This design comes from an exercise in tuning for small area, a short achievable clock period and few clock cycles on the open sky130 flow, not from production work.
RTL that was checked went through simulation tests only; none was proved equivalent to the original.
Not every run is shown, and edits may drop behaviour that the tests do not exercise.
Function not checked in runs 2 and 3: the RTL went through the layout flow alone.

## design/flow/constraint.sdc

```tcl
create_clock -name core_clock -period 10.0 [get_ports {clk}]
set_input_delay 2.0000 -clock core_clock [delete_from_list [all_inputs] [get_ports {clk}]]
set_output_delay 2.0000 -clock core_clock [all_outputs]
set_load 0.01 [all_outputs]
```

## design/flow/run.sh

```bash
#!/bin/bash
# synth_recipe.tcl (not shown) runs the flow's synth.tcl, then flattens the netlist and writes it again
# the make line also repeats each setting of config.mk as NAME=value (left out here)
make -C /OpenROAD-flow-scripts/flow DESIGN_CONFIG=/design/flow/config.mk WORK_HOME=/design/flow/orfs CLKGATE_MAP_FILE= SYNTH_SCRIPT=/design/flow/synth_recipe.tcl finish
```

## design/flow/config.mk

```make
export PLATFORM = sky130hd
export DESIGN_NAME = top
export DESIGN_NICKNAME = top
export VERILOG_FILES = /design/flow/design.v
export SDC_FILE = /design/flow/constraint.sdc
export NUM_CORES = 8
export LEC_CHECK = 0
export CAP_MARGIN = 20
export CORE_MARGIN = 2
export CORE_UTILIZATION = 40
export SLEW_MARGIN = 20
```

## design/flow/design.v

```verilog
module if_stage
(
    input wire clk,
    input wire rst_n,
    output wire ice,               
    output reg [31:0] pc,          
    output wire [31:0] iaddr,      
    input wire [31:0] jump_addr_1,  
    input wire [31:0] jump_addr_2,  
    input wire [31:0] jump_addr_3,  
    input wire [1:0] jtsel,         
    output wire [31:0] pc_plus_4,
    input wire [3:0] stall
);
wire [31:0] pc_next;  
assign pc_plus_4 = (rst_n) ? pc + 4 : 32'h00000000;
assign pc_next = (jtsel == 2'b00) ? pc_plus_4 :
                    (jtsel == 2'b01) ? jump_addr_1 :
                    (jtsel == 2'b10) ? jump_addr_3 :
                    (jtsel == 2'b11) ? jump_addr_2 : 32'h00000000;
wire ce = (!rst_n) ? 1'b0 : 1'b1;
assign ice = (stall [1] == 1'b1) ? 0 : ce;
always @(posedge clk or negedge rst_n) begin
    if (!rst_n) begin
        pc <= 32'h00000000;  
    end
    else begin
        if (stall[0] == 1'b0) begin
            pc <= pc_next;
        end
    end
end
assign iaddr = (ice) ? pc : 32'h00000000;
endmodule
module ifid_reg(
    input wire clk,
    input wire rst_n,
    input wire [31:0] if_pc,         
    output reg [31:0] id_pc,         
    input wire [31:0] if_pc_plus_4,  
    output reg [31:0] id_pc_plus_4,  
    input wire [3:0] stall
);
    always @(posedge clk or negedge rst_n) begin
        if(!rst_n) begin
            id_pc <= 32'h0000_3000;
            id_pc_plus_4 <= 32'h0000_3000;
        end else if (stall[1] == 1'b1 && stall[2] == 1'b0) begin
            id_pc <= 32'h0000_0000;
            id_pc_plus_4 <= 32'h0000_0000;
        end
        else if (stall[1] == 1'b0) begin
            id_pc <= if_pc;
            id_pc_plus_4 <= if_pc_plus_4;
        end
    end
endmodule
module id_stage(
    input wire rst_n,
    input wire [31:0] id_inst_i,
    input wire [31:0] id_pc_i,  
    input wire [31:0] rd1,
    input wire [31:0] rd2,
    output wire [2:0] id_alutype_o,   
    output wire [7:0] id_aluop_o,     
    output wire       id_whilo_o,     
    output wire       id_mreg_o,      
    output wire       id_wreg_o,      
    output wire [4:0] id_wa_o,        
    output wire [31:0] id_din_o,      
    output wire [31:0] id_src1_o,
    output wire [31:0] id_src2_o,
    output wire rreg1,
    output wire rreg2,
    output wire [4:0] ra1,
    output wire [4:0] ra2,
    input wire exe2id_wreg,
    input wire [4:0] exe2id_wa,
    input wire [31:0] exe2id_wd,
    input wire mem2id_wreg,
    input wire [4:0] mem2id_wa,
    input wire [31:0] mem2id_wd,
    input wire [31:0] pc_plus_4,  
    output wire [31:0] jump_addr_1,  
    output wire [31:0] jump_addr_2,  
    output wire [31:0] jump_addr_3,  
    output wire [1:0] jtsel ,    
    output wire [31:0] ret_addr,
    input wire exe2id_mreg,
    input wire mem2id_mreg,
    output wire stallreq_id
);
wire [31:0] id_inst = {id_inst_i[7:0], id_inst_i[15:8], id_inst_i[23:16], id_inst_i[31:24]};
wire [5:0] op = id_inst[31:26];
wire [4:0] rs = id_inst[25:21];
wire [4:0] rt = id_inst[20:16];
wire [4:0] rd = id_inst[15:11];
wire [4:0] sa = id_inst[10:6];
wire [5:0] funct = id_inst[5:0];
wire [15:0] imm = id_inst[15:0];
wire [1:0] fwrd1 = (rst_n == 1'b0) ? 2'b00 : 
                    (exe2id_wreg && exe2id_wa == ra1 && rreg1 && ra1 != 5'b0) ? 2'b01 : 
                    (mem2id_wreg && mem2id_wa == ra1 && rreg1 && ra1 != 5'b0) ? 2'b10 :
                    (rreg1) ? 2'b11 : 2'b00;
wire [1:0] fwrd2 = (rst_n == 1'b0) ? 2'b00 :
                    (exe2id_wreg && exe2id_wa == ra2 && rreg2 && ra2 != 5'b0) ? 2'b01 : 
                    (mem2id_wreg && mem2id_wa == ra2 && rreg2 && ra2 != 5'b0) ? 2'b10 :
                    (rreg2) ? 2'b11 : 2'b00;
assign id_din_o = (rst_n == 1'b0) ? 32'b0 :
                    (fwrd2 == 2'b01) ? exe2id_wd :
                    (fwrd2 == 2'b10) ? mem2id_wd :
                    (fwrd2 == 2'b11) ? rd2 : 32'b0;
wire inst_reg  = ~|op;
wire inst_div = inst_reg & ~funct[5] &  funct[4] &  funct[3] & ~funct[2] & funct[1] & ~funct[0];
wire inst_add  = inst_reg & funct[5] & ~funct[4] & ~funct[3] & ~funct[2] & ~funct[1] & ~funct[0];
wire inst_subu = inst_reg & funct[5] & ~funct[4] & ~funct[3] & ~funct[2] &  funct[1] &  funct[0];
wire inst_slt  = inst_reg & funct[5] & ~funct[4] &  funct[3] & ~funct[2] &  funct[1] & ~funct[0];
wire inst_and  = inst_reg & funct[5] & ~funct[4] & ~funct[3] &  funct[2] & ~funct[1] & ~funct[0];
wire inst_mult = inst_reg & ~funct[5] &  funct[4] &  funct[3] & ~funct[2] & ~funct[1] & ~funct[0];
wire inst_mfhi = inst_reg & ~funct[5] &  funct[4] & ~funct[3] & ~funct[2] & ~funct[1] & ~funct[0];
wire inst_mflo = inst_reg & ~funct[5] &  funct[4] & ~funct[3] & ~funct[2] &  funct[1] & ~funct[0];
wire inst_sll  = inst_reg & ~funct[5] & ~funct[4] & ~funct[3] & ~funct[2] & ~funct[1] & ~funct[0];
wire inst_ori  = ~op[5] & ~op[4] &  op[3] &  op[2] & ~op[1] &  op[0];
wire inst_lui  = ~op[5] & ~op[4] &  op[3] &  op[2] &  op[1] &  op[0];
wire inst_addiu= ~op[5] & ~op[4] &  op[3] & ~op[2] & ~op[1] &  op[0];
wire inst_sltiu= ~op[5] & ~op[4] &  op[3] & ~op[2] &  op[1] &  op[0];
wire inst_lb   =  op[5] & ~op[4] & ~op[3] & ~op[2] & ~op[1] & ~op[0];
wire inst_lw   =  op[5] & ~op[4] & ~op[3] & ~op[2] &  op[1] &  op[0];
wire inst_sb   =  op[5] & ~op[4] &  op[3] & ~op[2] & ~op[1] & ~op[0];
wire inst_sw   =  op[5] & ~op[4] &  op[3] & ~op[2] &  op[1] &  op[0];
wire inst_i = ~op[5] & ~op[4] & ~op[3] & ~op[2] & op[1] & ~op[0];
wire inst_jal = ~op[5] & ~op[4] & ~op[3] & ~op[2] & op[1] & op[0];
wire inst_jr = inst_reg & ~funct[5] & ~funct[4] & funct[3] & ~funct[2] & ~funct[1] & ~funct[0];
wire inst_beq = ~op[5] & ~op[4] & ~op[3] & op[2] & ~op[1] & ~op[0];
wire inst_ben = ~op[5] & ~op[4] & ~op[3] & op[2] & ~op[1] & op[0];
wire equ = (rst_n == 1'b0) ?1'b0 :
            (inst_beq) ? (id_src1_o == id_src2_o) :
            (inst_ben) ? (id_src1_o != id_src2_o) :
            1'b0;
assign id_alutype_o[2] = (rst_n == 1'b0) ? 1'b0 : (inst_sll | inst_i | inst_jal | inst_jr | inst_beq | inst_ben);
assign id_alutype_o[1] = (rst_n == 1'b0) ? 1'b0 : (inst_and | inst_mfhi | inst_mflo | inst_ori | inst_lui);
assign id_alutype_o[0] = (rst_n == 1'b0) ? 1'b0 : (inst_add | inst_subu | inst_slt | inst_mfhi | inst_mflo | inst_addiu | inst_sltiu | inst_lb | inst_lw | inst_sb | inst_sw | inst_i | inst_jal | inst_jr | inst_beq | inst_ben);
assign id_aluop_o[7] = (rst_n == 1'b0) ? 1'b0 : (inst_lb | inst_lw | inst_sb | inst_sw);
assign id_aluop_o[6] = 1'b0;
assign id_aluop_o[5] = (rst_n == 1'b0) ? 1'b0 : (inst_slt | inst_sltiu | inst_i | inst_jal | inst_jr | inst_beq | inst_ben);
assign id_aluop_o[4] = (rst_n == 1'b0) ? 1'b0 : (inst_add | inst_subu | inst_and | inst_mult | inst_sll | inst_ori | inst_addiu | inst_lb | inst_lw | inst_sb | inst_sw | inst_beq | inst_ben | inst_div);
assign id_aluop_o[3] = (rst_n == 1'b0) ? 1'b0 : (inst_add | inst_subu | inst_and | inst_mfhi | inst_mflo | inst_ori | inst_addiu | inst_sb | inst_sw | inst_i | inst_jal | inst_jr);
assign id_aluop_o[2] = (rst_n == 1'b0) ? 1'b0 : (inst_slt | inst_and | inst_mult | inst_mfhi | inst_mflo | inst_ori | inst_lui | inst_sltiu |inst_i | inst_jal | inst_jr | inst_div);
assign id_aluop_o[1] = (rst_n == 1'b0) ? 1'b0 : (inst_subu | inst_slt | inst_sltiu | inst_lw | inst_sw | inst_jal | inst_div);
assign id_aluop_o[0] = (rst_n == 1'b0) ? 1'b0 : (inst_subu | inst_mflo | inst_sll | inst_ori | inst_lui | inst_addiu | inst_sltiu | inst_jr | inst_ben);
assign id_wreg_o = (rst_n == 1'b0) ? 1'b0 : (inst_add | inst_subu | inst_slt | inst_and | inst_mfhi | inst_mflo | inst_sll | inst_ori | inst_lui | inst_addiu | inst_sltiu | inst_lb | inst_lw | inst_jal);
assign id_whilo_o = (rst_n == 1'b0) ? 1'b0 : (inst_mult | inst_div);
assign id_mreg_o = (rst_n == 1'b0) ? 1'b0 : (inst_lb | inst_lw);
wire shift = inst_sll;
wire immsel = inst_ori | inst_lui | inst_addiu | inst_sltiu | inst_lb | inst_lw | inst_sb | inst_sw;
wire rtsel  = inst_ori | inst_lui | inst_addiu | inst_sltiu | inst_lb | inst_lw;
wire sext   = inst_addiu | inst_sltiu | inst_lb | inst_lw | inst_sb | inst_sw;
wire upper  = inst_lui;
assign rreg1 = (rst_n == 1'b0) ? 1'b0 : (inst_add | inst_subu | inst_slt | inst_and | inst_mult | inst_ori | inst_addiu | inst_sltiu | inst_lb | inst_lw | inst_sb | inst_sw | inst_jr | inst_beq | inst_ben | inst_div);
assign rreg2 = (rst_n == 1'b0) ? 1'b0 : (inst_add | inst_subu | inst_slt | inst_and | inst_mult | inst_sll | inst_sb | inst_sw | inst_beq | inst_ben | inst_div);
assign ra1 = (rst_n == 1'b0) ? 5'b0 : rs;
assign ra2 = (rst_n == 1'b0) ? 5'b0 : rt;
wire jal = inst_jal;
assign jtsel[1] = inst_jr | inst_beq & equ | inst_ben & equ;
assign jtsel[0] = inst_i | inst_jal | inst_beq & equ | inst_ben & equ;
wire [31:0] imm_ext = (rst_n == 1'b0) ? 32'b0 :
                      (upper ? (imm << 16) : (sext ? {{16{imm[15]}}, imm} : {16'b0, imm}));
assign id_wa_o = (rst_n == 1'b0) ? 5'b0 :
                    (rtsel) ? rt :
                    (jal) ? 5'b11111 :
                    rd;
assign id_src1_o = (rst_n == 1'b0) ? 32'b0 : 
                    (shift) ? {27'b0, sa} :
                    (fwrd1 == 2'b01) ? exe2id_wd :
                    (fwrd1 == 2'b10) ? mem2id_wd :
                    (fwrd1 == 2'b11) ? rd1 : 32'b0;
assign id_src2_o = (rst_n == 1'b0) ? 32'b0 :
                    (immsel) ? imm_ext :
                    (fwrd2 == 2'b01) ? exe2id_wd :
                    (fwrd2 == 2'b10) ? mem2id_wd :
                    (fwrd2 == 2'b11) ? rd2 : 32'b0;
wire [31:0] pc_plus_8 = pc_plus_4 + 4;
wire [25:0] instr_index = id_inst[25:0];
wire [31:0] imm_jump = {{14{imm[15]}}, imm, 2'b00};
assign jump_addr_1 = {pc_plus_4[31:28], instr_index, 2'b00};
assign jump_addr_2 = pc_plus_8 + imm_jump;
assign jump_addr_3 = id_src1_o;
assign ret_addr = pc_plus_8;
assign stallreq_id = (rst_n == 1'b0) ? 1'b0 :
                        (((exe2id_wreg && exe2id_wa == ra1 && rreg1) || (exe2id_wreg && exe2id_wa == ra2 &&rreg2)) && (exe2id_mreg)) ? 1'b1 :
                        (((mem2id_wreg && mem2id_wa == ra1 && rreg1) || (mem2id_wreg && mem2id_wa == ra2 && rreg2)) && (mem2id_mreg)) ? 1'b1 : 1'b0;
endmodule
module regfile(
    input wire clk,
    input wire rst_n,
    input wire [4:0] wa,        
    input wire [31:0] wd,       
    input wire we,              
    input wire re1,             
    input wire [4:0] ra1,       
    output reg [31:0] rd1,      
    input wire re2,             
    input wire [4:0] ra2,       
    output reg [31:0] rd2       
);
reg [31:0] rf [0:31];  
integer i;
always @(posedge clk or negedge rst_n) begin
    if (!rst_n) begin
        for (i = 0; i < 32; i = i + 1) begin
            rf[i] <= 32'b0;
        end
    end else if (we ) begin
        rf[wa] <= wd;
    end
end
always @(*) begin
    if (!re1) begin
        rd1 = 32'b0;
    end else if (ra1 == 5'b0) begin
        rd1 = 32'b0;
    end else if (re1 && we && wa == ra1) begin
        rd1 = wd;
    end else begin
        rd1 = rf[ra1];
    end
end
always @(*) begin
    if (!re2) begin
        rd2 = 32'b0;
    end else if (ra2 == 5'b0) begin
        rd2 = 32'b0;
    end else if (re2 && we && wa == ra2) begin
        rd2 = wd;
    end else begin
        rd2 = rf[ra2];
    end
end
endmodule
module idexe_reg(
    input wire clk,
    input wire rst_n,
    input wire [2:0] id_alutype,   
    input wire [7:0] id_aluop,     
    input wire [31:0] id_src1,     
    input wire [31:0] id_src2,     
    input wire [4:0] id_wa,        
    input wire id_wreg,            
    input wire id_mreg,            
    input wire [31:0] id_din,      
    input wire id_whilo,           
    output reg [2:0] exe_alutype,
    output reg [7:0] exe_aluop,
    output reg [31:0] exe_src1,
    output reg [31:0] exe_src2,
    output reg [4:0] exe_wa,
    output reg exe_wreg,
    output reg exe_mreg,
    output reg [31:0] exe_din,
    output reg exe_whilo,
    input wire [31:0] id_ret_addr,
    output reg [31:0] exe_ret_addr,
    input wire [3:0] stall
);
always @(posedge clk or negedge rst_n) begin
    if (!rst_n) begin
        exe_alutype <= 3'b0;
        exe_aluop   <= 8'b0;
        exe_src1    <= 32'b0;
        exe_src2    <= 32'b0;
        exe_wa      <= 5'b0;
        exe_wreg    <= 1'b0;
        exe_mreg    <= 1'b0;
        exe_din     <= 32'b0;
        exe_whilo   <= 1'b0;
        exe_ret_addr <= 32'b0;
    end else if (stall[2] == 1'b1 && stall[3] == 1'b0) begin
        exe_alutype <= 3'b000;
        exe_aluop   <= 8'h16;
        exe_src1    <= 32'b0;
        exe_src2    <= 32'b0;
        exe_wa      <= 5'b0;
        exe_wreg    <= 1'b0;
        exe_mreg    <= 1'b0;
        exe_din     <= 32'b0;
        exe_whilo   <= 1'b0;
        exe_ret_addr <= 32'b0;
    end
    else if (stall[2] == 1'b0) begin
        exe_alutype <= id_alutype;
        exe_aluop   <= id_aluop;
        exe_src1    <= id_src1;
        exe_src2    <= id_src2;
        exe_wa      <= id_wa;
        exe_wreg    <= id_wreg;
        exe_mreg    <= id_mreg;
        exe_din     <= id_din;
        exe_whilo   <= id_whilo;
        exe_ret_addr <= id_ret_addr;
    end
end
endmodule
module exe_stage(
    input wire rst_n,
    input wire [2:0] exe_alutype_i,
    input wire [7:0] exe_aluop_i,
    input wire [31:0] exe_src1_i,
    input wire [31:0] exe_src2_i,
    input wire [4:0] exe_wa_i,
    input wire exe_wreg_i,
    input wire exe_mreg_i,
    input wire [31:0] exe_din_i,
    input wire exe_whilo_i,
    input wire [31:0] hi_i,
    input wire [31:0] lo_i,
    output wire [7:0] exe_aluop_o,
    output wire [4:0] exe_wa_o,
    output wire [31:0] exe_wd_o,
    output wire exe_wreg_o,
    output wire exe_mreg_o,
    output wire exe_whilo_o,
    output wire [31:0] exe_din_o,
    output wire [63:0] exe_hilo_o,
    input wire mem_2exe_whilo,
    input wire [63:0] mem_2exe_hilo,
    input wire wb2exe_whilo,
    input wire [63:0] wb2exe_hilo,
    input wire [31:0] ret_addr,
    input wire clk,
    output wire stallreq_exe
);
    wire [31:0] logicres = (rst_n == 1'b0) ? 32'b0 :
        (exe_aluop_i == 8'h1C) ? (exe_src1_i & exe_src2_i) :  
        (exe_aluop_i == 8'h1D) ? (exe_src1_i | exe_src2_i) :  
        (exe_aluop_i == 8'h05) ? exe_src2_i : 32'b0;          
    wire [31:0] shiftres = (rst_n == 1'b0) ? 32'b0 :
        (exe_aluop_i == 8'h11) ? (exe_src2_i << exe_src1_i) : 32'b0;  
    wire [31:0] hi_t = (rst_n == 1'b0) ? 32'b0 : 
                        (mem_2exe_whilo) ? mem_2exe_hilo[63:32] :
                        (wb2exe_whilo) ? wb2exe_hilo[63:32] : hi_i;
    wire [31:0] lo_t = (rst_n == 1'b0) ? 32'b0 : 
                        (mem_2exe_whilo) ? mem_2exe_hilo[31:0] :
                        (wb2exe_whilo) ? wb2exe_hilo[31:0] : lo_i;
    wire [31:0] moveres = (rst_n == 1'b0) ? 32'b0 :
        (exe_aluop_i == 8'h0C) ? hi_t :  
        (exe_aluop_i == 8'h0D) ? lo_t : 32'b0;  
    wire [31:0] arithres = (rst_n == 1'b0) ? 32'b0 :
        (exe_aluop_i == 8'h18) ? (exe_src1_i + exe_src2_i) :  
        (exe_aluop_i == 8'h90) ? (exe_src1_i + exe_src2_i) :  
        (exe_aluop_i == 8'h92) ? (exe_src1_i + exe_src2_i) :  
        (exe_aluop_i == 8'h98) ? (exe_src1_i + exe_src2_i) :  
        (exe_aluop_i == 8'h9A) ? (exe_src1_i + exe_src2_i) :  
        (exe_aluop_i == 8'h19) ? (exe_src1_i + exe_src2_i) :  
        (exe_aluop_i == 8'h1B) ? (exe_src1_i + (~exe_src2_i) + 1) :  
        (exe_aluop_i == 8'h26) ? (($signed(exe_src1_i) < $signed(exe_src2_i)) ? 32'b1 : 32'b0) :  
        (exe_aluop_i == 8'h27) ? ((exe_src1_i < exe_src2_i) ? 32'b1 : 32'b0) : 32'b0;  
    wire [63:0] mulres = $signed(exe_src1_i) * $signed(exe_src2_i);
    reg  [63:0] divres;
    reg  [5:0]  div_cnt;
    reg  [1:0]  state;
    reg         div_ready;
    reg  [31:0] dividend_reg, divisor_reg;
    reg  [31:0] quotient, remainder;
    reg         div_sign;
    reg         busy;
    wire        div_start = (rst_n == 1'b0) ? 1'b0 : ((exe_aluop_i == 8'h16) && (div_ready == 1'b0)) ? 1'b1 : 1'b0;
    assign stallreq_exe = (rst_n == 1'b0) ? 1'b0 : ((exe_aluop_i == 8'h16) && (div_ready == 1'b0)) ? 1'b1 : 1'b0;
    always @(posedge clk) begin
        if (!rst_n) begin
            state     <= 2'b00;
            div_ready <= 1'b0;
            divres    <= 64'b0;
            busy      <= 1'b0;
            div_cnt   <= 6'd0;
            quotient  <= 32'b0;
            remainder <= 32'b0;
            dividend_reg <= 32'b0;
            divisor_reg  <= 32'b0;
            div_sign     <= 1'b0;
        end else begin
            case (state)
            2'b00: begin  
                if (div_start) begin
                    state <= 2'b10;
                    busy  <= 1'b1;
                    div_ready <= 1'b0;
                    div_cnt   <= 6'd0;
                    div_sign <= exe_src1_i[31] ^ exe_src2_i[31];
                    dividend_reg <= exe_src1_i[31] ? (~exe_src1_i + 1) : exe_src1_i;
                    divisor_reg  <= exe_src2_i[31] ? (~exe_src2_i + 1) : exe_src2_i;
                    quotient     <= 32'b0;
                    remainder    <= 32'b0;
                end else begin
                    div_ready <= 1'b0;
                    divres    <= 64'b0;
                    busy      <= 1'b0;
                end
            end
            2'b10: begin  
                if (div_cnt < 6'd32) begin
                    {remainder, dividend_reg} = {remainder, dividend_reg} << 1;
                    if (remainder[31:0] >= divisor_reg) begin
                        remainder = remainder - divisor_reg;
                        quotient[31-div_cnt] = 1'b1;
                    end
                    div_cnt = div_cnt + 1;
                end else begin
                    if (div_sign) quotient = ~quotient + 1;
                    if (exe_src1_i[31]) remainder = ~remainder + 1;
                    divres <= {remainder, quotient};
                    div_ready <= 1'b1;
                    state <= 2'b11;
                    busy  <= 1'b0;
                end
            end
            2'b11: begin  
                if (!div_start) begin
                    state     <= 2'b00;
                    div_ready <= 1'b0;
                end
            end
            endcase
        end
    end
    assign exe_hilo_o = (rst_n == 1'b0) ? 64'b0 :
        (exe_aluop_i == 8'h14) ? mulres :
        (exe_aluop_i == 8'h16) ? divres : 64'b0;
    assign exe_aluop_o = (rst_n == 1'b0) ? 8'b0 : exe_aluop_i;
    assign exe_wa_o    = (rst_n == 1'b0) ? 5'b0 : exe_wa_i;
    assign exe_wreg_o  = (rst_n == 1'b0) ? 1'b0 : exe_wreg_i;
    assign exe_mreg_o  = (rst_n == 1'b0) ? 1'b0 : exe_mreg_i;
    assign exe_whilo_o = (rst_n == 1'b0) ? 1'b0 : exe_whilo_i;
    assign exe_din_o   = (rst_n == 1'b0) ? 32'b0 : exe_din_i;
    assign exe_wd_o = (rst_n == 1'b0) ? 32'b0 :
        (exe_alutype_i == 3'b010) ? logicres :  
        (exe_alutype_i == 3'b100) ? shiftres :  
        (exe_alutype_i == 3'b011) ? moveres  :  
        (exe_alutype_i == 3'b001) ? arithres :  
        (exe_alutype_i == 3'b101) ? ret_addr :
        32'b0;
endmodule
module exemem_reg(
    input wire clk,
    input wire rst_n,
    input wire [7:0] exe_aluop,     
    input wire [4:0] exe_wa,        
    input wire [31:0] exe_wd,       
    input wire exe_wreg,            
    input wire exe_mreg,            
    input wire exe_whilo,           
    input wire[31:0] exe_din,       
    input wire[63:0] exe_hilo,      
    output reg [7:0] mem_aluop,
    output reg [4:0] mem_wa,
    output reg [31:0] mem_wd,
    output reg mem_wreg,
    output reg mem_mreg,
    output reg mem_whilo,
    output reg [31:0] mem_din,
    output reg [63:0] mem_hilo,
    input wire [3:0] stall
);
always @(posedge clk or negedge rst_n) begin
    if (!rst_n) begin
        mem_aluop  <= 8'b0;
        mem_wa     <= 5'b0;
        mem_wd     <= 32'b0;
        mem_wreg   <= 1'b0;
        mem_mreg   <= 1'b0;
        mem_whilo  <= 1'b0;
        mem_din    <= 32'b0;
        mem_hilo   <= 64'b0;
    end else if (stall[3] == 1'b1) begin
        mem_aluop  <= 8'h11;
        mem_wa     <= 5'b00000;
        mem_wd     <= 32'b0;
        mem_wreg   <= 1'b0;
        mem_mreg   <= 1'b0;
        mem_whilo  <= 1'b0;
        mem_din    <= 32'b0;
        mem_hilo   <= 64'b0;
    end
    else if (stall[3] == 1'b0) begin
        mem_aluop  <= exe_aluop;
        mem_wa     <= exe_wa;
        mem_wd     <= exe_wd;
        mem_wreg   <= exe_wreg;
        mem_mreg   <= exe_mreg;
        mem_whilo  <= exe_whilo;
        mem_din    <= exe_din;
        mem_hilo   <= exe_hilo;
    end
end
endmodule
module mem_stage(
    input wire rst_n,
    input wire [7:0] mem_aluop_i,     
    input wire [4:0] mem_wa_i,        
    input wire mem_wreg_i,            
    input wire mem_mreg_i,            
    input wire [31:0] mem_wd_i,       
    input wire [31:0] mem_din_i,      
    input wire [63:0] mem_hilo_i,     
    input wire mem_whilo_i,           
    output wire [31:0] mem_dreg_o,
    output wire [4:0] mem_wa_o,
    output wire mem_wreg_o,
    output wire mem_mreg_o,
    output wire [3:0] dre,
    output wire mem_whilo_o,
    output wire [63:0] mem_hilo_o,
    output wire dce,
    output wire [31:0] daddr,         
    output wire [31:0] din,           
    output wire [3:0] we              
);
    wire inst_lb = (mem_aluop_i == 8'h90);
    wire inst_lw = (mem_aluop_i == 8'h92);
    wire inst_sb = (mem_aluop_i == 8'h98);
    wire inst_sw = (mem_aluop_i == 8'h9A);
    assign dre[3] = (rst_n == 1'b0) ? 1'b0 : (((inst_lb | inst_sb) & (mem_wd_i[1:0] == 2'b00)) | inst_lw | inst_sw);
    assign dre[2] = (rst_n == 1'b0) ? 1'b0 : (((inst_lb | inst_sb) & (mem_wd_i[1:0] == 2'b01)) | inst_lw | inst_sw);
    assign dre[1] = (rst_n == 1'b0) ? 1'b0 : (((inst_lb | inst_sb) & (mem_wd_i[1:0] == 2'b10)) | inst_lw | inst_sw);
    assign dre[0] = (rst_n == 1'b0) ? 1'b0 : (((inst_lb | inst_sb) & (mem_wd_i[1:0] == 2'b11)) | inst_lw | inst_sw);
    assign dce = (rst_n == 1'b0) ? 1'b0 : (inst_lb | inst_lw | inst_sb | inst_sw);
    assign daddr = (rst_n == 1'b0) ? 32'b0 : mem_wd_i;
    wire [3:0] we_internal;
    assign we_internal[3] = (rst_n == 1'b0) ? 1'b0 : ((inst_sb | inst_sw) ? dre[3] : 1'b0);
    assign we_internal[2] = (rst_n == 1'b0) ? 1'b0 : ((inst_sb | inst_sw) ? dre[2] : 1'b0);
    assign we_internal[1] = (rst_n == 1'b0) ? 1'b0 : ((inst_sb | inst_sw) ? dre[1] : 1'b0);
    assign we_internal[0] = (rst_n == 1'b0) ? 1'b0 : ((inst_sb | inst_sw) ? dre[0] : 1'b0);
    assign we = we_internal;
    wire [31:0] din_reverse = {mem_din_i[7:0], mem_din_i[15:8], mem_din_i[23:16], mem_din_i[31:24]};
    wire [31:0] din_byte    = {mem_din_i[7:0], mem_din_i[7:0], mem_din_i[7:0], mem_din_i[7:0]};
    assign din = (rst_n == 1'b0) ? 32'b0 :
                 (we == 4'b1111) ? din_reverse :
                 (we == 4'b1000) ? din_byte :
                 (we == 4'b0100) ? din_byte :
                 (we == 4'b0010) ? din_byte :
                 (we == 4'b0001) ? din_byte : 32'b0;
    assign mem_wa_o    = (rst_n == 1'b0) ? 5'b0  : mem_wa_i;
    assign mem_wreg_o  = (rst_n == 1'b0) ? 1'b0  : mem_wreg_i;
    assign mem_dreg_o  = (rst_n == 1'b0) ? 32'b0 : mem_wd_i;
    assign mem_whilo_o = (rst_n == 1'b0) ? 1'b0  : mem_whilo_i;
    assign mem_hilo_o  = (rst_n == 1'b0) ? 64'b0 : mem_hilo_i;
    assign mem_mreg_o  = (rst_n == 1'b0) ? 1'b0  : mem_mreg_i;
endmodule
module memwb_reg(
    input wire clk,
    input wire rst_n,
    input wire [31:0] mem_dreg,     
    input wire [4:0] mem_wa,        
    input wire mem_wreg,            
    input wire mem_mreg,            
    input wire [3:0] dre,
    input wire mem_whilo,           
    input wire [63:0] mem_hilo,     
    output reg [31:0] wb_dreg,
    output reg [4:0] wb_wa,
    output reg wb_wreg,
    output reg wb_mreg,
    output reg [3:0] wb_dre,
    output reg wb_whilo,
    output reg [63:0] wb_hilo
);
always @(posedge clk or negedge rst_n) begin
    if (!rst_n) begin
        wb_dreg   <= 32'b0;
        wb_wa     <= 5'b0;
        wb_wreg   <= 1'b0;
        wb_mreg   <= 1'b0;
        wb_dre    <= 4'b0;
        wb_whilo  <= 1'b0;
        wb_hilo   <= 64'b0;
    end else begin
        wb_dreg   <= mem_dreg;
        wb_wa     <= mem_wa;
        wb_wreg   <= mem_wreg;
        wb_mreg   <= mem_mreg;
        wb_dre    <= dre;
        wb_whilo  <= mem_whilo;
        wb_hilo   <= mem_hilo;
    end
end
endmodule
module wb_stage(
    input wire rst_n,
    input wire [4:0] wb_wa_i,        
    input wire wb_wreg_i,            
    input wire [31:0] wb_dreg_i,     
    input wire wb_mreg_i,            
    input wire [3:0] wb_dre_i,       
    input wire wb_whilo_i,           
    input wire [63:0] wb_hilo_i,     
    input wire [31:0] dm,            
    output wire [4:0] wb_wa_o,
    output wire wb_wreg_o,
    output wire [31:0] wb_wd_o,
    output wire wb_whilo_o,
    output wire [63:0] wb_hilo_o
);
    assign wb_wa_o    = (rst_n == 1'b0) ? 5'b0 : wb_wa_i;
    assign wb_wreg_o  = (rst_n == 1'b0) ? 1'b0 : wb_wreg_i;
    assign wb_whilo_o = (rst_n == 1'b0) ? 1'b0 : wb_whilo_i;
    assign wb_hilo_o  = (rst_n == 1'b0) ? 64'b0 : wb_hilo_i;
    wire [31:0] data = (rst_n == 1'b0) ? 32'b0 :
        (wb_dre_i == 4'b1111) ? {dm[7:0], dm[15:8], dm[23:16], dm[31:24]} :
        (wb_dre_i == 4'b1000) ? {{24{dm[31]}}, dm[31:24]} :
        (wb_dre_i == 4'b0100) ? {{24{dm[23]}}, dm[23:16]} :
        (wb_dre_i == 4'b0010) ? {{24{dm[15]}}, dm[15:8 ]} :
        (wb_dre_i == 4'b0001) ? {{24{dm[7 ]}}, dm[7 :0 ]} : 32'b0;
    assign wb_wd_o = (rst_n == 1'b0) ? 32'b0 :
        (wb_mreg_i ? data : wb_dreg_i);
endmodule
module hilo(
    input wire clk,
    input wire rst_n,
    input wire we,
    input wire [31:0] hi_i,
    input wire [31:0] lo_i,
    output reg [31:0] hi_o,
    output reg [31:0] lo_o
);
always @(posedge clk or negedge rst_n) begin
    if (!rst_n) begin
        hi_o <= 32'h0;
        lo_o <= 32'h0;
    end
    else if (we) begin
        hi_o <= hi_i;
        lo_o <= lo_i;
    end
end
endmodule
module scu(
    input wire rst_n,
    input wire stallreq_id,
    input wire stallreq_exe,
    output wire [3:0] stall
);
reg [3:0] stall_r;
assign stall = (rst_n) ? stall_r : 4'b0000;
always @(*) begin
    if (rst_n == 1'b0)
        stall_r = 4'b0000;
    else if (stallreq_exe === 1'b1)
        stall_r = 4'b1111;
    else if (stallreq_id === 1'b1)
        stall_r = 4'b0111;
    else
        stall_r = 4'b0000;
end
endmodule
module top(
    input wire clk,
    input wire rst_n,
    output wire [31:0] iaddr,
    output wire ice,
    input wire [31:0] inst,
    output wire dce,
    output wire [31:0] daddr,
    output wire [3:0] we,
    output wire [31:0] din,
    input wire [31:0] dm
);
wire [31:0] pc;
wire [31:0] id_pc_i;
wire re1;
wire [4:0] ra1;
wire [31:0] rd1;
wire re2;
wire [4:0] ra2;
wire [31:0] rd2;
wire [7:0] id_aluop_o;
wire [2:0] id_alutype_o;
wire [31:0] id_src1_o;
wire [31:0] id_src2_o;
wire id_wreg_o;
wire [4:0] id_wa_o;
wire whilo_o;
wire mreg_o;
wire [31:0] id_din_o;
wire [7:0] exe_aluop_i;
wire [2:0] exe_alutype_i;
wire [31:0] exe_src1_i;
wire [31:0] exe_src2_i;
wire exe_wreg_i;
wire [4:0] exe_wa_i;
wire whilo_i;
wire mreg_i;
wire [31:0] exe_din_i;
wire [31:0] hi_i;
wire [31:0] lo_i;
wire [7:0] exe_aluop_o;
wire exe_wreg_o;
wire [4:0] exe_wa_o;
wire [31:0] exe_wd_o;
wire exe_mreg_o;
wire [31:0] exe_din_o;
wire exe_whilo_o;
wire [63:0] exe_hilo_o;
wire [7:0] mem_aluop_i;
wire mem_wreg_i;
wire [4:0] mem_wa_i;
wire [31:0] mem_wd_i;
wire mem_mreg_i;
wire [31:0] mem_din_i;
wire mem_whilo_i;
wire [63:0] mem_hilo_i;
wire mem_wreg_o;
wire [4:0] mem_wa_o;
wire [31:0] mem_dreg_o;
wire mem_mreg_o;
wire [3:0] mem_dre_o;
wire mem_whilo_o;
wire [63:0] mem_hilo_o;
wire wb_wreg_i;
wire [4:0] wb_wa_i;
wire [31:0] wb_dreg_i;
wire wb_mreg_i;
wire [3:0] wb_dre_i;
wire wb_whilo_i;
wire [63:0] wb_hilo_i;
wire [4:0] wb_wa_o;
wire [31:0] wb_wd_o;
wire wb_wreg_o;
wire wb_whilo_o;
wire [63:0] wb_hilo_o;
wire [31:0] jump_addr_1;
wire [31:0] jump_addr_2;
wire [31:0] jump_addr_3;
wire [1:0] jtsel;
wire [31:0] ret_addr;
wire [31:0] pc_plus_4;
wire [31:0] id_pc_plus_4;
wire [31:0] id_ret_addr;
wire [3:0] stall;
wire stallreq_id;
wire stallreq_exe;
if_stage if_stage(
    .clk(clk),
    .rst_n(rst_n),
    .ice(ice),
    .iaddr(iaddr),
    .pc(pc),
    .pc_plus_4(pc_plus_4),
    .jump_addr_1(jump_addr_1),
    .jump_addr_2(jump_addr_2),
    .jump_addr_3(jump_addr_3),
    .jtsel(jtsel),
    .stall(stall)
);
ifid_reg ifid_reg(
    .clk(clk),
    .rst_n(rst_n),
    .if_pc(pc),
    .id_pc(id_pc_i),
    .if_pc_plus_4(pc_plus_4),
    .id_pc_plus_4(id_pc_plus_4),
    .stall(stall)
);
id_stage id_stage(
    .rst_n(rst_n),
    .id_inst_i(inst),
    .id_pc_i(id_pc_i),
    .rd1(rd1),
    .rd2(rd2),
    .ra1(ra1),
    .ra2(ra2),
    .rreg1(re1),
    .rreg2(re2),
    .id_aluop_o(id_aluop_o),
    .id_alutype_o(id_alutype_o),
    .id_src1_o(id_src1_o),
    .id_src2_o(id_src2_o),
    .id_wreg_o(id_wreg_o),
    .id_wa_o(id_wa_o),
    .id_whilo_o(whilo_o),
    .id_mreg_o(mreg_o),
    .id_din_o(id_din_o),
    .exe2id_wa(exe_wa_o),
    .exe2id_wreg(exe_wreg_o),
    .exe2id_wd(exe_wd_o),
    .mem2id_wa(mem_wa_o),
    .mem2id_wreg(mem_wreg_o),
    .mem2id_wd(mem_dreg_o),
    .jump_addr_1(jump_addr_1),
    .jump_addr_2(jump_addr_2),
    .jump_addr_3(jump_addr_3),
    .jtsel(jtsel),
    .ret_addr(ret_addr),
    .pc_plus_4(id_pc_plus_4),
    .exe2id_mreg(exe_mreg_o),
    .mem2id_mreg(mem_mreg_o),
    .stallreq_id(stallreq_id)
);
regfile regfile(
    .clk(clk),
    .rst_n(rst_n),
    .re1(re1),
    .ra1(ra1),
    .rd1(rd1),
    .re2(re2),
    .ra2(ra2),
    .rd2(rd2),
    .we(wb_wreg_o),
    .wa(wb_wa_o),
    .wd(wb_wd_o)
);
idexe_reg id_exe_reg(
    .clk(clk),
    .rst_n(rst_n),
    .id_alutype(id_alutype_o),
    .id_aluop(id_aluop_o),
    .id_src1(id_src1_o),
    .id_src2(id_src2_o),
    .id_wreg(id_wreg_o),
    .id_wa(id_wa_o),
    .id_whilo(whilo_o),
    .id_mreg(mreg_o),
    .id_din(id_din_o),
    .exe_alutype(exe_alutype_i),
    .exe_aluop(exe_aluop_i),
    .exe_src1(exe_src1_i),
    .exe_src2(exe_src2_i),
    .exe_wreg(exe_wreg_i),
    .exe_wa(exe_wa_i),
    .exe_whilo(whilo_i),
    .exe_mreg(mreg_i),
    .exe_din(exe_din_i),
    .id_ret_addr(ret_addr),
    .exe_ret_addr(id_ret_addr),
    .stall(stall)
);
exe_stage exe_stage(
    .rst_n(rst_n),
    .exe_alutype_i(exe_alutype_i),
    .exe_aluop_i(exe_aluop_i),
    .exe_src1_i(exe_src1_i),
    .exe_src2_i(exe_src2_i),
    .exe_wreg_i(exe_wreg_i),
    .exe_wa_i(exe_wa_i),
    .exe_whilo_i(whilo_i),
    .exe_mreg_i(mreg_i),
    .exe_din_i(exe_din_i),
    .hi_i(hi_i),
    .lo_i(lo_i),
    .exe_aluop_o(exe_aluop_o),
    .exe_wreg_o(exe_wreg_o),
    .exe_wa_o(exe_wa_o),
    .exe_wd_o(exe_wd_o),
    .exe_mreg_o(exe_mreg_o),
    .exe_din_o(exe_din_o),
    .exe_whilo_o(exe_whilo_o),
    .exe_hilo_o(exe_hilo_o),
    .mem_2exe_whilo(mem_whilo_o),
    .mem_2exe_hilo(mem_hilo_o),
    .wb2exe_whilo(wb_whilo_o),
    .wb2exe_hilo(wb_hilo_o),
    .ret_addr(id_ret_addr),
    .clk(clk),
    .stallreq_exe(stallreq_exe)
    );
exemem_reg exe_mem_reg(
    .clk(clk),
    .rst_n(rst_n),
    .exe_aluop(exe_aluop_o),
    .exe_wa(exe_wa_o),
    .exe_wd(exe_wd_o),
    .exe_wreg(exe_wreg_o),
    .exe_mreg(exe_mreg_o),
    .exe_din(exe_din_o),
    .exe_whilo(exe_whilo_o),
    .exe_hilo(exe_hilo_o),
    .mem_aluop(mem_aluop_i),
    .mem_wa(mem_wa_i),
    .mem_wd(mem_wd_i),
    .mem_wreg(mem_wreg_i),
    .mem_mreg(mem_mreg_i),
    .mem_din(mem_din_i),
    .mem_whilo(mem_whilo_i),
    .mem_hilo(mem_hilo_i),
    .stall(stall)
);
mem_stage mem_stage(
    .rst_n(rst_n),
    .mem_aluop_i(mem_aluop_i),
    .mem_wa_i(mem_wa_i),
    .mem_wreg_i(mem_wreg_i),
    .mem_mreg_i(mem_mreg_i),
    .mem_wd_i(mem_wd_i),
    .mem_din_i(mem_din_i),
    .mem_hilo_i(mem_hilo_i),
    .mem_whilo_i(mem_whilo_i),
    .mem_dreg_o(mem_dreg_o),
    .mem_wa_o(mem_wa_o),
    .mem_wreg_o(mem_wreg_o),
    .mem_mreg_o(mem_mreg_o),
    .dre(mem_dre_o),
    .mem_whilo_o(mem_whilo_o),
    .mem_hilo_o(mem_hilo_o),
    .dce(dce),
    .daddr(daddr),
    .din(din),
    .we(we)
);
memwb_reg mem_wb_reg(
    .clk(clk),
    .rst_n(rst_n),
    .mem_dreg(mem_dreg_o),
    .mem_wa(mem_wa_o),
    .mem_wreg(mem_wreg_o),
    .mem_mreg(mem_mreg_o),
    .dre(mem_dre_o),
    .mem_whilo(mem_whilo_o),
    .mem_hilo(mem_hilo_o),
    .wb_dreg(wb_dreg_i),
    .wb_wa(wb_wa_i),
    .wb_wreg(wb_wreg_i),
    .wb_mreg(wb_mreg_i),
    .wb_dre(wb_dre_i),
    .wb_whilo(wb_whilo_i),
    .wb_hilo(wb_hilo_i)
);
wb_stage wb_stage(
    .rst_n(rst_n),
    .wb_dreg_i(wb_dreg_i),
    .wb_wa_i(wb_wa_i),
    .wb_wreg_i(wb_wreg_i),
    .wb_mreg_i(wb_mreg_i),
    .wb_dre_i(wb_dre_i),
    .wb_whilo_i(wb_whilo_i),
    .wb_hilo_i(wb_hilo_i),
    .dm(dm),
    .wb_wa_o(wb_wa_o),
    .wb_wd_o(wb_wd_o),
    .wb_wreg_o(wb_wreg_o),
    .wb_whilo_o(wb_whilo_o),
    .wb_hilo_o(wb_hilo_o)
);
hilo hilo_reg(
    .clk(clk),
    .rst_n(rst_n),
    .hi_i(wb_hilo_o[63:32]),
    .lo_i(wb_hilo_o[31:0]),
    .hi_o(hi_i),
    .lo_o(lo_i),
    .we(wb_whilo_o)
);
scu scu(
    .rst_n(rst_n),
    .stall(stall),
    .stallreq_id(stallreq_id),
    .stallreq_exe(stallreq_exe)
);
endmodule
```

==> run_1/zoom.png <==
Window x 413 to 453, y 124 to 164 um. Cells in grey, sequential cells in the stronger grey; small squares are vias.
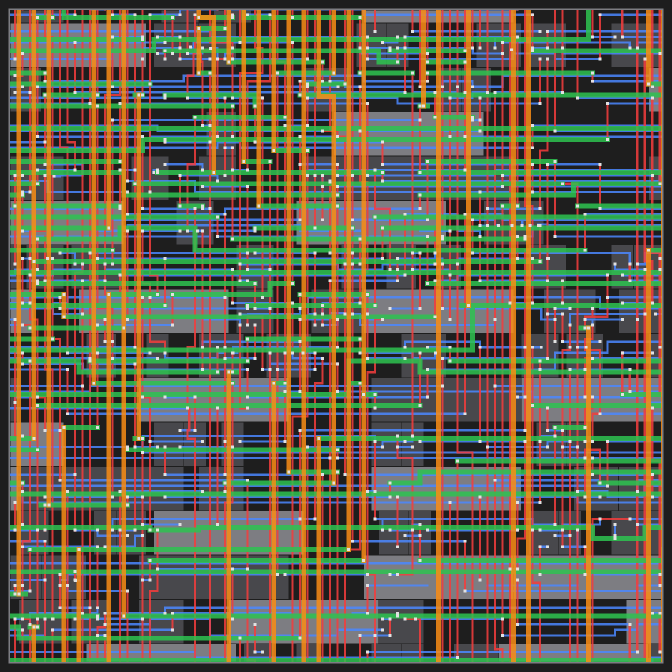
legend:
  met1:
    colour: blue
  met4:
    colour: orange
  met3:
    colour: green
  met2:
    colour: red
sequential cells in the window: 13
most frequent: nand2_1 (14), dfrtp_1 (13), o21ai_0 (12)
netlist names of flops here include: regfile.rf (13)
cells with their middle in the window: 79

==> run_1/pdn.png <==
Drawn at 0.5 px/um. Pins as bars on the die edge. Tap cells in grey.
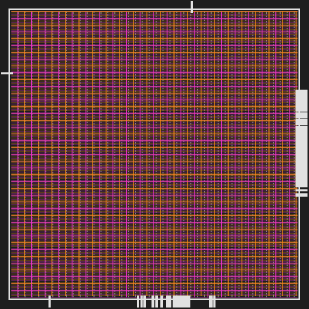
legend:
  VSS:
    colour: magenta
  VDD:
    colour: orange
signal pins: 168
met1 rails: 211
rows: 210
met4 straps: 42
met5 straps: 42
CORE AREA: 0.3271 mm^2

==> run_1/cell_classes.png <==
Drawn at 1.5 px/um. Fill, decap, tap and diode cells in grey.
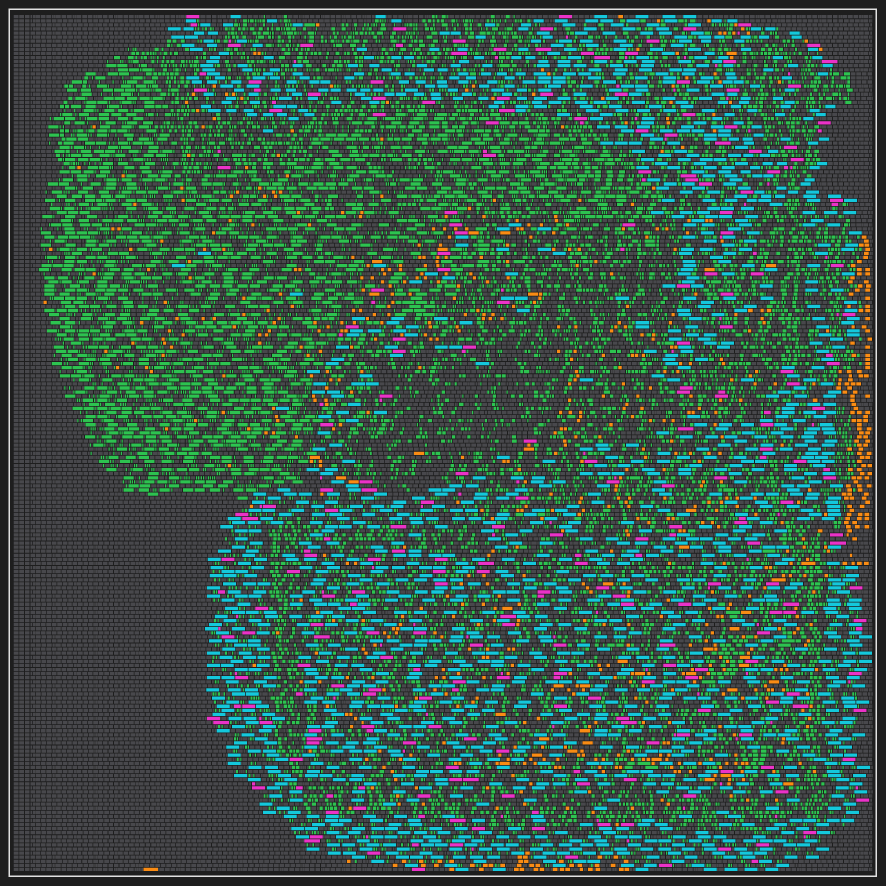
legend:
  other buffers and delay cells:
    colour: orange
    cells: 903
    share_of_their_area: 5.5%
  clock drivers and dummy loads:
    colour: magenta
    cells: 345
    share_of_their_area: 4.7%
  flops:
    colour: cyan
    cells: 1719
    share_of_their_area: 30%
  all other logic:
    colour: green
    cells: 12311
    share_of_their_area: 60%
Post-Layout Inst Area: 0.1478 mm^2
row count: 210
final core area utilization: 45.18%
proportion of cell area occupied by registers: 28.44%

==> run_1/final_placement.png <==
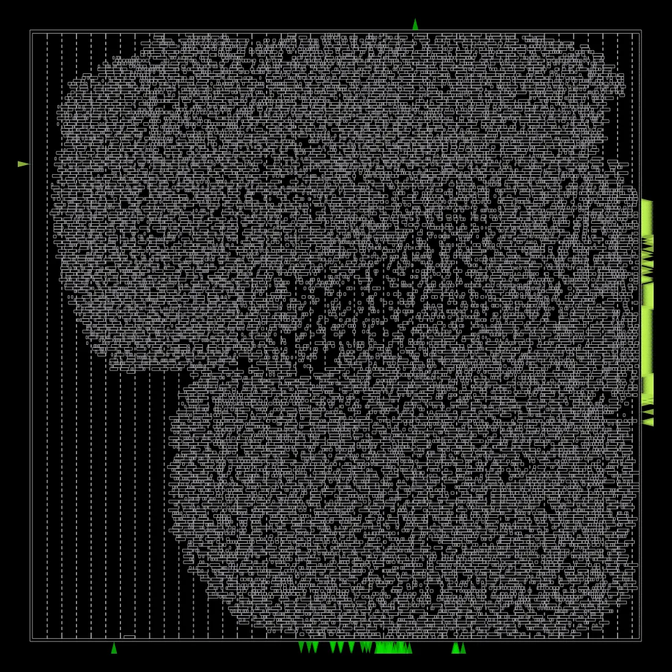
well tap count: 4346
final non-filler cell total: 19674
total of fill cells in the finished design: 32382
sequential cell count of the final layout: 1719

==> flow_summary.ini, run 1 <==
[outcome]
outcome = complete, no violations

[global_routing]
grt_max_degree = 141
grt_overflow = 0
grt_util_all_layers_pct = 40.55
first_global_vias = 120034
grt_pass1_wl_um = 956900
use_met3_pct = 17.91
use_met2_pct = 53.04
number_of_antenna_violations_at_the_first_check_in_global_routing = 86

[cells_and_area]
mostFrequentLayoutCell = nand2_1
layout.area.top_class = multi-input gates
layout.nets = 16639
insertedDiodeCount = 50
number_of_clock_buffer_instances_in_the_layout = 266
inverters_excl_clock = 1370
multi_input_area_share_pct = 54.55
largest-register = regfile.rf
signal_buffer_area_fraction_pct = 5.247
mostFrequentLayoutCells = 2418 x nand2_1, 1502 x dfrtp_1, 1439 x o21ai_0, 1326 x inv_1, 1086 x fa_1
largest_reg_flops = 992
flow.area_growth_from_synthesis_pct = 12.51
layout.comb_gates.multi_input = 10941
register_area_mm2 = 0.04202
multiInputGateArea_mm2 = 0.08061

[cts]
cts_root_buffer = clkbuf_16
cts_resized = 0
post_cts_hold_buffer_count = 0
post_cts_buffers = 0
cts_buf_count = 195
clockBufferDepth = 4
clock_sinks = 1719
clkTransAtPathRegs_ns = 0.06

[timing]
final_period_util_pct = 95.29
worstMarginPinSlew_ns = 1.407
clock-skew-final_ns = 0.09254
finalWorstSetupSlack_ns = 0.4707
finalHoldViolCount = 0
timing.max_slew.rel_slack_pct = 5.944
fmaxAchievable_mhz = 104.9
setup_total_neg_slack_ns = 0
final-setup-viol-count = 0

[job]
maxCapViolations = 0

[route]
detail_route.vias_per_cell = 6.567
wl_met3_um = 108800
ant_nets = 0
met2_wirelength_um = 261200
remaining_drc_errors = 0
drt-wirelength-per-cell_um = 34.99
drt-pass1-iter-count = 10
route.final.wire_length_um = 688300

[logic_synthesis]
synthesis.yosys.warnings = 10
synth_ff_type = dfrtp_1
async_reset_ff_share_pct = 88.25
synth.top_cells.by_count = 2452 x nand2_1, 1515 x dfrtp_1, 1442 x o21ai_0
mappedNetlistArea_mm2 = 0.1314
cell_with_the_most_instances_after_synthesis = nand2_1
synth-adder-area-share_pct = 19.95
synth_compound_area_share_pct = 19.72
ys_seq_elements = 1719
synth_edf_count = 0
synth_area_leader_cell = dfrtp_1
yosys.area_share.simple_pct = 17.19
synth.lib_cells_used.distinct = 111
synth.area.top_cells = dfrtp_1 29%, fa_1 17%, nand2_1 7.0%
dominant_combinational_cell_family_by_area_after_synthesis = adder cells

[floorplan]
start_util_pct = 40.15
i_o_pins = 168
floorplan.die.width_um = 577.1

[placed_design]
placed_instances = 19276
placement.cell_area_mm2 = 0.1409
place_congestion = 1.075

[critical_path]
r2r-start = id_exe_reg.exe_src1[27]
timing.critical_path.max_delay_family = adder cells
worst-path-buf-inv = 7
required_arrival_time_at_the_worst_endpoint_ns = 10.75
crit_path_max_fanout = 16
critical_path.max_stage_delay_ns = 1.10
worst_ep_arrival_time_ns = 10.28
start_kind = flip-flop
worstRegToRegCells = 33
timing_worst_setup_path_type = reg2reg

[hold_path]
hold_path_depth = 2
Testbench counts for the RTL of run 1, summed over its fixed seeds: cycles 76,299.
--- run 2 (changed files replaced; the others as in run 1) ---
==> design/flow/design.v <==
module regfile(
    input wire clk,
    input wire rst_n,
    input wire we,               
    input wire [4:0] wa,
    input wire [31:0] wd,
    input wire [4:0] ra1,
    output wire [31:0] rd1,
    input wire [4:0] ra2,
    output wire [31:0] rd2,
    output wire [31:0] r31       
);
reg [31:0] rf [0:31];
reg [31:0] vld;
integer i;
always @(posedge clk) begin
    for (i = 1; i < 32; i = i + 1)
        if (we && wa == i) rf[i] <= wd;
end
always @(posedge clk or negedge rst_n) begin
    if (!rst_n) vld <= 32'b0;
    else if (we) vld[wa] <= (wa != 5'd0);
end
assign rd1 = vld[ra1] ? rf[ra1] : 32'b0;
assign rd2 = vld[ra2] ? rf[ra2] : 32'b0;
assign r31 = vld[31] ? rf[31] : 32'b0;
endmodule
module hilo(
    input wire clk,
    input wire rst_n,
    input wire start_mul,
    input wire start_div,
    input wire [31:0] a,         
    input wire [31:0] b,         
    input wire [31:0] abs_a,
    input wire [31:0] abs_b,
    output reg [31:0] hi,
    output reg [31:0] lo,
    output reg neg_hi,
    output reg neg_lo,
    output wire busy
);
localparam IDLE = 2'd0, MUL = 2'd1, DSET = 2'd2, DIV = 2'd3;
reg [1:0] st;
reg [4:0] cnt;
reg [31:0] dv;               
reg [5:0] za, zb;            
assign busy = (st != IDLE);
function [5:0] clz;
    input [31:0] x;
    integer k;
    reg found;
    begin
        clz = 6'd32;
        found = 1'b0;
        for (k = 31; k >= 0; k = k - 1)
            if (!found && x[k]) begin
                clz = 31 - k;
                found = 1'b1;
            end
    end
endfunction
function [5:0] clz_abs;
    input [31:0] x;
    reg [31:0] y;
    begin
        y = x[31] ? ~x : x;
        clz_abs = clz(y) - {5'b0, x[31] & ~|({1'b0, y[31:1]} & ~y)};
    end
endfunction
reg [3:0] b_one, b_two, b_neg;
function [11:0] booth_dec;       
    input [7:0] x;
    input xl;
    reg [8:0] y;
    integer j;
    begin
        y = {x, xl};
        for (j = 0; j < 4; j = j + 1) begin
            booth_dec[j] = y[2*j] ^ y[2*j+1];
            booth_dec[4+j] = (~y[2*j+2] & y[2*j+1] & y[2*j]) | (y[2*j+2] & ~y[2*j+1] & ~y[2*j]);
            booth_dec[8+j] = y[2*j+2];
        end
    end
endfunction
wire [40:0] r0 = {{9{hi[31]}}, hi};
wire [40:0] r1, r2, r3, r4;
wire [40:0] r5 = {34'b0, b_neg[3], 1'b0, b_neg[2], 1'b0, b_neg[1], 1'b0, b_neg[0]};
genvar k;
generate
    for (k = 0; k < 4; k = k + 1) begin : booth
        wire [32:0] mag = ({33{b_one[k]}} & {dv[31], dv}) | ({33{b_two[k]}} & {dv, 1'b0});
        wire [32:0] row = mag ^ {33{b_neg[k]}};
        wire [40:0] ext = {{8{row[32]}}, row} << (2 * k);
        if (k == 0) assign r1 = ext;
        if (k == 1) assign r2 = ext;
        if (k == 2) assign r3 = ext;
        if (k == 3) assign r4 = ext;
    end
endgenerate
wire [40:0] s1 = r0 ^ r1 ^ r2;
wire [40:0] c1 = {(r0[39:0] & r1[39:0]) | (r0[39:0] & r2[39:0]) | (r1[39:0] & r2[39:0]), 1'b0};
wire [40:0] s2 = r3 ^ r4 ^ r5;
wire [40:0] c2 = {(r3[39:0] & r4[39:0]) | (r3[39:0] & r5[39:0]) | (r4[39:0] & r5[39:0]), 1'b0};
wire [40:0] s3 = s1 ^ c1 ^ s2;
wire [40:0] c3 = {(s1[39:0] & c1[39:0]) | (s1[39:0] & s2[39:0]) | (c1[39:0] & s2[39:0]), 1'b0};
wire [40:0] s4 = s3 ^ c3 ^ c2;
wire [40:0] c4 = {(s3[39:0] & c3[39:0]) | (s3[39:0] & c2[39:0]) | (c3[39:0] & c2[39:0]), 1'b0};
wire [40:0] prod = s4 + c4;
wire [5:0] sh = zb - za;
wire [31:0] dv_al = dv << sh[4:0];
wire [32:0] diff = {1'b0, hi} - {1'b0, dv};
wire ge = ~diff[32];
always @(posedge clk or negedge rst_n) begin
    if (!rst_n) begin
        st <= IDLE;
        hi <= 32'b0;
        lo <= 32'b0;
        neg_hi <= 1'b0;
        neg_lo <= 1'b0;
        cnt <= 5'd0;
        b_one <= 4'b0;
        b_two <= 4'b0;
        b_neg <= 4'b0;
    end else begin
        case (st)
        IDLE: begin
            if (start_mul) begin
                hi <= 32'b0;
                lo <= b;
                neg_hi <= 1'b0;
                neg_lo <= 1'b0;
                cnt <= 5'd0;
                {b_neg, b_two, b_one} <= booth_dec(b[7:0], 1'b0);
                st <= MUL;
            end else if (start_div) begin
                hi <= abs_a;
                neg_hi <= a[31];
                neg_lo <= a[31] ^ b[31];
                st <= DSET;
            end
        end
        MUL: begin
            hi <= prod[39:8];
            lo <= {prod[7:0], lo[31:8]};
            {b_neg, b_two, b_one} <= booth_dec(lo[15:8], lo[7]);
            cnt <= cnt + 5'd1;
            if (cnt[1:0] == 2'd3) st <= IDLE;
        end
        DSET: begin
            if (zb == 6'd32) begin           
                lo <= 32'hffffffff;
                st <= IDLE;
            end else if (zb < za) begin      
                lo <= 32'b0;
                st <= IDLE;
            end else begin
                lo <= 32'b0;
                cnt <= sh[4:0];
                st <= DIV;
            end
        end
        DIV: begin
            if (ge) hi <= diff[31:0];
            lo <= {lo[30:0], ge};
            cnt <= cnt - 5'd1;
            if (cnt == 5'd0) st <= IDLE;
        end
        endcase
    end
end
always @(posedge clk) begin
    if (st == IDLE) begin
        if (start_mul) dv <= a;
        else if (start_div) dv <= abs_b;
        za <= clz_abs(a);
        zb <= clz_abs(b);
    end else if (st == DSET) begin
        dv <= dv_al;
    end else if (st == DIV) begin
        dv <= {1'b0, dv[31:1]};
    end
end
endmodule
module top(
    input wire clk,
    input wire rst_n,
    output wire [31:0] iaddr,
    output wire ice,
    input wire [31:0] inst,
    output wire dce,
    output wire [31:0] daddr,
    output wire [3:0] we,
    output wire [31:0] din,
    input wire [31:0] dm
);
reg [31:0] pc_f;             
reg        kill_d;           
reg [31:0] e_a;              
reg [31:0] e_b;              
reg [31:0] e_alt;            
reg [15:0] e_imm16;
reg [4:0]  e_dest;
reg        e_wreg;
reg        e_add, e_sub, e_slt, e_sltu, e_and, e_or, e_sll, e_lui, e_jal;
reg        e_mfhi, e_mflo, e_mult, e_div;
reg        e_beq, e_bne, e_jr, e_pred;
reg        e_load, e_lb, e_store, e_sb;
reg        e_imm;            
reg        e_zext;           
reg        fa_m, fa_w, fa_x, fb_m, fb_w, fb_x;
reg        hz;
reg [31:0] m_res;
reg [4:0]  m_dest;
reg        m_wreg, m_load, m_lb, m_dce;
reg [3:0]  m_we;
reg [31:0] m_din;
reg [31:0] w_res;
reg [4:0]  w_dest;
reg        w_wreg, w_load, w_lb;
reg [31:0] x_val;
reg [4:0]  x_dest;
reg        x_wreg;
wire stall;
wire redirect;
wire [31:0] w_val;             
wire [31:0] redirect_pc;
wire [31:0] pc_f4 = pc_f + 32'd4;
assign iaddr = pc_f;
assign ice = ~stall;
wire [31:0] ir = {inst[7:0], inst[15:8], inst[23:16], inst[31:24]};
wire [5:0]  op = ir[31:26];
wire [4:0]  rs = ir[25:21];
wire [4:0]  rt = ir[20:16];
wire [4:0]  rd = ir[15:11];
wire [5:0]  fn = ir[5:0];
wire [15:0] imm = ir[15:0];
wire rtype   = (op == 6'h00);
wire i_sll   = rtype & (fn == 6'h00);
wire i_jr    = rtype & (fn == 6'h08);
wire i_mfhi  = rtype & (fn == 6'h10);
wire i_mflo  = rtype & (fn == 6'h12);
wire i_mult  = rtype & (fn == 6'h18);
wire i_div   = rtype & (fn == 6'h1a);
wire i_add   = rtype & (fn == 6'h20);
wire i_subu  = rtype & (fn == 6'h23);
wire i_and   = rtype & (fn == 6'h24);
wire i_slt   = rtype & (fn == 6'h2a);
wire i_j     = (op == 6'h02);
wire i_jal   = (op == 6'h03);
wire i_beq   = (op == 6'h04);
wire i_bne   = (op == 6'h05);
wire i_addiu = (op == 6'h09);
wire i_sltiu = (op == 6'h0b);
wire i_ori   = (op == 6'h0d);
wire i_lui   = (op == 6'h0f);
wire i_lb    = (op == 6'h20);
wire i_lw    = (op == 6'h23);
wire i_sb    = (op == 6'h28);
wire i_sw    = (op == 6'h2b);
wire d_valid = ~kill_d;
wire use_rs = i_add | i_subu | i_slt | i_and | i_mult | i_div | i_jr |
              i_ori | i_addiu | i_sltiu | i_lb | i_lw | i_sb | i_sw | i_beq | i_bne;
wire use_rt = i_add | i_subu | i_slt | i_and | i_sll | i_mult | i_div |
              i_sb | i_sw | i_beq | i_bne;
wire wr_rd  = i_add | i_subu | i_slt | i_and | i_sll | i_mfhi | i_mflo;
wire wr_rt  = i_ori | i_lui | i_addiu | i_sltiu | i_lb | i_lw;
wire [4:0] d_dest = i_jal ? 5'd31 : wr_rt ? rt : rd;
wire d_wreg = (wr_rd | wr_rt | i_jal) & (d_dest != 5'd0);
wire [4:0] d_rsn = (d_valid & use_rs) ? rs : 5'd0;
wire [4:0] d_rtn = (d_valid & use_rt) ? rt : 5'd0;
wire [31:0] rd1, rd2, r31;
wire pred_jr = i_jr & (rs == 5'd31);
wire take_d  = d_valid & (i_j | i_jal | pred_jr);
wire [31:0] d_target = pred_jr ? r31 : {pc_f[31:28], ir[25:0], 2'b00};
regfile regfile(
    .clk(clk),
    .rst_n(rst_n),
    .we(w_wreg),
    .wa(w_dest),
    .wd(w_val),
    .ra1(rs),
    .rd1(rd1),
    .ra2(rt),
    .rd2(rd2),
    .r31(r31)
);
wire e_go = e_wreg & ~stall;             
wire nfa_m = e_go & (e_dest == d_rsn);
wire nfa_w = m_wreg & (m_dest == d_rsn);
wire nfa_x = w_wreg & (w_dest == d_rsn);
wire nfb_m = e_go & (e_dest == d_rtn);
wire nfb_w = m_wreg & (m_dest == d_rtn);
wire nfb_x = w_wreg & (w_dest == d_rtn);
wire nhz = (nfa_m & e_load) | (~nfa_m & nfa_w & m_load) |
           (nfb_m & e_load) | (~nfb_m & nfb_w & m_load);
wire [31:0] fa = fa_m ? m_res : fa_w ? w_res : fa_x ? x_val : e_a;
wire [31:0] fb = fb_m ? m_res : fb_w ? w_res : fb_x ? x_val : e_b;
wire md_busy;
wire md_op = e_mfhi | e_mflo | e_mult | e_div;
assign stall = hz | (md_op & md_busy);
wire [31:0] immx = {e_zext ? 16'b0 : {16{e_imm16[15]}}, e_imm16};
wire [31:0] opb = e_imm ? immx : fb;
wire sub = e_sub | e_slt | e_sltu;
wire [33:0] sum2 = {1'b0, fa, 1'b1} + {1'b0, sub ? ~opb : opb, sub};
wire [32:0] sum = sum2[33:1];
wire lt_s = (fa[31] ^ opb[31]) ? fa[31] : sum[31];
wire lt_u = ~sum[32];
wire [31:0] shl = fb << e_imm16[10:6];
wire [31:0] hi, lo;
wire neg_hi, neg_lo;
wire mf = e_mfhi | e_mflo;
wire [31:0] hl = e_mfhi ? hi : lo;
wire hl_neg = e_mfhi ? neg_hi : neg_lo;
wire [31:0] neg_in = mf ? hl : fa;
wire [31:0] neg_out = 32'd0 - neg_in;
wire [31:0] abs_a = fa[31] ? neg_out : fa;
wire [31:0] abs_b = fb[31] ? (32'd0 - fb) : fb;
wire [31:0] mfres = hl_neg ? neg_out : hl;
wire [31:0] e_res = ({32{e_add | e_sub}} & sum[31:0]) |
                    {31'b0, (e_slt & lt_s) | (e_sltu & lt_u)} |
                    ({32{e_and}} & (fa & opb)) |
                    ({32{e_or}} & (fa | opb)) |
                    ({32{e_sll}} & shl) |
                    ({32{e_lui}} & {e_imm16, 16'b0}) |
                    ({32{e_jal}} & e_alt) |
                    ({32{mf}} & mfres);
wire [31:0] btarget = e_alt + {{14{e_imm16[15]}}, e_imm16, 2'b00};
wire eq = (fa == fb);
wire taken = (e_beq & eq) | (e_bne & ~eq);
wire jr_mis = e_jr & (~e_pred | (e_alt != fa));
assign redirect = ~stall & (taken | jr_mis);
assign redirect_pc = e_jr ? fa : btarget;
hilo hilo_reg(
    .clk(clk),
    .rst_n(rst_n),
    .start_mul(e_mult & ~stall),
    .start_div(e_div & ~stall),
    .a(fa),
    .b(fb),
    .abs_a(abs_a),
    .abs_b(abs_b),
    .hi(hi),
    .lo(lo),
    .neg_hi(neg_hi),
    .neg_lo(neg_lo),
    .busy(md_busy)
);
wire [7:0] lbyte = (w_res[1:0] == 2'd0) ? dm[31:24] :
                   (w_res[1:0] == 2'd1) ? dm[23:16] :
                   (w_res[1:0] == 2'd2) ? dm[15:8] : dm[7:0];
wire [31:0] ldval = w_lb ? {{24{lbyte[7]}}, lbyte} :
                    {dm[7:0], dm[15:8], dm[23:16], dm[31:24]};
assign w_val = w_load ? ldval : w_res;
assign dce = m_dce;
assign daddr = m_res;
assign we = m_we;
assign din = m_din;
always @(posedge clk or negedge rst_n) begin
    if (!rst_n) begin
        pc_f <= 32'b0;
        kill_d <= 1'b0;
    end else if (!stall) begin
        pc_f <= redirect ? redirect_pc : take_d ? d_target : pc_f4;
        kill_d <= redirect;
    end
end
always @(posedge clk or negedge rst_n) begin
    if (!rst_n) begin
        fa_m <= 1'b0; fa_w <= 1'b0; fa_x <= 1'b0;
        fb_m <= 1'b0; fb_w <= 1'b0; fb_x <= 1'b0;
        hz <= 1'b0;
    end else if (stall) begin
        fa_m <= 1'b0; fa_w <= fa_m; fa_x <= fa_w;
        fb_m <= 1'b0; fb_w <= fb_m; fb_x <= fb_w;
        hz <= (fa_m | fb_m) & m_load;
    end else begin
        fa_m <= nfa_m; fa_w <= nfa_w; fa_x <= nfa_x;
        fb_m <= nfb_m; fb_w <= nfb_w; fb_x <= nfb_x;
        hz <= nhz;
    end
end
always @(posedge clk or negedge rst_n) begin
    if (!rst_n) begin
        e_dest <= 5'd0; e_wreg <= 1'b0;
        e_add <= 1'b0; e_sub <= 1'b0; e_slt <= 1'b0; e_sltu <= 1'b0;
        e_and <= 1'b0; e_or <= 1'b0; e_sll <= 1'b0; e_lui <= 1'b0; e_jal <= 1'b0;
        e_mfhi <= 1'b0; e_mflo <= 1'b0; e_mult <= 1'b0; e_div <= 1'b0;
        e_beq <= 1'b0; e_bne <= 1'b0; e_jr <= 1'b0; e_pred <= 1'b0;
        e_load <= 1'b0; e_lb <= 1'b0; e_store <= 1'b0; e_sb <= 1'b0;
        e_imm <= 1'b0; e_zext <= 1'b0;
    end else if (!stall) begin
        e_dest <= d_dest;
        e_wreg <= d_valid & d_wreg;
        e_add <= d_valid & (i_add | i_addiu | i_lb | i_lw | i_sb | i_sw);
        e_sub <= d_valid & i_subu;
        e_slt <= d_valid & i_slt;
        e_sltu <= d_valid & i_sltiu;
        e_and <= d_valid & i_and;
        e_or <= d_valid & i_ori;
        e_sll <= d_valid & i_sll;
        e_lui <= d_valid & i_lui;
        e_jal <= d_valid & i_jal;
        e_mfhi <= d_valid & i_mfhi;
        e_mflo <= d_valid & i_mflo;
        e_mult <= d_valid & i_mult;
        e_div <= d_valid & i_div;
        e_beq <= d_valid & i_beq;
        e_bne <= d_valid & i_bne;
        e_jr <= d_valid & i_jr;
        e_pred <= pred_jr;
        e_load <= d_valid & (i_lb | i_lw);
        e_lb <= i_lb;
        e_store <= d_valid & (i_sb | i_sw);
        e_sb <= i_sb;
        e_imm <= i_addiu | i_sltiu | i_ori | i_lb | i_lw | i_sb | i_sw;
        e_zext <= i_ori;
    end
end
always @(posedge clk) begin
    if (stall) begin
        e_a <= fa;
        e_b <= fb;
    end else begin
        e_a <= rd1;
        e_b <= rd2;
        e_alt <= i_jr ? r31 : pc_f4;
        e_imm16 <= imm;
    end
end
always @(posedge clk or negedge rst_n) begin
    if (!rst_n) begin
        m_dest <= 5'd0; m_wreg <= 1'b0; m_load <= 1'b0; m_lb <= 1'b0;
        m_dce <= 1'b0; m_we <= 4'b0;
    end else begin
        m_dest <= e_dest;
        m_wreg <= e_wreg & ~stall;
        m_load <= e_load & ~stall;
        m_lb <= e_lb;
        m_dce <= (e_load | e_store) & ~stall;
        m_we <= (e_store & ~stall) ? (e_sb ? (4'b1000 >> sum[1:0]) : 4'b1111) : 4'b0000;
    end
end
always @(posedge clk) begin
    m_res <= e_res;
    m_din <= e_sb ? {4{fb[7:0]}} : {fb[7:0], fb[15:8], fb[23:16], fb[31:24]};
end
always @(posedge clk or negedge rst_n) begin
    if (!rst_n) begin
        w_dest <= 5'd0; w_wreg <= 1'b0; w_load <= 1'b0; w_lb <= 1'b0;
        x_dest <= 5'd0; x_wreg <= 1'b0;
    end else begin
        w_dest <= m_dest;
        w_wreg <= m_wreg;
        w_load <= m_load;
        w_lb <= m_lb;
        x_dest <= w_dest;
        x_wreg <= w_wreg;
    end
end
always @(posedge clk) begin
    w_res <= m_res;
    x_val <= w_val;
end
endmodule
==> design/flow/config.mk <==
export PLATFORM = sky130hd
export DESIGN_NAME = top
export DESIGN_NICKNAME = top
export VERILOG_FILES = /design/flow/design.v
export SDC_FILE = /design/flow/constraint.sdc
export NUM_CORES = 8
export LEC_CHECK = 0
export ABC_CLOCK_PERIOD_IN_PS = 4000
export CAP_MARGIN = 20
export CORE_MARGIN = 2
export CORE_UTILIZATION = 40
export SETUP_SLACK_MARGIN = 5
export SLEW_MARGIN = 20
==> run_2/pdn.png <==
Pins as bars on the die edge. Tap cells in grey.
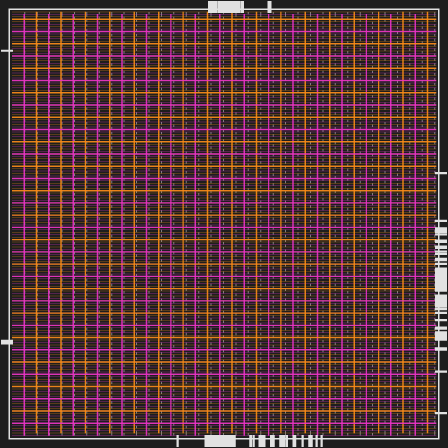
legend:
  VDD:
    colour: orange
  VSS:
    colour: magenta
rows: 173
met4 straps: 34
signal pins: 168
height of the die: 475.4 um
CORE AREA: 0.2217 mm^2
x dimension of the die: 475.4 um

==> run_2/zoom.png <==
Window x 337 to 377, y 99 to 139 um. Cells in grey, sequential cells in the stronger grey; small squares are vias.
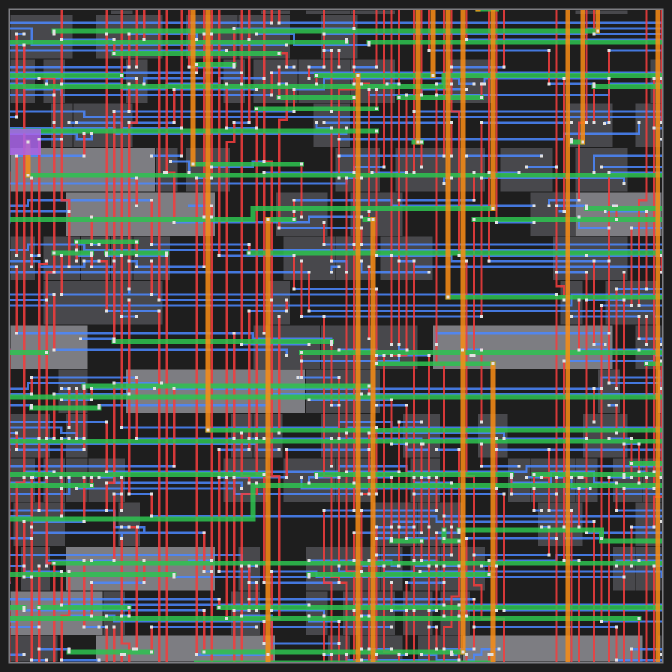
legend:
  met5:
    colour: purple
  met3:
    colour: green
  met2:
    colour: red
  met4:
    colour: orange
  met1:
    colour: blue
most frequent: xnor2_1 (16), nand2_1 (13)
netlist names of flops here include: e_alt (4), pc_f (2)
sequential cells in the window: 8
cells with their middle in the window: 98

==> run 2 against run 1 <==
Net effect: largest cell class unchanged; sequential share of layout area increased by 12 points; critical path depth decreased by 12; sequential cell count down 236.
==> flow_summary.ini, run 2 <==
[outcome]
outcome = complete, no violations

[cells_and_area]
final_cells = 11683
signal_buffer_area_fraction_pct = 5.355
mostFrequentLayoutCell = edfxtp_1
largest-register = regfile.rf
flow.area_growth_from_synthesis_pct = 16.76
largest_reg_flops = 992
multiInputGateArea_mm2 = 0.04578
inverters_excl_clock = 333
mostFrequentLayoutCells = 1084 x edfxtp_1, 592 x nand2_1, 422 x nor2_1, 416 x o21ai_0, 394 x buf_4
layout.comb_gates.multi_input = 5938
multi_input_area_share_pct = 44.12
layout.nets = 8913
layout.area.top_class = multi-input gates
nFlopsAndLatches = 1483
nFillCells = 20048

[critical_path]
timing.critical_path.max_delay_family = compound AO/OA/AOI/OAI gates
worst_ep_arrival_time_ns = 5.92
r2r-start = hilo_reg.b_one[0]
worstRegToRegCells = 21
start_kind = flip-flop
required_arrival_time_at_the_worst_endpoint_ns = 10.65
crit_path_max_fanout = 6
timing_worst_setup_path_type = reg2reg

[logic_synthesis]
async_reset_ff_share_pct = 13.96
mappedNetlistArea_mm2 = 0.08888
dominant_combinational_cell_family_by_area_after_synthesis = compound AO/OA/AOI/OAI gates
synth-adder-area-share_pct = 5.240
synth_compound_area_share_pct = 24.09
yosys.area_share.simple_pct = 10.33
synth_ff_type = edfxtp_1
synth.top_cells.by_count = 1084 x edfxtp_1, 600 x nand2_1, 559 x clkbuf_1
synthesis.yosys.warnings = 36
cell_with_the_most_instances_after_synthesis = edfxtp_1
ys_seq_elements = 1483

[route]
route.final.wire_length_um = 479200
drt-pass1-iter-count = 22
detail_route.vias_per_cell = 7.447
met2_wirelength_um = 188900
remaining_drc_errors = 0
wl_met3_um = 80100
drt-wirelength-per-cell_um = 41.02

[timing]
finalHoldViolCount = 0
timing.max_slew.rel_slack_pct = 22.88
fmaxAchievable_mhz = 189.7
clock-skew-final_ns = 0.1146
setup_total_neg_slack_ns = 0
final-setup-viol-count = 0
finalWorstSetupSlack_ns = 4.728

[floorplan]
i_o_pins = 168
start_util_pct = 40.10

[placed_design]
placed_instances = 11198
place_congestion = 1.050
placement.cell_area_mm2 = 0.09510

[global_routing]
grt_overflow = 0
use_met2_pct = 56.14
use_met3_pct = 19.59
grt_pass1_wl_um = 643900
grt_max_degree = 120

[cts]
clkTransAtPathRegs_ns = 0.06
clockBufferDepth = 3
cts_root_buffer = clkbuf_16
cts_resized = 204
clock_sinks = 1483
cts_buf_count = 163
post_cts_buffers = 113

[job]
maxCapViolations = 0

[hold_path]
hold_path_depth = 0
==> run_2/cell_classes.png <==
Drawn at 1.5 px/um. Fill, decap, tap and diode cells in grey.
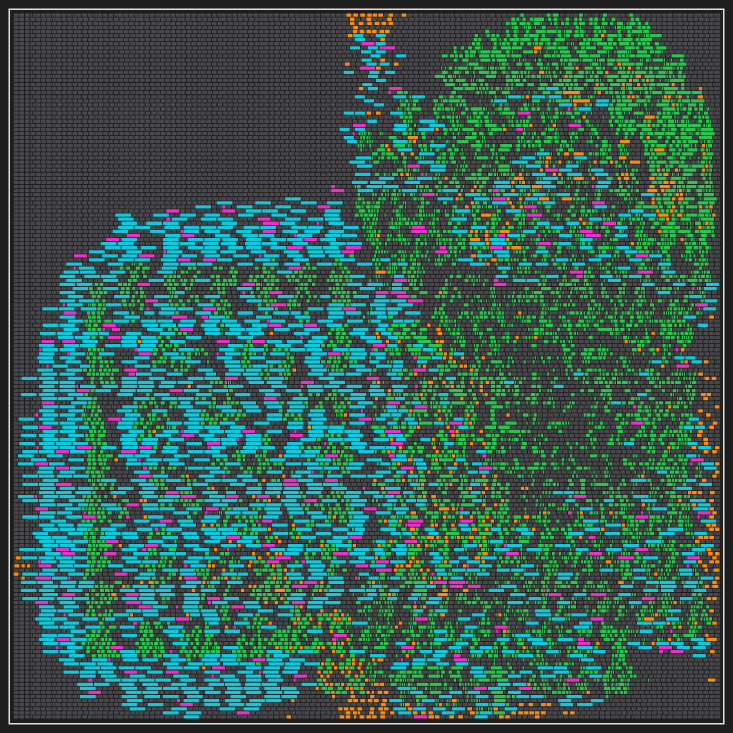
legend:
  other buffers and delay cells:
    colour: orange
    cells: 620
    share_of_their_area: 5.6%
  clock drivers and dummy loads:
    colour: magenta
    cells: 306
    share_of_their_area: 5.7%
  all other logic:
    colour: green
    cells: 6271
    share_of_their_area: 47%
  flops:
    colour: cyan
    cells: 1483
    share_of_their_area: 42%
Post-Layout Inst Area: 0.1038 mm^2
proportion of cell area occupied by registers: 40.11%
final core area utilization: 46.82%
row count: 173

==> run_2/registers.png <==
Drawn at 1 px/um. Other sequential cells in the stronger grey, the rest of the logic in the fainter grey.
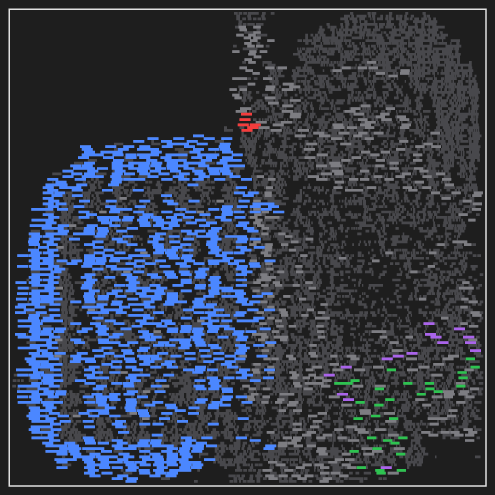
legend:
  hilo_reg.zb:
    colour: red
    flops: 6
    where: top centre
  regfile.rf:
    colour: blue
    flops: 992
  e_imm16:
    colour: purple
    flops: 16
    where: lower right
  pc_f:
    colour: green
    flops: 32
    where: lower right
not coloured: 437
register area: 0.04162 mm^2

==> run 3: changes to the inputs <==
--- a/design/flow/design.v
+++ b/design/flow/design.v
@@ -22,6 +22,16 @@
     else if (we) vld[wa] <= (wa != 5'd0);
 end
-assign rd1 = vld[ra1] ? rf[ra1] : 32'b0;
-assign rd2 = vld[ra2] ? rf[ra2] : 32'b0;
+reg [31:0] rd1_r, rd2_r;
+integer j;
+always @(*) begin
+    rd1_r = 32'b0;
+    rd2_r = 32'b0;
+    for (j = 1; j < 32; j = j + 1) begin
+        rd1_r = rd1_r | ({32{vld[j] && ra1 == j}} & rf[j]);
+        rd2_r = rd2_r | ({32{vld[j] && ra2 == j}} & rf[j]);
+    end
+end
+assign rd1 = rd1_r;
+assign rd2 = rd2_r;
 assign r31 = vld[31] ? rf[31] : 32'b0;
 endmodule
@@ -33,13 +43,16 @@
     input wire [31:0] a,         
     input wire [31:0] b,         
-    input wire [31:0] abs_a,
-    input wire [31:0] abs_b,
-    output reg [31:0] hi,
-    output reg [31:0] lo,
-    output reg neg_hi,
-    output reg neg_lo,
-    output wire busy
+    output wire [31:0] mf_hi,    
+    output wire [31:0] mf_lo,    
+    output wire dset,            
+    output wire [31:0] sh_in,
+    output wire [4:0] sh_amt,
+    input wire [31:0] sh_out,
+    output wire busy,
+    output wire busy_next
 );
 localparam IDLE = 2'd0, MUL = 2'd1, DSET = 2'd2, DIV = 2'd3;
+reg [31:0] hi, lo;
+reg neg_hi, neg_lo;
 reg [1:0] st;
 reg [4:0] cnt;
@@ -47,4 +60,8 @@
 reg [5:0] za, zb;            
 assign busy = (st != IDLE);
+assign busy_next = (st == IDLE) ? (start_mul | start_div) :
+                   (st == MUL) ? (cnt[1:0] != 2'd3) :
+                   (st == DSET) ? (zb != 6'd32 && zb >= za) :
+                   (cnt != 5'd0);
 function [5:0] clz;
     input [31:0] x;
@@ -108,6 +125,14 @@
 wire [40:0] c4 = {(s3[39:0] & c3[39:0]) | (s3[39:0] & c2[39:0]) | (c3[39:0] & c2[39:0]), 1'b0};
 wire [40:0] prod = s4 + c4;
+wire [31:0] n1 = 32'd0 - hi;
+wire [31:0] n2 = 32'd0 - ((st == DSET) ? dv : lo);
+assign mf_hi = neg_hi ? n1 : hi;
+assign mf_lo = neg_lo ? n2 : lo;
 wire [5:0] sh = zb - za;
-wire [31:0] dv_al = dv << sh[4:0];
+wire [31:0] abs_b = (neg_hi ^ neg_lo) ? n2 : dv;
+assign dset = (st == DSET);
+assign sh_in = abs_b;
+assign sh_amt = sh[4:0];
+wire [31:0] dv_al = sh_out;
 wire [32:0] diff = {1'b0, hi} - {1'b0, dv};
 wire ge = ~diff[32];
@@ -135,5 +160,5 @@
                 st <= MUL;
             end else if (start_div) begin
-                hi <= abs_a;
+                hi <= a;
                 neg_hi <= a[31];
                 neg_lo <= a[31] ^ b[31];
@@ -149,4 +174,5 @@
         end
         DSET: begin
+            hi <= mf_hi;
             if (zb == 6'd32) begin           
                 lo <= 32'hffffffff;
@@ -173,5 +199,5 @@
     if (st == IDLE) begin
         if (start_mul) dv <= a;
-        else if (start_div) dv <= abs_b;
+        else if (start_div) dv <= b;
         za <= clz_abs(a);
         zb <= clz_abs(b);
@@ -210,5 +236,4 @@
 reg        e_zext;           
 reg        fa_m, fa_w, fa_x, fb_m, fb_w, fb_x;
-reg        hz;
 reg [31:0] m_res;
 reg [4:0]  m_dest;
@@ -271,7 +296,11 @@
 wire [4:0] d_rtn = (d_valid & use_rt) ? rt : 5'd0;
 wire [31:0] rd1, rd2, r31;
+wire [10:0] bsum = {1'b0, pc_f4[11:2]} + {1'b0, imm[9:0]};
+wire pred_b  = (i_beq | i_bne) & (&imm[15:10]) & bsum[10];
 wire pred_jr = i_jr & (rs == 5'd31);
-wire take_d  = d_valid & (i_j | i_jal | pred_jr);
-wire [31:0] d_target = pred_jr ? r31 : {pc_f[31:28], ir[25:0], 2'b00};
+wire take_d  = d_valid & (i_j | i_jal | pred_jr | pred_b);
+wire [31:0] d_target = pred_jr ? r31 :
+                       pred_b ? {pc_f4[31:12], bsum[9:0], pc_f4[1:0]} :
+                       {pc_f[31:28], ir[25:0], 2'b00};
 regfile regfile(
     .clk(clk),
@@ -297,7 +326,13 @@
 wire [31:0] fa = fa_m ? m_res : fa_w ? w_res : fa_x ? x_val : e_a;
 wire [31:0] fb = fb_m ? m_res : fb_w ? w_res : fb_x ? x_val : e_b;
-wire md_busy;
+wire md_busy, md_busy_next;
 wire md_op = e_mfhi | e_mflo | e_mult | e_div;
-assign stall = hz | (md_op & md_busy);
+reg stall_r;
+assign stall = stall_r;
+wire d_mdop = d_valid & (i_mfhi | i_mflo | i_mult | i_div);
+wire md_start_div = e_div & ~stall & ~md_busy;
+wire nstall = (stall ? ((fa_m | fb_m) & m_load) : nhz) |
+              (md_start_div & (stall ? e_sll : d_valid & i_sll)) |
+              ((stall ? md_op : d_mdop) & md_busy_next);
 wire [31:0] immx = {e_zext ? 16'b0 : {16{e_imm16[15]}}, e_imm16};
 wire [31:0] opb = e_imm ? immx : fb;
@@ -307,15 +342,11 @@
 wire lt_s = (fa[31] ^ opb[31]) ? fa[31] : sum[31];
 wire lt_u = ~sum[32];
-wire [31:0] shl = fb << e_imm16[10:6];
-wire [31:0] hi, lo;
-wire neg_hi, neg_lo;
+wire md_dset;
+wire [31:0] md_sh_in;
+wire [4:0] md_sh_amt;
+wire [31:0] shl = (md_dset ? md_sh_in : fb) << (md_dset ? md_sh_amt : e_imm16[10:6]);
+wire [31:0] mf_hi, mf_lo;
 wire mf = e_mfhi | e_mflo;
-wire [31:0] hl = e_mfhi ? hi : lo;
-wire hl_neg = e_mfhi ? neg_hi : neg_lo;
-wire [31:0] neg_in = mf ? hl : fa;
-wire [31:0] neg_out = 32'd0 - neg_in;
-wire [31:0] abs_a = fa[31] ? neg_out : fa;
-wire [31:0] abs_b = fb[31] ? (32'd0 - fb) : fb;
-wire [31:0] mfres = hl_neg ? neg_out : hl;
+wire [31:0] mfres = e_mfhi ? mf_hi : mf_lo;
 wire [31:0] e_res = ({32{e_add | e_sub}} & sum[31:0]) |
                     {31'b0, (e_slt & lt_s) | (e_sltu & lt_u)} |
@@ -329,7 +360,8 @@
 wire eq = (fa == fb);
 wire taken = (e_beq & eq) | (e_bne & ~eq);
+wire br_mis = (e_beq | e_bne) & (taken ^ e_pred);
 wire jr_mis = e_jr & (~e_pred | (e_alt != fa));
-assign redirect = ~stall & (taken | jr_mis);
-assign redirect_pc = e_jr ? fa : btarget;
+assign redirect = ~stall & (br_mis | jr_mis);
+assign redirect_pc = e_jr ? fa : taken ? btarget : e_alt;
 hilo hilo_reg(
     .clk(clk),
@@ -339,11 +371,12 @@
     .a(fa),
     .b(fb),
-    .abs_a(abs_a),
-    .abs_b(abs_b),
-    .hi(hi),
-    .lo(lo),
-    .neg_hi(neg_hi),
-    .neg_lo(neg_lo),
-    .busy(md_busy)
+    .mf_hi(mf_hi),
+    .mf_lo(mf_lo),
+    .dset(md_dset),
+    .sh_in(md_sh_in),
+    .sh_amt(md_sh_amt),
+    .sh_out(shl),
+    .busy(md_busy),
+    .busy_next(md_busy_next)
 );
 wire [7:0] lbyte = (w_res[1:0] == 2'd0) ? dm[31:24] :
@@ -358,4 +391,8 @@
 assign din = m_din;
 always @(posedge clk or negedge rst_n) begin
+    if (!rst_n) stall_r <= 1'b0;
+    else stall_r <= nstall;
+end
+always @(posedge clk or negedge rst_n) begin
     if (!rst_n) begin
         pc_f <= 32'b0;
@@ -370,13 +407,10 @@
         fa_m <= 1'b0; fa_w <= 1'b0; fa_x <= 1'b0;
         fb_m <= 1'b0; fb_w <= 1'b0; fb_x <= 1'b0;
-        hz <= 1'b0;
     end else if (stall) begin
         fa_m <= 1'b0; fa_w <= fa_m; fa_x <= fa_w;
         fb_m <= 1'b0; fb_w <= fb_m; fb_x <= fb_w;
-        hz <= (fa_m | fb_m) & m_load;
     end else begin
         fa_m <= nfa_m; fa_w <= nfa_w; fa_x <= nfa_x;
         fb_m <= nfb_m; fb_w <= nfb_w; fb_x <= nfb_x;
-        hz <= nhz;
     end
 end
@@ -409,5 +443,5 @@
         e_bne <= d_valid & i_bne;
         e_jr <= d_valid & i_jr;
-        e_pred <= pred_jr;
+        e_pred <= pred_jr | pred_b;
         e_load <= d_valid & (i_lb | i_lw);
         e_lb <= i_lb;
==> design/flow/flow/run.sh (new file) <==
#!/bin/bash
# Standard ORFS layout, with timing repair aiming for extra setup slack.
# Each ORFS step writes its own log under orfs/logs/; make's output goes
# to flow_make.log.
set -o pipefail
MARGIN=$(cat flow/margin.txt)
bash standard.sh SETUP_SLACK_MARGIN=$MARGIN finish > flow_make.log 2>&1
==> design/flow/flow/margin.txt (new file) <==
6
==> design/flow/standard.sh (new file) <==
#!/bin/bash
# synth_recipe.tcl (not shown) runs the flow's synth.tcl, then flattens the netlist and writes it again
# the make line also repeats each setting of config.mk as NAME=value (left out here)
make -C /OpenROAD-flow-scripts/flow DESIGN_CONFIG=/design/flow/config.mk WORK_HOME=/design/flow/orfs CLKGATE_MAP_FILE= SYNTH_SCRIPT=/design/flow/synth_recipe.tcl "${@:-finish}"
--- a/design/flow/config.mk
+++ b/design/flow/config.mk
@@ -10,4 +10,3 @@
 export CORE_MARGIN = 2
 export CORE_UTILIZATION = 40
-export SETUP_SLACK_MARGIN = 5
 export SLEW_MARGIN = 20
removed: design/flow/run.sh
==> run_3/registers.png <==
Drawn at 1 px/um. Other sequential cells in the stronger grey, the rest of the logic in the fainter grey.
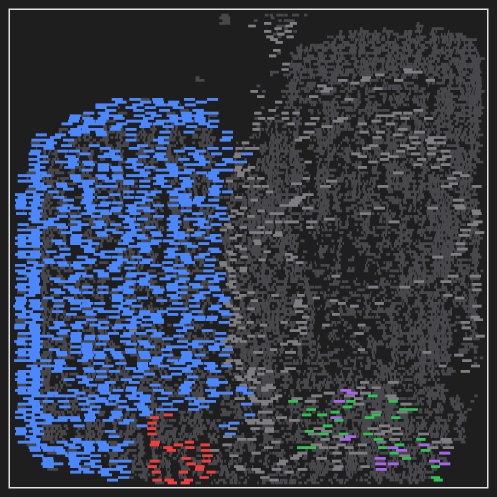
legend:
  regfile.vld:
    colour: red
    flops: 31
  e_imm16:
    colour: purple
    flops: 16
    where: lower right
  pc_f:
    colour: green
    flops: 32
    where: lower right
  regfile.rf:
    colour: blue
    flops: 992
register area: 0.04164 mm^2

==> run_3/pdn.png <==
Pins as bars on the die edge. Tap cells in grey.
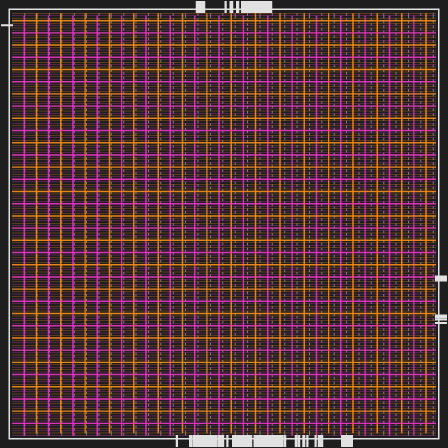
legend:
  VDD:
    colour: orange
  VSS:
    colour: magenta
met4 straps: 34
met1 rails: 174
tap cells: 2975
signal pins: 168
rows: 173
CORE AREA: 0.2223 mm^2
x dimension of the die: 477.0 um
height of the die: 477.0 um

==> run 3 against run 2 <==
Net effect: clock skew fell by 0.028 ns; clock-buffer cell count up 2; sequential cell count fell by 1; non-clock buffer count is 362 higher; synthesized cell count increased by 4.8%; maximum frequency decreased by 1.8%; global-route usage up 3.2 points.
==> flow_summary.ini, run 3 <==
[cells_and_area]
largest_reg_flops = 992
mostFrequentLayoutCells = 1084 x edfxtp_1, 585 x buf_4, 561 x nand2_1, 514 x a21oi_1, 503 x a22oi_1
multi_input_area_share_pct = 44.27
layout.area.top_class = multi-input gates
insertedDiodeCount = 38
layout.comb_gates.multi_input = 6269
number_of_clock_buffer_instances_in_the_layout = 203
signal_buffer_area_fraction_pct = 8.782
drive_above_1_share_pct = 22.51
largest-register = regfile.rf
multiInputGateArea_mm2 = 0.04961
final_cells = 12398
flow.area_growth_from_synthesis_pct = 25.21
inverters_excl_clock = 345
final.signal_buffer_count = 982
clockNetworkAreaShare_pct = 5.065
mostFrequentLayoutCell = edfxtp_1
nFlopsAndLatches = 1482
layout.nets = 9626

[cts]
post_cts_buffers = 334
clockBufferDepth = 3
cts_root_buffer = clkbuf_16
cts_resized = 935
clock_sinks = 1482
cts_tree = done
cts_htree_levels = 4
cts_buf_count = 165
clkTransAtPathRegs_ns = 0.06

[route]
met2_wirelength_um = 213000
detail_route.vias_per_cell = 7.451
drt-wirelength-per-cell_um = 42.38
top_layer_used = met5
ant_nets = 0
wl_met3_um = 81220
drt-pass1-iter-count = 13
route.final.wire_length_um = 525500
remaining_drc_errors = 0
drt-met1-wl_um = 167600
first_iter_violations = 19672
vias = 92381

[logic_synthesis]
synth.top_cell.area_share_pct = 36.37
yosys.area_share.simple_pct = 11.45
synth_compound_area_share_pct = 25.03
ys_seq_elements = 1482
mappedNetlistArea_mm2 = 0.08950
synth.top_cells.by_count = 1084 x edfxtp_1, 621 x clkbuf_1, 620 x a21oi_1
synthXorXnorAreaFrac_pct = 4.648
async_reset_ff_share_pct = 13.90
synth_edf_count = 1084
synth-adder-area-share_pct = 5.309
synth_ff_type = edfxtp_1
cell_with_the_most_instances_after_synthesis = edfxtp_1
synthMuxAreaShare_pct = 2.371
synth_area_leader_cell = edfxtp_1
syn_nets = 9216
syn_avg_cell_area_um2 = 10.13
seq_area_frac_synth_pct = 46.42
synth.lib_cells_used.distinct = 111
dominant_combinational_cell_family_by_area_after_synthesis = compound AO/OA/AOI/OAI gates
synthesis.yosys.warnings = 4

[critical_path]
rrSetupSlack_ns = 4.63
crit-reg2reg-capture = hilo_reg.hi[31]
critical_path_stages = 21
crit_end = hilo_reg.hi[31]
r2r-start = hilo_reg.dv[2]
worst_ep_arrival_time_ns = 6.08
timing_worst_setup_path_type = reg2reg
start_kind = flip-flop
timing.critical_path.max_delay_family = compound AO/OA/AOI/OAI gates
worstSetupStartpoint = hilo_reg.dv[2]
critical_path.max_stage_delay_ns = 0.61
crit_path_max_fanout = 5
worstRegToRegCells = 21
worst-path-buf-inv = 3
required_arrival_time_at_the_worst_endpoint_ns = 10.71

[timing]
finalHoldViolCount = 0
timing.hold.ws_ns = 0.3636
clock-skew-final_ns = 0.08661
worstMarginPinSlew_ns = 1.370
timing.max_slew.rel_slack_pct = 8.695
final-setup-viol-count = 0
finalWorstSetupSlack_ns = 4.633
rsz0062_at_grt = yes
fmaxAchievable_mhz = 186.3
setup_total_neg_slack_ns = 0

[hold_path]
hold_end = w_lb
hold_path_depth = 0
timing.hold.worst.start = m_lb

[global_routing]
use_met3_pct = 19.40
grt_util_all_layers_pct = 43.95
grt_overflow = 0
grt_max_degree = 115
use_met2_pct = 62.84
grt_pass1_wl_um = 700600
global_route.peak_usage_layer = met2

[floorplan]
i_o_pins = 168
placement_rows = 173
start_util_pct = 40.26

[placed_design]
placed_instances = 11532
count_of_buffers_from_port_buffering = 167
place_ws_ns = 3.850
placement.cell_area_mm2 = 0.09576
place_congestion = 1.087

[job]
maxCapViolations = 0

[outcome]
outcome = complete, no violations
==> run_3/cell_classes.png <==
Drawn at 1.5 px/um. Fill, decap, tap and diode cells in grey.
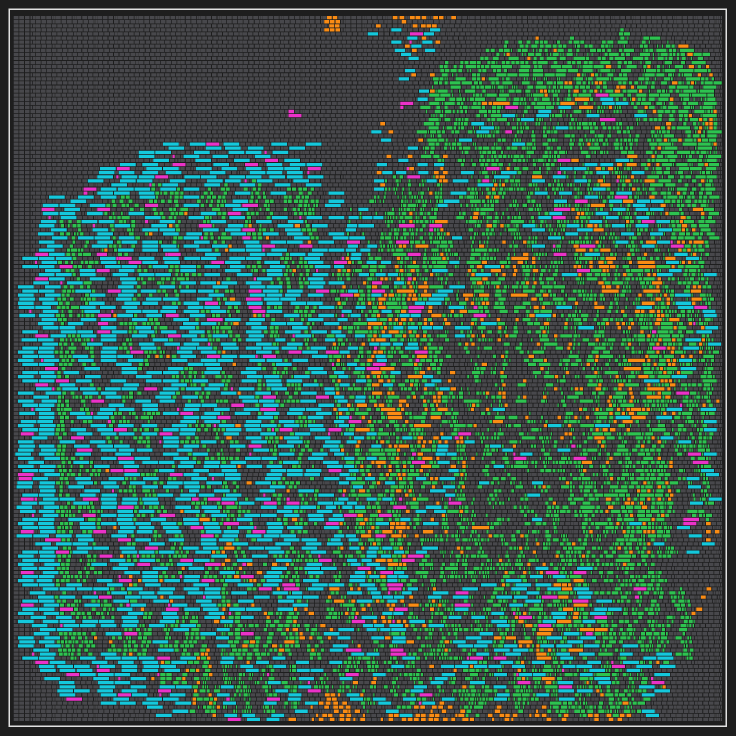
legend:
  all other logic:
    colour: green
    cells: 6614
    share_of_their_area: 47%
  flops:
    colour: cyan
    cells: 1482
    share_of_their_area: 38%
  clock drivers and dummy loads:
    colour: magenta
    cells: 307
    share_of_their_area: 5.2%
  other buffers and delay cells:
    colour: orange
    cells: 982
    share_of_their_area: 9.1%
Post-Layout Inst Area: 0.1121 mm^2
proportion of cell area occupied by registers: 37.16%
final core area utilization: 50.41%

==> run_3/final_placement.png <==
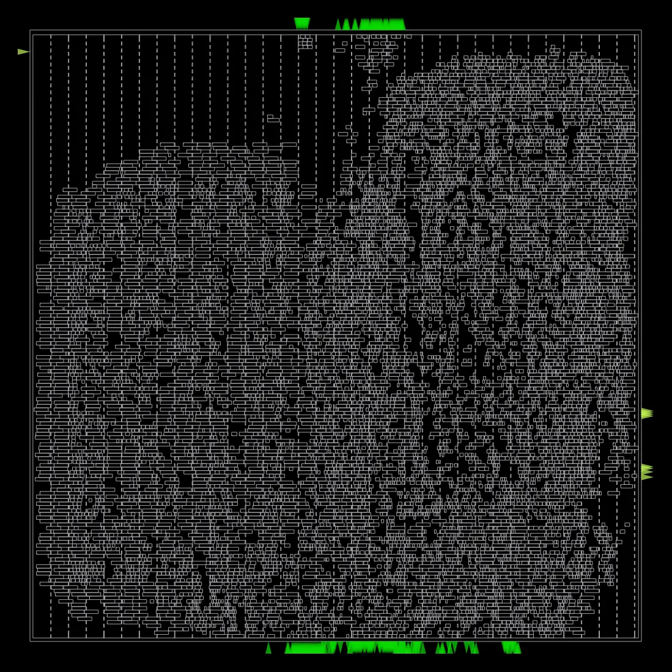
well tap count: 2975
total of fill cells in the finished design: 19690

==> run 4: changes to the inputs <==
--- a/design/flow/design.v
+++ b/design/flow/design.v
@@ -226,5 +226,4 @@
 reg [31:0] e_b;              
 reg [31:0] e_alt;            
-reg [15:0] e_imm16;
 reg [4:0]  e_dest;
 reg        e_wreg;
@@ -234,5 +233,4 @@
 reg        e_load, e_lb, e_store, e_sb;
 reg        e_imm;            
-reg        e_zext;           
 reg        fa_m, fa_w, fa_x, fb_m, fb_w, fb_x;
 reg [31:0] m_res;
@@ -296,10 +294,10 @@
 wire [4:0] d_rtn = (d_valid & use_rt) ? rt : 5'd0;
 wire [31:0] rd1, rd2, r31;
-wire [10:0] bsum = {1'b0, pc_f4[11:2]} + {1'b0, imm[9:0]};
-wire pred_b  = (i_beq | i_bne) & (&imm[15:10]) & bsum[10];
+wire [31:0] btarget = pc_f4 + {{14{imm[15]}}, imm, 2'b00};     
+wire pred_b  = (i_beq | i_bne) & imm[15];
 wire pred_jr = i_jr & (rs == 5'd31);
 wire take_d  = d_valid & (i_j | i_jal | pred_jr | pred_b);
 wire [31:0] d_target = pred_jr ? r31 :
-                       pred_b ? {pc_f4[31:12], bsum[9:0], pc_f4[1:0]} :
+                       pred_b ? btarget :
                        {pc_f[31:28], ir[25:0], 2'b00};
 regfile regfile(
@@ -335,6 +333,5 @@
               (md_start_div & (stall ? e_sll : d_valid & i_sll)) |
               ((stall ? md_op : d_mdop) & md_busy_next);
-wire [31:0] immx = {e_zext ? 16'b0 : {16{e_imm16[15]}}, e_imm16};
-wire [31:0] opb = e_imm ? immx : fb;
+wire [31:0] opb = e_imm ? e_alt : fb;
 wire sub = e_sub | e_slt | e_sltu;
 wire [33:0] sum2 = {1'b0, fa, 1'b1} + {1'b0, sub ? ~opb : opb, sub};
@@ -345,5 +342,5 @@
 wire [31:0] md_sh_in;
 wire [4:0] md_sh_amt;
-wire [31:0] shl = (md_dset ? md_sh_in : fb) << (md_dset ? md_sh_amt : e_imm16[10:6]);
+wire [31:0] shl = (md_dset ? md_sh_in : fb) << (md_dset ? md_sh_amt : e_alt[10:6]);
 wire [31:0] mf_hi, mf_lo;
 wire mf = e_mfhi | e_mflo;
@@ -354,8 +351,6 @@
                     ({32{e_or}} & (fa | opb)) |
                     ({32{e_sll}} & shl) |
-                    ({32{e_lui}} & {e_imm16, 16'b0}) |
-                    ({32{e_jal}} & e_alt) |
+                    ({32{e_lui | e_jal}} & e_alt) |
                     ({32{mf}} & mfres);
-wire [31:0] btarget = e_alt + {{14{e_imm16[15]}}, e_imm16, 2'b00};
 wire eq = (fa == fb);
 wire taken = (e_beq & eq) | (e_bne & ~eq);
@@ -363,5 +358,5 @@
 wire jr_mis = e_jr & (~e_pred | (e_alt != fa));
 assign redirect = ~stall & (br_mis | jr_mis);
-assign redirect_pc = e_jr ? fa : taken ? btarget : e_alt;
+assign redirect_pc = e_jr ? fa : e_alt;
 hilo hilo_reg(
     .clk(clk),
@@ -423,5 +418,5 @@
         e_beq <= 1'b0; e_bne <= 1'b0; e_jr <= 1'b0; e_pred <= 1'b0;
         e_load <= 1'b0; e_lb <= 1'b0; e_store <= 1'b0; e_sb <= 1'b0;
-        e_imm <= 1'b0; e_zext <= 1'b0;
+        e_imm <= 1'b0;
     end else if (!stall) begin
         e_dest <= d_dest;
@@ -449,5 +444,4 @@
         e_sb <= i_sb;
         e_imm <= i_addiu | i_sltiu | i_ori | i_lb | i_lw | i_sb | i_sw;
-        e_zext <= i_ori;
     end
 end
@@ -459,6 +453,9 @@
         e_a <= rd1;
         e_b <= rd2;
-        e_alt <= i_jr ? r31 : pc_f4;
-        e_imm16 <= imm;
+        e_alt <= i_jal ? pc_f4 :
+                 (i_beq | i_bne) ? (pred_b ? pc_f4 : btarget) :
+                 i_jr ? r31 :
+                 i_lui ? {imm, 16'b0} :
+                 i_ori ? {16'b0, imm} : {{16{imm[15]}}, imm};
     end
 end
==> design/flow/run.sh (new file) <==
#!/bin/bash
# synth_recipe.tcl (not shown) runs the flow's synth.tcl, then flattens the netlist and writes it again
# the make line also repeats each setting of config.mk as NAME=value (left out here)
make -C /OpenROAD-flow-scripts/flow DESIGN_CONFIG=/design/flow/config.mk WORK_HOME=/design/flow/orfs CLKGATE_MAP_FILE= SYNTH_SCRIPT=/design/flow/synth_recipe.tcl finish
--- a/design/flow/config.mk
+++ b/design/flow/config.mk
@@ -10,3 +10,4 @@
 export CORE_MARGIN = 2
 export CORE_UTILIZATION = 40
+export SETUP_SLACK_MARGIN = 5
 export SLEW_MARGIN = 20
removed: design/flow/flow/run.sh
removed: design/flow/flow/margin.txt
removed: design/flow/standard.sh
==> run_4/registers.png <==
Drawn at 1 px/um. Other sequential cells in the stronger grey, the rest of the logic in the fainter grey.
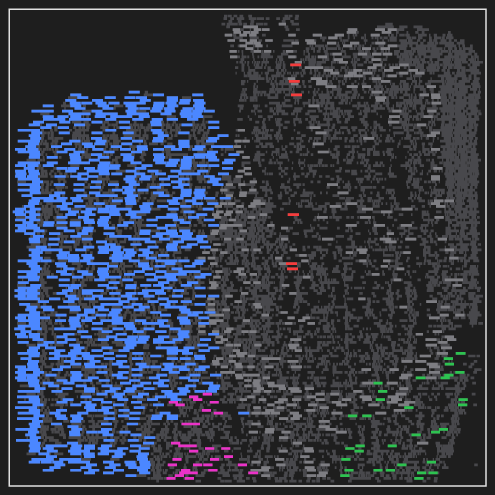
legend:
  regfile.rf:
    colour: blue
    flops: 992
  hilo_reg.zb:
    colour: red
    flops: 6
  regfile.vld:
    colour: magenta
    flops: 31
    where: bottom centre
  pc_f:
    colour: green
    flops: 32
    where: lower right
final core area utilization: 47.73%
register area: 0.04109 mm^2
proportion of cell area occupied by registers: 39.10%

==> run_4/cell_classes.png <==
Drawn at 1.5 px/um. Fill, decap, tap and diode cells in grey.
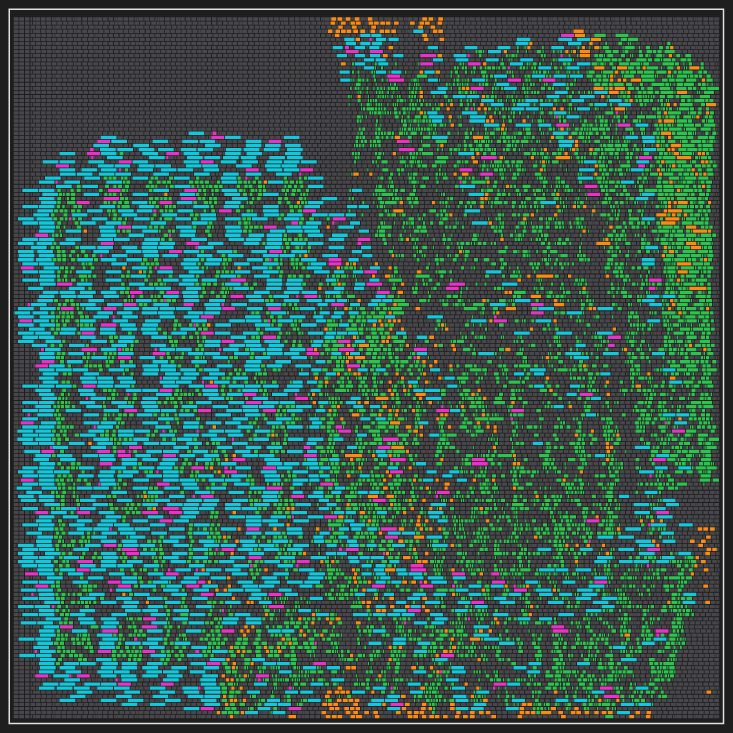
legend:
  all other logic:
    colour: green
    cells: 6588
    share_of_their_area: 47%
  flops:
    colour: cyan
    cells: 1465
    share_of_their_area: 41%
  clock drivers and dummy loads:
    colour: magenta
    cells: 305
    share_of_their_area: 5.6%
  other buffers and delay cells:
    colour: orange
    cells: 696
    share_of_their_area: 6.4%
row count: 172
Post-Layout Inst Area: 0.1051 mm^2
CORE AREA: 0.2202 mm^2

==> run 4 against run 3 <==
Net effect: still clean; die area is 0.76% lower; synthesized area is 0.77% lower; maximum frequency is 0.20% higher; clock skew is 0.012 ns lower; routed wire length is 2.6% lower; synthesized cell count is 0.51% lower; critical path depth is 1 lower; final cell count is 2.8% lower; core utilization is 2.7 points lower; first-iteration DRC count is 9.8% lower; worst hold slack worse by 0.0070 ns; critical path type unchanged; critical endpoint is now hilo_reg.hi[12].
==> flow_summary.ini, run 4 <==
[outcome]
outcome = complete, no violations

[cts]
clock_sinks = 1465
clkTransAtPathRegs_ns = 0.06
cts_htree_levels = 4
clockBufferDepth = 3
post_cts_buffers = 152
cts_tree = done
post_cts_hold_buffer_count = 0
cts_resized = 347
cts_buf_count = 165
cts_root_buffer = clkbuf_16

[critical_path]
rrSetupSlack_ns = 4.64
critical_path_stages = 20
timing_worst_setup_path_type = reg2reg
start_kind = flip-flop
worst_ep_arrival_time_ns = 6.10
required_arrival_time_at_the_worst_endpoint_ns = 10.75
crit-reg2reg-capture = hilo_reg.hi[12]
worstSetupStartpoint = hilo_reg.b_two[1]
timing.critical_path.max_delay_family = compound AO/OA/AOI/OAI gates
critPathSlowestCell = a211oi_4
cp_common_cell = fa_1
worst-path-buf-inv = 2
r2r-start = hilo_reg.b_two[1]
crit_end = hilo_reg.hi[12]
worstRegToRegCells = 20
crit_path_max_fanout = 8
critical_path.max_stage_delay_ns = 0.58

[logic_synthesis]
synth-adder-area-share_pct = 5.187
seq_area_frac_synth_pct = 46.21
syn_nets = 9160
syn_avg_cell_area_um2 = 10.10
synth.top_cells.by_count = 1068 x edfxtp_1, 649 x a21oi_1, 618 x clkbuf_1
synth_compound_area_share_pct = 25.17
synth.lib_cells_used.distinct = 102
synth.top_cell.area_share_pct = 36.11
synthMuxAreaShare_pct = 3.116
synth_ff_type = edfxtp_1
synthXorXnorAreaFrac_pct = 4.901
cell_with_the_most_instances_after_synthesis = edfxtp_1
yosys.area_share.simple_pct = 10.68
ys_seq_elements = 1465
synth_edf_count = 1068
synth_area_leader_cell = edfxtp_1
async_reset_ff_share_pct = 13.99
dominant_combinational_cell_family_by_area_after_synthesis = compound AO/OA/AOI/OAI gates
mappedNetlistArea_mm2 = 0.08882
synthesis.yosys.warnings = 4

[timing]
final-setup-viol-count = 0
finalWorstSetupSlack_ns = 4.644
timing.hold.ws_ns = 0.3566
fmaxAchievable_mhz = 186.7
setup_total_neg_slack_ns = 0
finalHoldViolCount = 0
final_min_period_ns = 5.356
timing.max_slew.rel_slack_pct = 16.32
worstMarginPinSlew_ns = 1.242
clock-skew-final_ns = 0.07489
rsz0062_at_grt = yes

[cells_and_area]
final.signal_buffer_count = 696
layout.area.top_class = multi-input gates
inverters_excl_clock = 350
nFillCells = 20089
final_cells = 12048
drive_above_1_share_pct = 16.17
multi_input_area_share_pct = 44.33
largest_reg_flops = 992
layout.nets = 9286
clockNetworkAreaShare_pct = 5.425
insertedDiodeCount = 36
layout.comb_gates.multi_input = 6238
flow.area_growth_from_synthesis_pct = 18.32
mostFrequentLayoutCells = 1068 x edfxtp_1, 587 x nand2_1, 585 x a21oi_1, 484 x nor2_1, 451 x buf_4
multiInputGateArea_mm2 = 0.04658
number_of_clock_buffer_instances_in_the_layout = 213
largest-register = regfile.rf
signal_buffer_area_fraction_pct = 6.187
mostFrequentLayoutCell = edfxtp_1

[global_routing]
grt_pass1_wl_um = 682500
grt_util_all_layers_pct = 43.63
first_global_vias = 81605
grt_max_degree = 98
global_route.peak_usage_layer = met2
use_met2_pct = 62.92
use_met3_pct = 17.10
grt_overflow = 0

[route]
drt-met1-wl_um = 170300
top_layer_used = met5
remaining_drc_errors = 0
detail_route.vias_per_cell = 7.384
route.final.wire_length_um = 512100
first_iter_violations = 17750
drt-pass1-iter-count = 13
ant_nets = 0
vias = 88960
met2_wirelength_um = 210200
wl_met3_um = 76160
drt-wirelength-per-cell_um = 42.50

[placed_design]
place_ws_ns = 3.373
place.detailed.hpwl_um = 327800
placed_instances = 11479
placement.cell_area_mm2 = 0.09448
place_congestion = 1.087
count_of_buffers_from_port_buffering = 167

[hold_path]
hold_end = w_lb
hold_path_depth = 0
timing.hold.worst.start = m_lb

[floorplan]
i_o_pins = 168
start_util_pct = 40.34
overall_die_area_mm2 = 0.2258

[job]
maxCapViolations = 0
Testbench counts for the RTL of run 4, summed over its fixed seeds: cycles 42,920.
==> run_4/pdn.png <==
Pins as bars on the die edge. Tap cells in grey.
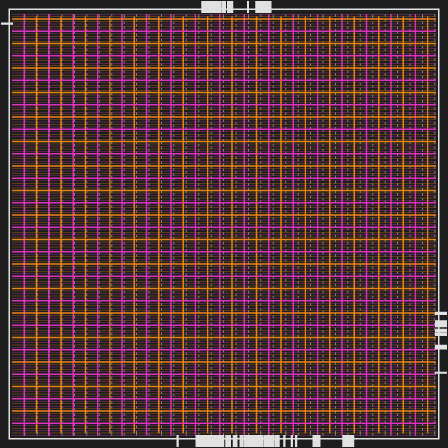
legend:
  VSS:
    colour: magenta
  VDD:
    colour: orange
rows: 172
met1 rails: 173
x dimension of the die: 475.2 um

==> run_4/final_placement.png <==
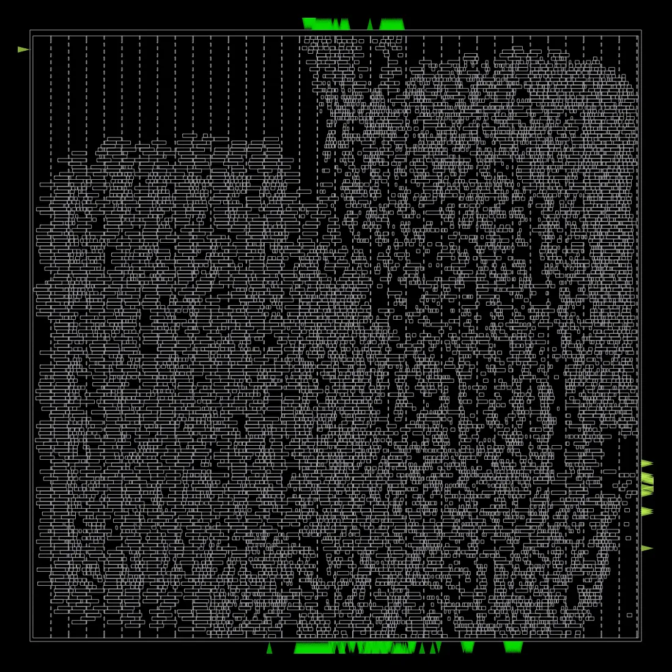
well tap count: 2958
sequential cell count of the final layout: 1465

==> run 5: changes to the inputs <==
--- a/design/flow/design.v
+++ b/design/flow/design.v
@@ -53,9 +53,14 @@
 );
 localparam IDLE = 2'd0, MUL = 2'd1, DSET = 2'd2, DIV = 2'd3;
-reg [31:0] hi, lo;
+reg [32:0] hi;                
+reg [32:0] hc;                
+reg cin;                      
+reg hi_cs;                    
+reg [31:0] lo;
 reg neg_hi, neg_lo;
 reg [1:0] st;
 reg [4:0] cnt;
-reg [31:0] dv;               
+reg [32:0] dv;               
+reg dset_q;                  
 reg [5:0] za, zb;            
 assign busy = (st != IDLE);
@@ -101,15 +106,17 @@
     end
 endfunction
-wire [40:0] r0 = {{9{hi[31]}}, hi};
+wire [40:0] r0 = {8'b0, hi};
+wire [40:0] r5 = {8'b0, hc};
+wire [40:0] r6 = {2'b0, 1'b1, 1'b0, 1'b1, 1'b0, 1'b1, 1'b0, 1'b1, 25'b0,
+                  b_neg[3], 1'b0, b_neg[2], 1'b0, b_neg[1], 1'b0, b_neg[0]};
 wire [40:0] r1, r2, r3, r4;
-wire [40:0] r5 = {34'b0, b_neg[3], 1'b0, b_neg[2], 1'b0, b_neg[1], 1'b0, b_neg[0]};
 genvar k;
 generate
     for (k = 0; k < 4; k = k + 1) begin : booth
-        wire [32:0] mag = ({33{b_one[k]}} & {dv[31], dv}) | ({33{b_two[k]}} & {dv, 1'b0});
-        wire [32:0] row = mag ^ {33{b_neg[k]}};
-        wire [40:0] ext = {{8{row[32]}}, row} << (2 * k);
+        wire [33:0] mag = ({34{b_one[k]}} & {dv[31], dv[31], dv[31:0]}) | ({34{b_two[k]}} & {dv[31], dv[31:0], 1'b0});
+        wire [33:0] row = mag ^ {34{b_neg[k]}};
+        wire [40:0] ext = {7'b0, ~row[33], row[32:0]} << (2 * k);
         if (k == 0) assign r1 = ext;
-        if (k == 1) assign r2 = ext;
+        if (k == 1) assign r2 = {ext[40:1], cin};
         if (k == 2) assign r3 = ext;
         if (k == 3) assign r4 = ext;
@@ -124,21 +131,27 @@
 wire [40:0] s4 = s3 ^ c3 ^ c2;
 wire [40:0] c4 = {(s3[39:0] & c3[39:0]) | (s3[39:0] & c2[39:0]) | (c3[39:0] & c2[39:0]), 1'b0};
-wire [40:0] prod = s4 + c4;
-wire [31:0] n1 = 32'd0 - hi;
-wire [31:0] n2 = 32'd0 - ((st == DSET) ? dv : lo);
-assign mf_hi = neg_hi ? n1 : hi;
+wire [40:0] s5 = s4 ^ c4 ^ r6;
+wire [40:0] c5 = {(s4[39:0] & c4[39:0]) | (s4[39:0] & r6[39:0]) | (c4[39:0] & r6[39:0]), 1'b0};
+wire [8:0] lowb = {1'b0, s5[7:0]} + {1'b0, c5[7:0]};
+wire [31:0] n1 = (hi_cs ? hi[31:0] : ~hi[31:0]) + (hi_cs ? hc[31:0] : 32'd0) + {31'b0, hi_cs ? cin : 1'b1};
+wire [31:0] n2 = 32'd0 - lo;
+assign mf_hi = (hi_cs | neg_hi) ? n1 : hi[31:0];
 assign mf_lo = neg_lo ? n2 : lo;
 wire [5:0] sh = zb - za;
-wire [31:0] abs_b = (neg_hi ^ neg_lo) ? n2 : dv;
-assign dset = (st == DSET);
-assign sh_in = abs_b;
+wire bneg = neg_hi ^ neg_lo;             
+assign dset = dset_q;
+assign sh_in = dv[31:0];
 assign sh_amt = sh[4:0];
 wire [31:0] dv_al = sh_out;
-wire [32:0] diff = {1'b0, hi} - {1'b0, dv};
-wire ge = ~diff[32];
+wire [33:0] diff = {2'b0, hi[31:0]} + ({dv[32], dv} ^ {34{~bneg}}) + {33'b0, ~bneg};
+wire ge = ~diff[33];
 always @(posedge clk or negedge rst_n) begin
     if (!rst_n) begin
         st <= IDLE;
-        hi <= 32'b0;
+        hi <= 33'b0;
+        hc <= 33'b0;
+        cin <= 1'b0;
+        hi_cs <= 1'b0;
+        dset_q <= 1'b0;
         lo <= 32'b0;
         neg_hi <= 1'b0;
@@ -149,8 +162,12 @@
         b_neg <= 4'b0;
     end else begin
+        dset_q <= (st == IDLE) & ~start_mul & start_div;
         case (st)
         IDLE: begin
             if (start_mul) begin
-                hi <= 32'b0;
+                hi <= {1'b1, 32'b0};
+                hc <= 33'b0;
+                cin <= 1'b0;
+                hi_cs <= 1'b1;
                 lo <= b;
                 neg_hi <= 1'b0;
@@ -160,5 +177,6 @@
                 st <= MUL;
             end else if (start_div) begin
-                hi <= a;
+                hi <= {1'b0, a};
+                hi_cs <= 1'b0;
                 neg_hi <= a[31];
                 neg_lo <= a[31] ^ b[31];
@@ -167,6 +185,8 @@
         end
         MUL: begin
-            hi <= prod[39:8];
-            lo <= {prod[7:0], lo[31:8]};
+            hi <= s5[40:8];
+            hc <= c5[40:8];
+            cin <= lowb[8];
+            lo <= {lowb[7:0], lo[31:8]};
             {b_neg, b_two, b_one} <= booth_dec(lo[15:8], lo[7]);
             cnt <= cnt + 5'd1;
@@ -174,5 +194,5 @@
         end
         DSET: begin
-            hi <= mf_hi;
+            hi <= {1'b0, mf_hi};
             if (zb == 6'd32) begin           
                 lo <= 32'hffffffff;
@@ -188,5 +208,5 @@
         end
         DIV: begin
-            if (ge) hi <= diff[31:0];
+            if (ge) hi <= {1'b0, diff[31:0]};
             lo <= {lo[30:0], ge};
             cnt <= cnt - 5'd1;
@@ -198,12 +218,12 @@
 always @(posedge clk) begin
     if (st == IDLE) begin
-        if (start_mul) dv <= a;
-        else if (start_div) dv <= b;
+        if (start_mul) dv <= {a[31], a};
+        else if (start_div) dv <= {b[31], b};
         za <= clz_abs(a);
         zb <= clz_abs(b);
     end else if (st == DSET) begin
-        dv <= dv_al;
+        dv <= {bneg, dv_al};
     end else if (st == DIV) begin
-        dv <= {1'b0, dv[31:1]};
+        dv <= {dv[32], dv[32:1]};
     end
 end
==> design/flow/flow/run.sh (new file) <==
#!/bin/bash
# Standard ORFS layout, with timing repair aiming for extra setup slack.
# Each ORFS step writes its own log under orfs/logs/; make's output goes
# to flow_make.log.
set -o pipefail
MARGIN=$(cat flow/margin.txt)
bash standard.sh SETUP_SLACK_MARGIN=$MARGIN finish > flow_make.log 2>&1
==> design/flow/flow/margin.txt (new file) <==
6
==> design/flow/standard.sh (new file) <==
#!/bin/bash
# synth_recipe.tcl (not shown) runs the flow's synth.tcl, then flattens the netlist and writes it again
# the make line also repeats each setting of config.mk as NAME=value (left out here)
make -C /OpenROAD-flow-scripts/flow DESIGN_CONFIG=/design/flow/config.mk WORK_HOME=/design/flow/orfs CLKGATE_MAP_FILE= SYNTH_SCRIPT=/design/flow/synth_recipe.tcl "${@:-finish}"
--- a/design/flow/config.mk
+++ b/design/flow/config.mk
@@ -10,4 +10,3 @@
 export CORE_MARGIN = 2
 export CORE_UTILIZATION = 40
-export SETUP_SLACK_MARGIN = 5
 export SLEW_MARGIN = 20
removed: design/flow/run.sh
==> run_5/pdn.png <==
Pins as bars on the die edge. Tap cells in grey.
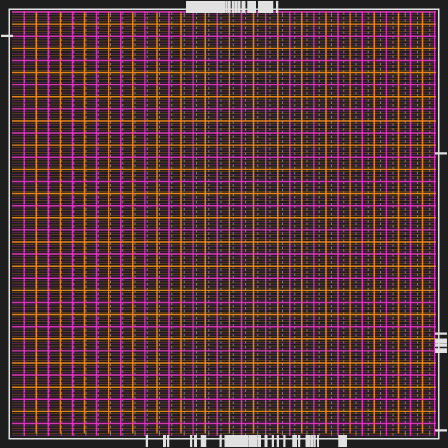
legend:
  VSS:
    colour: magenta
  VDD:
    colour: orange
tap cells: 3009
met1 rails: 176
signal pins: 168
x dimension of the die: 481.0 um
CORE AREA: 0.2268 mm^2

==> run_5/registers.png <==
Drawn at 1 px/um. Other sequential cells in the stronger grey, the rest of the logic in the fainter grey.
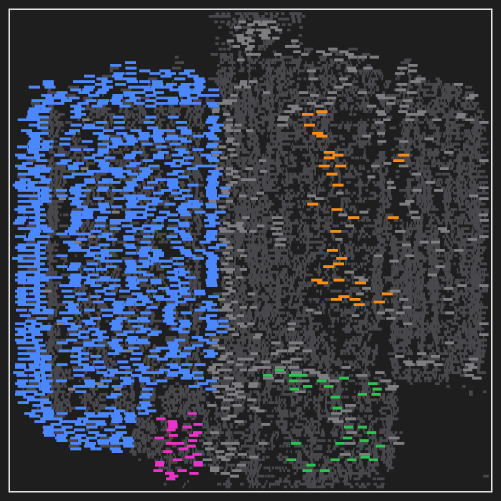
legend:
  hilo_reg.dv:
    colour: orange
    flops: 33
  regfile.rf:
    colour: blue
    flops: 992
  regfile.vld:
    colour: magenta
    flops: 31
  pc_f:
    colour: green
    flops: 32
final core area utilization: 49.81%
proportion of cell area occupied by registers: 37.29%

==> run 5 against run 4 <==
Net effect: still clean; maximum frequency increased by 19%; highest routed layer unchanged; sequential cell count increased by 38; core utilization increased by 2.1 points.
==> flow_summary.ini, run 5 <==
[global_routing]
first_global_vias = 84116
use_met2_pct = 60.74
grt_max_degree = 83
use_met3_pct = 18.64
grt_util_all_layers_pct = 42.69
use_met1_pct = 48.30
grt_overflow = 0
global_route.peak_usage_layer = met2
number_of_antenna_violations_at_the_first_check_in_global_routing = 42
grt_pass1_wl_um = 689200

[route]
drt-met1-wl_um = 167600
ant_nets = 0
met2_wirelength_um = 208800
vias = 91565
top_layer_used = met5
detail_route.vias_per_cell = 7.397
first_iter_violations = 19134
remaining_drc_errors = 0
drt-wirelength-per-cell_um = 41.88
wl_met3_um = 79990
route.final.wire_length_um = 518400
drt-pass1-iter-count = 15

[logic_synthesis]
dominant_combinational_cell_family_by_area_after_synthesis = compound AO/OA/AOI/OAI gates
cell_with_the_most_instances_after_synthesis = edfxtp_1
yosys.area_share.simple_pct = 10.45
synth_edf_count = 1069
synth.area.top_cells = edfxtp_1 35%, dfrtp_1 6.7%, dfxtp_1 4.2%
synth.top_cells.by_count = 1069 x edfxtp_1, 650 x clkbuf_1, 588 x a21oi_1
synth_ff_type = edfxtp_1
synthMuxAreaShare_pct = 3.782
syn_nets = 9203
mappedNetlistArea_mm2 = 0.09102
synth-adder-area-share_pct = 5.820
synthesis.yosys.warnings = 4
synthXorXnorAreaFrac_pct = 4.906
async_reset_ff_share_pct = 16.10
seq_area_frac_synth_pct = 46.14
ys_seq_elements = 1503
synth.lib_cells_used.distinct = 98
syn_avg_cell_area_um2 = 10.35
synthCells = 8794
synth_area_leader_cell = edfxtp_1
synth.top_cell.area_share_pct = 35.27
synth_compound_area_share_pct = 23.92

[cells_and_area]
multi_input_area_share_pct = 43.84
largest_reg_flops = 992
multiInputGateArea_mm2 = 0.04954
layout.area.top_class = multi-input gates
insertedDiodeCount = 26
layout.comb_gates.multi_input = 6114
final.signal_buffer_count = 984
mostFrequentLayoutCell = edfxtp_1
clockNetworkAreaShare_pct = 5.296
layout.nets = 9609
finalInstanceArea_mm2 = 0.1130
drive_above_1_share_pct = 22.99
number_of_clock_buffer_instances_in_the_layout = 215
final_cells = 12379
register_area_mm2 = 0.04214
flow.area_growth_from_synthesis_pct = 24.14
signal_buffer_area_fraction_pct = 8.564
mostFrequentLayoutCells = 1069 x edfxtp_1, 607 x buf_4, 557 x nand2_1, 493 x a21oi_1, 394 x a22oi_1
nFlopsAndLatches = 1503
largest-register = regfile.rf
inverters_excl_clock = 428

[cts]
cts_htree_levels = 4
clkTransAtPathRegs_ns = 0.06
cts_buf_count = 169
clock_sinks = 1503
post_cts_hold_buffer_count = 0
cts_tree = done
cts_resized = 826
worst_skew_pair.late_latency_ns = 0.88
clockBufferDepth = 3
cts_root_buffer = clkbuf_16
post_cts_buffers = 270

[placed_design]
count_of_buffers_from_port_buffering = 167
place_congestion = 1.033
placed_instances = 11503
place.detailed.hpwl_um = 315100
placement.cell_area_mm2 = 0.09661
place_ws_ns = 3.894

[critical_path]
critical_path.max_stage_delay_ns = 0.57
worst_ep_arrival_time_ns = 5.08
r2r-start = fa_x
timing_worst_setup_path_type = reg2reg
required_arrival_time_at_the_worst_endpoint_ns = 10.57
timing.critical_path.max_delay_family = simple AND/OR/NAND/NOR gates
crit_end = hilo_reg.za[4]
critical_path_stages = 17
start_kind = flip-flop
crit_path_end_kind = flip-flop
rrSetupSlack_ns = 5.49
cp_cell_sequence = buf_12, clkbuf_16, mux2_2, mux2i_4, o21a_1, buf_12, inv_8, or4_4, a21o_1, and4bb_2, and2_4, a221oi_4, ha_4, ha_4, nand2_4, nor2_4, xnor2_2
crit-reg2reg-capture = hilo_reg.za[4]
crit_path_max_fanout = 8
worstSetupStartpoint = fa_x
worstRegToRegCells = 17
worst-path-buf-inv = 4
critPathSlowestCell = dfrtp_4

[timing]
timing.hold.ws_ns = 0.3632
fmaxAchievable_mhz = 221.9
maxSlewViolCount = 0
finalHoldViolCount = 0
final_period_util_pct = 45.07
final-setup-viol-count = 0
clock-skew-final_ns = 0.06257
finalWorstSetupSlack_ns = 5.493
final_min_period_ns = 4.507
rsz0062_at_grt = yes
worstMarginPinSlew_ns = 1.392
timing.max_slew.rel_slack_pct = 6.878
setup_total_neg_slack_ns = 0

[job]
maxCapViolations = 0

[outcome]
outcome = complete, no violations

[hold_path]
hold_path_class = reg2reg
hold_path_depth = 0
timing.hold.worst.start = m_lb
hold_end = w_lb

[floorplan]
overall_die_area_mm2 = 0.2314
start_util_pct = 40.13
placement_rows = 175
i_o_pins = 168
Testbench counts for the RTL of run 5, summed over its fixed seeds: cycles 42,920.
==> run_5/zoom.png <==
Window x 341 to 381, y 100 to 140 um. Cells in grey, sequential cells in the stronger grey; small squares are vias.
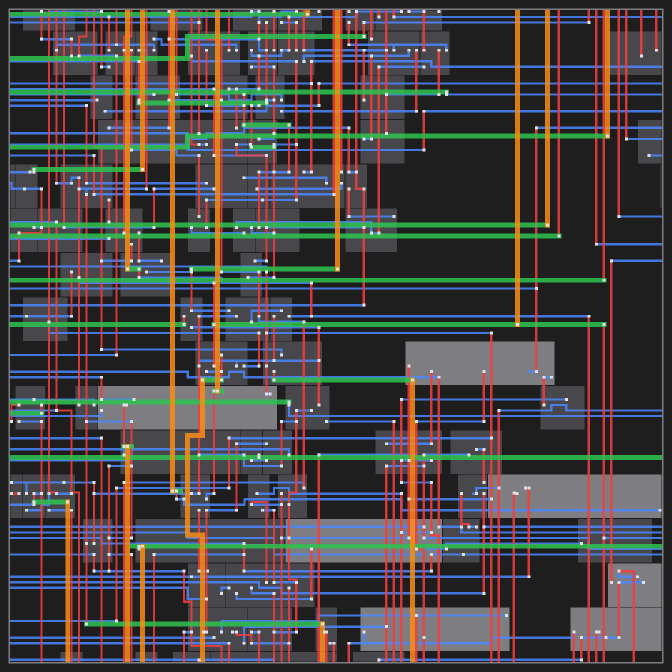
legend:
  met1:
    colour: blue
  met4:
    colour: orange
  met3:
    colour: green
  met2:
    colour: red
netlist names of flops here include: e_alt (3), pc_f (2)
cells with their middle in the window: 68
sequential cells in the window: 6
most frequent: buf_4 (9), a21oi_1 (7)

==> run_5/final_placement.png <==
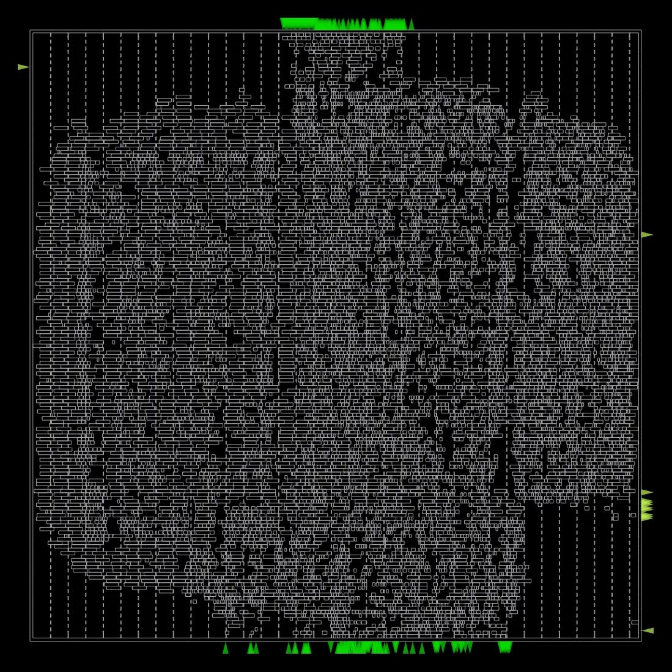
total of fill cells in the finished design: 20217
well tap count: 3009

==> run 6: changes to the inputs <==
==> design/flow/run.sh (new file) <==
#!/bin/bash
# synth_recipe.tcl (not shown) runs the flow's synth.tcl, then flattens the netlist and writes it again
# the make line also repeats each setting of config.mk as NAME=value (left out here)
make -C /OpenROAD-flow-scripts/flow DESIGN_CONFIG=/design/flow/config.mk WORK_HOME=/design/flow/orfs CLKGATE_MAP_FILE= SYNTH_SCRIPT=/design/flow/synth_recipe.tcl finish
--- a/design/flow/config.mk
+++ b/design/flow/config.mk
@@ -10,3 +10,4 @@
 export CORE_MARGIN = 2
 export CORE_UTILIZATION = 40
+export SETUP_SLACK_MARGIN = 5
 export SLEW_MARGIN = 20
removed: design/flow/flow/run.sh
removed: design/flow/flow/margin.txt
removed: design/flow/standard.sh
==> run_6/final_placement.png <==
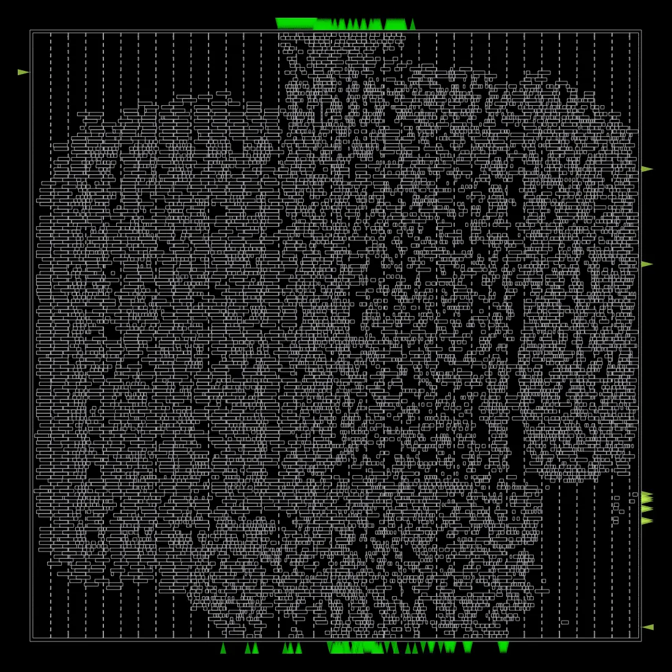
proportion of cell area occupied by registers: 40.62%
final core area utilization: 45.63%

==> run_6/registers.png <==
Drawn at 1 px/um. Other sequential cells in the stronger grey, the rest of the logic in the fainter grey.
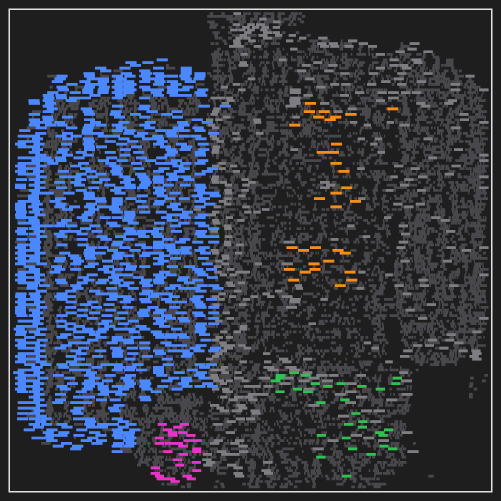
legend:
  pc_f:
    colour: green
    flops: 32
  hilo_reg.dv:
    colour: orange
    flops: 33
  regfile.rf:
    colour: blue
    flops: 992
  regfile.vld:
    colour: magenta
    flops: 31
not coloured: 415
register area: 0.04205 mm^2

==> run 6 against run 5 <==
Net effect: core utilization fell by 4.2 points; register-to-register slack got worse by 0.46 ns; global-route usage shrank 1.4 points; routed wire length fell by 4.6%.
==> flow_summary.ini, run 6 <==
[outcome]
outcome = complete, no violations

[cells_and_area]
nFillCells = 21066
final.signal_buffer_count = 511
drive_above_1_share_pct = 12.20
signal_buffer_area_fraction_pct = 4.286
inverters_excl_clock = 427
layout.nets = 9129
multi_input_area_share_pct = 44.11
mostFrequentLayoutCell = edfxtp_1
layout.area.top_class = multi-input gates
layout.comb_gates.multi_input = 6111
nFlopsAndLatches = 1503
multiInputGateArea_mm2 = 0.04565
clockNetworkAreaShare_pct = 5.644
insertedDiodeCount = 45
number_of_clock_buffer_instances_in_the_layout = 202
flow.area_growth_from_synthesis_pct = 13.71
finalInstanceArea_mm2 = 0.1035
largest-register = regfile.rf
final_cells = 11915
largest_reg_flops = 992

[placed_design]
place_congestion = 1.047
count_of_buffers_from_port_buffering = 167
place_ws_ns = 3.468
place.detailed.hpwl_um = 322500
placed_instances = 11532
placement.cell_area_mm2 = 0.09664

[critical_path]
critical_path_stages = 10
crit_path_end_kind = flip-flop
worstSetupStartpoint = inst[15]
crit_end = e_a[6]
start_kind = input pin
timing_worst_setup_path_type = in2reg
r2r-start = e_imm
crit-reg2reg-capture = m_res[30]
cp_cell_sequence = clkdlybuf4s50_1, nor2b_1, nor2b_1, and3_2, buf_4, a22o_1, a221oi_1, nand4_1, nor3_2, a21oi_1
crit_path_max_fanout = 24
critical_path.max_stage_delay_ns = 0.76
worstRegToRegCells = 14
required_arrival_time_at_the_worst_endpoint_ns = 10.70
critPathSlowestCell = nor3_2
timing.critical_path.max_delay_family = simple AND/OR/NAND/NOR gates
rrSetupSlack_ns = 5.03
worst_ep_arrival_time_ns = 5.76

[timing]
clock-skew-final_ns = 0.06236
final-setup-viol-count = 0
final_period_util_pct = 50.60
final_min_period_ns = 5.060
worstMarginPinSlew_ns = 1.323
fmaxAchievable_mhz = 197.6
timing.max_slew.rel_slack_pct = 11.19
finalWorstSetupSlack_ns = 4.940
maxSlewViolCount = 0
rsz0062_at_grt = yes
finalHoldViolCount = 0
setup_total_neg_slack_ns = 0

[route]
drt-wirelength-per-cell_um = 41.49
drt-pass1-iter-count = 13
vias = 87192
remaining_drc_errors = 0
drt-met1-wl_um = 165400
route.final.wire_length_um = 494400
ant_nets = 0
first_iter_violations = 16957
met2_wirelength_um = 207600
top_layer_used = met5
wl_met3_um = 67290

[global_routing]
use_met2_pct = 60.81
number_of_antenna_violations_at_the_first_check_in_global_routing = 43
global_route.peak_usage_layer = met2
grt_max_degree = 97
grt_overflow = 0
use_met1_pct = 47.66
grt_util_all_layers_pct = 41.32
first_global_vias = 81675
use_met3_pct = 15.26

[logic_synthesis]
synth_area_leader_cell = edfxtp_1
yosys.area_share.simple_pct = 10.45
synth.lib_cells_used.distinct = 98
synth.top_cells.by_count = 1069 x edfxtp_1, 650 x clkbuf_1, 588 x a21oi_1
synth_edf_count = 1069
synthMuxAreaShare_pct = 3.782
cell_with_the_most_instances_after_synthesis = edfxtp_1
async_reset_ff_share_pct = 16.10
synthesis.yosys.warnings = 4
syn_nets = 9203
syn_avg_cell_area_um2 = 10.35
synth.top_cell.area_share_pct = 35.27
synth_compound_area_share_pct = 23.92
dominant_combinational_cell_family_by_area_after_synthesis = compound AO/OA/AOI/OAI gates
ys_seq_elements = 1503
synth-adder-area-share_pct = 5.820
synthCells = 8794
synthXorXnorAreaFrac_pct = 4.906
synth_ff_type = edfxtp_1
mappedNetlistArea_mm2 = 0.09102
seq_area_frac_synth_pct = 46.14
synth.area.top_cells = edfxtp_1 35%, dfrtp_1 6.7%, dfxtp_1 4.2%

[cts]
cts_htree_levels = 4
clockBufferDepth = 3
clock_sinks = 1503
cts_buf_count = 166
worst_skew_pair.late_latency_ns = 0.87
post_cts_buffers = 11
cts_root_buffer = clkbuf_16
post_cts_hold_buffer_count = 0

[hold_path]
hold_end = m_lb
timing.hold.worst.start = e_lb
hold_path_depth = 0

[floorplan]
floorplan.die.width_um = 481.0
i_o_pins = 168
overall_die_area_mm2 = 0.2314
start_util_pct = 40.13
placement_rows = 175
taps = 3009
coreArea_mm2 = 0.2268

[job]
maxCapViolations = 0
==> run_6/pdn.png <==
Pins as bars on the die edge. Tap cells in grey.
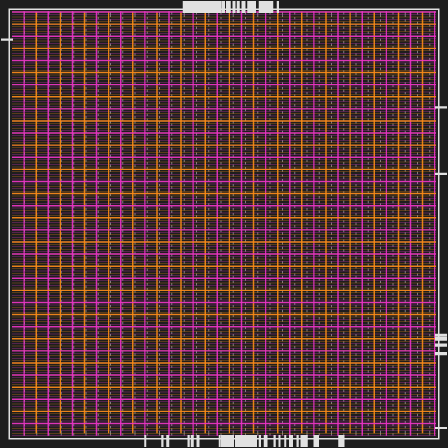
legend:
  VSS:
    colour: magenta
  VDD:
    colour: orange
met1 rails: 176
tap cells: 3009
height of the die: 481.0 um

==> run_6/zoom.png <==
Window x 341 to 381, y 100 to 140 um. Cells in grey, sequential cells in the stronger grey; small squares are vias.
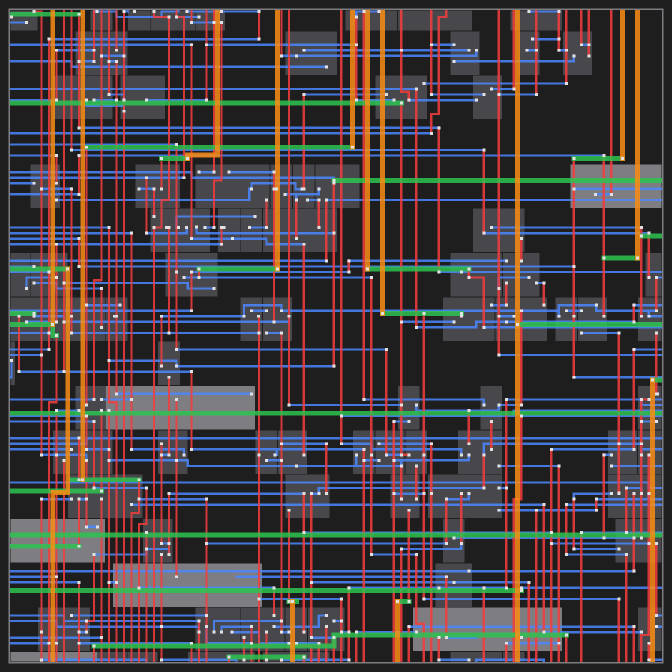
legend:
  met2:
    colour: red
  met4:
    colour: orange
  met1:
    colour: blue
  met3:
    colour: green
sequential cells in the window: 5
most frequent: a21oi_1 (7), xnor2_1 (7), nor2_1 (7)
cells with their middle in the window: 69
netlist names of flops here include: pc_f (2)

==> run 7: changes to the inputs <==
--- a/design/flow/design.v
+++ b/design/flow/design.v
@@ -63,5 +63,9 @@
 reg [32:0] dv;               
 reg dset_q;                  
-reg [5:0] za, zb;            
+reg hl_v;                    
+reg [5:0] za_r, zb_r;        
+reg za_c, zb_c;              
+wire [5:0] za = za_r - {5'b0, za_c};      
+wire [5:0] zb = zb_r - {5'b0, zb_c};      
 assign busy = (st != IDLE);
 assign busy_next = (st == IDLE) ? (start_mul | start_div) :
@@ -83,10 +87,8 @@
     end
 endfunction
-function [5:0] clz_abs;
+function clz_cor;
     input [31:0] x;
-    reg [31:0] y;
     begin
-        y = x[31] ? ~x : x;
-        clz_abs = clz(y) - {5'b0, x[31] & ~|({1'b0, y[31:1]} & ~y)};
+        clz_cor = x[31] & ~|({1'b0, ~x[31:1]} & x);
     end
 endfunction
@@ -136,8 +138,8 @@
 wire [31:0] n1 = (hi_cs ? hi[31:0] : ~hi[31:0]) + (hi_cs ? hc[31:0] : 32'd0) + {31'b0, hi_cs ? cin : 1'b1};
 wire [31:0] n2 = 32'd0 - lo;
-assign mf_hi = (hi_cs | neg_hi) ? n1 : hi[31:0];
-assign mf_lo = neg_lo ? n2 : lo;
+assign mf_hi = {32{hl_v}} & ((hi_cs | neg_hi) ? n1 : hi[31:0]);
+assign mf_lo = {32{hl_v}} & (neg_lo ? n2 : lo);
 wire [5:0] sh = zb - za;
-wire bneg = neg_hi ^ neg_lo;             
+reg bneg;                                
 assign dset = dset_q;
 assign sh_in = dv[31:0];
@@ -149,16 +151,6 @@
     if (!rst_n) begin
         st <= IDLE;
-        hi <= 33'b0;
-        hc <= 33'b0;
-        cin <= 1'b0;
-        hi_cs <= 1'b0;
         dset_q <= 1'b0;
-        lo <= 32'b0;
-        neg_hi <= 1'b0;
-        neg_lo <= 1'b0;
-        cnt <= 5'd0;
-        b_one <= 4'b0;
-        b_two <= 4'b0;
-        b_neg <= 4'b0;
+        hl_v <= 1'b0;
     end else begin
         dset_q <= (st == IDLE) & ~start_mul & start_div;
@@ -166,65 +158,69 @@
         IDLE: begin
             if (start_mul) begin
-                hi <= {1'b1, 32'b0};
-                hc <= 33'b0;
-                cin <= 1'b0;
-                hi_cs <= 1'b1;
-                lo <= b;
-                neg_hi <= 1'b0;
-                neg_lo <= 1'b0;
-                cnt <= 5'd0;
-                {b_neg, b_two, b_one} <= booth_dec(b[7:0], 1'b0);
+                hl_v <= 1'b1;
                 st <= MUL;
             end else if (start_div) begin
-                hi <= {1'b0, a};
-                hi_cs <= 1'b0;
-                neg_hi <= a[31];
-                neg_lo <= a[31] ^ b[31];
+                hl_v <= 1'b1;
                 st <= DSET;
             end
         end
-        MUL: begin
-            hi <= s5[40:8];
-            hc <= c5[40:8];
-            cin <= lowb[8];
-            lo <= {lowb[7:0], lo[31:8]};
-            {b_neg, b_two, b_one} <= booth_dec(lo[15:8], lo[7]);
-            cnt <= cnt + 5'd1;
-            if (cnt[1:0] == 2'd3) st <= IDLE;
-        end
+        MUL: if (cnt[1:0] == 2'd3) st <= IDLE;
         DSET: begin
-            hi <= {1'b0, mf_hi};
-            if (zb == 6'd32) begin           
-                lo <= 32'hffffffff;
-                st <= IDLE;
-            end else if (zb < za) begin      
-                lo <= 32'b0;
-                st <= IDLE;
-            end else begin
-                lo <= 32'b0;
-                cnt <= sh[4:0];
-                st <= DIV;
-            end
-        end
-        DIV: begin
-            if (ge) hi <= {1'b0, diff[31:0]};
-            lo <= {lo[30:0], ge};
-            cnt <= cnt - 5'd1;
-            if (cnt == 5'd0) st <= IDLE;
+            if (zb == 6'd32 || zb < za) st <= IDLE;
+            else st <= DIV;
         end
+        DIV: if (cnt == 5'd0) st <= IDLE;
         endcase
     end
 end
 always @(posedge clk) begin
-    if (st == IDLE) begin
-        if (start_mul) dv <= {a[31], a};
-        else if (start_div) dv <= {b[31], b};
-        za <= clz_abs(a);
-        zb <= clz_abs(b);
-    end else if (st == DSET) begin
+    case (st)
+    IDLE: begin
+        if (start_mul) begin
+            hi <= {1'b1, 32'b0};
+            hc <= 33'b0;
+            cin <= 1'b0;
+            hi_cs <= 1'b1;
+            lo <= b;
+            neg_hi <= 1'b0;
+            neg_lo <= 1'b0;
+            cnt <= 5'd0;
+            {b_neg, b_two, b_one} <= booth_dec(b[7:0], 1'b0);
+            dv <= {a[31], a};
+        end else if (start_div) begin
+            hi <= {1'b0, a};
+            hi_cs <= 1'b0;
+            neg_hi <= a[31];
+            neg_lo <= a[31] ^ b[31];
+            bneg <= b[31];
+            dv <= {b[31], b};
+        end
+        za_r <= clz(a[31] ? ~a : a);
+        za_c <= clz_cor(a);
+        zb_r <= clz(b[31] ? ~b : b);
+        zb_c <= clz_cor(b);
+    end
+    MUL: begin
+        hi <= s5[40:8];
+        hc <= c5[40:8];
+        cin <= lowb[8];
+        lo <= {lowb[7:0], lo[31:8]};
+        {b_neg, b_two, b_one} <= booth_dec(lo[15:8], lo[7]);
+        cnt <= cnt + 5'd1;
+    end
+    DSET: begin
+        hi <= {1'b0, mf_hi};
+        if (zb == 6'd32) lo <= 32'hffffffff;     
+        else lo <= 32'b0;
+        cnt <= sh[4:0];
         dv <= {bneg, dv_al};
-    end else if (st == DIV) begin
+    end
+    DIV: begin
+        if (ge) hi <= {1'b0, diff[31:0]};
+        lo <= {lo[30:0], ge};
+        cnt <= cnt - 5'd1;
         dv <= {dv[32], dv[32:1]};
     end
+    endcase
 end
 endmodule
@@ -253,5 +249,6 @@
 reg        e_load, e_lb, e_store, e_sb;
 reg        e_imm;            
-reg        fa_m, fa_w, fa_x, fb_m, fb_w, fb_x;
+reg        fa_m, fa_w, fa_x, fa_r, fb_m, fb_w, fb_x, fb_r;
+reg        ob_m, ob_w, ob_x, ob_r, ob_i;      
 reg [31:0] m_res;
 reg [4:0]  m_dest;
@@ -312,4 +309,5 @@
 wire d_wreg = (wr_rd | wr_rt | i_jal) & (d_dest != 5'd0);
 wire [4:0] d_rsn = (d_valid & use_rs) ? rs : 5'd0;
+wire d_imm = i_addiu | i_sltiu | i_ori | i_lb | i_lw | i_sb | i_sw;
 wire [4:0] d_rtn = (d_valid & use_rt) ? rt : 5'd0;
 wire [31:0] rd1, rd2, r31;
@@ -342,6 +340,6 @@
 wire nhz = (nfa_m & e_load) | (~nfa_m & nfa_w & m_load) |
            (nfb_m & e_load) | (~nfb_m & nfb_w & m_load);
-wire [31:0] fa = fa_m ? m_res : fa_w ? w_res : fa_x ? x_val : e_a;
-wire [31:0] fb = fb_m ? m_res : fb_w ? w_res : fb_x ? x_val : e_b;
+wire [31:0] fa = ({32{fa_m}} & m_res) | ({32{fa_w}} & w_res) | ({32{fa_x}} & x_val) | ({32{fa_r}} & e_a);
+wire [31:0] fb = ({32{fb_m}} & m_res) | ({32{fb_w}} & w_res) | ({32{fb_x}} & x_val) | ({32{fb_r}} & e_b);
 wire md_busy, md_busy_next;
 wire md_op = e_mfhi | e_mflo | e_mult | e_div;
@@ -353,5 +351,6 @@
               (md_start_div & (stall ? e_sll : d_valid & i_sll)) |
               ((stall ? md_op : d_mdop) & md_busy_next);
-wire [31:0] opb = e_imm ? e_alt : fb;
+wire [31:0] opb = ({32{ob_m}} & m_res) | ({32{ob_w}} & w_res) | ({32{ob_x}} & x_val) |
+                  ({32{ob_r}} & e_b) | ({32{ob_i}} & e_alt);
 wire sub = e_sub | e_slt | e_sltu;
 wire [33:0] sum2 = {1'b0, fa, 1'b1} + {1'b0, sub ? ~opb : opb, sub};
@@ -420,12 +419,25 @@
 always @(posedge clk or negedge rst_n) begin
     if (!rst_n) begin
-        fa_m <= 1'b0; fa_w <= 1'b0; fa_x <= 1'b0;
-        fb_m <= 1'b0; fb_w <= 1'b0; fb_x <= 1'b0;
+        fa_m <= 1'b0; fa_w <= 1'b0; fa_x <= 1'b0; fa_r <= 1'b1;
+        fb_m <= 1'b0; fb_w <= 1'b0; fb_x <= 1'b0; fb_r <= 1'b1;
+        ob_m <= 1'b0; ob_w <= 1'b0; ob_x <= 1'b0; ob_r <= 1'b1; ob_i <= 1'b0;
     end else if (stall) begin
-        fa_m <= 1'b0; fa_w <= fa_m; fa_x <= fa_w;
-        fb_m <= 1'b0; fb_w <= fb_m; fb_x <= fb_w;
+        fa_m <= 1'b0; fa_w <= fa_m; fa_x <= fa_w; fa_r <= ~fa_m & ~fa_w;
+        fb_m <= 1'b0; fb_w <= fb_m; fb_x <= fb_w; fb_r <= ~fb_m & ~fb_w;
+        ob_m <= 1'b0; ob_w <= ob_m; ob_x <= ob_w; ob_r <= ~ob_m & ~ob_w & ~ob_i;
     end else begin
-        fa_m <= nfa_m; fa_w <= nfa_w; fa_x <= nfa_x;
-        fb_m <= nfb_m; fb_w <= nfb_w; fb_x <= nfb_x;
+        fa_m <= nfa_m;
+        fa_w <= ~nfa_m & nfa_w;
+        fa_x <= ~nfa_m & ~nfa_w & nfa_x;
+        fa_r <= ~nfa_m & ~nfa_w & ~nfa_x;
+        fb_m <= nfb_m;
+        fb_w <= ~nfb_m & nfb_w;
+        fb_x <= ~nfb_m & ~nfb_w & nfb_x;
+        fb_r <= ~nfb_m & ~nfb_w & ~nfb_x;
+        ob_m <= ~d_imm & nfb_m;
+        ob_w <= ~d_imm & ~nfb_m & nfb_w;
+        ob_x <= ~d_imm & ~nfb_m & ~nfb_w & nfb_x;
+        ob_r <= ~d_imm & ~nfb_m & ~nfb_w & ~nfb_x;
+        ob_i <= d_imm;
     end
 end
@@ -463,5 +475,5 @@
         e_store <= d_valid & (i_sb | i_sw);
         e_sb <= i_sb;
-        e_imm <= i_addiu | i_sltiu | i_ori | i_lb | i_lw | i_sb | i_sw;
+        e_imm <= d_imm;
     end
 end
==> design/flow/flow/run.sh (new file) <==
#!/bin/bash
# Standard ORFS layout, with timing repair aiming for extra setup slack.
# Each ORFS step writes its own log under orfs/logs/; make's output goes
# to flow_make.log.
set -o pipefail
MARGIN=$(cat flow/margin.txt)
bash standard.sh SETUP_SLACK_MARGIN=$MARGIN finish > flow_make.log 2>&1
==> design/flow/flow/margin.txt (new file) <==
6
==> design/flow/standard.sh (new file) <==
#!/bin/bash
# synth_recipe.tcl (not shown) runs the flow's synth.tcl, then flattens the netlist and writes it again
# the make line also repeats each setting of config.mk as NAME=value (left out here)
make -C /OpenROAD-flow-scripts/flow DESIGN_CONFIG=/design/flow/config.mk WORK_HOME=/design/flow/orfs CLKGATE_MAP_FILE= SYNTH_SCRIPT=/design/flow/synth_recipe.tcl "${@:-finish}"
--- a/design/flow/config.mk
+++ b/design/flow/config.mk
@@ -6,8 +6,6 @@
 export NUM_CORES = 8
 export LEC_CHECK = 0
-export ABC_CLOCK_PERIOD_IN_PS = 4000
 export CAP_MARGIN = 20
 export CORE_MARGIN = 2
 export CORE_UTILIZATION = 40
-export SETUP_SLACK_MARGIN = 5
 export SLEW_MARGIN = 20
removed: design/flow/run.sh
==> run_7/cell_classes.png <==
Drawn at 1.5 px/um. Fill, decap, tap and diode cells in grey.
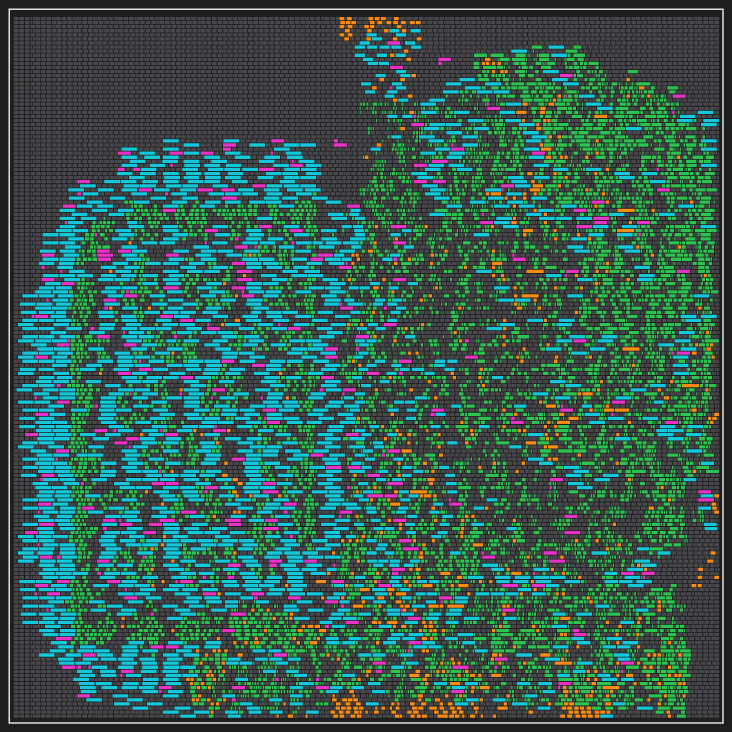
legend:
  clock drivers and dummy loads:
    colour: magenta
    cells: 322
    share_of_their_area: 5.8%
  flops:
    colour: cyan
    cells: 1513
    share_of_their_area: 42%
  all other logic:
    colour: green
    cells: 6071
    share_of_their_area: 46%
  other buffers and delay cells:
    colour: orange
    cells: 707
    share_of_their_area: 6.4%
CORE AREA: 0.2202 mm^2
proportion of cell area occupied by registers: 40.47%
Post-Layout Inst Area: 0.1061 mm^2
final core area utilization: 48.18%

==> run_7/registers.png <==
Drawn at 1 px/um. Other sequential cells in the stronger grey, the rest of the logic in the fainter grey.
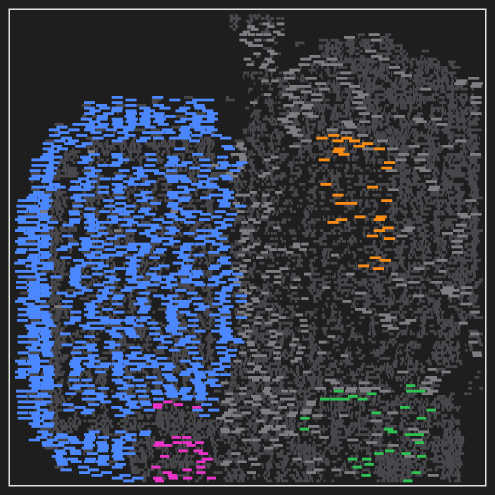
legend:
  regfile.vld:
    colour: magenta
    flops: 31
  hilo_reg.dv:
    colour: orange
    flops: 33
    where: middle right
  pc_f:
    colour: green
    flops: 32
    where: lower right
  regfile.rf:
    colour: blue
    flops: 992
not coloured: 425
register area: 0.04293 mm^2

==> run 7 against run 6 <==
Net effect: cell area up 2.5%; worst hold slack worse by 0.033 ns; global-route usage up 1.1 points; final cell count down 2.6%; via count down 0.63%; largest cell class unchanged.
==> flow_summary.ini, run 7 <==
[outcome]
outcome = complete, no violations

[critical_path]
timing.critical_path.max_delay_family = adder cells
crit_path_max_fanout = 4
rrSetupSlack_ns = 5.65
critPathSlowestCell = edfxtp_1
crit_end = hilo_reg.lo[31]
r2r-start = hilo_reg.dv[2]
worst_ep_arrival_time_ns = 4.93
crit-reg2reg-capture = hilo_reg.lo[31]

[hold_path]
hold_end = w_lb
hold_path_depth = 0

[global_routing]
global_route.peak_usage_layer = met2
grt_overflow = 0
first_global_vias = 79654
number_of_antenna_violations_at_the_first_check_in_global_routing = 40

[cts]
cts_htree_levels = 4
clockBufferDepth = 3
cts_root_buffer = clkbuf_16
clock_sinks = 1513
post_cts_buffers = 132
worst_skew_pair.late_latency_ns = 0.90

[placed_design]
place_ws_ns = 3.897
placed_instances = 10968
place.detailed.hpwl_um = 312300

[route]
met2_wirelength_um = 199600
first_iter_violations = 18712
drt-met1-wl_um = 164200
drt-pass1-iter-count = 15
wl_met3_um = 79940

[logic_synthesis]
synth-adder-area-share_pct = 6.058
synth.top_cells.by_count = 1191 x edfxtp_1, 583 x clkbuf_1, 539 x a22oi_1
synth_area_leader_cell = edfxtp_1
synthCells = 8302
synth.lib_cells_used.distinct = 116
synthXorXnorAreaFrac_pct = 4.809
dominant_combinational_cell_family_by_area_after_synthesis = compound AO/OA/AOI/OAI gates
cell_with_the_most_instances_after_synthesis = edfxtp_1
mappedNetlistArea_mm2 = 0.08869
synth.area.top_cells = edfxtp_1 40%, a22oi_1 4.6%, dfxtp_1 4.3%
synthMuxAreaShare_pct = 1.686

[cells_and_area]
layout.comb_gates.multi_input = 5798
largest-register = regfile.rf
final.signal_buffer_count = 707
insertedDiodeCount = 30
multi_input_area_share_pct = 43.16
largest_reg_flops = 992
signal_buffer_area_fraction_pct = 6.196
mostFrequentLayoutCell = edfxtp_1
inverters_excl_clock = 273
number_of_clock_buffer_instances_in_the_layout = 202

[timing]
finalWorstSetupSlack_ns = 5.651
rsz0062_at_grt = yes
timing.max_slew.rel_slack_pct = 9.018
finalHoldViolCount = 0
maxSlewViolCount = 0
fmaxAchievable_mhz = 229.9
final-setup-viol-count = 0
Testbench counts for the RTL of run 7, summed over its fixed seeds: cycles 42,920.
==> run_7/final_placement.png <==
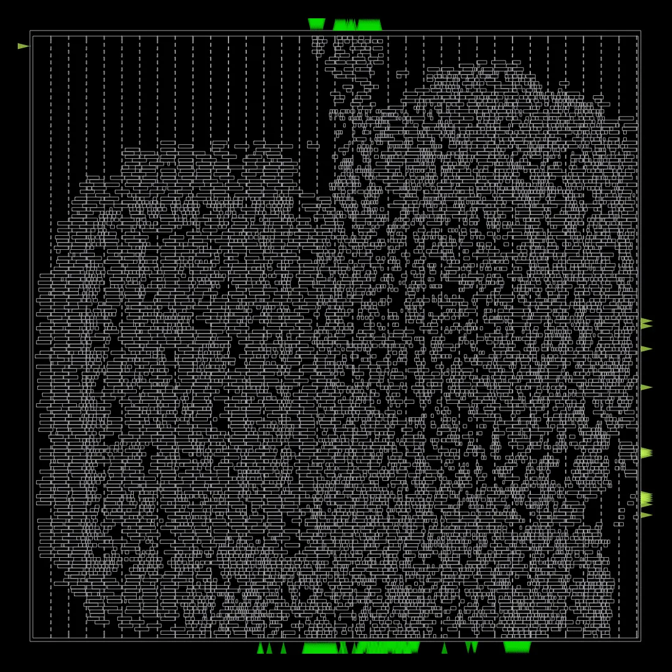
sequential cell count of the final layout: 1513
total of fill cells in the finished design: 19780
final non-filler cell total: 11601
well tap count: 2958

==> run_7/zoom.png <==
Window x 336 to 376, y 99 to 139 um. Cells in grey, sequential cells in the stronger grey; small squares are vias.
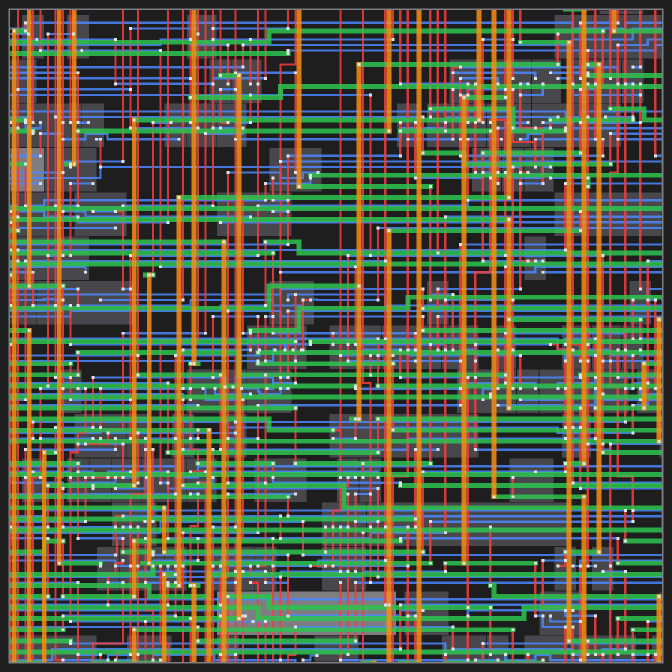
legend:
  met4:
    colour: orange
  met1:
    colour: blue
  met2:
    colour: red
  met3:
    colour: green
sequential cells in the window: 1
most frequent: nand2_1 (19), nor2_1 (11), o211ai_1 (9)
netlist names of flops here include: e_alt (1)
cells with their middle in the window: 96

==> run 8: changes to the inputs <==
--- a/design/flow/design.v
+++ b/design/flow/design.v
@@ -120,19 +120,19 @@
         wire [40:0] ext = {7'b0, ~row[33], row[32:0]} << (2 * k);
         if (k == 0) assign r1 = ext;
-        if (k == 1) assign r2 = {ext[40:1], cin};
+        if (k == 1) assign r2 = ext;
         if (k == 2) assign r3 = ext;
         if (k == 3) assign r4 = ext;
     end
 endgenerate
-wire [40:0] s1 = r0 ^ r1 ^ r2;
-wire [40:0] c1 = {(r0[39:0] & r1[39:0]) | (r0[39:0] & r2[39:0]) | (r1[39:0] & r2[39:0]), 1'b0};
-wire [40:0] s2 = r3 ^ r4 ^ r5;
-wire [40:0] c2 = {(r3[39:0] & r4[39:0]) | (r3[39:0] & r5[39:0]) | (r4[39:0] & r5[39:0]), 1'b0};
+wire [40:0] se = r0 ^ r5 ^ r6;
+wire [40:0] ce = {(r0[39:0] & r5[39:0]) | (r0[39:0] & r6[39:0]) | (r5[39:0] & r6[39:0]), cin};
+wire [40:0] s1 = r1 ^ r2 ^ r3;
+wire [40:0] c1 = {(r1[39:0] & r2[39:0]) | (r1[39:0] & r3[39:0]) | (r2[39:0] & r3[39:0]), 1'b0};
+wire [40:0] s2 = r4 ^ se ^ ce;
+wire [40:0] c2 = {(r4[39:0] & se[39:0]) | (r4[39:0] & ce[39:0]) | (se[39:0] & ce[39:0]), 1'b0};
 wire [40:0] s3 = s1 ^ c1 ^ s2;
 wire [40:0] c3 = {(s1[39:0] & c1[39:0]) | (s1[39:0] & s2[39:0]) | (c1[39:0] & s2[39:0]), 1'b0};
-wire [40:0] s4 = s3 ^ c3 ^ c2;
-wire [40:0] c4 = {(s3[39:0] & c3[39:0]) | (s3[39:0] & c2[39:0]) | (c3[39:0] & c2[39:0]), 1'b0};
-wire [40:0] s5 = s4 ^ c4 ^ r6;
-wire [40:0] c5 = {(s4[39:0] & c4[39:0]) | (s4[39:0] & r6[39:0]) | (c4[39:0] & r6[39:0]), 1'b0};
+wire [40:0] s5 = s3 ^ c3 ^ c2;
+wire [40:0] c5 = {(s3[39:0] & c3[39:0]) | (s3[39:0] & c2[39:0]) | (c3[39:0] & c2[39:0]), 1'b0};
 wire [8:0] lowb = {1'b0, s5[7:0]} + {1'b0, c5[7:0]};
 wire [31:0] n1 = (hi_cs ? hi[31:0] : ~hi[31:0]) + (hi_cs ? hc[31:0] : 32'd0) + {31'b0, hi_cs ? cin : 1'b1};
@@ -146,5 +146,5 @@
 assign sh_amt = sh[4:0];
 wire [31:0] dv_al = sh_out;
-wire [33:0] diff = {2'b0, hi[31:0]} + ({dv[32], dv} ^ {34{~bneg}}) + {33'b0, ~bneg};
+wire [33:0] diff = {2'b0, hi[31:0]} + {dv[32], dv} + {33'b0, ~bneg};
 wire ge = ~diff[33];
 always @(posedge clk or negedge rst_n) begin
@@ -214,5 +214,5 @@
         else lo <= 32'b0;
         cnt <= sh[4:0];
-        dv <= {bneg, dv_al};
+        dv <= {bneg, dv_al} ^ {33{~bneg}};    
     end
     DIV: begin
==> run_8/final_placement.png <==
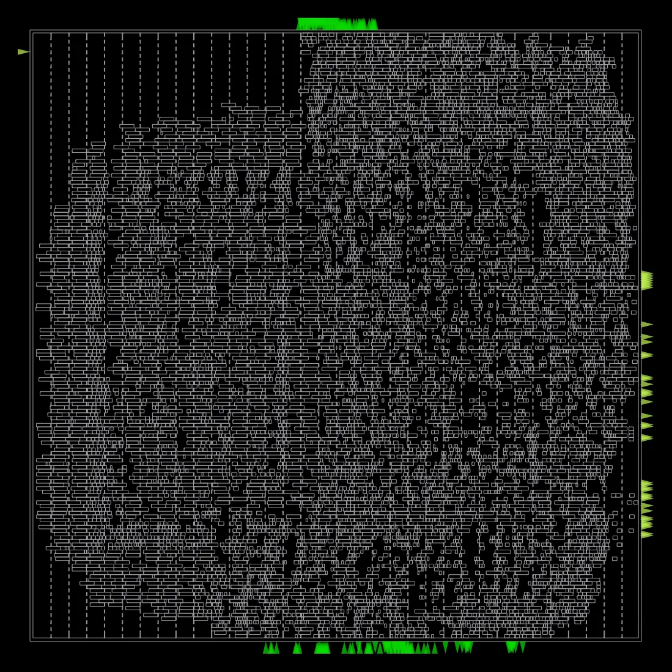
total of fill cells in the finished design: 19723
CORE AREA: 0.2191 mm^2

==> run_8/pdn.png <==
Pins as bars on the die edge. Tap cells in grey.
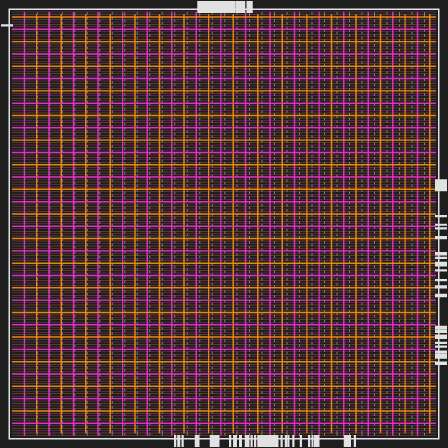
legend:
  VSS:
    colour: magenta
  VDD:
    colour: orange
tap cells: 2871
met5 straps: 34
height of the die: 472.9 um

==> run 8 against run 7 <==
Net effect: final cell count decreased by 1.4%; via count decreased by 0.53%; clock skew decreased by 0.0075 ns; clock-buffer cell count increased by 3; synthesized area decreased by 0.86%; still clean on timing, DRC and antenna; routed wire length increased by 2.7%; non-clock buffer count increased by 70; sequential cell count decreased by 1; critical path depth decreased by 3.
==> flow_summary.ini, run 8 <==
[outcome]
outcome = complete, no violations

[hold_path]
hold_end = w_lb
timing.hold.worst.start = m_lb
hold_path_depth = 0

[logic_synthesis]
synth.area.top_cells = edfxtp_1 41%, a22oi_1 4.5%, dfxtp_1 4.4%
synthXorXnorAreaFrac_pct = 4.801
synth_compound_area_share_pct = 24.06
synth_area_leader_cell = edfxtp_1
synth.top_cells.by_count = 1190 x edfxtp_1, 591 x clkbuf_1, 529 x a21oi_1
synth-adder-area-share_pct = 6.082
synthCells = 8144
seq_area_frac_synth_pct = 48.71
synthesis.yosys.warnings = 4
synth.lib_cells_used.distinct = 101
syn_avg_cell_area_um2 = 10.80
mappedNetlistArea_mm2 = 0.08793
syn_nets = 8554
cell_with_the_most_instances_after_synthesis = edfxtp_1
synth.top_cell.area_share_pct = 40.64
synth_edf_count = 1190
dominant_combinational_cell_family_by_area_after_synthesis = compound AO/OA/AOI/OAI gates
synthMuxAreaShare_pct = 1.804

[cts]
cts_htree_levels = 4
worst_skew_pair.late_latency_ns = 0.88
clockBufferDepth = 3
post_cts_buffers = 172
cts_root_buffer = clkbuf_16
clock_sinks = 1512
cts_resized = 607
clkTransAtPathRegs_ns = 0.06
cts_tree = done

[critical_path]
r2r-start = ob_x
crit_path_end_kind = flip-flop
critical_path.max_stage_delay_ns = 0.63
cp_cell_sequence = buf_12, a22oi_2, nand2_4, xnor2_4, ha_4, a2111oi_4, or3b_4, a31oi_4, o31ai_4, buf_4, a31oi_4, xor2_2, o21ai_4, a21oi_2, o211ai_1
worst-path-buf-inv = 2
crit_path_max_fanout = 8
crit-reg2reg-capture = m_res[19]
start_kind = flip-flop
critPathSlowestCell = a22oi_2
critical_path_stages = 15
worstRegToRegCells = 15
timing_worst_setup_path_type = reg2reg
worst_ep_arrival_time_ns = 5.03
cp_common_cell = a31oi_4
crit_end = m_res[19]
timing.critical_path.max_delay_family = compound AO/OA/AOI/OAI gates
required_arrival_time_at_the_worst_endpoint_ns = 10.71
rrSetupSlack_ns = 5.68
worstSetupStartpoint = ob_x

[cells_and_area]
multiInputGateArea_mm2 = 0.04548
largest-register = regfile.rf
insertedDiodeCount = 36
drive_above_1_share_pct = 19.38
final.signal_buffer_count = 777
multi_input_area_share_pct = 43.01
inverters_excl_clock = 184
largestRegisters = regfile.rf x992, hilo_reg.dv x33, hilo_reg.hi x33
nFlopsAndLatches = 1512
mostFrequentLayoutCell = edfxtp_1
signal_buffer_area_fraction_pct = 6.956
largest_reg_flops = 992
number_of_clock_buffer_instances_in_the_layout = 205
final_cells = 11435
register_area_mm2 = 0.04290
layout.area.top_class = multi-input gates
layout.comb_gates.multi_input = 5741

[route]
remaining_drc_errors = 0
drt-met1-wl_um = 173300
met2_wirelength_um = 205700
detail_route.vias_per_cell = 7.537
first_iter_violations = 19032
wl_met3_um = 78050
drt-pass1-iter-count = 21
vias = 86186

[floorplan]
overall_die_area_mm2 = 0.2236
taps = 2871
placement_rows = 172
i_o_pins = 168

[timing]
fmaxAchievable_mhz = 231.3
clock-skew-final_ns = 0.06906
final-setup-viol-count = 0
finalWorstSetupSlack_ns = 5.677
final_min_period_ns = 4.323
maxSlewViolCount = 0
finalHoldViolCount = 0
timing.max_slew.rel_slack_pct = 14.56
worstMarginPinSlew_ns = 1.277
rsz0062_at_grt = yes

[placed_design]
place_ws_ns = 3.745
placement.cell_area_mm2 = 0.09365
place_congestion = 1.064
placed_instances = 10777
place.detailed.hpwl_um = 328000

[global_routing]
number_of_antenna_violations_at_the_first_check_in_global_routing = 36
grt_overflow = 0
first_global_vias = 79656
grt_util_all_layers_pct = 43.83
global_route.peak_usage_layer = met2
Testbench counts for the RTL of run 8, summed over its fixed seeds: cycles 42,920.
==> run_8/zoom.png <==
Window x 335 to 375, y 98 to 138 um. Cells in grey, sequential cells in the stronger grey; small squares are vias.
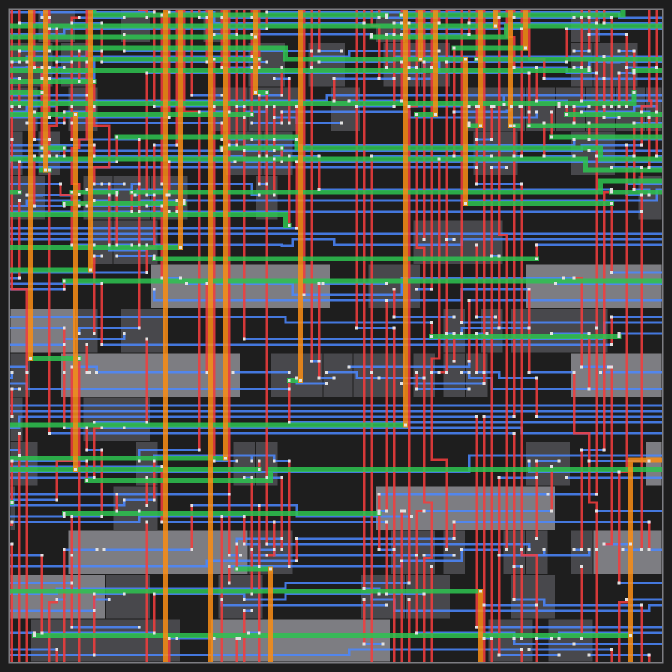
legend:
  met2:
    colour: red
  met4:
    colour: orange
  met3:
    colour: green
  met1:
    colour: blue
netlist names of flops here include: hilo_reg.za_r (4), e_alt (3)
most frequent: nand2_1 (15)
sequential cells in the window: 8
cells with their middle in the window: 81

==> run_8/cell_classes.png <==
Drawn at 1.5 px/um. Fill, decap, tap and diode cells in grey.
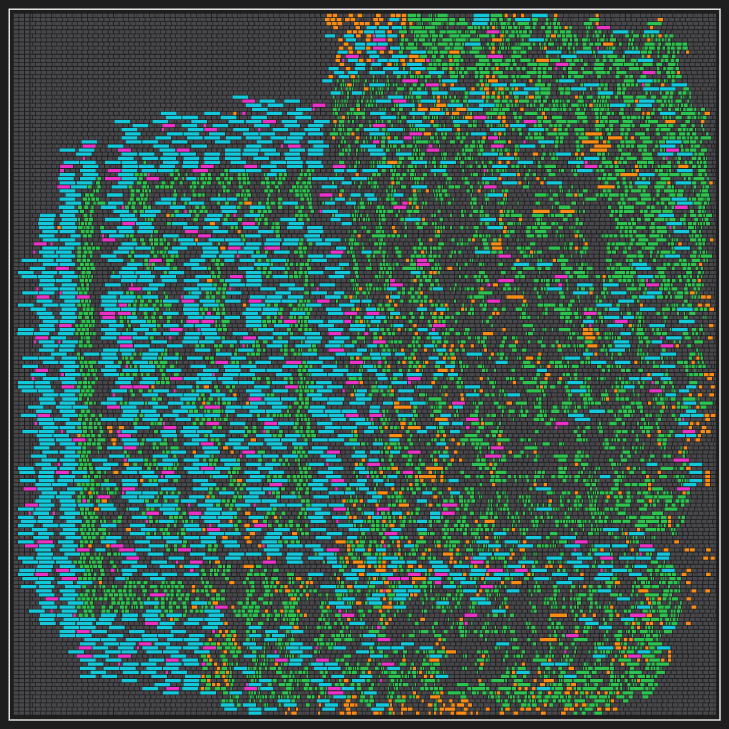
legend:
  clock drivers and dummy loads:
    colour: magenta
    cells: 314
    share_of_their_area: 5.5%
  all other logic:
    colour: green
    cells: 5925
    share_of_their_area: 45%
  other buffers and delay cells:
    colour: orange
    cells: 777
    share_of_their_area: 7.2%
  flops:
    colour: cyan
    cells: 1512
    share_of_their_area: 42%
final core area utilization: 48.27%
Post-Layout Inst Area: 0.1057 mm^2
proportion of cell area occupied by registers: 40.56%

==> run 9: changes to the inputs <==
==> design/flow/flow/run.sh (replaced) <==
#!/bin/bash
# Standard ORFS layout, with timing repair aiming for extra setup slack and
# no dummy clock loads in the clock tree.  Each ORFS step writes its own log
# under orfs/logs/; make's output goes to flow_make.log.
set -o pipefail
MARGIN=$(cat flow/margin.txt)
bash standard.sh SETUP_SLACK_MARGIN=$MARGIN \
  "CTS_ARGS=-sink_clustering_enable -repair_clock_nets -dont_use_dummy_load" \
  finish > flow_make.log 2>&1
==> design/flow/flow/margin.txt (replaced) <==
5.75
==> run_9/registers.png <==
Drawn at 1 px/um. Other sequential cells in the stronger grey, the rest of the logic in the fainter grey.
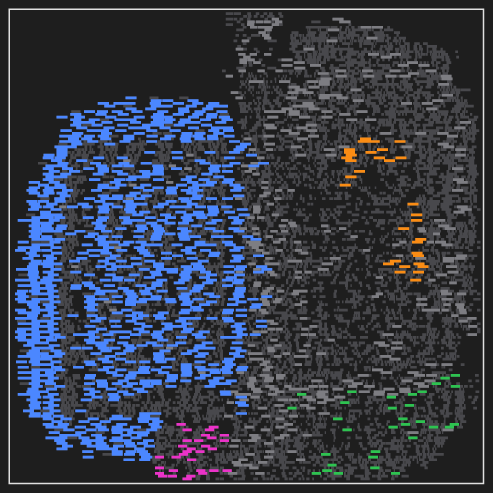
legend:
  pc_f:
    colour: green
    flops: 32
    where: lower right
  regfile.rf:
    colour: blue
    flops: 992
  hilo_reg.dv:
    colour: orange
    flops: 33
  regfile.vld:
    colour: magenta
    flops: 31
proportion of cell area occupied by registers: 42.42%
register area: 0.04286 mm^2
final core area utilization: 46.11%

==> run_9/final_placement.png <==
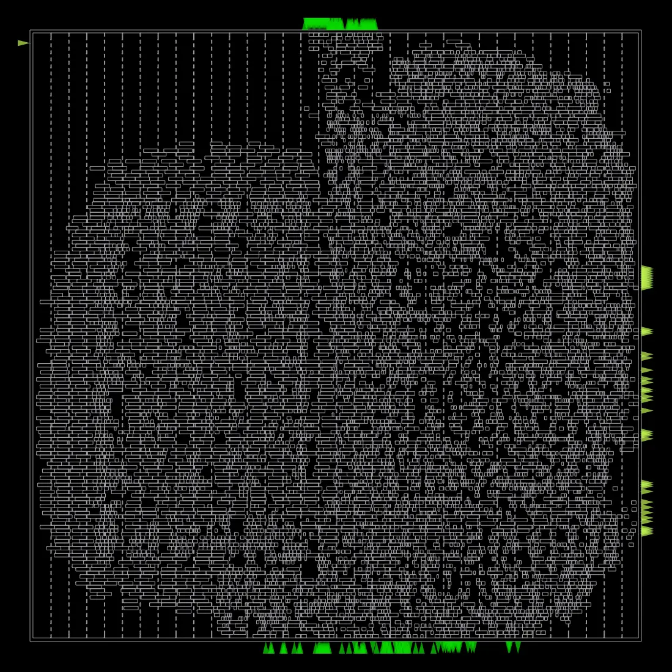
well tap count: 2871
total of fill cells in the finished design: 19877
sequential cell count of the final layout: 1512
final non-filler cell total: 11085

==> run 9 against run 8 <==
Net effect: clock-buffer cell count decreased by 37; register-to-register slack improved by 0.06 ns; global-route usage decreased by 2.5 points; critical endpoint is now e_b[26].
==> flow_summary.ini, run 9 <==
[outcome]
outcome = complete, no violations

[cts]
post_cts_buffers = 47
clockBufferDepth = 3
cts_resized = 309
post_cts_hold_buffer_count = 0
cts_tree = done
worst_skew_pair.late_latency_ns = 0.90
clkTransAtPathRegs_ns = 0.06
cts_htree_levels = 4
cts_root_buffer = clkbuf_16
clock_sinks = 1512

[critical_path]
cp_cell_sequence = clkdlybuf4s50_1, buf_6, nor2b_1, and2_1, and3_4, buf_6, a22o_1, a221oi_1, nand4_1, nor3_2, a21oi_1
timing_worst_setup_path_type = in2reg
timing.critical_path.max_delay_family = simple AND/OR/NAND/NOR gates
crit_path_end_kind = flip-flop
worst_ep_arrival_time_ns = 5.07
cp_common_cell = buf_6
worst-path-buf-inv = 3
required_arrival_time_at_the_worst_endpoint_ns = 10.77
critical_path.max_stage_delay_ns = 0.58
crit_end = e_b[26]
critPathSlowestCell = and3_4
critical_path_stages = 11
worstRegToRegCells = 12
r2r-start = fb_x
crit-reg2reg-capture = pc_f[12]
start_kind = input pin
crit_path_max_fanout = 17
rrSetupSlack_ns = 5.74
worstSetupStartpoint = inst[10]

[cells_and_area]
signal_buffer_area_fraction_pct = 5.428
insertedDiodeCount = 24
largest_reg_flops = 992
flow.area_growth_from_synthesis_pct = 14.89
drive_above_1_share_pct = 14.11
largest-register = regfile.rf
clockNetworkAreaShare_pct = 4.161
inverters_excl_clock = 184
multiInputGateArea_mm2 = 0.04409
mostFrequentLayoutCells = 1190 x edfxtp_1, 508 x a22oi_1, 479 x a21oi_1, 436 x nand2_1, 402 x nor2_1
largestRegisters = regfile.rf x992, hilo_reg.dv x33, hilo_reg.hi x33
number_of_clock_buffer_instances_in_the_layout = 168
mostFrequentLayoutCell = edfxtp_1
layout.area.top_class = multi-input gates
multi_input_area_share_pct = 43.65
layout.comb_gates.multi_input = 5738
final.signal_buffer_count = 588

[logic_synthesis]
async_reset_ff_share_pct = 8.598
ys_seq_elements = 1512
synthCells = 8144
seq_area_frac_synth_pct = 48.71
synth.top_cells.by_count = 1190 x edfxtp_1, 591 x clkbuf_1, 529 x a21oi_1
synth_edf_count = 1190
syn_nets = 8554
mappedNetlistArea_mm2 = 0.08793
synthXorXnorAreaFrac_pct = 4.801
syn_avg_cell_area_um2 = 10.80
cell_with_the_most_instances_after_synthesis = edfxtp_1
synth_area_leader_cell = edfxtp_1
synth-adder-area-share_pct = 6.082
synth_compound_area_share_pct = 24.06
synthesis.yosys.warnings = 4
dominant_combinational_cell_family_by_area_after_synthesis = compound AO/OA/AOI/OAI gates
synth.top_cell.area_share_pct = 40.64
synth.area.top_cells = edfxtp_1 41%, a22oi_1 4.5%, dfxtp_1 4.4%
synthMuxAreaShare_pct = 1.804
synth.lib_cells_used.distinct = 101

[hold_path]
hold_path_class = reg2reg
timing.hold.worst.start = m_lb
hold_path_depth = 0
hold_end = w_lb

[floorplan]
coreArea_mm2 = 0.2191
placement_rows = 172
i_o_pins = 168
overall_die_area_mm2 = 0.2236

[route]
remaining_drc_errors = 0
drt-pass1-iter-count = 17
drt-met1-wl_um = 159900
met2_wirelength_um = 194900
vias = 84336
first_iter_violations = 18191
detail_route.vias_per_cell = 7.608
wl_met3_um = 75570
top_layer_used = met5

[global_routing]
grt_max_degree = 108
grt_util_all_layers_pct = 41.37
first_global_vias = 77774
number_of_antenna_violations_at_the_first_check_in_global_routing = 35
global_route.peak_usage_layer = met2
use_met2_pct = 58.76
grt_overflow = 0

[job]
maxCapViolations = 0

[placed_design]
place.detailed.hpwl_um = 310700
place_congestion = 1.049
placement.cell_area_mm2 = 0.09339
count_of_buffers_from_port_buffering = 167
place_ws_ns = 3.878
placed_instances = 10766

[timing]
maxSlewViolCount = 0
worstMarginPinSlew_ns = 1.258
timing.max_slew.rel_slack_pct = 15.99
finalWorstSetupSlack_ns = 5.693
fmaxAchievable_mhz = 232.2
final-setup-viol-count = 0
finalHoldViolCount = 0
clock-skew-final_ns = 0.08538
final_min_period_ns = 4.307
timing.hold.ws_ns = 0.3584
rsz0062_at_grt = yes
==> run_9/pdn.png <==
Pins as bars on the die edge. Tap cells in grey.
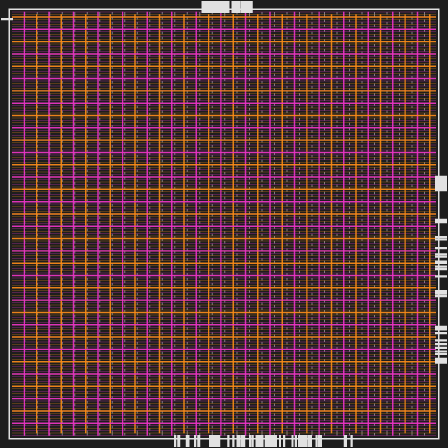
legend:
  VDD:
    colour: orange
  VSS:
    colour: magenta
rows: 172
met4 straps: 34
x dimension of the die: 472.9 um

==> run_9/cell_classes.png <==
Drawn at 1.5 px/um. Fill, decap, tap and diode cells in grey.
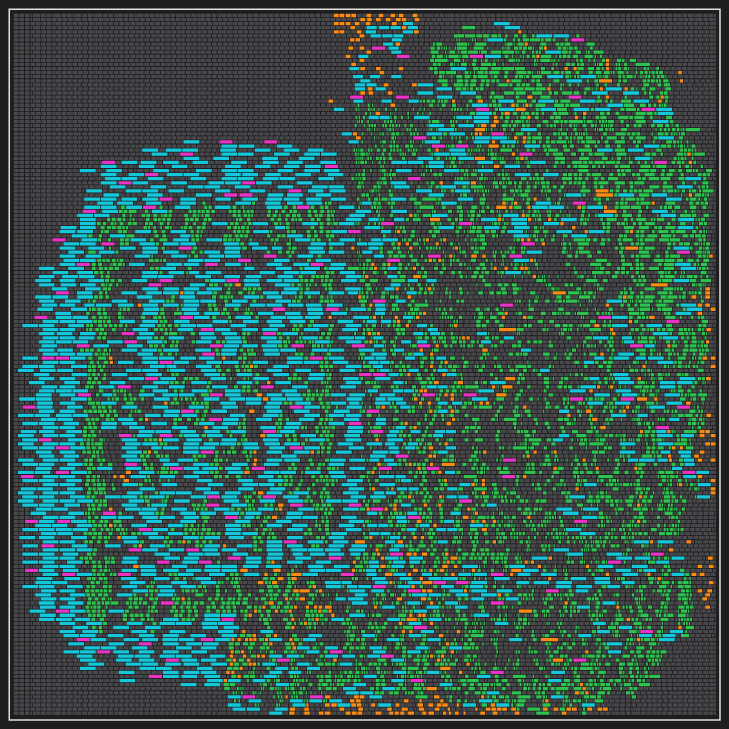
legend:
  flops:
    colour: cyan
    cells: 1512
    share_of_their_area: 44%
  other buffers and delay cells:
    colour: orange
    cells: 588
    share_of_their_area: 5.6%
  cells driving clock nets:
    colour: magenta
    cells: 168
    share_of_their_area: 4.3%
  all other logic:
    colour: green
    cells: 5922
    share_of_their_area: 46%
Post-Layout Inst Area: 0.1010 mm^2

==> run 10: changes to the inputs <==
--- a/design/flow/design.v
+++ b/design/flow/design.v
@@ -313,5 +313,6 @@
 wire [31:0] rd1, rd2, r31;
 wire [31:0] btarget = pc_f4 + {{14{imm[15]}}, imm, 2'b00};     
-wire pred_b  = (i_beq | i_bne) & imm[15];
+wire same_reg = (rs == rt);
+wire pred_b  = (i_beq & (same_reg | imm[15])) | (i_bne & ~same_reg & imm[15]);
 wire pred_jr = i_jr & (rs == 5'd31);
 wire take_d  = d_valid & (i_j | i_jal | pred_jr | pred_b);
@@ -486,5 +487,5 @@
         e_b <= rd2;
         e_alt <= i_jal ? pc_f4 :
-                 (i_beq | i_bne) ? (pred_b ? pc_f4 : btarget) :
+                 (i_beq | i_bne) ? (imm[15] ? pc_f4 : btarget) :    
                  i_jr ? r31 :
                  i_lui ? {imm, 16'b0} :
==> design/flow/flow/margin.txt (replaced) <==
6
==> run_10/cell_classes.png <==
Drawn at 1.5 px/um. Fill, decap, tap and diode cells in grey.
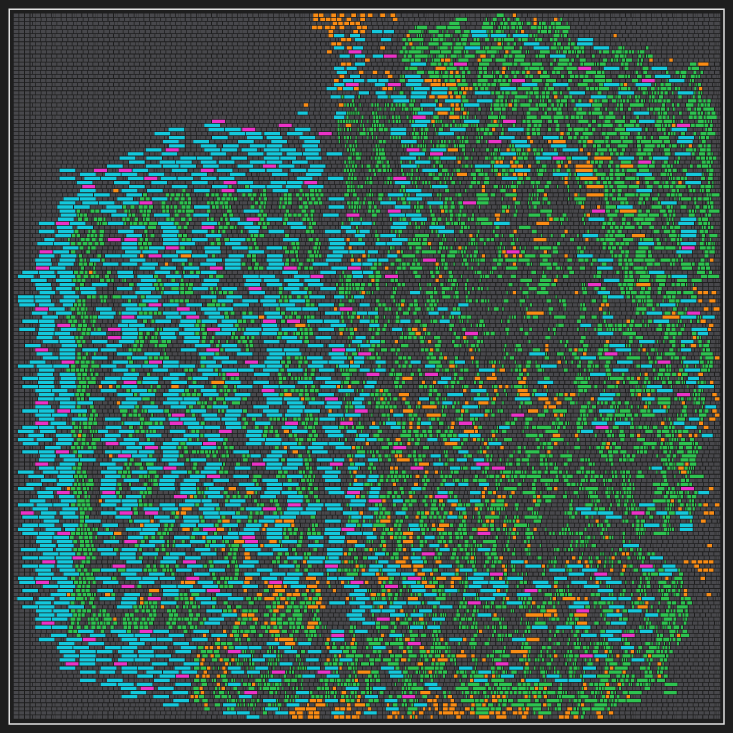
legend:
  flops:
    colour: cyan
    cells: 1512
    share_of_their_area: 42%
  cells driving clock nets:
    colour: magenta
    cells: 170
    share_of_their_area: 4.1%
  other buffers and delay cells:
    colour: orange
    cells: 796
    share_of_their_area: 7.8%
  all other logic:
    colour: green
    cells: 6091
    share_of_their_area: 46%
proportion of cell area occupied by registers: 40.30%
CORE AREA: 0.2217 mm^2
row count: 173
Post-Layout Inst Area: 0.1065 mm^2

==> run_10/zoom.png <==
Window x 337 to 377, y 99 to 139 um. Cells in grey, sequential cells in the stronger grey; small squares are vias.
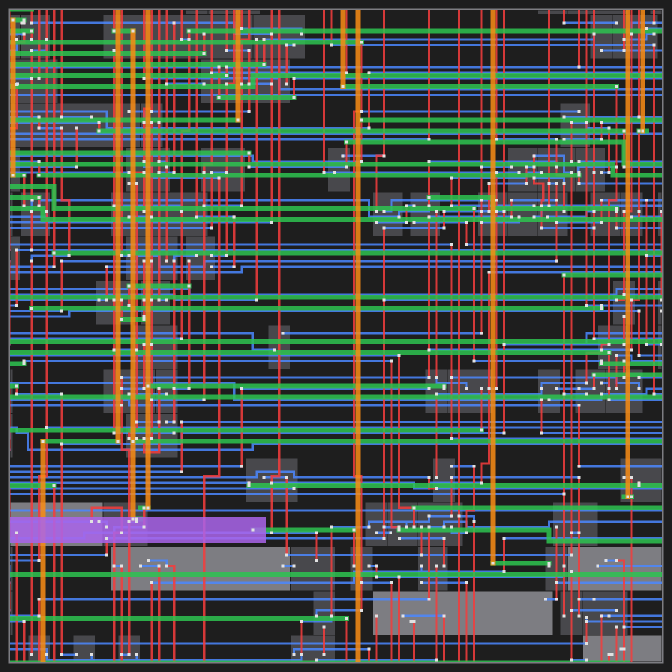
legend:
  met5:
    colour: purple
  met2:
    colour: red
  met4:
    colour: orange
  met1:
    colour: blue
  met3:
    colour: green
most frequent: nand2_1 (10), a21oi_1 (8), buf_4 (7)
sequential cells in the window: 4
netlist names of flops here include: e_alt (3), e_sll (1)
cells with their middle in the window: 65

==> run 10 against run 9 <==
Net effect: still clean; non-clock buffer count is 208 higher; die area is 1.1% higher; core utilization is 1.9 points higher; register-to-register slack better by 0.07 ns; synthesized cell count is 2.2% higher; critical path depth is 1 lower.
==> flow_summary.ini, run 10 <==
[outcome]
outcome = complete, no violations

[logic_synthesis]
seq_area_frac_synth_pct = 48.19
synth_area_leader_cell = edfxtp_1
synth.top_cells.by_count = 1190 x edfxtp_1, 626 x clkbuf_1, 566 x a22oi_1
synth-adder-area-share_pct = 6.016
synthXorXnorAreaFrac_pct = 4.404
ys_seq_elements = 1512
synth.top_cell.area_share_pct = 40.20
synth_edf_count = 1190
async_reset_ff_share_pct = 8.598
synthMuxAreaShare_pct = 1.958
synth.area.top_cells = edfxtp_1 40%, a22oi_1 4.8%, dfxtp_1 4.3%
syn_nets = 8735
synthCells = 8325

[timing]
timing.max_slew.rel_slack_pct = 20.30
final_min_period_ns = 4.380
maxSlewViolCount = 0
clock-skew-final_ns = 0.09738
finalHoldViolCount = 0
timing.hold.ws_ns = 0.3701

[route]
first_iter_violations = 19239
met2_wirelength_um = 208300
drt-met1-wl_um = 169900
wl_met3_um = 78910
vias = 87439

[critical_path]
required_arrival_time_at_the_worst_endpoint_ns = 10.69
crit_end = e_a[0]
timing.critical_path.max_delay_family = simple AND/OR/NAND/NOR gates
critical_path_stages = 10
r2r-start = ob_x
critical_path.max_stage_delay_ns = 0.67
rrSetupSlack_ns = 5.81
cp_cell_sequence = clkdlybuf4s50_1, buf_12, nor3b_4, and3_4, clkbuf_8, a22o_1, a221oi_1, nand4_1, nor3_1, a22oi_2

[global_routing]
number_of_antenna_violations_at_the_first_check_in_global_routing = 37
grt_max_degree = 82
use_met2_pct = 61.95
global_route.peak_usage_layer = met2
grt_util_all_layers_pct = 43.56
grt_overflow = 0
first_global_vias = 80328

[cells_and_area]
mostFrequentLayoutCells = 1190 x edfxtp_1, 530 x a22oi_1, 497 x nand2_1, 463 x buf_4, 444 x a21oi_1
largest_reg_flops = 992
clockNetworkAreaShare_pct = 3.995
layout.comb_gates.multi_input = 5905
signal_buffer_area_fraction_pct = 7.562
insertedDiodeCount = 37
flow.area_growth_from_synthesis_pct = 19.79
mostFrequentLayoutCell = edfxtp_1
nFlopsAndLatches = 1512
drive_above_1_share_pct = 19.00
final.signal_buffer_count = 796
largest-register = regfile.rf
inverters_excl_clock = 186

[placed_design]
place_congestion = 1.072
place.detailed.hpwl_um = 328200
placement.cell_area_mm2 = 0.09480
count_of_buffers_from_port_buffering = 167

[cts]
post_cts_buffers = 141
clockBufferDepth = 3
cts_root_buffer = clkbuf_16
clock_sinks = 1512

[floorplan]
floorplan.die.width_um = 475.4
i_o_pins = 168
Testbench counts for the RTL of run 10, summed over its fixed seeds: cycles 42,645.
==> run_10/pdn.png <==
Pins as bars on the die edge. Tap cells in grey.
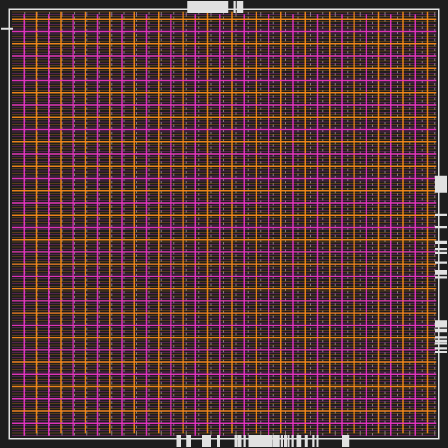
legend:
  VDD:
    colour: orange
  VSS:
    colour: magenta
rows: 173
met5 straps: 34
signal pins: 168
height of the die: 475.4 um

==> run_10/final_placement.png <==
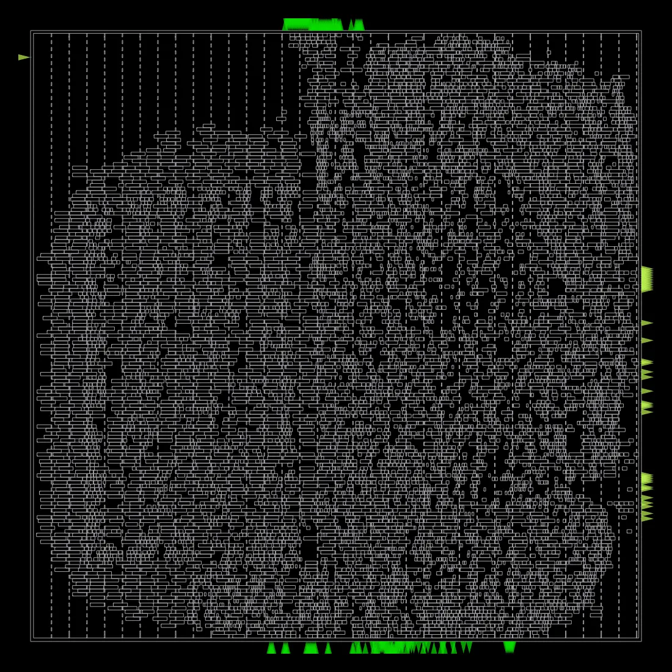
well tap count: 2975
final core area utilization: 48.04%
total of fill cells in the finished design: 20037
final non-filler cell total: 11581

==> run 11: changes to the inputs <==
==> design/flow/flow/margin.txt (replaced) <==
5.75
==> run_11/cell_classes.png <==
Drawn at 1.5 px/um. Fill, decap, tap and diode cells in grey.
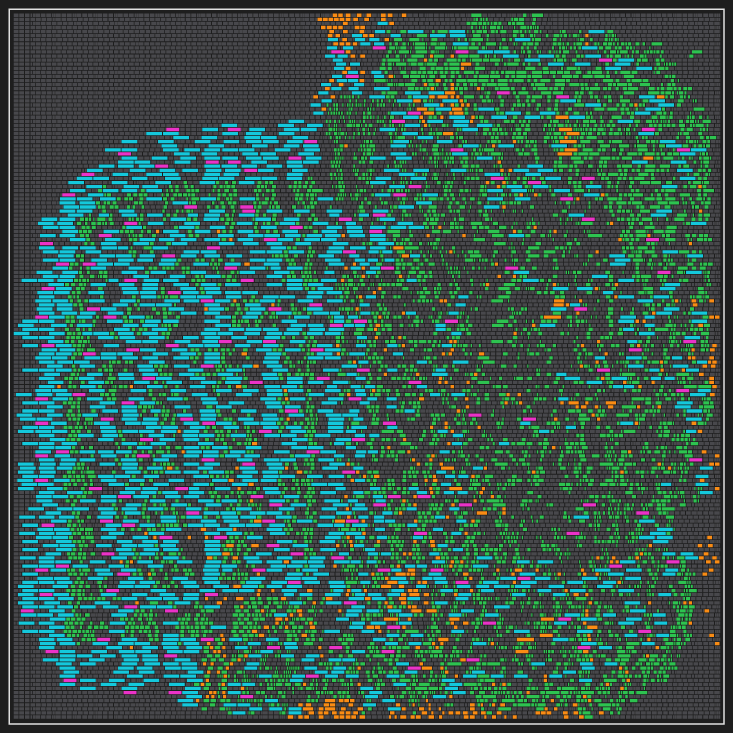
legend:
  flops:
    colour: cyan
    cells: 1512
    share_of_their_area: 43%
  cells driving clock nets:
    colour: magenta
    cells: 168
    share_of_their_area: 4.2%
  all other logic:
    colour: green
    cells: 6086
    share_of_their_area: 46%
  other buffers and delay cells:
    colour: orange
    cells: 629
    share_of_their_area: 6.1%
proportion of cell area occupied by registers: 41.65%
Post-Layout Inst Area: 0.1029 mm^2
final core area utilization: 46.43%

==> run_11/final_placement.png <==
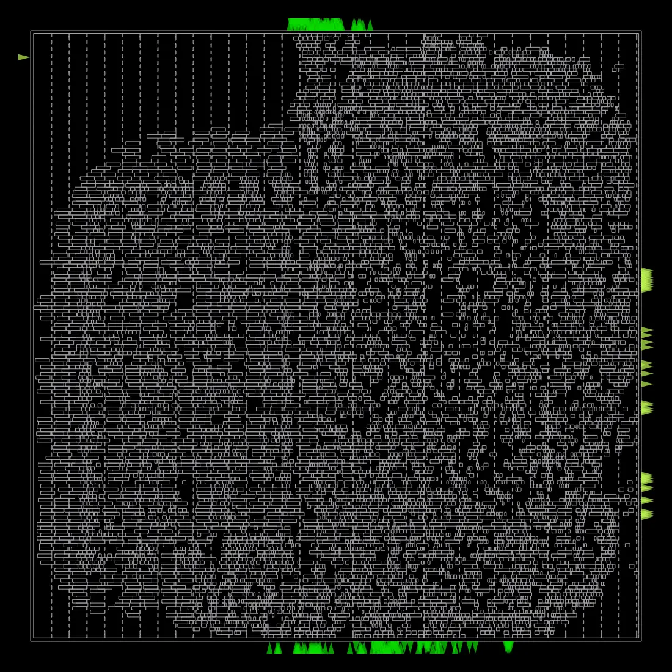
final non-filler cell total: 11400
total of fill cells in the finished design: 20404

==> run 11 against run 10 <==
Net effect: global-route usage fell by 0.76 points; synthesized area did not move; maximum frequency grew 1.0%; routed wire length fell by 2.4%; setup slack better by 0.044 ns; register-to-register slack worse by 0.13 ns; non-clock buffer count down 167; synthesized cell count did not move; via count fell by 2.1%; largest cell class unchanged; highest routed layer unchanged.
==> flow_summary.ini, run 11 <==
[cells_and_area]
nFlopsAndLatches = 1512
clockNetworkAreaShare_pct = 4.085
signal_buffer_area_fraction_pct = 5.831
number_of_clock_buffer_instances_in_the_layout = 168
drive_above_1_share_pct = 14.81
insertedDiodeCount = 30
largest-register = regfile.rf
multi_input_area_share_pct = 44.02
inverters_excl_clock = 186
layout.comb_gates.multi_input = 5900
flow.area_growth_from_synthesis_pct = 15.78
final.signal_buffer_count = 629
mostFrequentLayoutCell = edfxtp_1
mostFrequentLayoutCells = 1190 x edfxtp_1, 535 x a22oi_1, 502 x nand2_1, 453 x a21oi_1, 403 x a22o_1
largest_reg_flops = 992

[route]
first_iter_violations = 18118
detail_route.vias_per_cell = 7.508
drt-met1-wl_um = 170000
drt-pass1-iter-count = 12
wl_met3_um = 75630
vias = 85595
met2_wirelength_um = 204000

[hold_path]
hold_path_class = reg2reg
hold_end = w_lb

[critical_path]
cp_cell_sequence = clkdlybuf4s50_1, buf_12, and3_2, and3_4, buf_6, a22o_1, a221oi_1, nand4_1, nor3_4, a21oi_1
r2r-start = ob_w
crit_path_max_fanout = 18
crit_end = e_a[4]
timing.critical_path.max_delay_family = simple AND/OR/NAND/NOR gates
required_arrival_time_at_the_worst_endpoint_ns = 10.62
critical_path.max_stage_delay_ns = 0.53
start_kind = input pin

[timing]
fmaxAchievable_mhz = 230.6
clock-skew-final_ns = 0.09327
timing.max_slew.rel_slack_pct = 17.22
timing.hold.ws_ns = 0.3468
final_period_util_pct = 43.37
maxSlewViolCount = 0
final_min_period_ns = 4.337
finalHoldViolCount = 0

[logic_synthesis]
synthXorXnorAreaFrac_pct = 4.404
synth.top_cell.area_share_pct = 40.20
synthMuxAreaShare_pct = 1.958
ys_seq_elements = 1512
synth.lib_cells_used.distinct = 91
syn_nets = 8735
synth-adder-area-share_pct = 6.016
async_reset_ff_share_pct = 8.598
synth.area.top_cells = edfxtp_1 40%, a22oi_1 4.8%, dfxtp_1 4.3%
dominant_combinational_cell_family_by_area_after_synthesis = compound AO/OA/AOI/OAI gates
synth_area_leader_cell = edfxtp_1
synth_edf_count = 1190
synthCells = 8325
seq_area_frac_synth_pct = 48.19
synth.top_cells.by_count = 1190 x edfxtp_1, 626 x clkbuf_1, 566 x a22oi_1

[cts]
clockBufferDepth = 3
cts_buf_count = 168
post_cts_buffers = 61
cts_root_buffer = clkbuf_16
clock_sinks = 1512

[global_routing]
global_route.peak_usage_layer = met2
first_global_vias = 78514
grt_util_all_layers_pct = 42.80
use_met2_pct = 61.00
grt_max_degree = 93
number_of_antenna_violations_at_the_first_check_in_global_routing = 40
grt_overflow = 0

[placed_design]
placement.cell_area_mm2 = 0.09460
place.detailed.hpwl_um = 327500
count_of_buffers_from_port_buffering = 167
place_congestion = 1.093

[floorplan]
placement_rows = 173
coreArea_mm2 = 0.2217
taps = 2975
i_o_pins = 168

[outcome]
outcome = complete, no violations
==> run_11/registers.png <==
Drawn at 1 px/um. Other sequential cells in the stronger grey, the rest of the logic in the fainter grey.
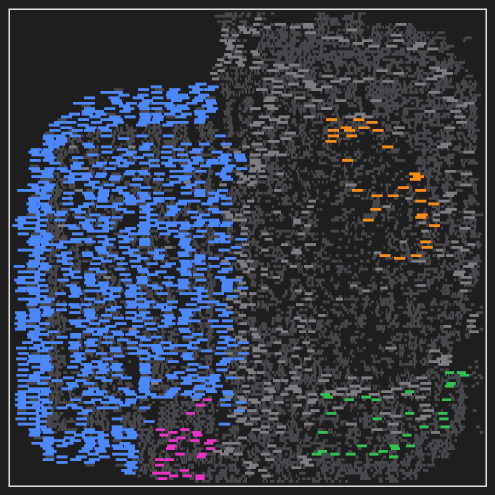
legend:
  pc_f:
    colour: green
    flops: 32
    where: lower right
  hilo_reg.dv:
    colour: orange
    flops: 33
  regfile.rf:
    colour: blue
    flops: 992
  regfile.vld:
    colour: magenta
    flops: 31
not coloured: 424
register area: 0.04286 mm^2

==> run_11/pdn.png <==
Pins as bars on the die edge. Tap cells in grey.
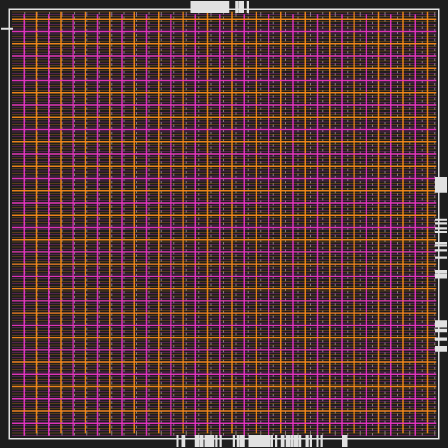
legend:
  VSS:
    colour: magenta
  VDD:
    colour: orange
met1 rails: 174
met4 straps: 34
rows: 173
tap cells: 2975
met5 straps: 34
x dimension of the die: 475.4 um

==> run 12: changes to the inputs <==
==> design/flow/flow/margin.txt (replaced) <==
5.5
==> run_12/registers.png <==
Drawn at 1 px/um. Other sequential cells in the stronger grey, the rest of the logic in the fainter grey.
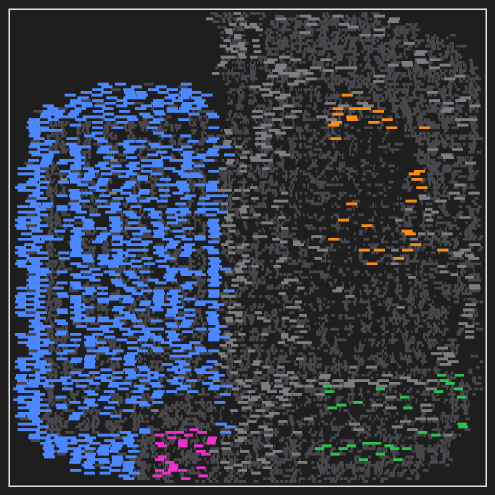
legend:
  hilo_reg.dv:
    colour: orange
    flops: 33
  regfile.vld:
    colour: magenta
    flops: 31
  pc_f:
    colour: green
    flops: 32
    where: lower right
  regfile.rf:
    colour: blue
    flops: 992
final core area utilization: 45.41%
proportion of cell area occupied by registers: 42.58%

==> run_12/final_placement.png <==
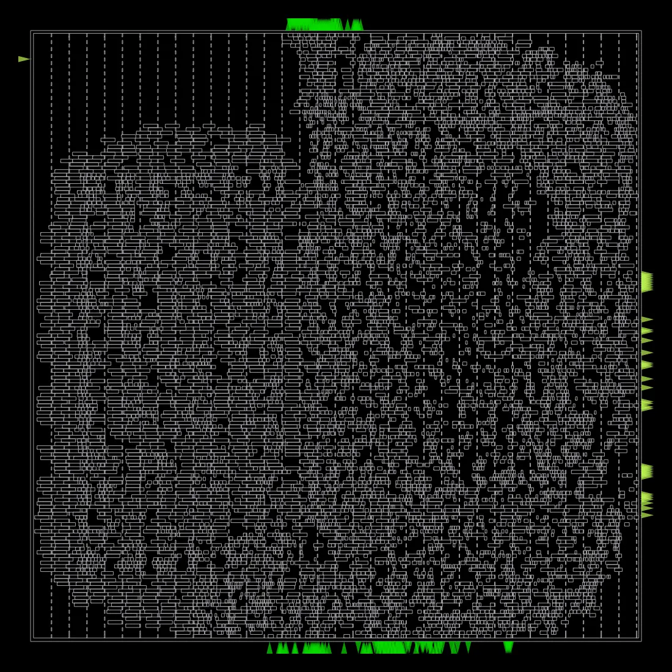
final non-filler cell total: 11276
total of fill cells in the finished design: 20517

==> run 12 against run 11 <==
Net effect: final cell count down 1.1%; setup slack lost 0.41 ns; critical endpoint is now e_a[2]; clock-buffer cell count unchanged; maximum frequency down 8.6%; die area did not move; via count down 2.1%; sequential share of layout area increased by 0.93 points.
==> flow_summary.ini, run 12 <==
[outcome]
outcome = complete, no violations

[hold_path]
hold_path_depth = 0
timing.hold.worst.start = e_lb
hold_path_class = reg2reg
hold_end = m_lb

[logic_synthesis]
synth-adder-area-share_pct = 6.016
syn_nets = 8735
mappedNetlistArea_mm2 = 0.08889
seq_area_frac_synth_pct = 48.19
synthXorXnorAreaFrac_pct = 4.404
synth.area.top_cells = edfxtp_1 40%, a22oi_1 4.8%, dfxtp_1 4.3%
yosys.area_share.simple_pct = 10.89
dominant_combinational_cell_family_by_area_after_synthesis = compound AO/OA/AOI/OAI gates
synth_edf_count = 1190
ys_seq_elements = 1512
async_reset_ff_share_pct = 8.598
synth_area_leader_cell = edfxtp_1
synthCells = 8325
synth_compound_area_share_pct = 24.58
synth.lib_cells_used.distinct = 91
synth.top_cells.by_count = 1190 x edfxtp_1, 626 x clkbuf_1, 566 x a22oi_1
synth.top_cell.area_share_pct = 40.20
syn_avg_cell_area_um2 = 10.68
cell_with_the_most_instances_after_synthesis = edfxtp_1
synthesis.yosys.warnings = 4
synth_ff_type = edfxtp_1
synthMuxAreaShare_pct = 1.958

[cts]
cts_root_buffer = clkbuf_16
clkTransAtPathRegs_ns = 0.06
clockBufferDepth = 3
post_cts_hold_buffer_count = 0
worst_skew_pair.late_latency_ns = 0.89
post_cts_buffers = 22
clock_sinks = 1512
cts_resized = 184
cts_htree_levels = 4
cts_tree = done
cts_buf_count = 168

[critical_path]
crit_path_end_kind = flip-flop
required_arrival_time_at_the_worst_endpoint_ns = 10.63
crit-reg2reg-capture = hilo_reg.dv[20]
worstRegToRegCells = 10
critical_path_stages = 10
cp_common_cell = buf_4
cp_cell_sequence = clkdlybuf4s50_1, buf_4, and3b_1, and3_2, buf_4, a22o_1, a221oi_1, nand4_1, nor3_1, a21oi_1
timing_worst_setup_path_type = in2reg
crit_end = e_a[2]
timing.critical_path.max_delay_family = simple AND/OR/NAND/NOR gates
rrSetupSlack_ns = 5.42
worst-path-buf-inv = 3
worstSetupStartpoint = inst[0]
r2r-start = fb_r
critical_path.max_stage_delay_ns = 0.94
critPathSlowestCell = nor3_1
start_kind = input pin
worst_ep_arrival_time_ns = 5.37
crit_path_max_fanout = 32

[cells_and_area]
nFlopsAndLatches = 1512
largest-register = regfile.rf
signal_buffer_area_fraction_pct = 4.586
largest_reg_flops = 992
layout.comb_gates.multi_input = 5901
multiInputGateArea_mm2 = 0.04449
clockNetworkAreaShare_pct = 4.177
layout.area.top_class = multi-input gates
flow.area_growth_from_synthesis_pct = 13.23
drive_above_1_share_pct = 12.18
largestRegisters = regfile.rf x992, hilo_reg.dv x33, hilo_reg.hi x33
register_area_mm2 = 0.04286
layout.nets = 8703
mostFrequentLayoutCells = 1190 x edfxtp_1, 553 x a22oi_1, 516 x nand2_1, 462 x a21oi_1, 402 x a22o_1
number_of_clock_buffer_instances_in_the_layout = 168
multi_input_area_share_pct = 44.20
insertedDiodeCount = 10
mostFrequentLayoutCell = edfxtp_1
inverters_excl_clock = 186
finalInstanceArea_mm2 = 0.1007
final.signal_buffer_count = 524

[timing]
final_period_util_pct = 47.43
clock-skew-final_ns = 0.1151
finalWorstSetupSlack_ns = 5.257
finalHoldViolCount = 0
final_min_period_ns = 4.743
rsz0062_at_grt = yes
maxSlewViolCount = 0
timing.max_slew.rel_slack_pct = 19.14
fmaxAchievable_mhz = 210.8
worstMarginPinSlew_ns = 1.204
setup_total_neg_slack_ns = 0
timing.hold.ws_ns = 0.3665
final-setup-viol-count = 0

[floorplan]
overall_die_area_mm2 = 0.2260
coreArea_mm2 = 0.2217
placement_rows = 173
start_util_pct = 40.11
floorplan.die.width_um = 475.4
i_o_pins = 168
taps = 2975
die_h_um = 475.4

[route]
detail_route.vias_per_cell = 7.432
vias = 83808
drt-wirelength-per-cell_um = 44.11
met2_wirelength_um = 204400
remaining_drc_errors = 0
wl_met3_um = 71540
drt-met1-wl_um = 169300
first_iter_violations = 17537
ant_nets = 0
drt-pass1-iter-count = 12
route.final.wire_length_um = 497400
top_layer_used = met5

[global_routing]
global_route.peak_usage_layer = met2
first_global_vias = 78107
grt_overflow = 0
use_met1_pct = 50.65
grt_pass1_wl_um = 661700
use_met2_pct = 61.29
use_met3_pct = 15.52
grt_util_all_layers_pct = 42.38
grt_max_degree = 89
number_of_antenna_violations_at_the_first_check_in_global_routing = 40

[job]
maxCapViolations = 0

[placed_design]
place_congestion = 1.061
placed_instances = 11042
placement.cell_area_mm2 = 0.09454
place_ws_ns = 3.741
count_of_buffers_from_port_buffering = 167
place.detailed.hpwl_um = 325000
==> run_12/zoom.png <==
Window x 337 to 377, y 99 to 139 um. Cells in grey, sequential cells in the stronger grey; small squares are vias.
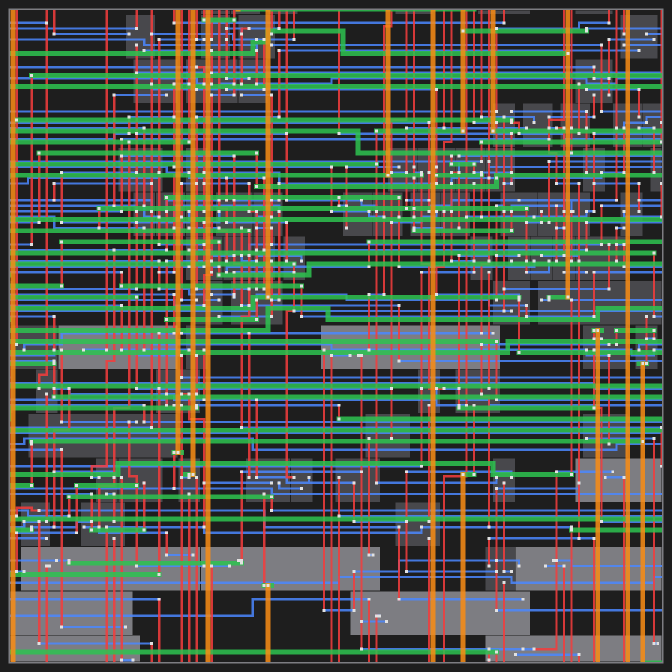
legend:
  met2:
    colour: red
  met1:
    colour: blue
  met3:
    colour: green
  met4:
    colour: orange
most frequent: nand2_1 (13), nor2_1 (10), o21ai_0 (9)
cells with their middle in the window: 78
netlist names of flops here include: e_alt (8), m_res (1)
sequential cells in the window: 9

==> run_12/pdn.png <==
Pins as bars on the die edge. Tap cells in grey.
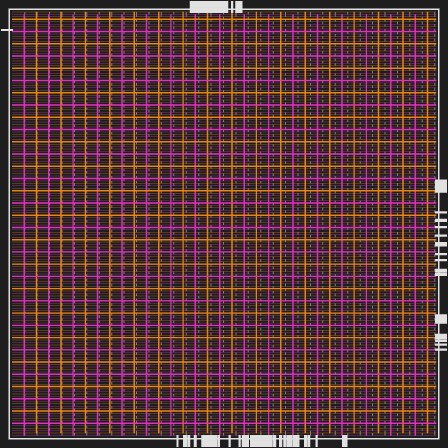
legend:
  VDD:
    colour: orange
  VSS:
    colour: magenta
met5 straps: 34
rows: 173
tap cells: 2975
met1 rails: 174
met4 straps: 34

==> run 13: changes to the inputs <==
==> design/flow/flow/margin.txt (replaced) <==
5.85
==> run_13/registers.png <==
Drawn at 1 px/um. Other sequential cells in the stronger grey, the rest of the logic in the fainter grey.
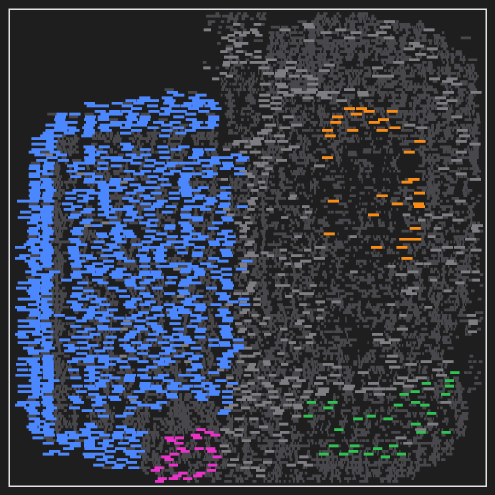
legend:
  regfile.rf:
    colour: blue
    flops: 992
  hilo_reg.dv:
    colour: orange
    flops: 33
  regfile.vld:
    colour: magenta
    flops: 31
  pc_f:
    colour: green
    flops: 32
    where: lower right
not coloured: 424
final core area utilization: 47.63%
register area: 0.04288 mm^2

==> run_13/final_placement.png <==
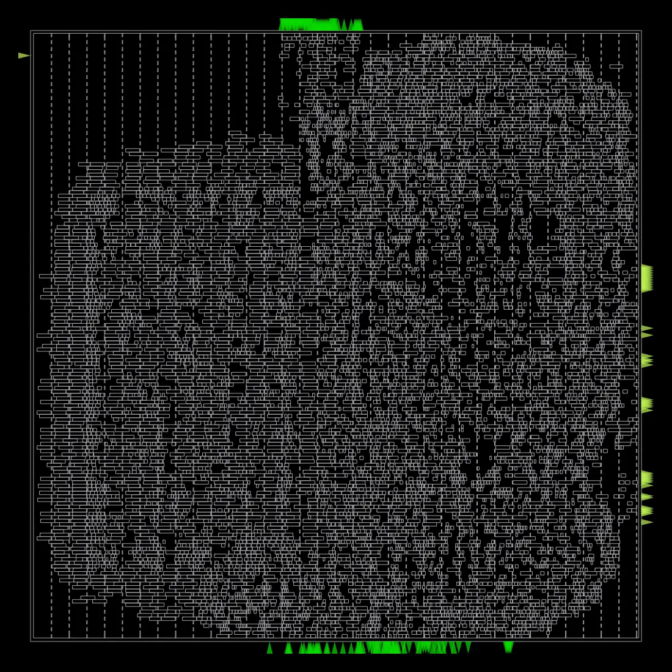
proportion of cell area occupied by registers: 40.62%
final non-filler cell total: 11557
total of fill cells in the finished design: 20260

==> run 13 against run 12 <==
Net effect: global-route usage up 0.99 points; worst hold slack worse by 0.026 ns; non-clock buffer count up 228; clock-buffer cell count unchanged; sequential cell count stayed put; critical path depth unchanged; critical endpoint is now e_a[0].
==> flow_summary.ini, run 13 <==
[cells_and_area]
largest-register = regfile.rf
signal_buffer_area_fraction_pct = 7.032
layout.nets = 8939
multiInputGateArea_mm2 = 0.04644
multi_input_area_share_pct = 43.99
clockNetworkAreaShare_pct = 3.982
inverters_excl_clock = 186
layout.comb_gates.multi_input = 5909
mostFrequentLayoutCells = 1190 x edfxtp_1, 516 x a22oi_1, 501 x nand2_1, 453 x a21oi_1, 445 x buf_4
drive_above_1_share_pct = 17.71
largestRegisters = regfile.rf x992, hilo_reg.dv x33, hilo_reg.hi x33
insertedDiodeCount = 55

[cts]
clock_sinks = 1512
cts_tree = done
cts_resized = 504
post_cts_hold_buffer_count = 0
post_cts_buffers = 111
clkTransAtPathRegs_ns = 0.06
clockBufferDepth = 3

[timing]
setup_total_neg_slack_ns = 0
final_min_period_ns = 4.444
clock-skew-final_ns = 0.1277
maxSlewViolCount = 0
timing.max_slew.rel_slack_pct = 14.04
final_period_util_pct = 44.44
finalHoldViolCount = 0
timing.hold.ws_ns = 0.3402
worstMarginPinSlew_ns = 1.289
rsz0062_at_grt = yes
final-setup-viol-count = 0

[route]
wl_met3_um = 82390
route.final.wire_length_um = 521700
remaining_drc_errors = 0
first_iter_violations = 19219
top_layer_used = met5
ant_nets = 0
drt-pass1-iter-count = 16
drt-met1-wl_um = 170300
detail_route.vias_per_cell = 7.641

[critical_path]
r2r-start = ob_i
critPathSlowestCell = and3_4
worst_ep_arrival_time_ns = 5.18
crit_end = e_a[0]
cp_common_cell = buf_6
crit_path_end_kind = flip-flop
cp_cell_sequence = clkdlybuf4s50_1, buf_6, nor2b_4, buf_6, and3_4, a22o_1, a221oi_1, nand3_1, nor3_1, a22oi_1
worstSetupStartpoint = inst[15]
worstRegToRegCells = 15
crit-reg2reg-capture = m_res[31]
timing.critical_path.max_delay_family = simple AND/OR/NAND/NOR gates
critical_path.max_stage_delay_ns = 0.65
crit_path_max_fanout = 17
required_arrival_time_at_the_worst_endpoint_ns = 10.73
rrSetupSlack_ns = 5.65
critical_path_stages = 10

[logic_synthesis]
synth.top_cell.area_share_pct = 40.20
synth_area_leader_cell = edfxtp_1
synthCells = 8325
synth_compound_area_share_pct = 24.58
synth.lib_cells_used.distinct = 91
yosys.area_share.simple_pct = 10.89
dominant_combinational_cell_family_by_area_after_synthesis = compound AO/OA/AOI/OAI gates
synth.area.top_cells = edfxtp_1 40%, a22oi_1 4.8%, dfxtp_1 4.3%
async_reset_ff_share_pct = 8.598
ys_seq_elements = 1512
cell_with_the_most_instances_after_synthesis = edfxtp_1
synthesis.yosys.warnings = 4
syn_nets = 8735
synth_edf_count = 1190
mappedNetlistArea_mm2 = 0.08889
syn_avg_cell_area_um2 = 10.68
seq_area_frac_synth_pct = 48.19

[hold_path]
hold_end = w_lb
hold_path_depth = 0
timing.hold.worst.start = m_lb
hold_path_class = reg2reg

[floorplan]
placement_rows = 173
die_h_um = 475.4
start_util_pct = 40.11
overall_die_area_mm2 = 0.2260
floorplan.die.width_um = 475.4
coreArea_mm2 = 0.2217
i_o_pins = 168

[global_routing]
global_route.peak_usage_layer = met2
number_of_antenna_violations_at_the_first_check_in_global_routing = 50
grt_overflow = 0
use_met1_pct = 50.16
grt_pass1_wl_um = 676000
grt_util_all_layers_pct = 43.37
grt_max_degree = 96
use_met3_pct = 19.60

[placed_design]
place.detailed.hpwl_um = 323800
count_of_buffers_from_port_buffering = 167
placement.cell_area_mm2 = 0.09465
place_ws_ns = 3.570
placed_instances = 11035

[job]
maxCapViolations = 0

[outcome]
outcome = complete, no violations
==> run_13/pdn.png <==
Pins as bars on the die edge. Tap cells in grey.
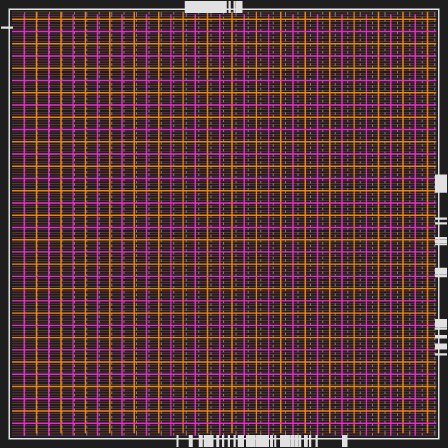
legend:
  VDD:
    colour: orange
  VSS:
    colour: magenta
tap cells: 2975
met5 straps: 34
met4 straps: 34
rows: 173
signal pins: 168

==> run_13/cell_classes.png <==
Drawn at 1.5 px/um. Fill, decap, tap and diode cells in grey.
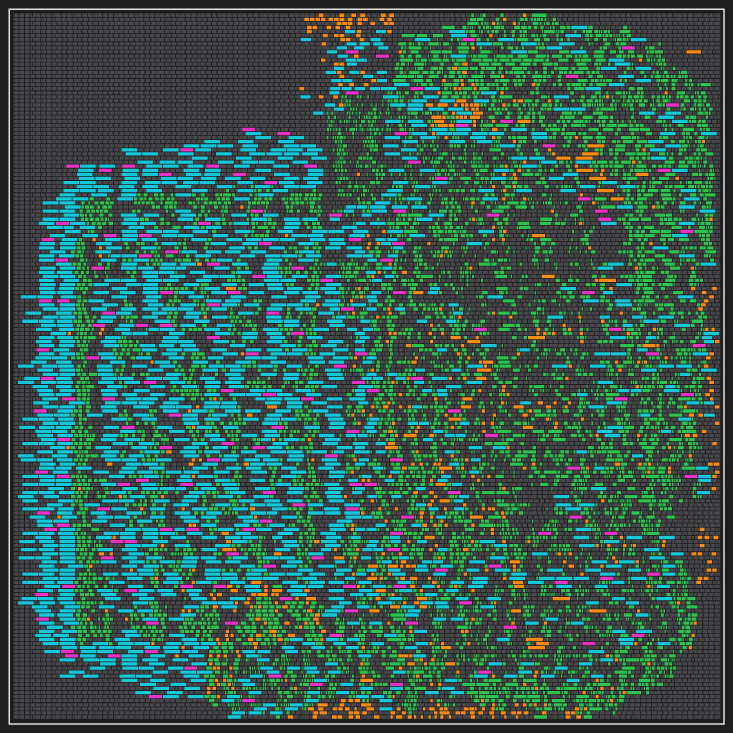
legend:
  cells driving clock nets:
    colour: magenta
    cells: 168
    share_of_their_area: 4.1%
  flops:
    colour: cyan
    cells: 1512
    share_of_their_area: 42%
  other buffers and delay cells:
    colour: orange
    cells: 752
    share_of_their_area: 7.3%
  all other logic:
    colour: green
    cells: 6095
    share_of_their_area: 46%
Post-Layout Inst Area: 0.1056 mm^2

==> run 14: changes to the inputs <==
==> design/flow/flow/margin.txt (replaced) <==
5.75
--- a/design/flow/config.mk
+++ b/design/flow/config.mk
@@ -8,4 +8,4 @@
 export CAP_MARGIN = 20
 export CORE_MARGIN = 2
-export CORE_UTILIZATION = 40
+export CORE_UTILIZATION = 30
 export SLEW_MARGIN = 20
==> run_14/registers.png <==
Drawn at 1 px/um. Other sequential cells in the stronger grey, the rest of the logic in the fainter grey.
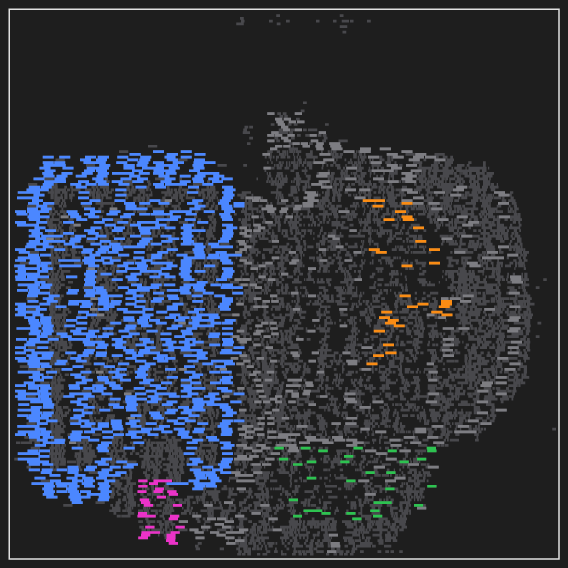
legend:
  regfile.vld:
    colour: magenta
    flops: 31
    where: lower left
  pc_f:
    colour: green
    flops: 32
  regfile.rf:
    colour: blue
    flops: 992
  hilo_reg.dv:
    colour: orange
    flops: 33
final core area utilization: 35.40%
proportion of cell area occupied by registers: 41.16%
register area: 0.04288 mm^2

==> run_14/zoom.png <==
Window x 391 to 431, y 117 to 157 um. Cells in grey, sequential cells in the stronger grey; small squares are vias.
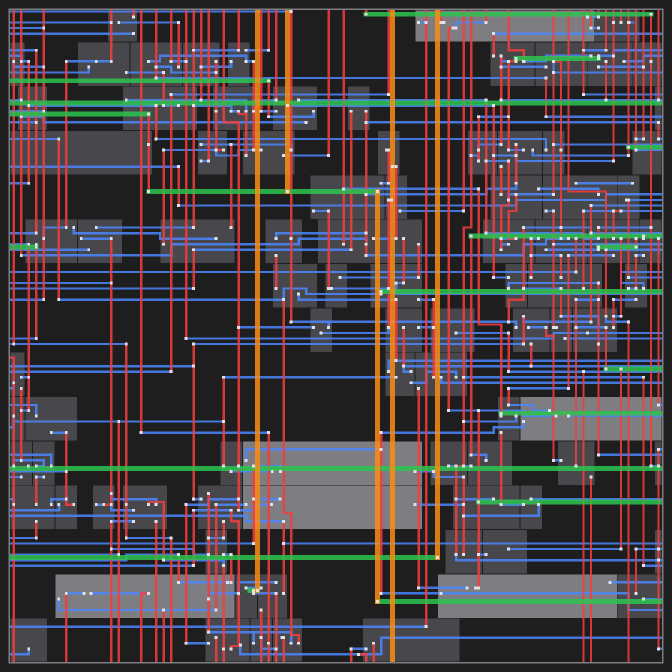
legend:
  met4:
    colour: orange
  met3:
    colour: green
  met2:
    colour: red
  met1:
    colour: blue
sequential cells in the window: 6
cells with their middle in the window: 84
netlist names of flops here include: hilo_reg.hi (3)
most frequent: nor2_1 (11), xnor2_1 (7)

==> run 14 against run 13 <==
Net effect: synthesized area did not move; highest routed layer unchanged; via count fell by 1.6%; worst hold slack improved by 0.0070 ns; setup slack barely moved; routed wire length fell by 3.0%.
==> flow_summary.ini, run 14 <==
[logic_synthesis]
ys_seq_elements = 1512
synth_compound_area_share_pct = 24.58
synth.area.top_cells = edfxtp_1 40%, a22oi_1 4.8%, dfxtp_1 4.3%
mappedNetlistArea_mm2 = 0.08889
synthCells = 8325
syn_nets = 8735
cell_with_the_most_instances_after_synthesis = edfxtp_1
synthesis.yosys.warnings = 4
synth.top_cell.area_share_pct = 40.20
synth_area_leader_cell = edfxtp_1
syn_avg_cell_area_um2 = 10.68
dominant_combinational_cell_family_by_area_after_synthesis = compound AO/OA/AOI/OAI gates
seq_area_frac_synth_pct = 48.19
synth_edf_count = 1190
async_reset_ff_share_pct = 8.598
synth.lib_cells_used.distinct = 91

[route]
drt-pass1-iter-count = 12
top_layer_used = met5
detail_route.vias_per_cell = 7.040
drt-met1-wl_um = 165600
wl_met3_um = 82220
first_iter_violations = 20228
remaining_drc_errors = 0
ant_nets = 0
route.final.wire_length_um = 505800

[timing]
maxSlewViolCount = 0
setup_total_neg_slack_ns = 0
worstMarginPinSlew_ns = 1.240
rsz0062_at_grt = yes
finalHoldViolCount = 0
timing.hold.ws_ns = 0.3472
final_period_util_pct = 44.44
final-setup-viol-count = 0
final_min_period_ns = 4.444
timing.max_slew.rel_slack_pct = 16.76

[critical_path]
timing.critical_path.max_delay_family = compound AO/OA/AOI/OAI gates
crit_end = m_res[19]
worst_ep_arrival_time_ns = 5.11
crit-reg2reg-capture = m_res[19]
critical_path_stages = 11
worstRegToRegCells = 11
cp_cell_sequence = buf_6, a22oi_1, nand2_1, o21ai_0, mux4_2, nor2_1, a21oi_1, a21oi_1, a21oi_1, o221ai_1, a211o_1
required_arrival_time_at_the_worst_endpoint_ns = 10.67
rrSetupSlack_ns = 5.56
r2r-start = fb_r
worstSetupStartpoint = fb_r
crit_path_max_fanout = 13
critPathSlowestCell = o21ai_0
crit_path_end_kind = flip-flop
critical_path.max_stage_delay_ns = 0.81

[placed_design]
placed_instances = 11960
place_ws_ns = 3.935
placement.cell_area_mm2 = 0.09562
count_of_buffers_from_port_buffering = 167

[outcome]
outcome = complete, no violations

[hold_path]
hold_end = w_lb
timing.hold.worst.start = m_lb
hold_path_class = reg2reg

[cts]
clockBufferDepth = 3
clkTransAtPathRegs_ns = 0.06
cts_resized = 359
post_cts_hold_buffer_count = 0
post_cts_buffers = 65
cts_tree = done

[cells_and_area]
signal_buffer_area_fraction_pct = 5.866
largest-register = regfile.rf
layout.comb_gates.multi_input = 5903
largestRegisters = regfile.rf x992, hilo_reg.dv x33, hilo_reg.hi x33
multi_input_area_share_pct = 43.50
drive_above_1_share_pct = 14.87
largest_reg_flops = 992
insertedDiodeCount = 28
inverters_excl_clock = 186
clockNetworkAreaShare_pct = 3.963
multiInputGateArea_mm2 = 0.04532
mostFrequentLayoutCells = 1190 x edfxtp_1, 545 x a22oi_1, 504 x nand2_1, 457 x a21oi_1, 400 x a22o_1

[global_routing]
grt_max_degree = 105
use_met3_pct = 14.23
global_route.peak_usage_layer = met2
grt_pass1_wl_um = 670200
use_met1_pct = 36.97
grt_overflow = 0
number_of_antenna_violations_at_the_first_check_in_global_routing = 44
grt_util_all_layers_pct = 31.83

[floorplan]
start_util_pct = 30.20
i_o_pins = 168
overall_die_area_mm2 = 0.3007

[job]
maxCapViolations = 0
==> run_14/final_placement.png <==
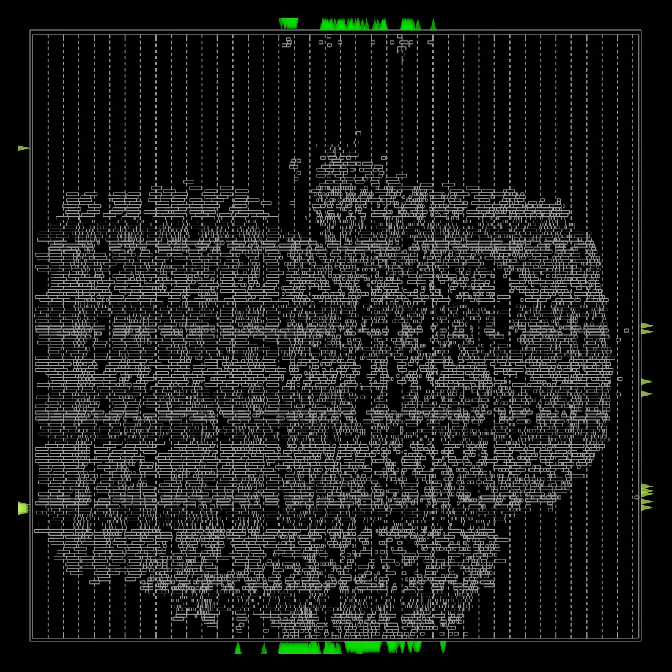
final non-filler cell total: 12338
well tap count: 3919
row count: 199
total of fill cells in the finished design: 28856
CORE AREA: 0.2943 mm^2

==> run_14/pdn.png <==
Pins as bars on the die edge. Tap cells in grey.
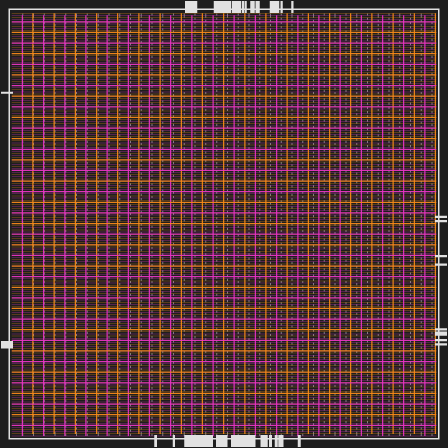
legend:
  VSS:
    colour: magenta
  VDD:
    colour: orange
rows: 199
met1 rails: 200
met5 straps: 39
met4 straps: 40
x dimension of the die: 548.3 um

==> run 15: changes to the inputs <==
==> design/flow/flow/run.sh (replaced) <==
#!/bin/bash
# Standard ORFS layout, with timing repair aiming for extra setup slack and
# no dummy clock loads and larger sink clusters in the clock tree.  Each ORFS step writes its own log
# under orfs/logs/; make's output goes to flow_make.log.
set -o pipefail
MARGIN=$(cat flow/margin.txt)
bash standard.sh SETUP_SLACK_MARGIN=$MARGIN \
  "CTS_ARGS=-sink_clustering_enable -repair_clock_nets -dont_use_dummy_load -sink_clustering_size 22 -sink_clustering_max_diameter 100" \
  finish > flow_make.log 2>&1
--- a/design/flow/config.mk
+++ b/design/flow/config.mk
@@ -8,4 +8,4 @@
 export CAP_MARGIN = 20
 export CORE_MARGIN = 2
-export CORE_UTILIZATION = 30
+export CORE_UTILIZATION = 40
 export SLEW_MARGIN = 20
==> run_15/cell_classes.png <==
Drawn at 1.5 px/um. Fill, decap, tap and diode cells in grey.
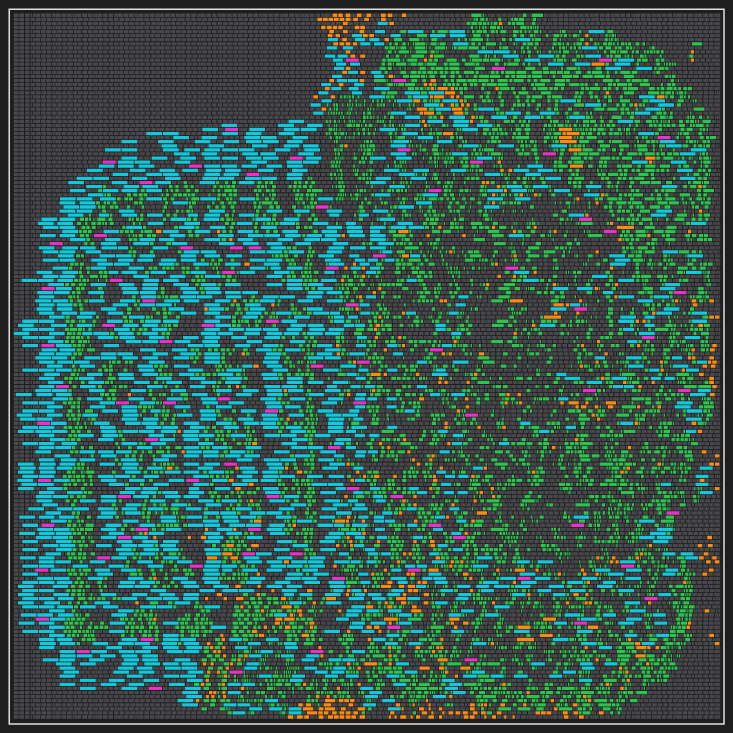
legend:
  flops:
    colour: cyan
    cells: 1512
    share_of_their_area: 44%
  cells driving clock nets:
    colour: magenta
    cells: 88
    share_of_their_area: 2.3%
  all other logic:
    colour: green
    cells: 6085
    share_of_their_area: 47%
  other buffers and delay cells:
    colour: orange
    cells: 633
    share_of_their_area: 6.3%
proportion of cell area occupied by registers: 42.33%
Post-Layout Inst Area: 0.1013 mm^2
CORE AREA: 0.2217 mm^2

==> run_15/registers.png <==
Drawn at 1 px/um. Other sequential cells in the stronger grey, the rest of the logic in the fainter grey.
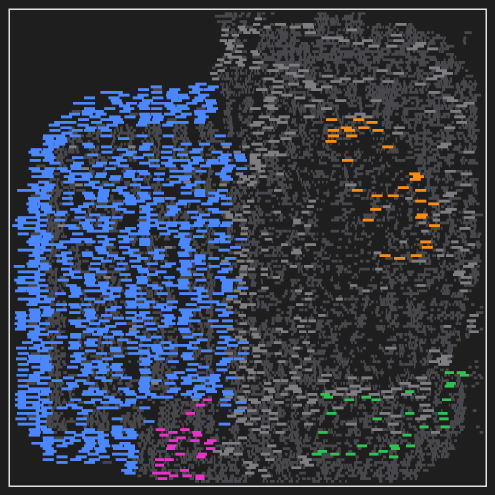
legend:
  regfile.vld:
    colour: magenta
    flops: 31
  hilo_reg.dv:
    colour: orange
    flops: 33
  pc_f:
    colour: green
    flops: 32
    where: lower right
  regfile.rf:
    colour: blue
    flops: 992
register area: 0.04286 mm^2
final core area utilization: 45.68%

==> run 15 against run 14 <==
Net effect: via count shrank 2.7%; clock skew shrank 0.016 ns; sequential cell count is the same; clock-buffer cell count shrank 77; first-iteration DRC count shrank 13%; largest cell class unchanged.
==> flow_summary.ini, run 15 <==
[route]
first_iter_violations = 17661
detail_route.vias_per_cell = 7.471
wl_met3_um = 75390
drt-pass1-iter-count = 12
ant_nets = 0
top_layer_used = met5
route.final.wire_length_um = 501200
drt-met1-wl_um = 168800
remaining_drc_errors = 0

[critical_path]
worstSetupStartpoint = inst[15]
rrSetupSlack_ns = 5.64
critPathSlowestCell = buf_4
worst_ep_arrival_time_ns = 5.08
required_arrival_time_at_the_worst_endpoint_ns = 10.60
timing.critical_path.max_delay_family = buffers and inverters
r2r-start = fb_m
crit_path_max_fanout = 19
crit_path_end_kind = flip-flop
worstRegToRegCells = 11
worst-path-buf-inv = 3
crit-reg2reg-capture = m_res[19]
critical_path_stages = 9
critical_path.max_stage_delay_ns = 0.57

[timing]
maxSlewViolCount = 0
final-setup-viol-count = 0
final_period_util_pct = 44.78
timing.max_slew.rel_slack_pct = 18.70
final_min_period_ns = 4.478
rsz0062_at_grt = yes
worstMarginPinSlew_ns = 1.215
finalHoldViolCount = 0

[cts]
post_cts_buffers = 77
cts_tree = done
cts_resized = 398
clockBufferDepth = 3
post_cts_hold_buffer_count = 0

[logic_synthesis]
synth.lib_cells_used.distinct = 91
syn_nets = 8735
synth.top_cells.by_count = 1190 x edfxtp_1, 626 x clkbuf_1, 566 x a22oi_1
synth.top_cell.area_share_pct = 40.20
seq_area_frac_synth_pct = 48.19
yosys.area_share.simple_pct = 10.89
synth_edf_count = 1190
synth_area_leader_cell = edfxtp_1
synthCells = 8325
synthesis.yosys.warnings = 4
ys_seq_elements = 1512
async_reset_ff_share_pct = 8.598
syn_avg_cell_area_um2 = 10.68
cell_with_the_most_instances_after_synthesis = edfxtp_1
synth.area.top_cells = edfxtp_1 40%, a22oi_1 4.8%, dfxtp_1 4.3%
mappedNetlistArea_mm2 = 0.08889
dominant_combinational_cell_family_by_area_after_synthesis = compound AO/OA/AOI/OAI gates
synth_compound_area_share_pct = 24.58

[hold_path]
hold_end = w_lb
hold_path_class = reg2reg
timing.hold.worst.start = m_lb

[cells_and_area]
clockNetworkAreaShare_pct = 2.175
multiInputGateArea_mm2 = 0.04553
insertedDiodeCount = 18
largest-register = regfile.rf
layout.comb_gates.multi_input = 5899
largest_reg_flops = 992
mostFrequentLayoutCells = 1190 x edfxtp_1, 532 x a22oi_1, 504 x nand2_1, 451 x a21oi_1, 403 x a22o_1
multi_input_area_share_pct = 44.97
signal_buffer_area_fraction_pct = 6.061

[floorplan]
start_util_pct = 40.11
i_o_pins = 168
floorplan.die.width_um = 475.4
placement_rows = 173
overall_die_area_mm2 = 0.2260

[placed_design]
placement.cell_area_mm2 = 0.09460
placed_instances = 11048
place_ws_ns = 3.622
count_of_buffers_from_port_buffering = 167

[global_routing]
grt_max_degree = 93
grt_overflow = 0
use_met1_pct = 50.64
grt_util_all_layers_pct = 42.67
use_met3_pct = 16.97
grt_pass1_wl_um = 666500
number_of_antenna_violations_at_the_first_check_in_global_routing = 28
global_route.peak_usage_layer = met2

[outcome]
outcome = complete, no violations

[job]
maxCapViolations = 0
==> run_15/zoom.png <==
Window x 337 to 377, y 99 to 139 um. Cells in grey, sequential cells in the stronger grey; small squares are vias.
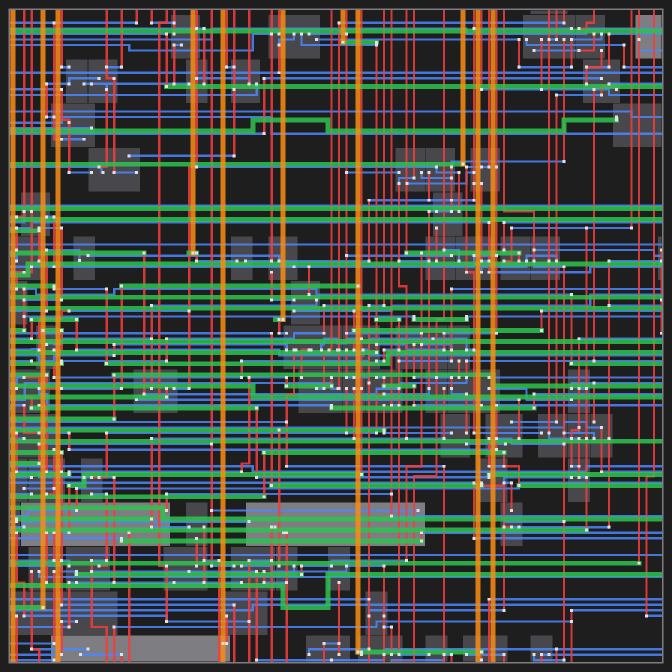
legend:
  met4:
    colour: orange
  met1:
    colour: blue
  met3:
    colour: green
  met2:
    colour: red
sequential cells in the window: 3
cells with their middle in the window: 67
most frequent: nand2_1 (10), nor2_1 (8), a21oi_1 (7)
netlist names of flops here include: e_alt (2), e_sll (1)

==> run_15/final_placement.png <==
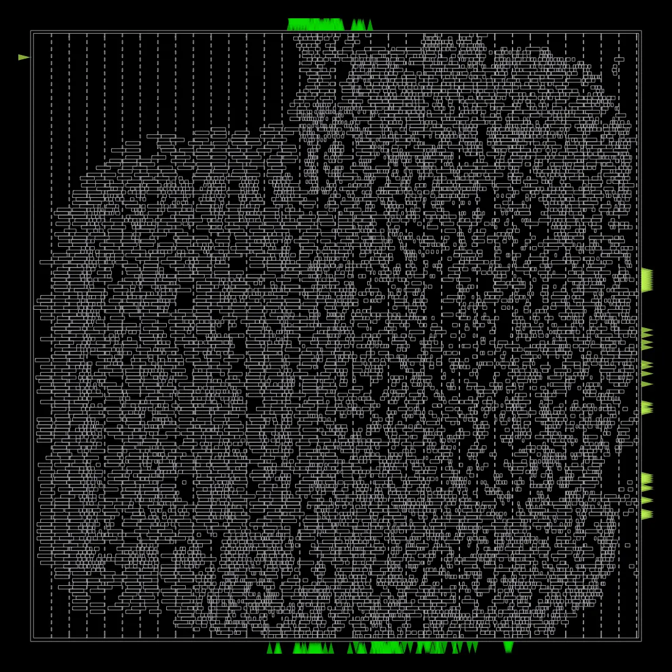
well tap count: 2975
total of fill cells in the finished design: 20519

==> run 16: changes to the inputs <==
--- a/design/flow/design.v
+++ b/design/flow/design.v
@@ -313,6 +313,5 @@
 wire [31:0] rd1, rd2, r31;
 wire [31:0] btarget = pc_f4 + {{14{imm[15]}}, imm, 2'b00};     
-wire same_reg = (rs == rt);
-wire pred_b  = (i_beq & (same_reg | imm[15])) | (i_bne & ~same_reg & imm[15]);
+wire pred_b  = (i_beq | i_bne) & imm[15];
 wire pred_jr = i_jr & (rs == 5'd31);
 wire take_d  = d_valid & (i_j | i_jal | pred_jr | pred_b);
@@ -487,5 +486,5 @@
         e_b <= rd2;
         e_alt <= i_jal ? pc_f4 :
-                 (i_beq | i_bne) ? (imm[15] ? pc_f4 : btarget) :    
+                 (i_beq | i_bne) ? (pred_b ? pc_f4 : btarget) :
                  i_jr ? r31 :
                  i_lui ? {imm, 16'b0} :
==> run_16/zoom.png <==
Window x 335 to 375, y 98 to 138 um. Cells in grey, sequential cells in the stronger grey; small squares are vias.
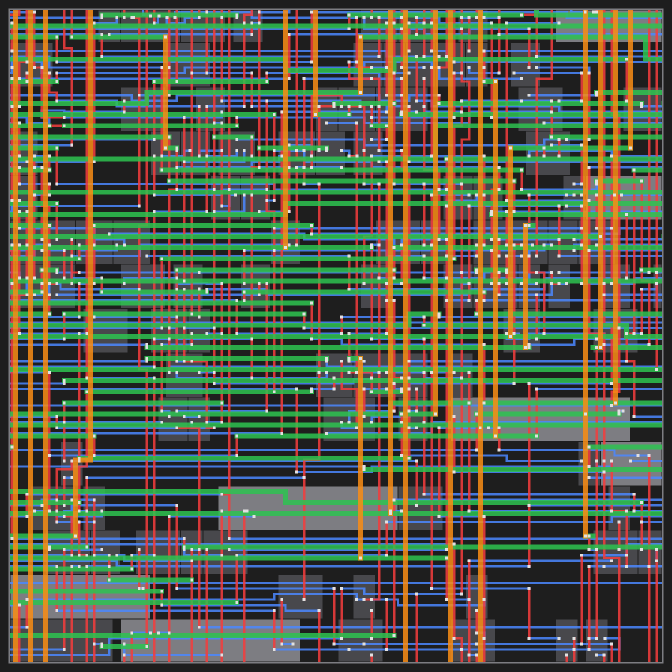
legend:
  met3:
    colour: green
  met2:
    colour: red
  met1:
    colour: blue
  met4:
    colour: orange
cells with their middle in the window: 98
netlist names of flops here include: e_alt (4), hilo_reg.za_r (1)
sequential cells in the window: 5
most frequent: nand2_1 (17), o21ai_0 (12), a21oi_1 (8)

==> run_16/cell_classes.png <==
Drawn at 1.5 px/um. Fill, decap, tap and diode cells in grey.
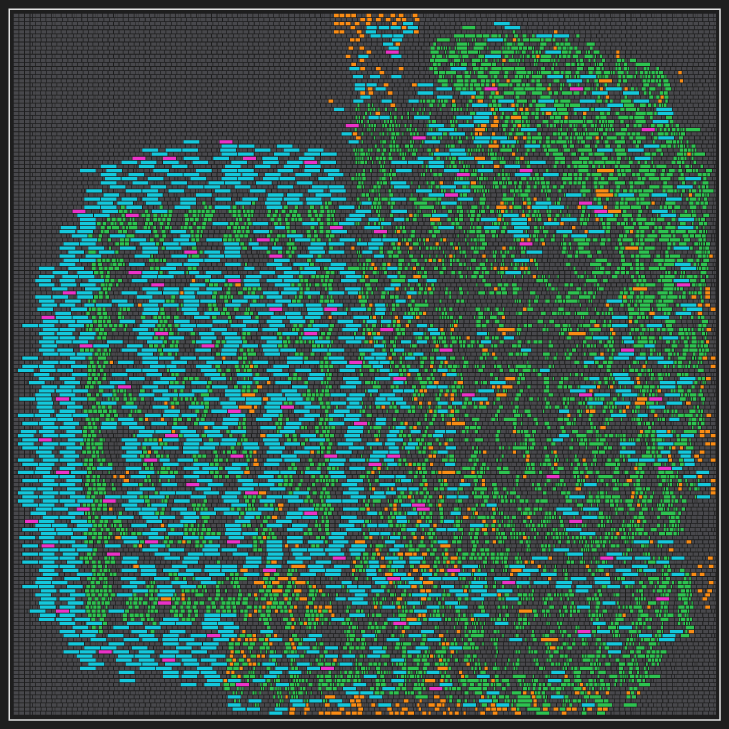
legend:
  other buffers and delay cells:
    colour: orange
    cells: 627
    share_of_their_area: 6.2%
  cells driving clock nets:
    colour: magenta
    cells: 89
    share_of_their_area: 2.3%
  all other logic:
    colour: green
    cells: 5921
    share_of_their_area: 47%
  flops:
    colour: cyan
    cells: 1512
    share_of_their_area: 45%
proportion of cell area occupied by registers: 43.00%
CORE AREA: 0.2191 mm^2
final core area utilization: 45.50%
Post-Layout Inst Area: 0.09967 mm^2
row count: 172

==> run 16 against run 15 <==
Net effect: still clean; synthesized cell count decreased by 2.2%; setup slack improved by 0.13 ns; via count decreased by 0.64%; clock skew increased by 0.015 ns; final cell count decreased by 2.3%; routed wire length decreased by 3.6%; sequential cell count unchanged; critical path type is now reg2reg.
==> flow_summary.ini, run 16 <==
[outcome]
outcome = complete, no violations

[timing]
timing.max_slew.rel_slack_pct = 21.49
final_period_util_pct = 43.49
worstMarginPinSlew_ns = 1.165
final_min_period_ns = 4.349
final-setup-viol-count = 0
rsz0062_at_grt = yes

[logic_synthesis]
synth.area.top_cells = edfxtp_1 41%, a22oi_1 4.5%, dfxtp_1 4.4%
seq_area_frac_synth_pct = 48.71
mappedNetlistArea_mm2 = 0.08793
async_reset_ff_share_pct = 8.598
synth.top_cell.area_share_pct = 40.64
synth_edf_count = 1190
synth_area_leader_cell = edfxtp_1
yosys.area_share.simple_pct = 10.54
syn_avg_cell_area_um2 = 10.80
ys_seq_elements = 1512
cell_with_the_most_instances_after_synthesis = edfxtp_1
synthCells = 8144

[cells_and_area]
insertedDiodeCount = 26
multiInputGateArea_mm2 = 0.04423
multi_input_area_share_pct = 44.38
signal_buffer_area_fraction_pct = 5.983
mostFrequentLayoutCells = 1190 x edfxtp_1, 510 x a22oi_1, 476 x a21oi_1, 438 x nand2_1, 397 x nor2_1
clockNetworkAreaShare_pct = 2.234
layout.comb_gates.multi_input = 5737
largest_reg_flops = 992

[critical_path]
rrSetupSlack_ns = 5.65
critPathSlowestCell = dfrtp_2
critical_path.max_stage_delay_ns = 0.46
required_arrival_time_at_the_worst_endpoint_ns = 10.60
crit-reg2reg-capture = m_res[25]
crit_path_max_fanout = 7
worst-path-buf-inv = 2
worst_ep_arrival_time_ns = 4.94
timing.critical_path.max_delay_family = compound AO/OA/AOI/OAI gates

[placed_design]
count_of_buffers_from_port_buffering = 167
placement.cell_area_mm2 = 0.09339
place_ws_ns = 3.878

[route]
remaining_drc_errors = 0
first_iter_violations = 18283
wl_met3_um = 74940
top_layer_used = met5
detail_route.vias_per_cell = 7.602

[global_routing]
number_of_antenna_violations_at_the_first_check_in_global_routing = 37
grt_util_all_layers_pct = 41.26
grt_pass1_wl_um = 643900
grt_overflow = 0
use_met3_pct = 17.40
global_route.peak_usage_layer = met2

[hold_path]
hold_path_class = reg2reg

[cts]
clockBufferDepth = 3
post_cts_buffers = 54

[job]
maxCapViolations = 0

[floorplan]
floorplan.die.width_um = 472.9
start_util_pct = 40.14
Testbench counts for the RTL of run 16, summed over its fixed seeds: cycles 42,920.
==> run_16/final_placement.png <==
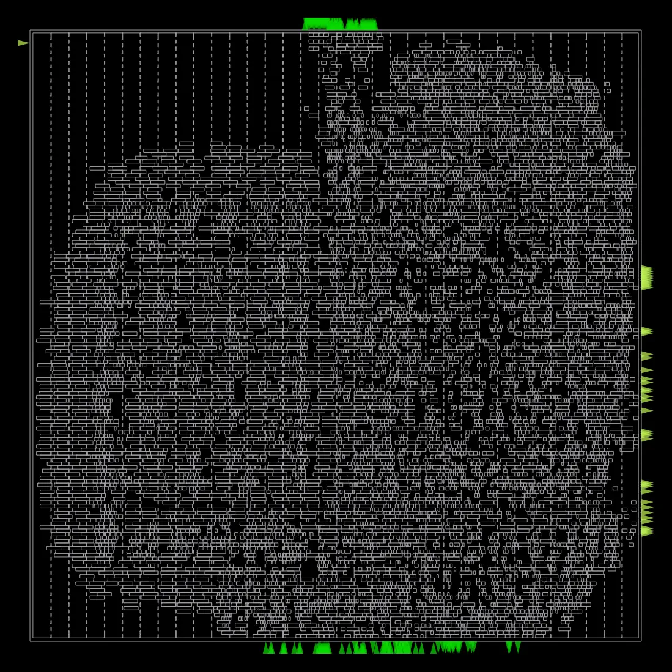
final non-filler cell total: 11046
well tap count: 2871
total of fill cells in the finished design: 20027

==> run_16/registers.png <==
Drawn at 1 px/um. Other sequential cells in the stronger grey, the rest of the logic in the fainter grey.
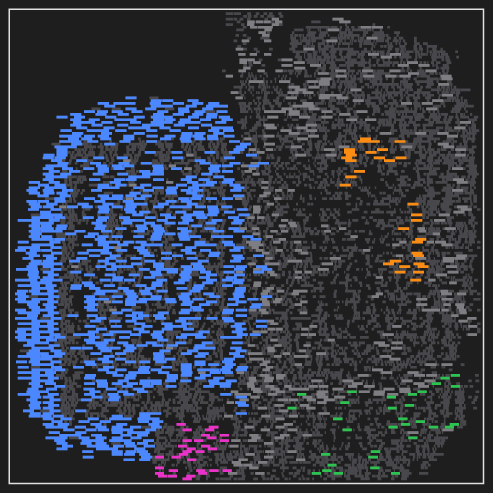
legend:
  regfile.rf:
    colour: blue
    flops: 992
  pc_f:
    colour: green
    flops: 32
    where: lower right
  hilo_reg.dv:
    colour: orange
    flops: 33
  regfile.vld:
    colour: magenta
    flops: 31
register area: 0.04285 mm^2

==> run 17: changes to the inputs <==
==> design/flow/flow/margin.txt (replaced) <==
5.85
==> run_17/zoom.png <==
Window x 335 to 375, y 98 to 138 um. Cells in grey, sequential cells in the stronger grey; small squares are vias.
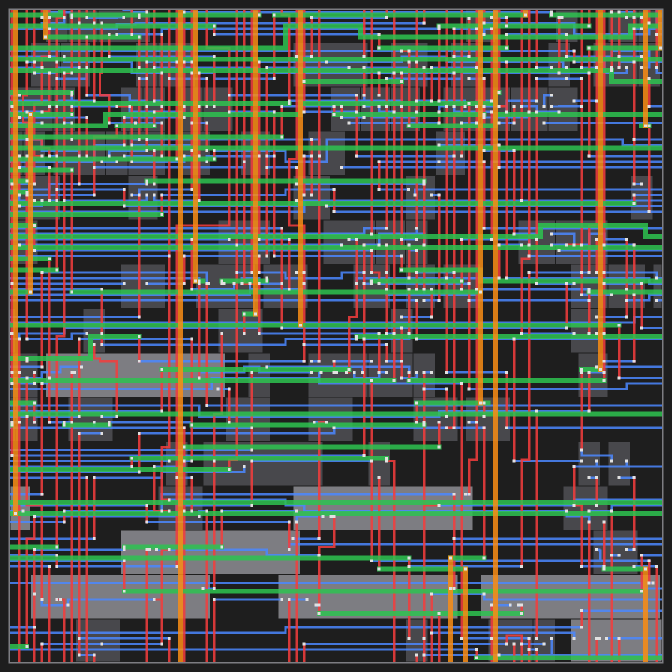
legend:
  met2:
    colour: red
  met1:
    colour: blue
  met4:
    colour: orange
  met3:
    colour: green
most frequent: nand2_1 (16), o21ai_0 (10), edfxtp_1 (7)
netlist names of flops here include: e_alt (7)
cells with their middle in the window: 93
sequential cells in the window: 7

==> run_17/pdn.png <==
Pins as bars on the die edge. Tap cells in grey.
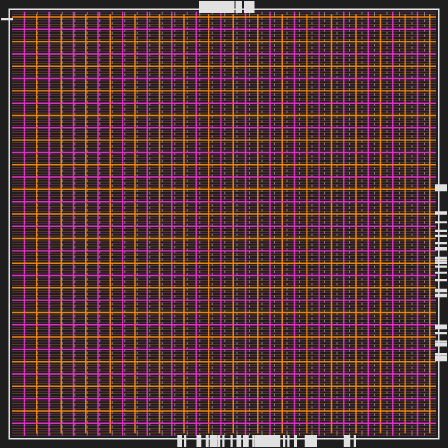
legend:
  VDD:
    colour: orange
  VSS:
    colour: magenta
rows: 172
met4 straps: 34
met5 straps: 34
tap cells: 2871
signal pins: 168
height of the die: 472.9 um
x dimension of the die: 472.9 um

==> run 17 against run 16 <==
Net effect: still clean on timing, DRC and antenna; register-to-register slack better by 0.17 ns; via count is 1.0% higher; cell area rose by 0.93%; sequential cell count unchanged; clock skew is 0.019 ns lower; sequential share of layout area is 0.39 points lower; synthesized area stayed put.
==> flow_summary.ini, run 17 <==
[route]
drt-met1-wl_um = 165500
drt-wirelength-per-cell_um = 45.28
remaining_drc_errors = 0
wl_met3_um = 77060
detail_route.vias_per_cell = 7.647
drt-pass1-iter-count = 17
top_layer_used = met5
first_iter_violations = 18561
route.final.wire_length_um = 502100

[logic_synthesis]
cell_with_the_most_instances_after_synthesis = edfxtp_1
synthCells = 8144
synth.top_cell.area_share_pct = 40.64
ys_seq_elements = 1512
seq_area_frac_synth_pct = 48.71
synth_compound_area_share_pct = 24.06
syn_avg_cell_area_um2 = 10.80
synth_edf_count = 1190
syn_nets = 8554
synth_area_leader_cell = edfxtp_1
synth.area.top_cells = edfxtp_1 41%, a22oi_1 4.5%, dfxtp_1 4.4%
mappedNetlistArea_mm2 = 0.08793
yosys.area_share.simple_pct = 10.54
synth-adder-area-share_pct = 6.082
async_reset_ff_share_pct = 8.598

[cts]
clkTransAtPathRegs_ns = 0.09
post_cts_hold_buffer_count = 0
cts_root_buffer = clkbuf_16
cts_tree = done
clockBufferDepth = 3
cts_htree_levels = 3
post_cts_buffers = 84

[critical_path]
worst_ep_arrival_time_ns = 5.08
worstRegToRegCells = 17
crit_path_max_fanout = 17
critical_path_stages = 9
rrSetupSlack_ns = 5.82
timing.critical_path.max_delay_family = simple AND/OR/NAND/NOR gates
crit-reg2reg-capture = m_res[25]
critical_path.max_stage_delay_ns = 1.12
crit_end = e_a[27]
worst-path-buf-inv = 2
critPathSlowestCell = and3_2
required_arrival_time_at_the_worst_endpoint_ns = 10.71

[hold_path]
hold_end = w_lb
hold_path_depth = 0
hold_path_class = reg2reg

[cells_and_area]
insertedDiodeCount = 32
signal_buffer_area_fraction_pct = 6.319
final_cells = 11090
multiInputGateArea_mm2 = 0.04472
final.signal_buffer_count = 656
finalInstanceArea_mm2 = 0.1006
multi_input_area_share_pct = 44.45
layout.comb_gates.multi_input = 5745
inverters_excl_clock = 184
clockNetworkAreaShare_pct = 2.239
mostFrequentLayoutCells = 1190 x edfxtp_1, 506 x a22oi_1, 473 x a21oi_1, 434 x nand2_1, 393 x nor2_1
nFlopsAndLatches = 1512
largest_reg_flops = 992

[timing]
rsz0062_at_grt = yes
timing.hold.ws_ns = 0.3546
fmaxAchievable_mhz = 228.8
finalHoldViolCount = 0
timing.max_slew.rel_slack_pct = 13.57
final-setup-viol-count = 0
worstMarginPinSlew_ns = 1.278
maxSlewViolCount = 0
final_period_util_pct = 43.71
setup_total_neg_slack_ns = 0
final_min_period_ns = 4.371

[floorplan]
start_util_pct = 40.14
coreArea_mm2 = 0.2191
taps = 2871
placement_rows = 172

[global_routing]
grt_max_degree = 94
grt_overflow = 0
grt_pass1_wl_um = 660000
number_of_antenna_violations_at_the_first_check_in_global_routing = 37
grt_util_all_layers_pct = 42.63
first_global_vias = 77701
global_route.peak_usage_layer = met2
use_met3_pct = 18.31

[job]
maxCapViolations = 0

[outcome]
outcome = complete, no violations

[placed_design]
count_of_buffers_from_port_buffering = 167
place.detailed.hpwl_um = 316000
placed_instances = 10761
place_ws_ns = 3.886
placement.cell_area_mm2 = 0.09350
==> run_17/final_placement.png <==
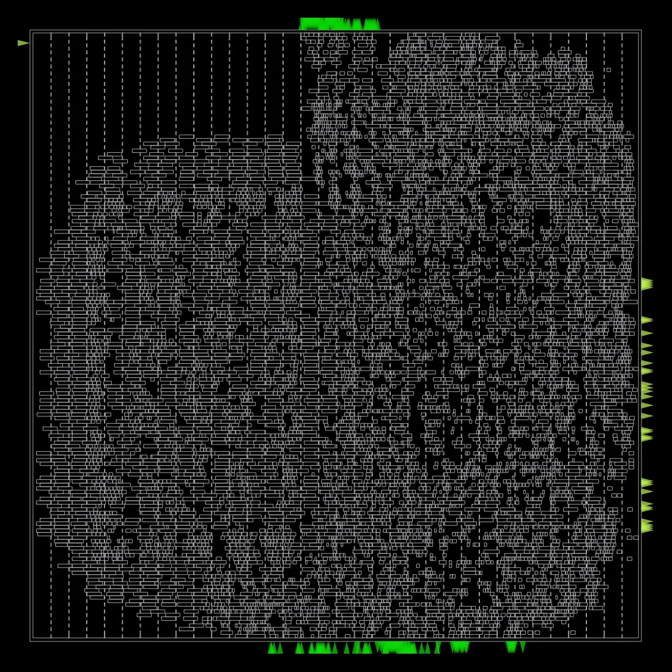
proportion of cell area occupied by registers: 42.61%
total of fill cells in the finished design: 20075
final core area utilization: 45.92%

==> run_17/registers.png <==
Drawn at 1 px/um. Other sequential cells in the stronger grey, the rest of the logic in the fainter grey.
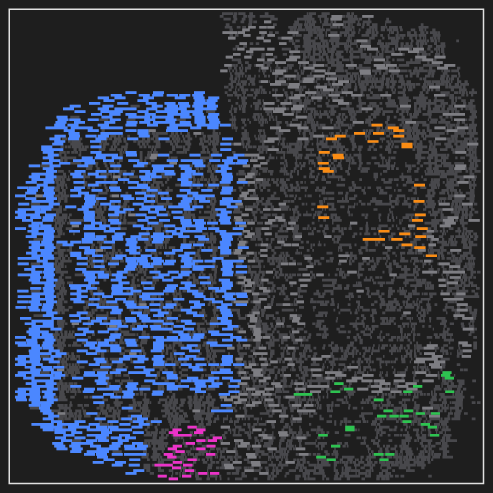
legend:
  hilo_reg.dv:
    colour: orange
    flops: 33
  pc_f:
    colour: green
    flops: 32
    where: lower right
  regfile.vld:
    colour: magenta
    flops: 31
  regfile.rf:
    colour: blue
    flops: 992
register area: 0.04286 mm^2


## Gallery

Cell classes on the final placement.
Drawn at 1.5 px/um. Fill, decap, tap and diode cells in grey.
(a)
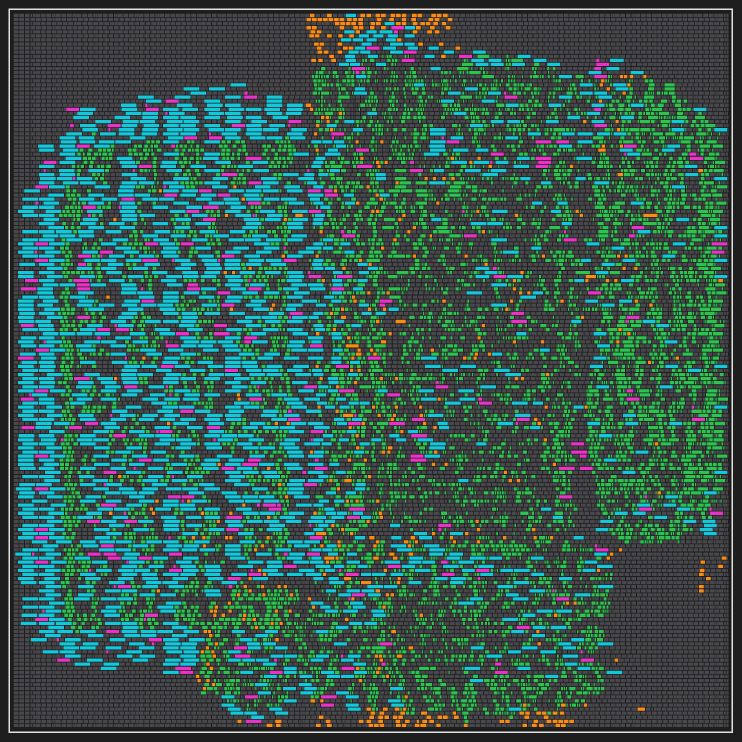
(b)
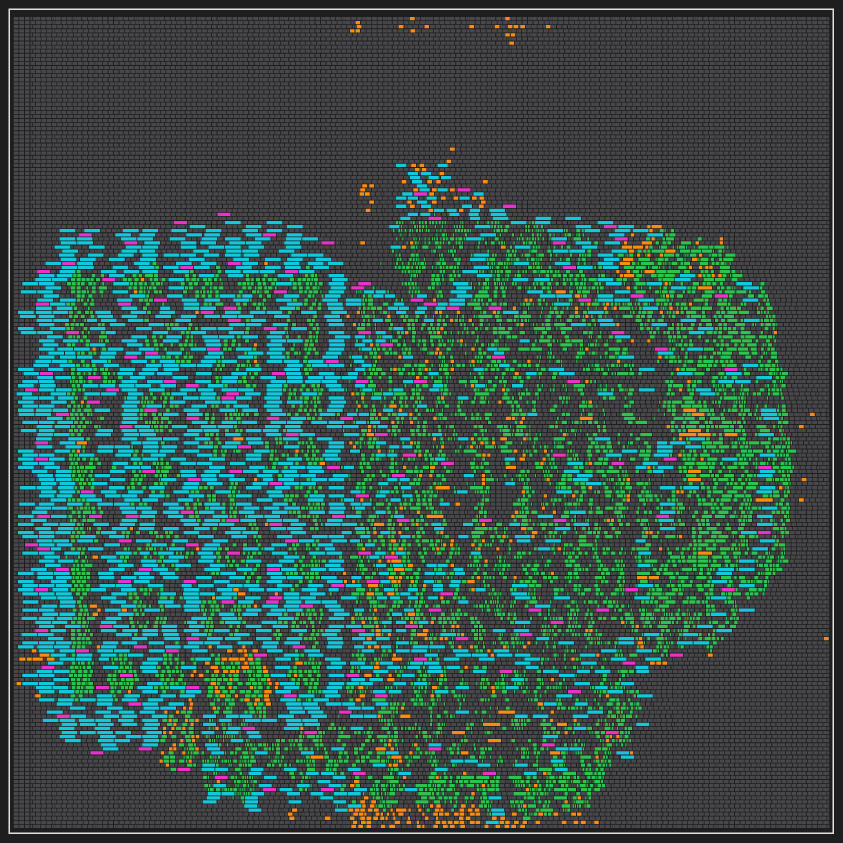
(c)
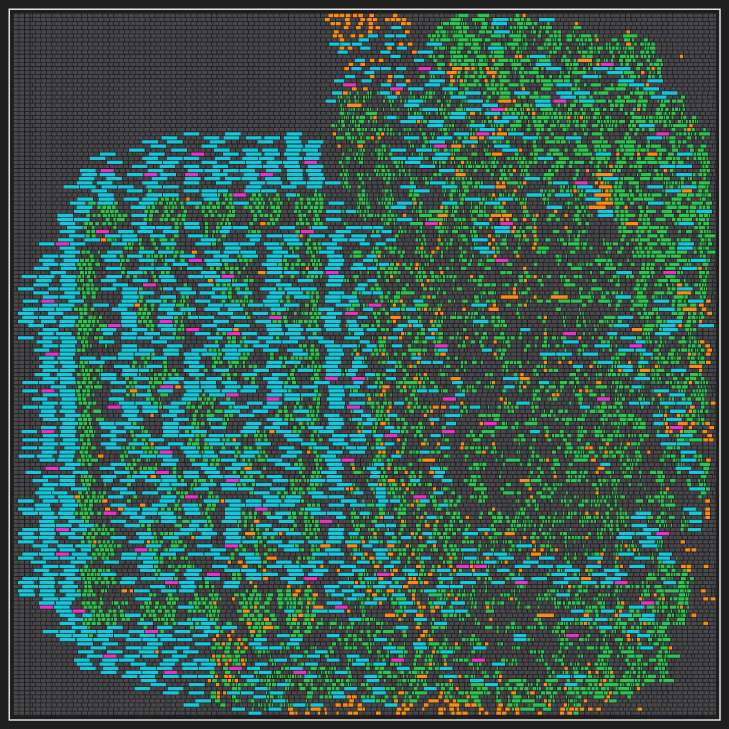
(a) -> run 6
(b) -> run 14
(c) -> run 17

static timing again, ports no longer ideal:
No port has a modelled driver above. Below, the same layouts with a new extraction and two added sets of constraints.
Step 1 assumes that a clkbuf_16 drives the clock port and a buf_2 every other input.
Step 2, shift: input delay + t, output delay - t, t = (earliest + latest rising clock arrival at the registers) / 2. This alone moves slack from input paths to output paths.
Three values: ideal, step 1, step 2; two values: the first two.
| run | shift t [ns] | slack for setup (ns) | worst hold slack (ns) | worst setup path after step 2 | slew at the worst register clock pin (ns) |
|---|---|---|---|---|---|
| run 1 | 0.986 | 0.471 / 0.471 / 0.092 | 0.443 / 0.443 / 0.443 | input to register | 0.08 / 0.08 |
| run 2 | 0.918 | 4.728 / 4.728 / 3.996 | 0.353 / 0.353 / 0.353 | input to register | 0.07 / 0.07 |
| run 3 | 0.949 | 4.633 / 4.633 / 4.633 | 0.364 / 0.364 / 0.364 | register to register | 0.07 / 0.07 |
| run 4 | 0.965 | 4.644 / 4.644 / 3.893 | 0.357 / 0.357 / 0.357 | input to register | 0.07 / 0.07 |
| run 5 | 0.943 | 5.493 / 5.493 / 4.994 | 0.363 / 0.363 / 0.363 | input to register | 0.07 / 0.07 |
| run 6 | 0.930 | 4.940 / 5.014 / 4.084 | 0.383 / 0.383 / 0.383 | input to register | 0.07 / 0.07 |
| run 7 | 0.962 | 5.651 / 5.651 / 4.883 | 0.350 / 0.350 / 0.350 | input to register | 0.08 / 0.08 |
| run 8 | 0.940 | 5.677 / 5.677 / 4.981 | 0.361 / 0.361 / 0.361 | input to register | 0.07 / 0.07 |
| run 9 | 0.939 | 5.693 / 5.636 / 4.824 | 0.358 / 0.358 / 0.358 | input to register | 0.07 / 0.07 |
| run 10 | 0.939 | 5.620 / 5.690 / 4.751 | 0.370 / 0.370 / 0.370 | input to register | 0.07 / 0.07 |
| run 11 | 0.911 | 5.663 / 5.656 / 4.821 | 0.347 / 0.347 / 0.347 | input to register | 0.07 / 0.07 |
| run 12 | 0.920 | 5.257 / 5.327 / 4.407 | 0.367 / 0.367 / 0.367 | input to register | 0.07 / 0.07 |
| run 13 | 0.948 | 5.556 / 5.615 / 4.667 | 0.340 / 0.340 / 0.340 | input to register | 0.07 / 0.07 |
| run 14 | 0.904 | 5.556 / 5.482 / 4.578 | 0.347 / 0.347 / 0.347 | input to register | 0.07 / 0.07 |
| run 15 | 0.856 | 5.522 / 5.586 / 4.730 | 0.357 / 0.357 / 0.357 | input to register | 0.10 / 0.10 |
| run 16 | 0.869 | 5.651 / 5.651 / 4.872 | 0.386 / 0.386 / 0.386 | input to register | 0.10 / 0.10 |
| run 17 | 0.849 | 5.629 / 5.696 / 4.848 | 0.355 / 0.355 / 0.355 | input to register | 0.10 / 0.10 |
After both steps every run listed still meets setup and hold. The setup slack of run 14, which loses most, moves by -0.074 ns with the drivers and by -0.978 ns with both steps.
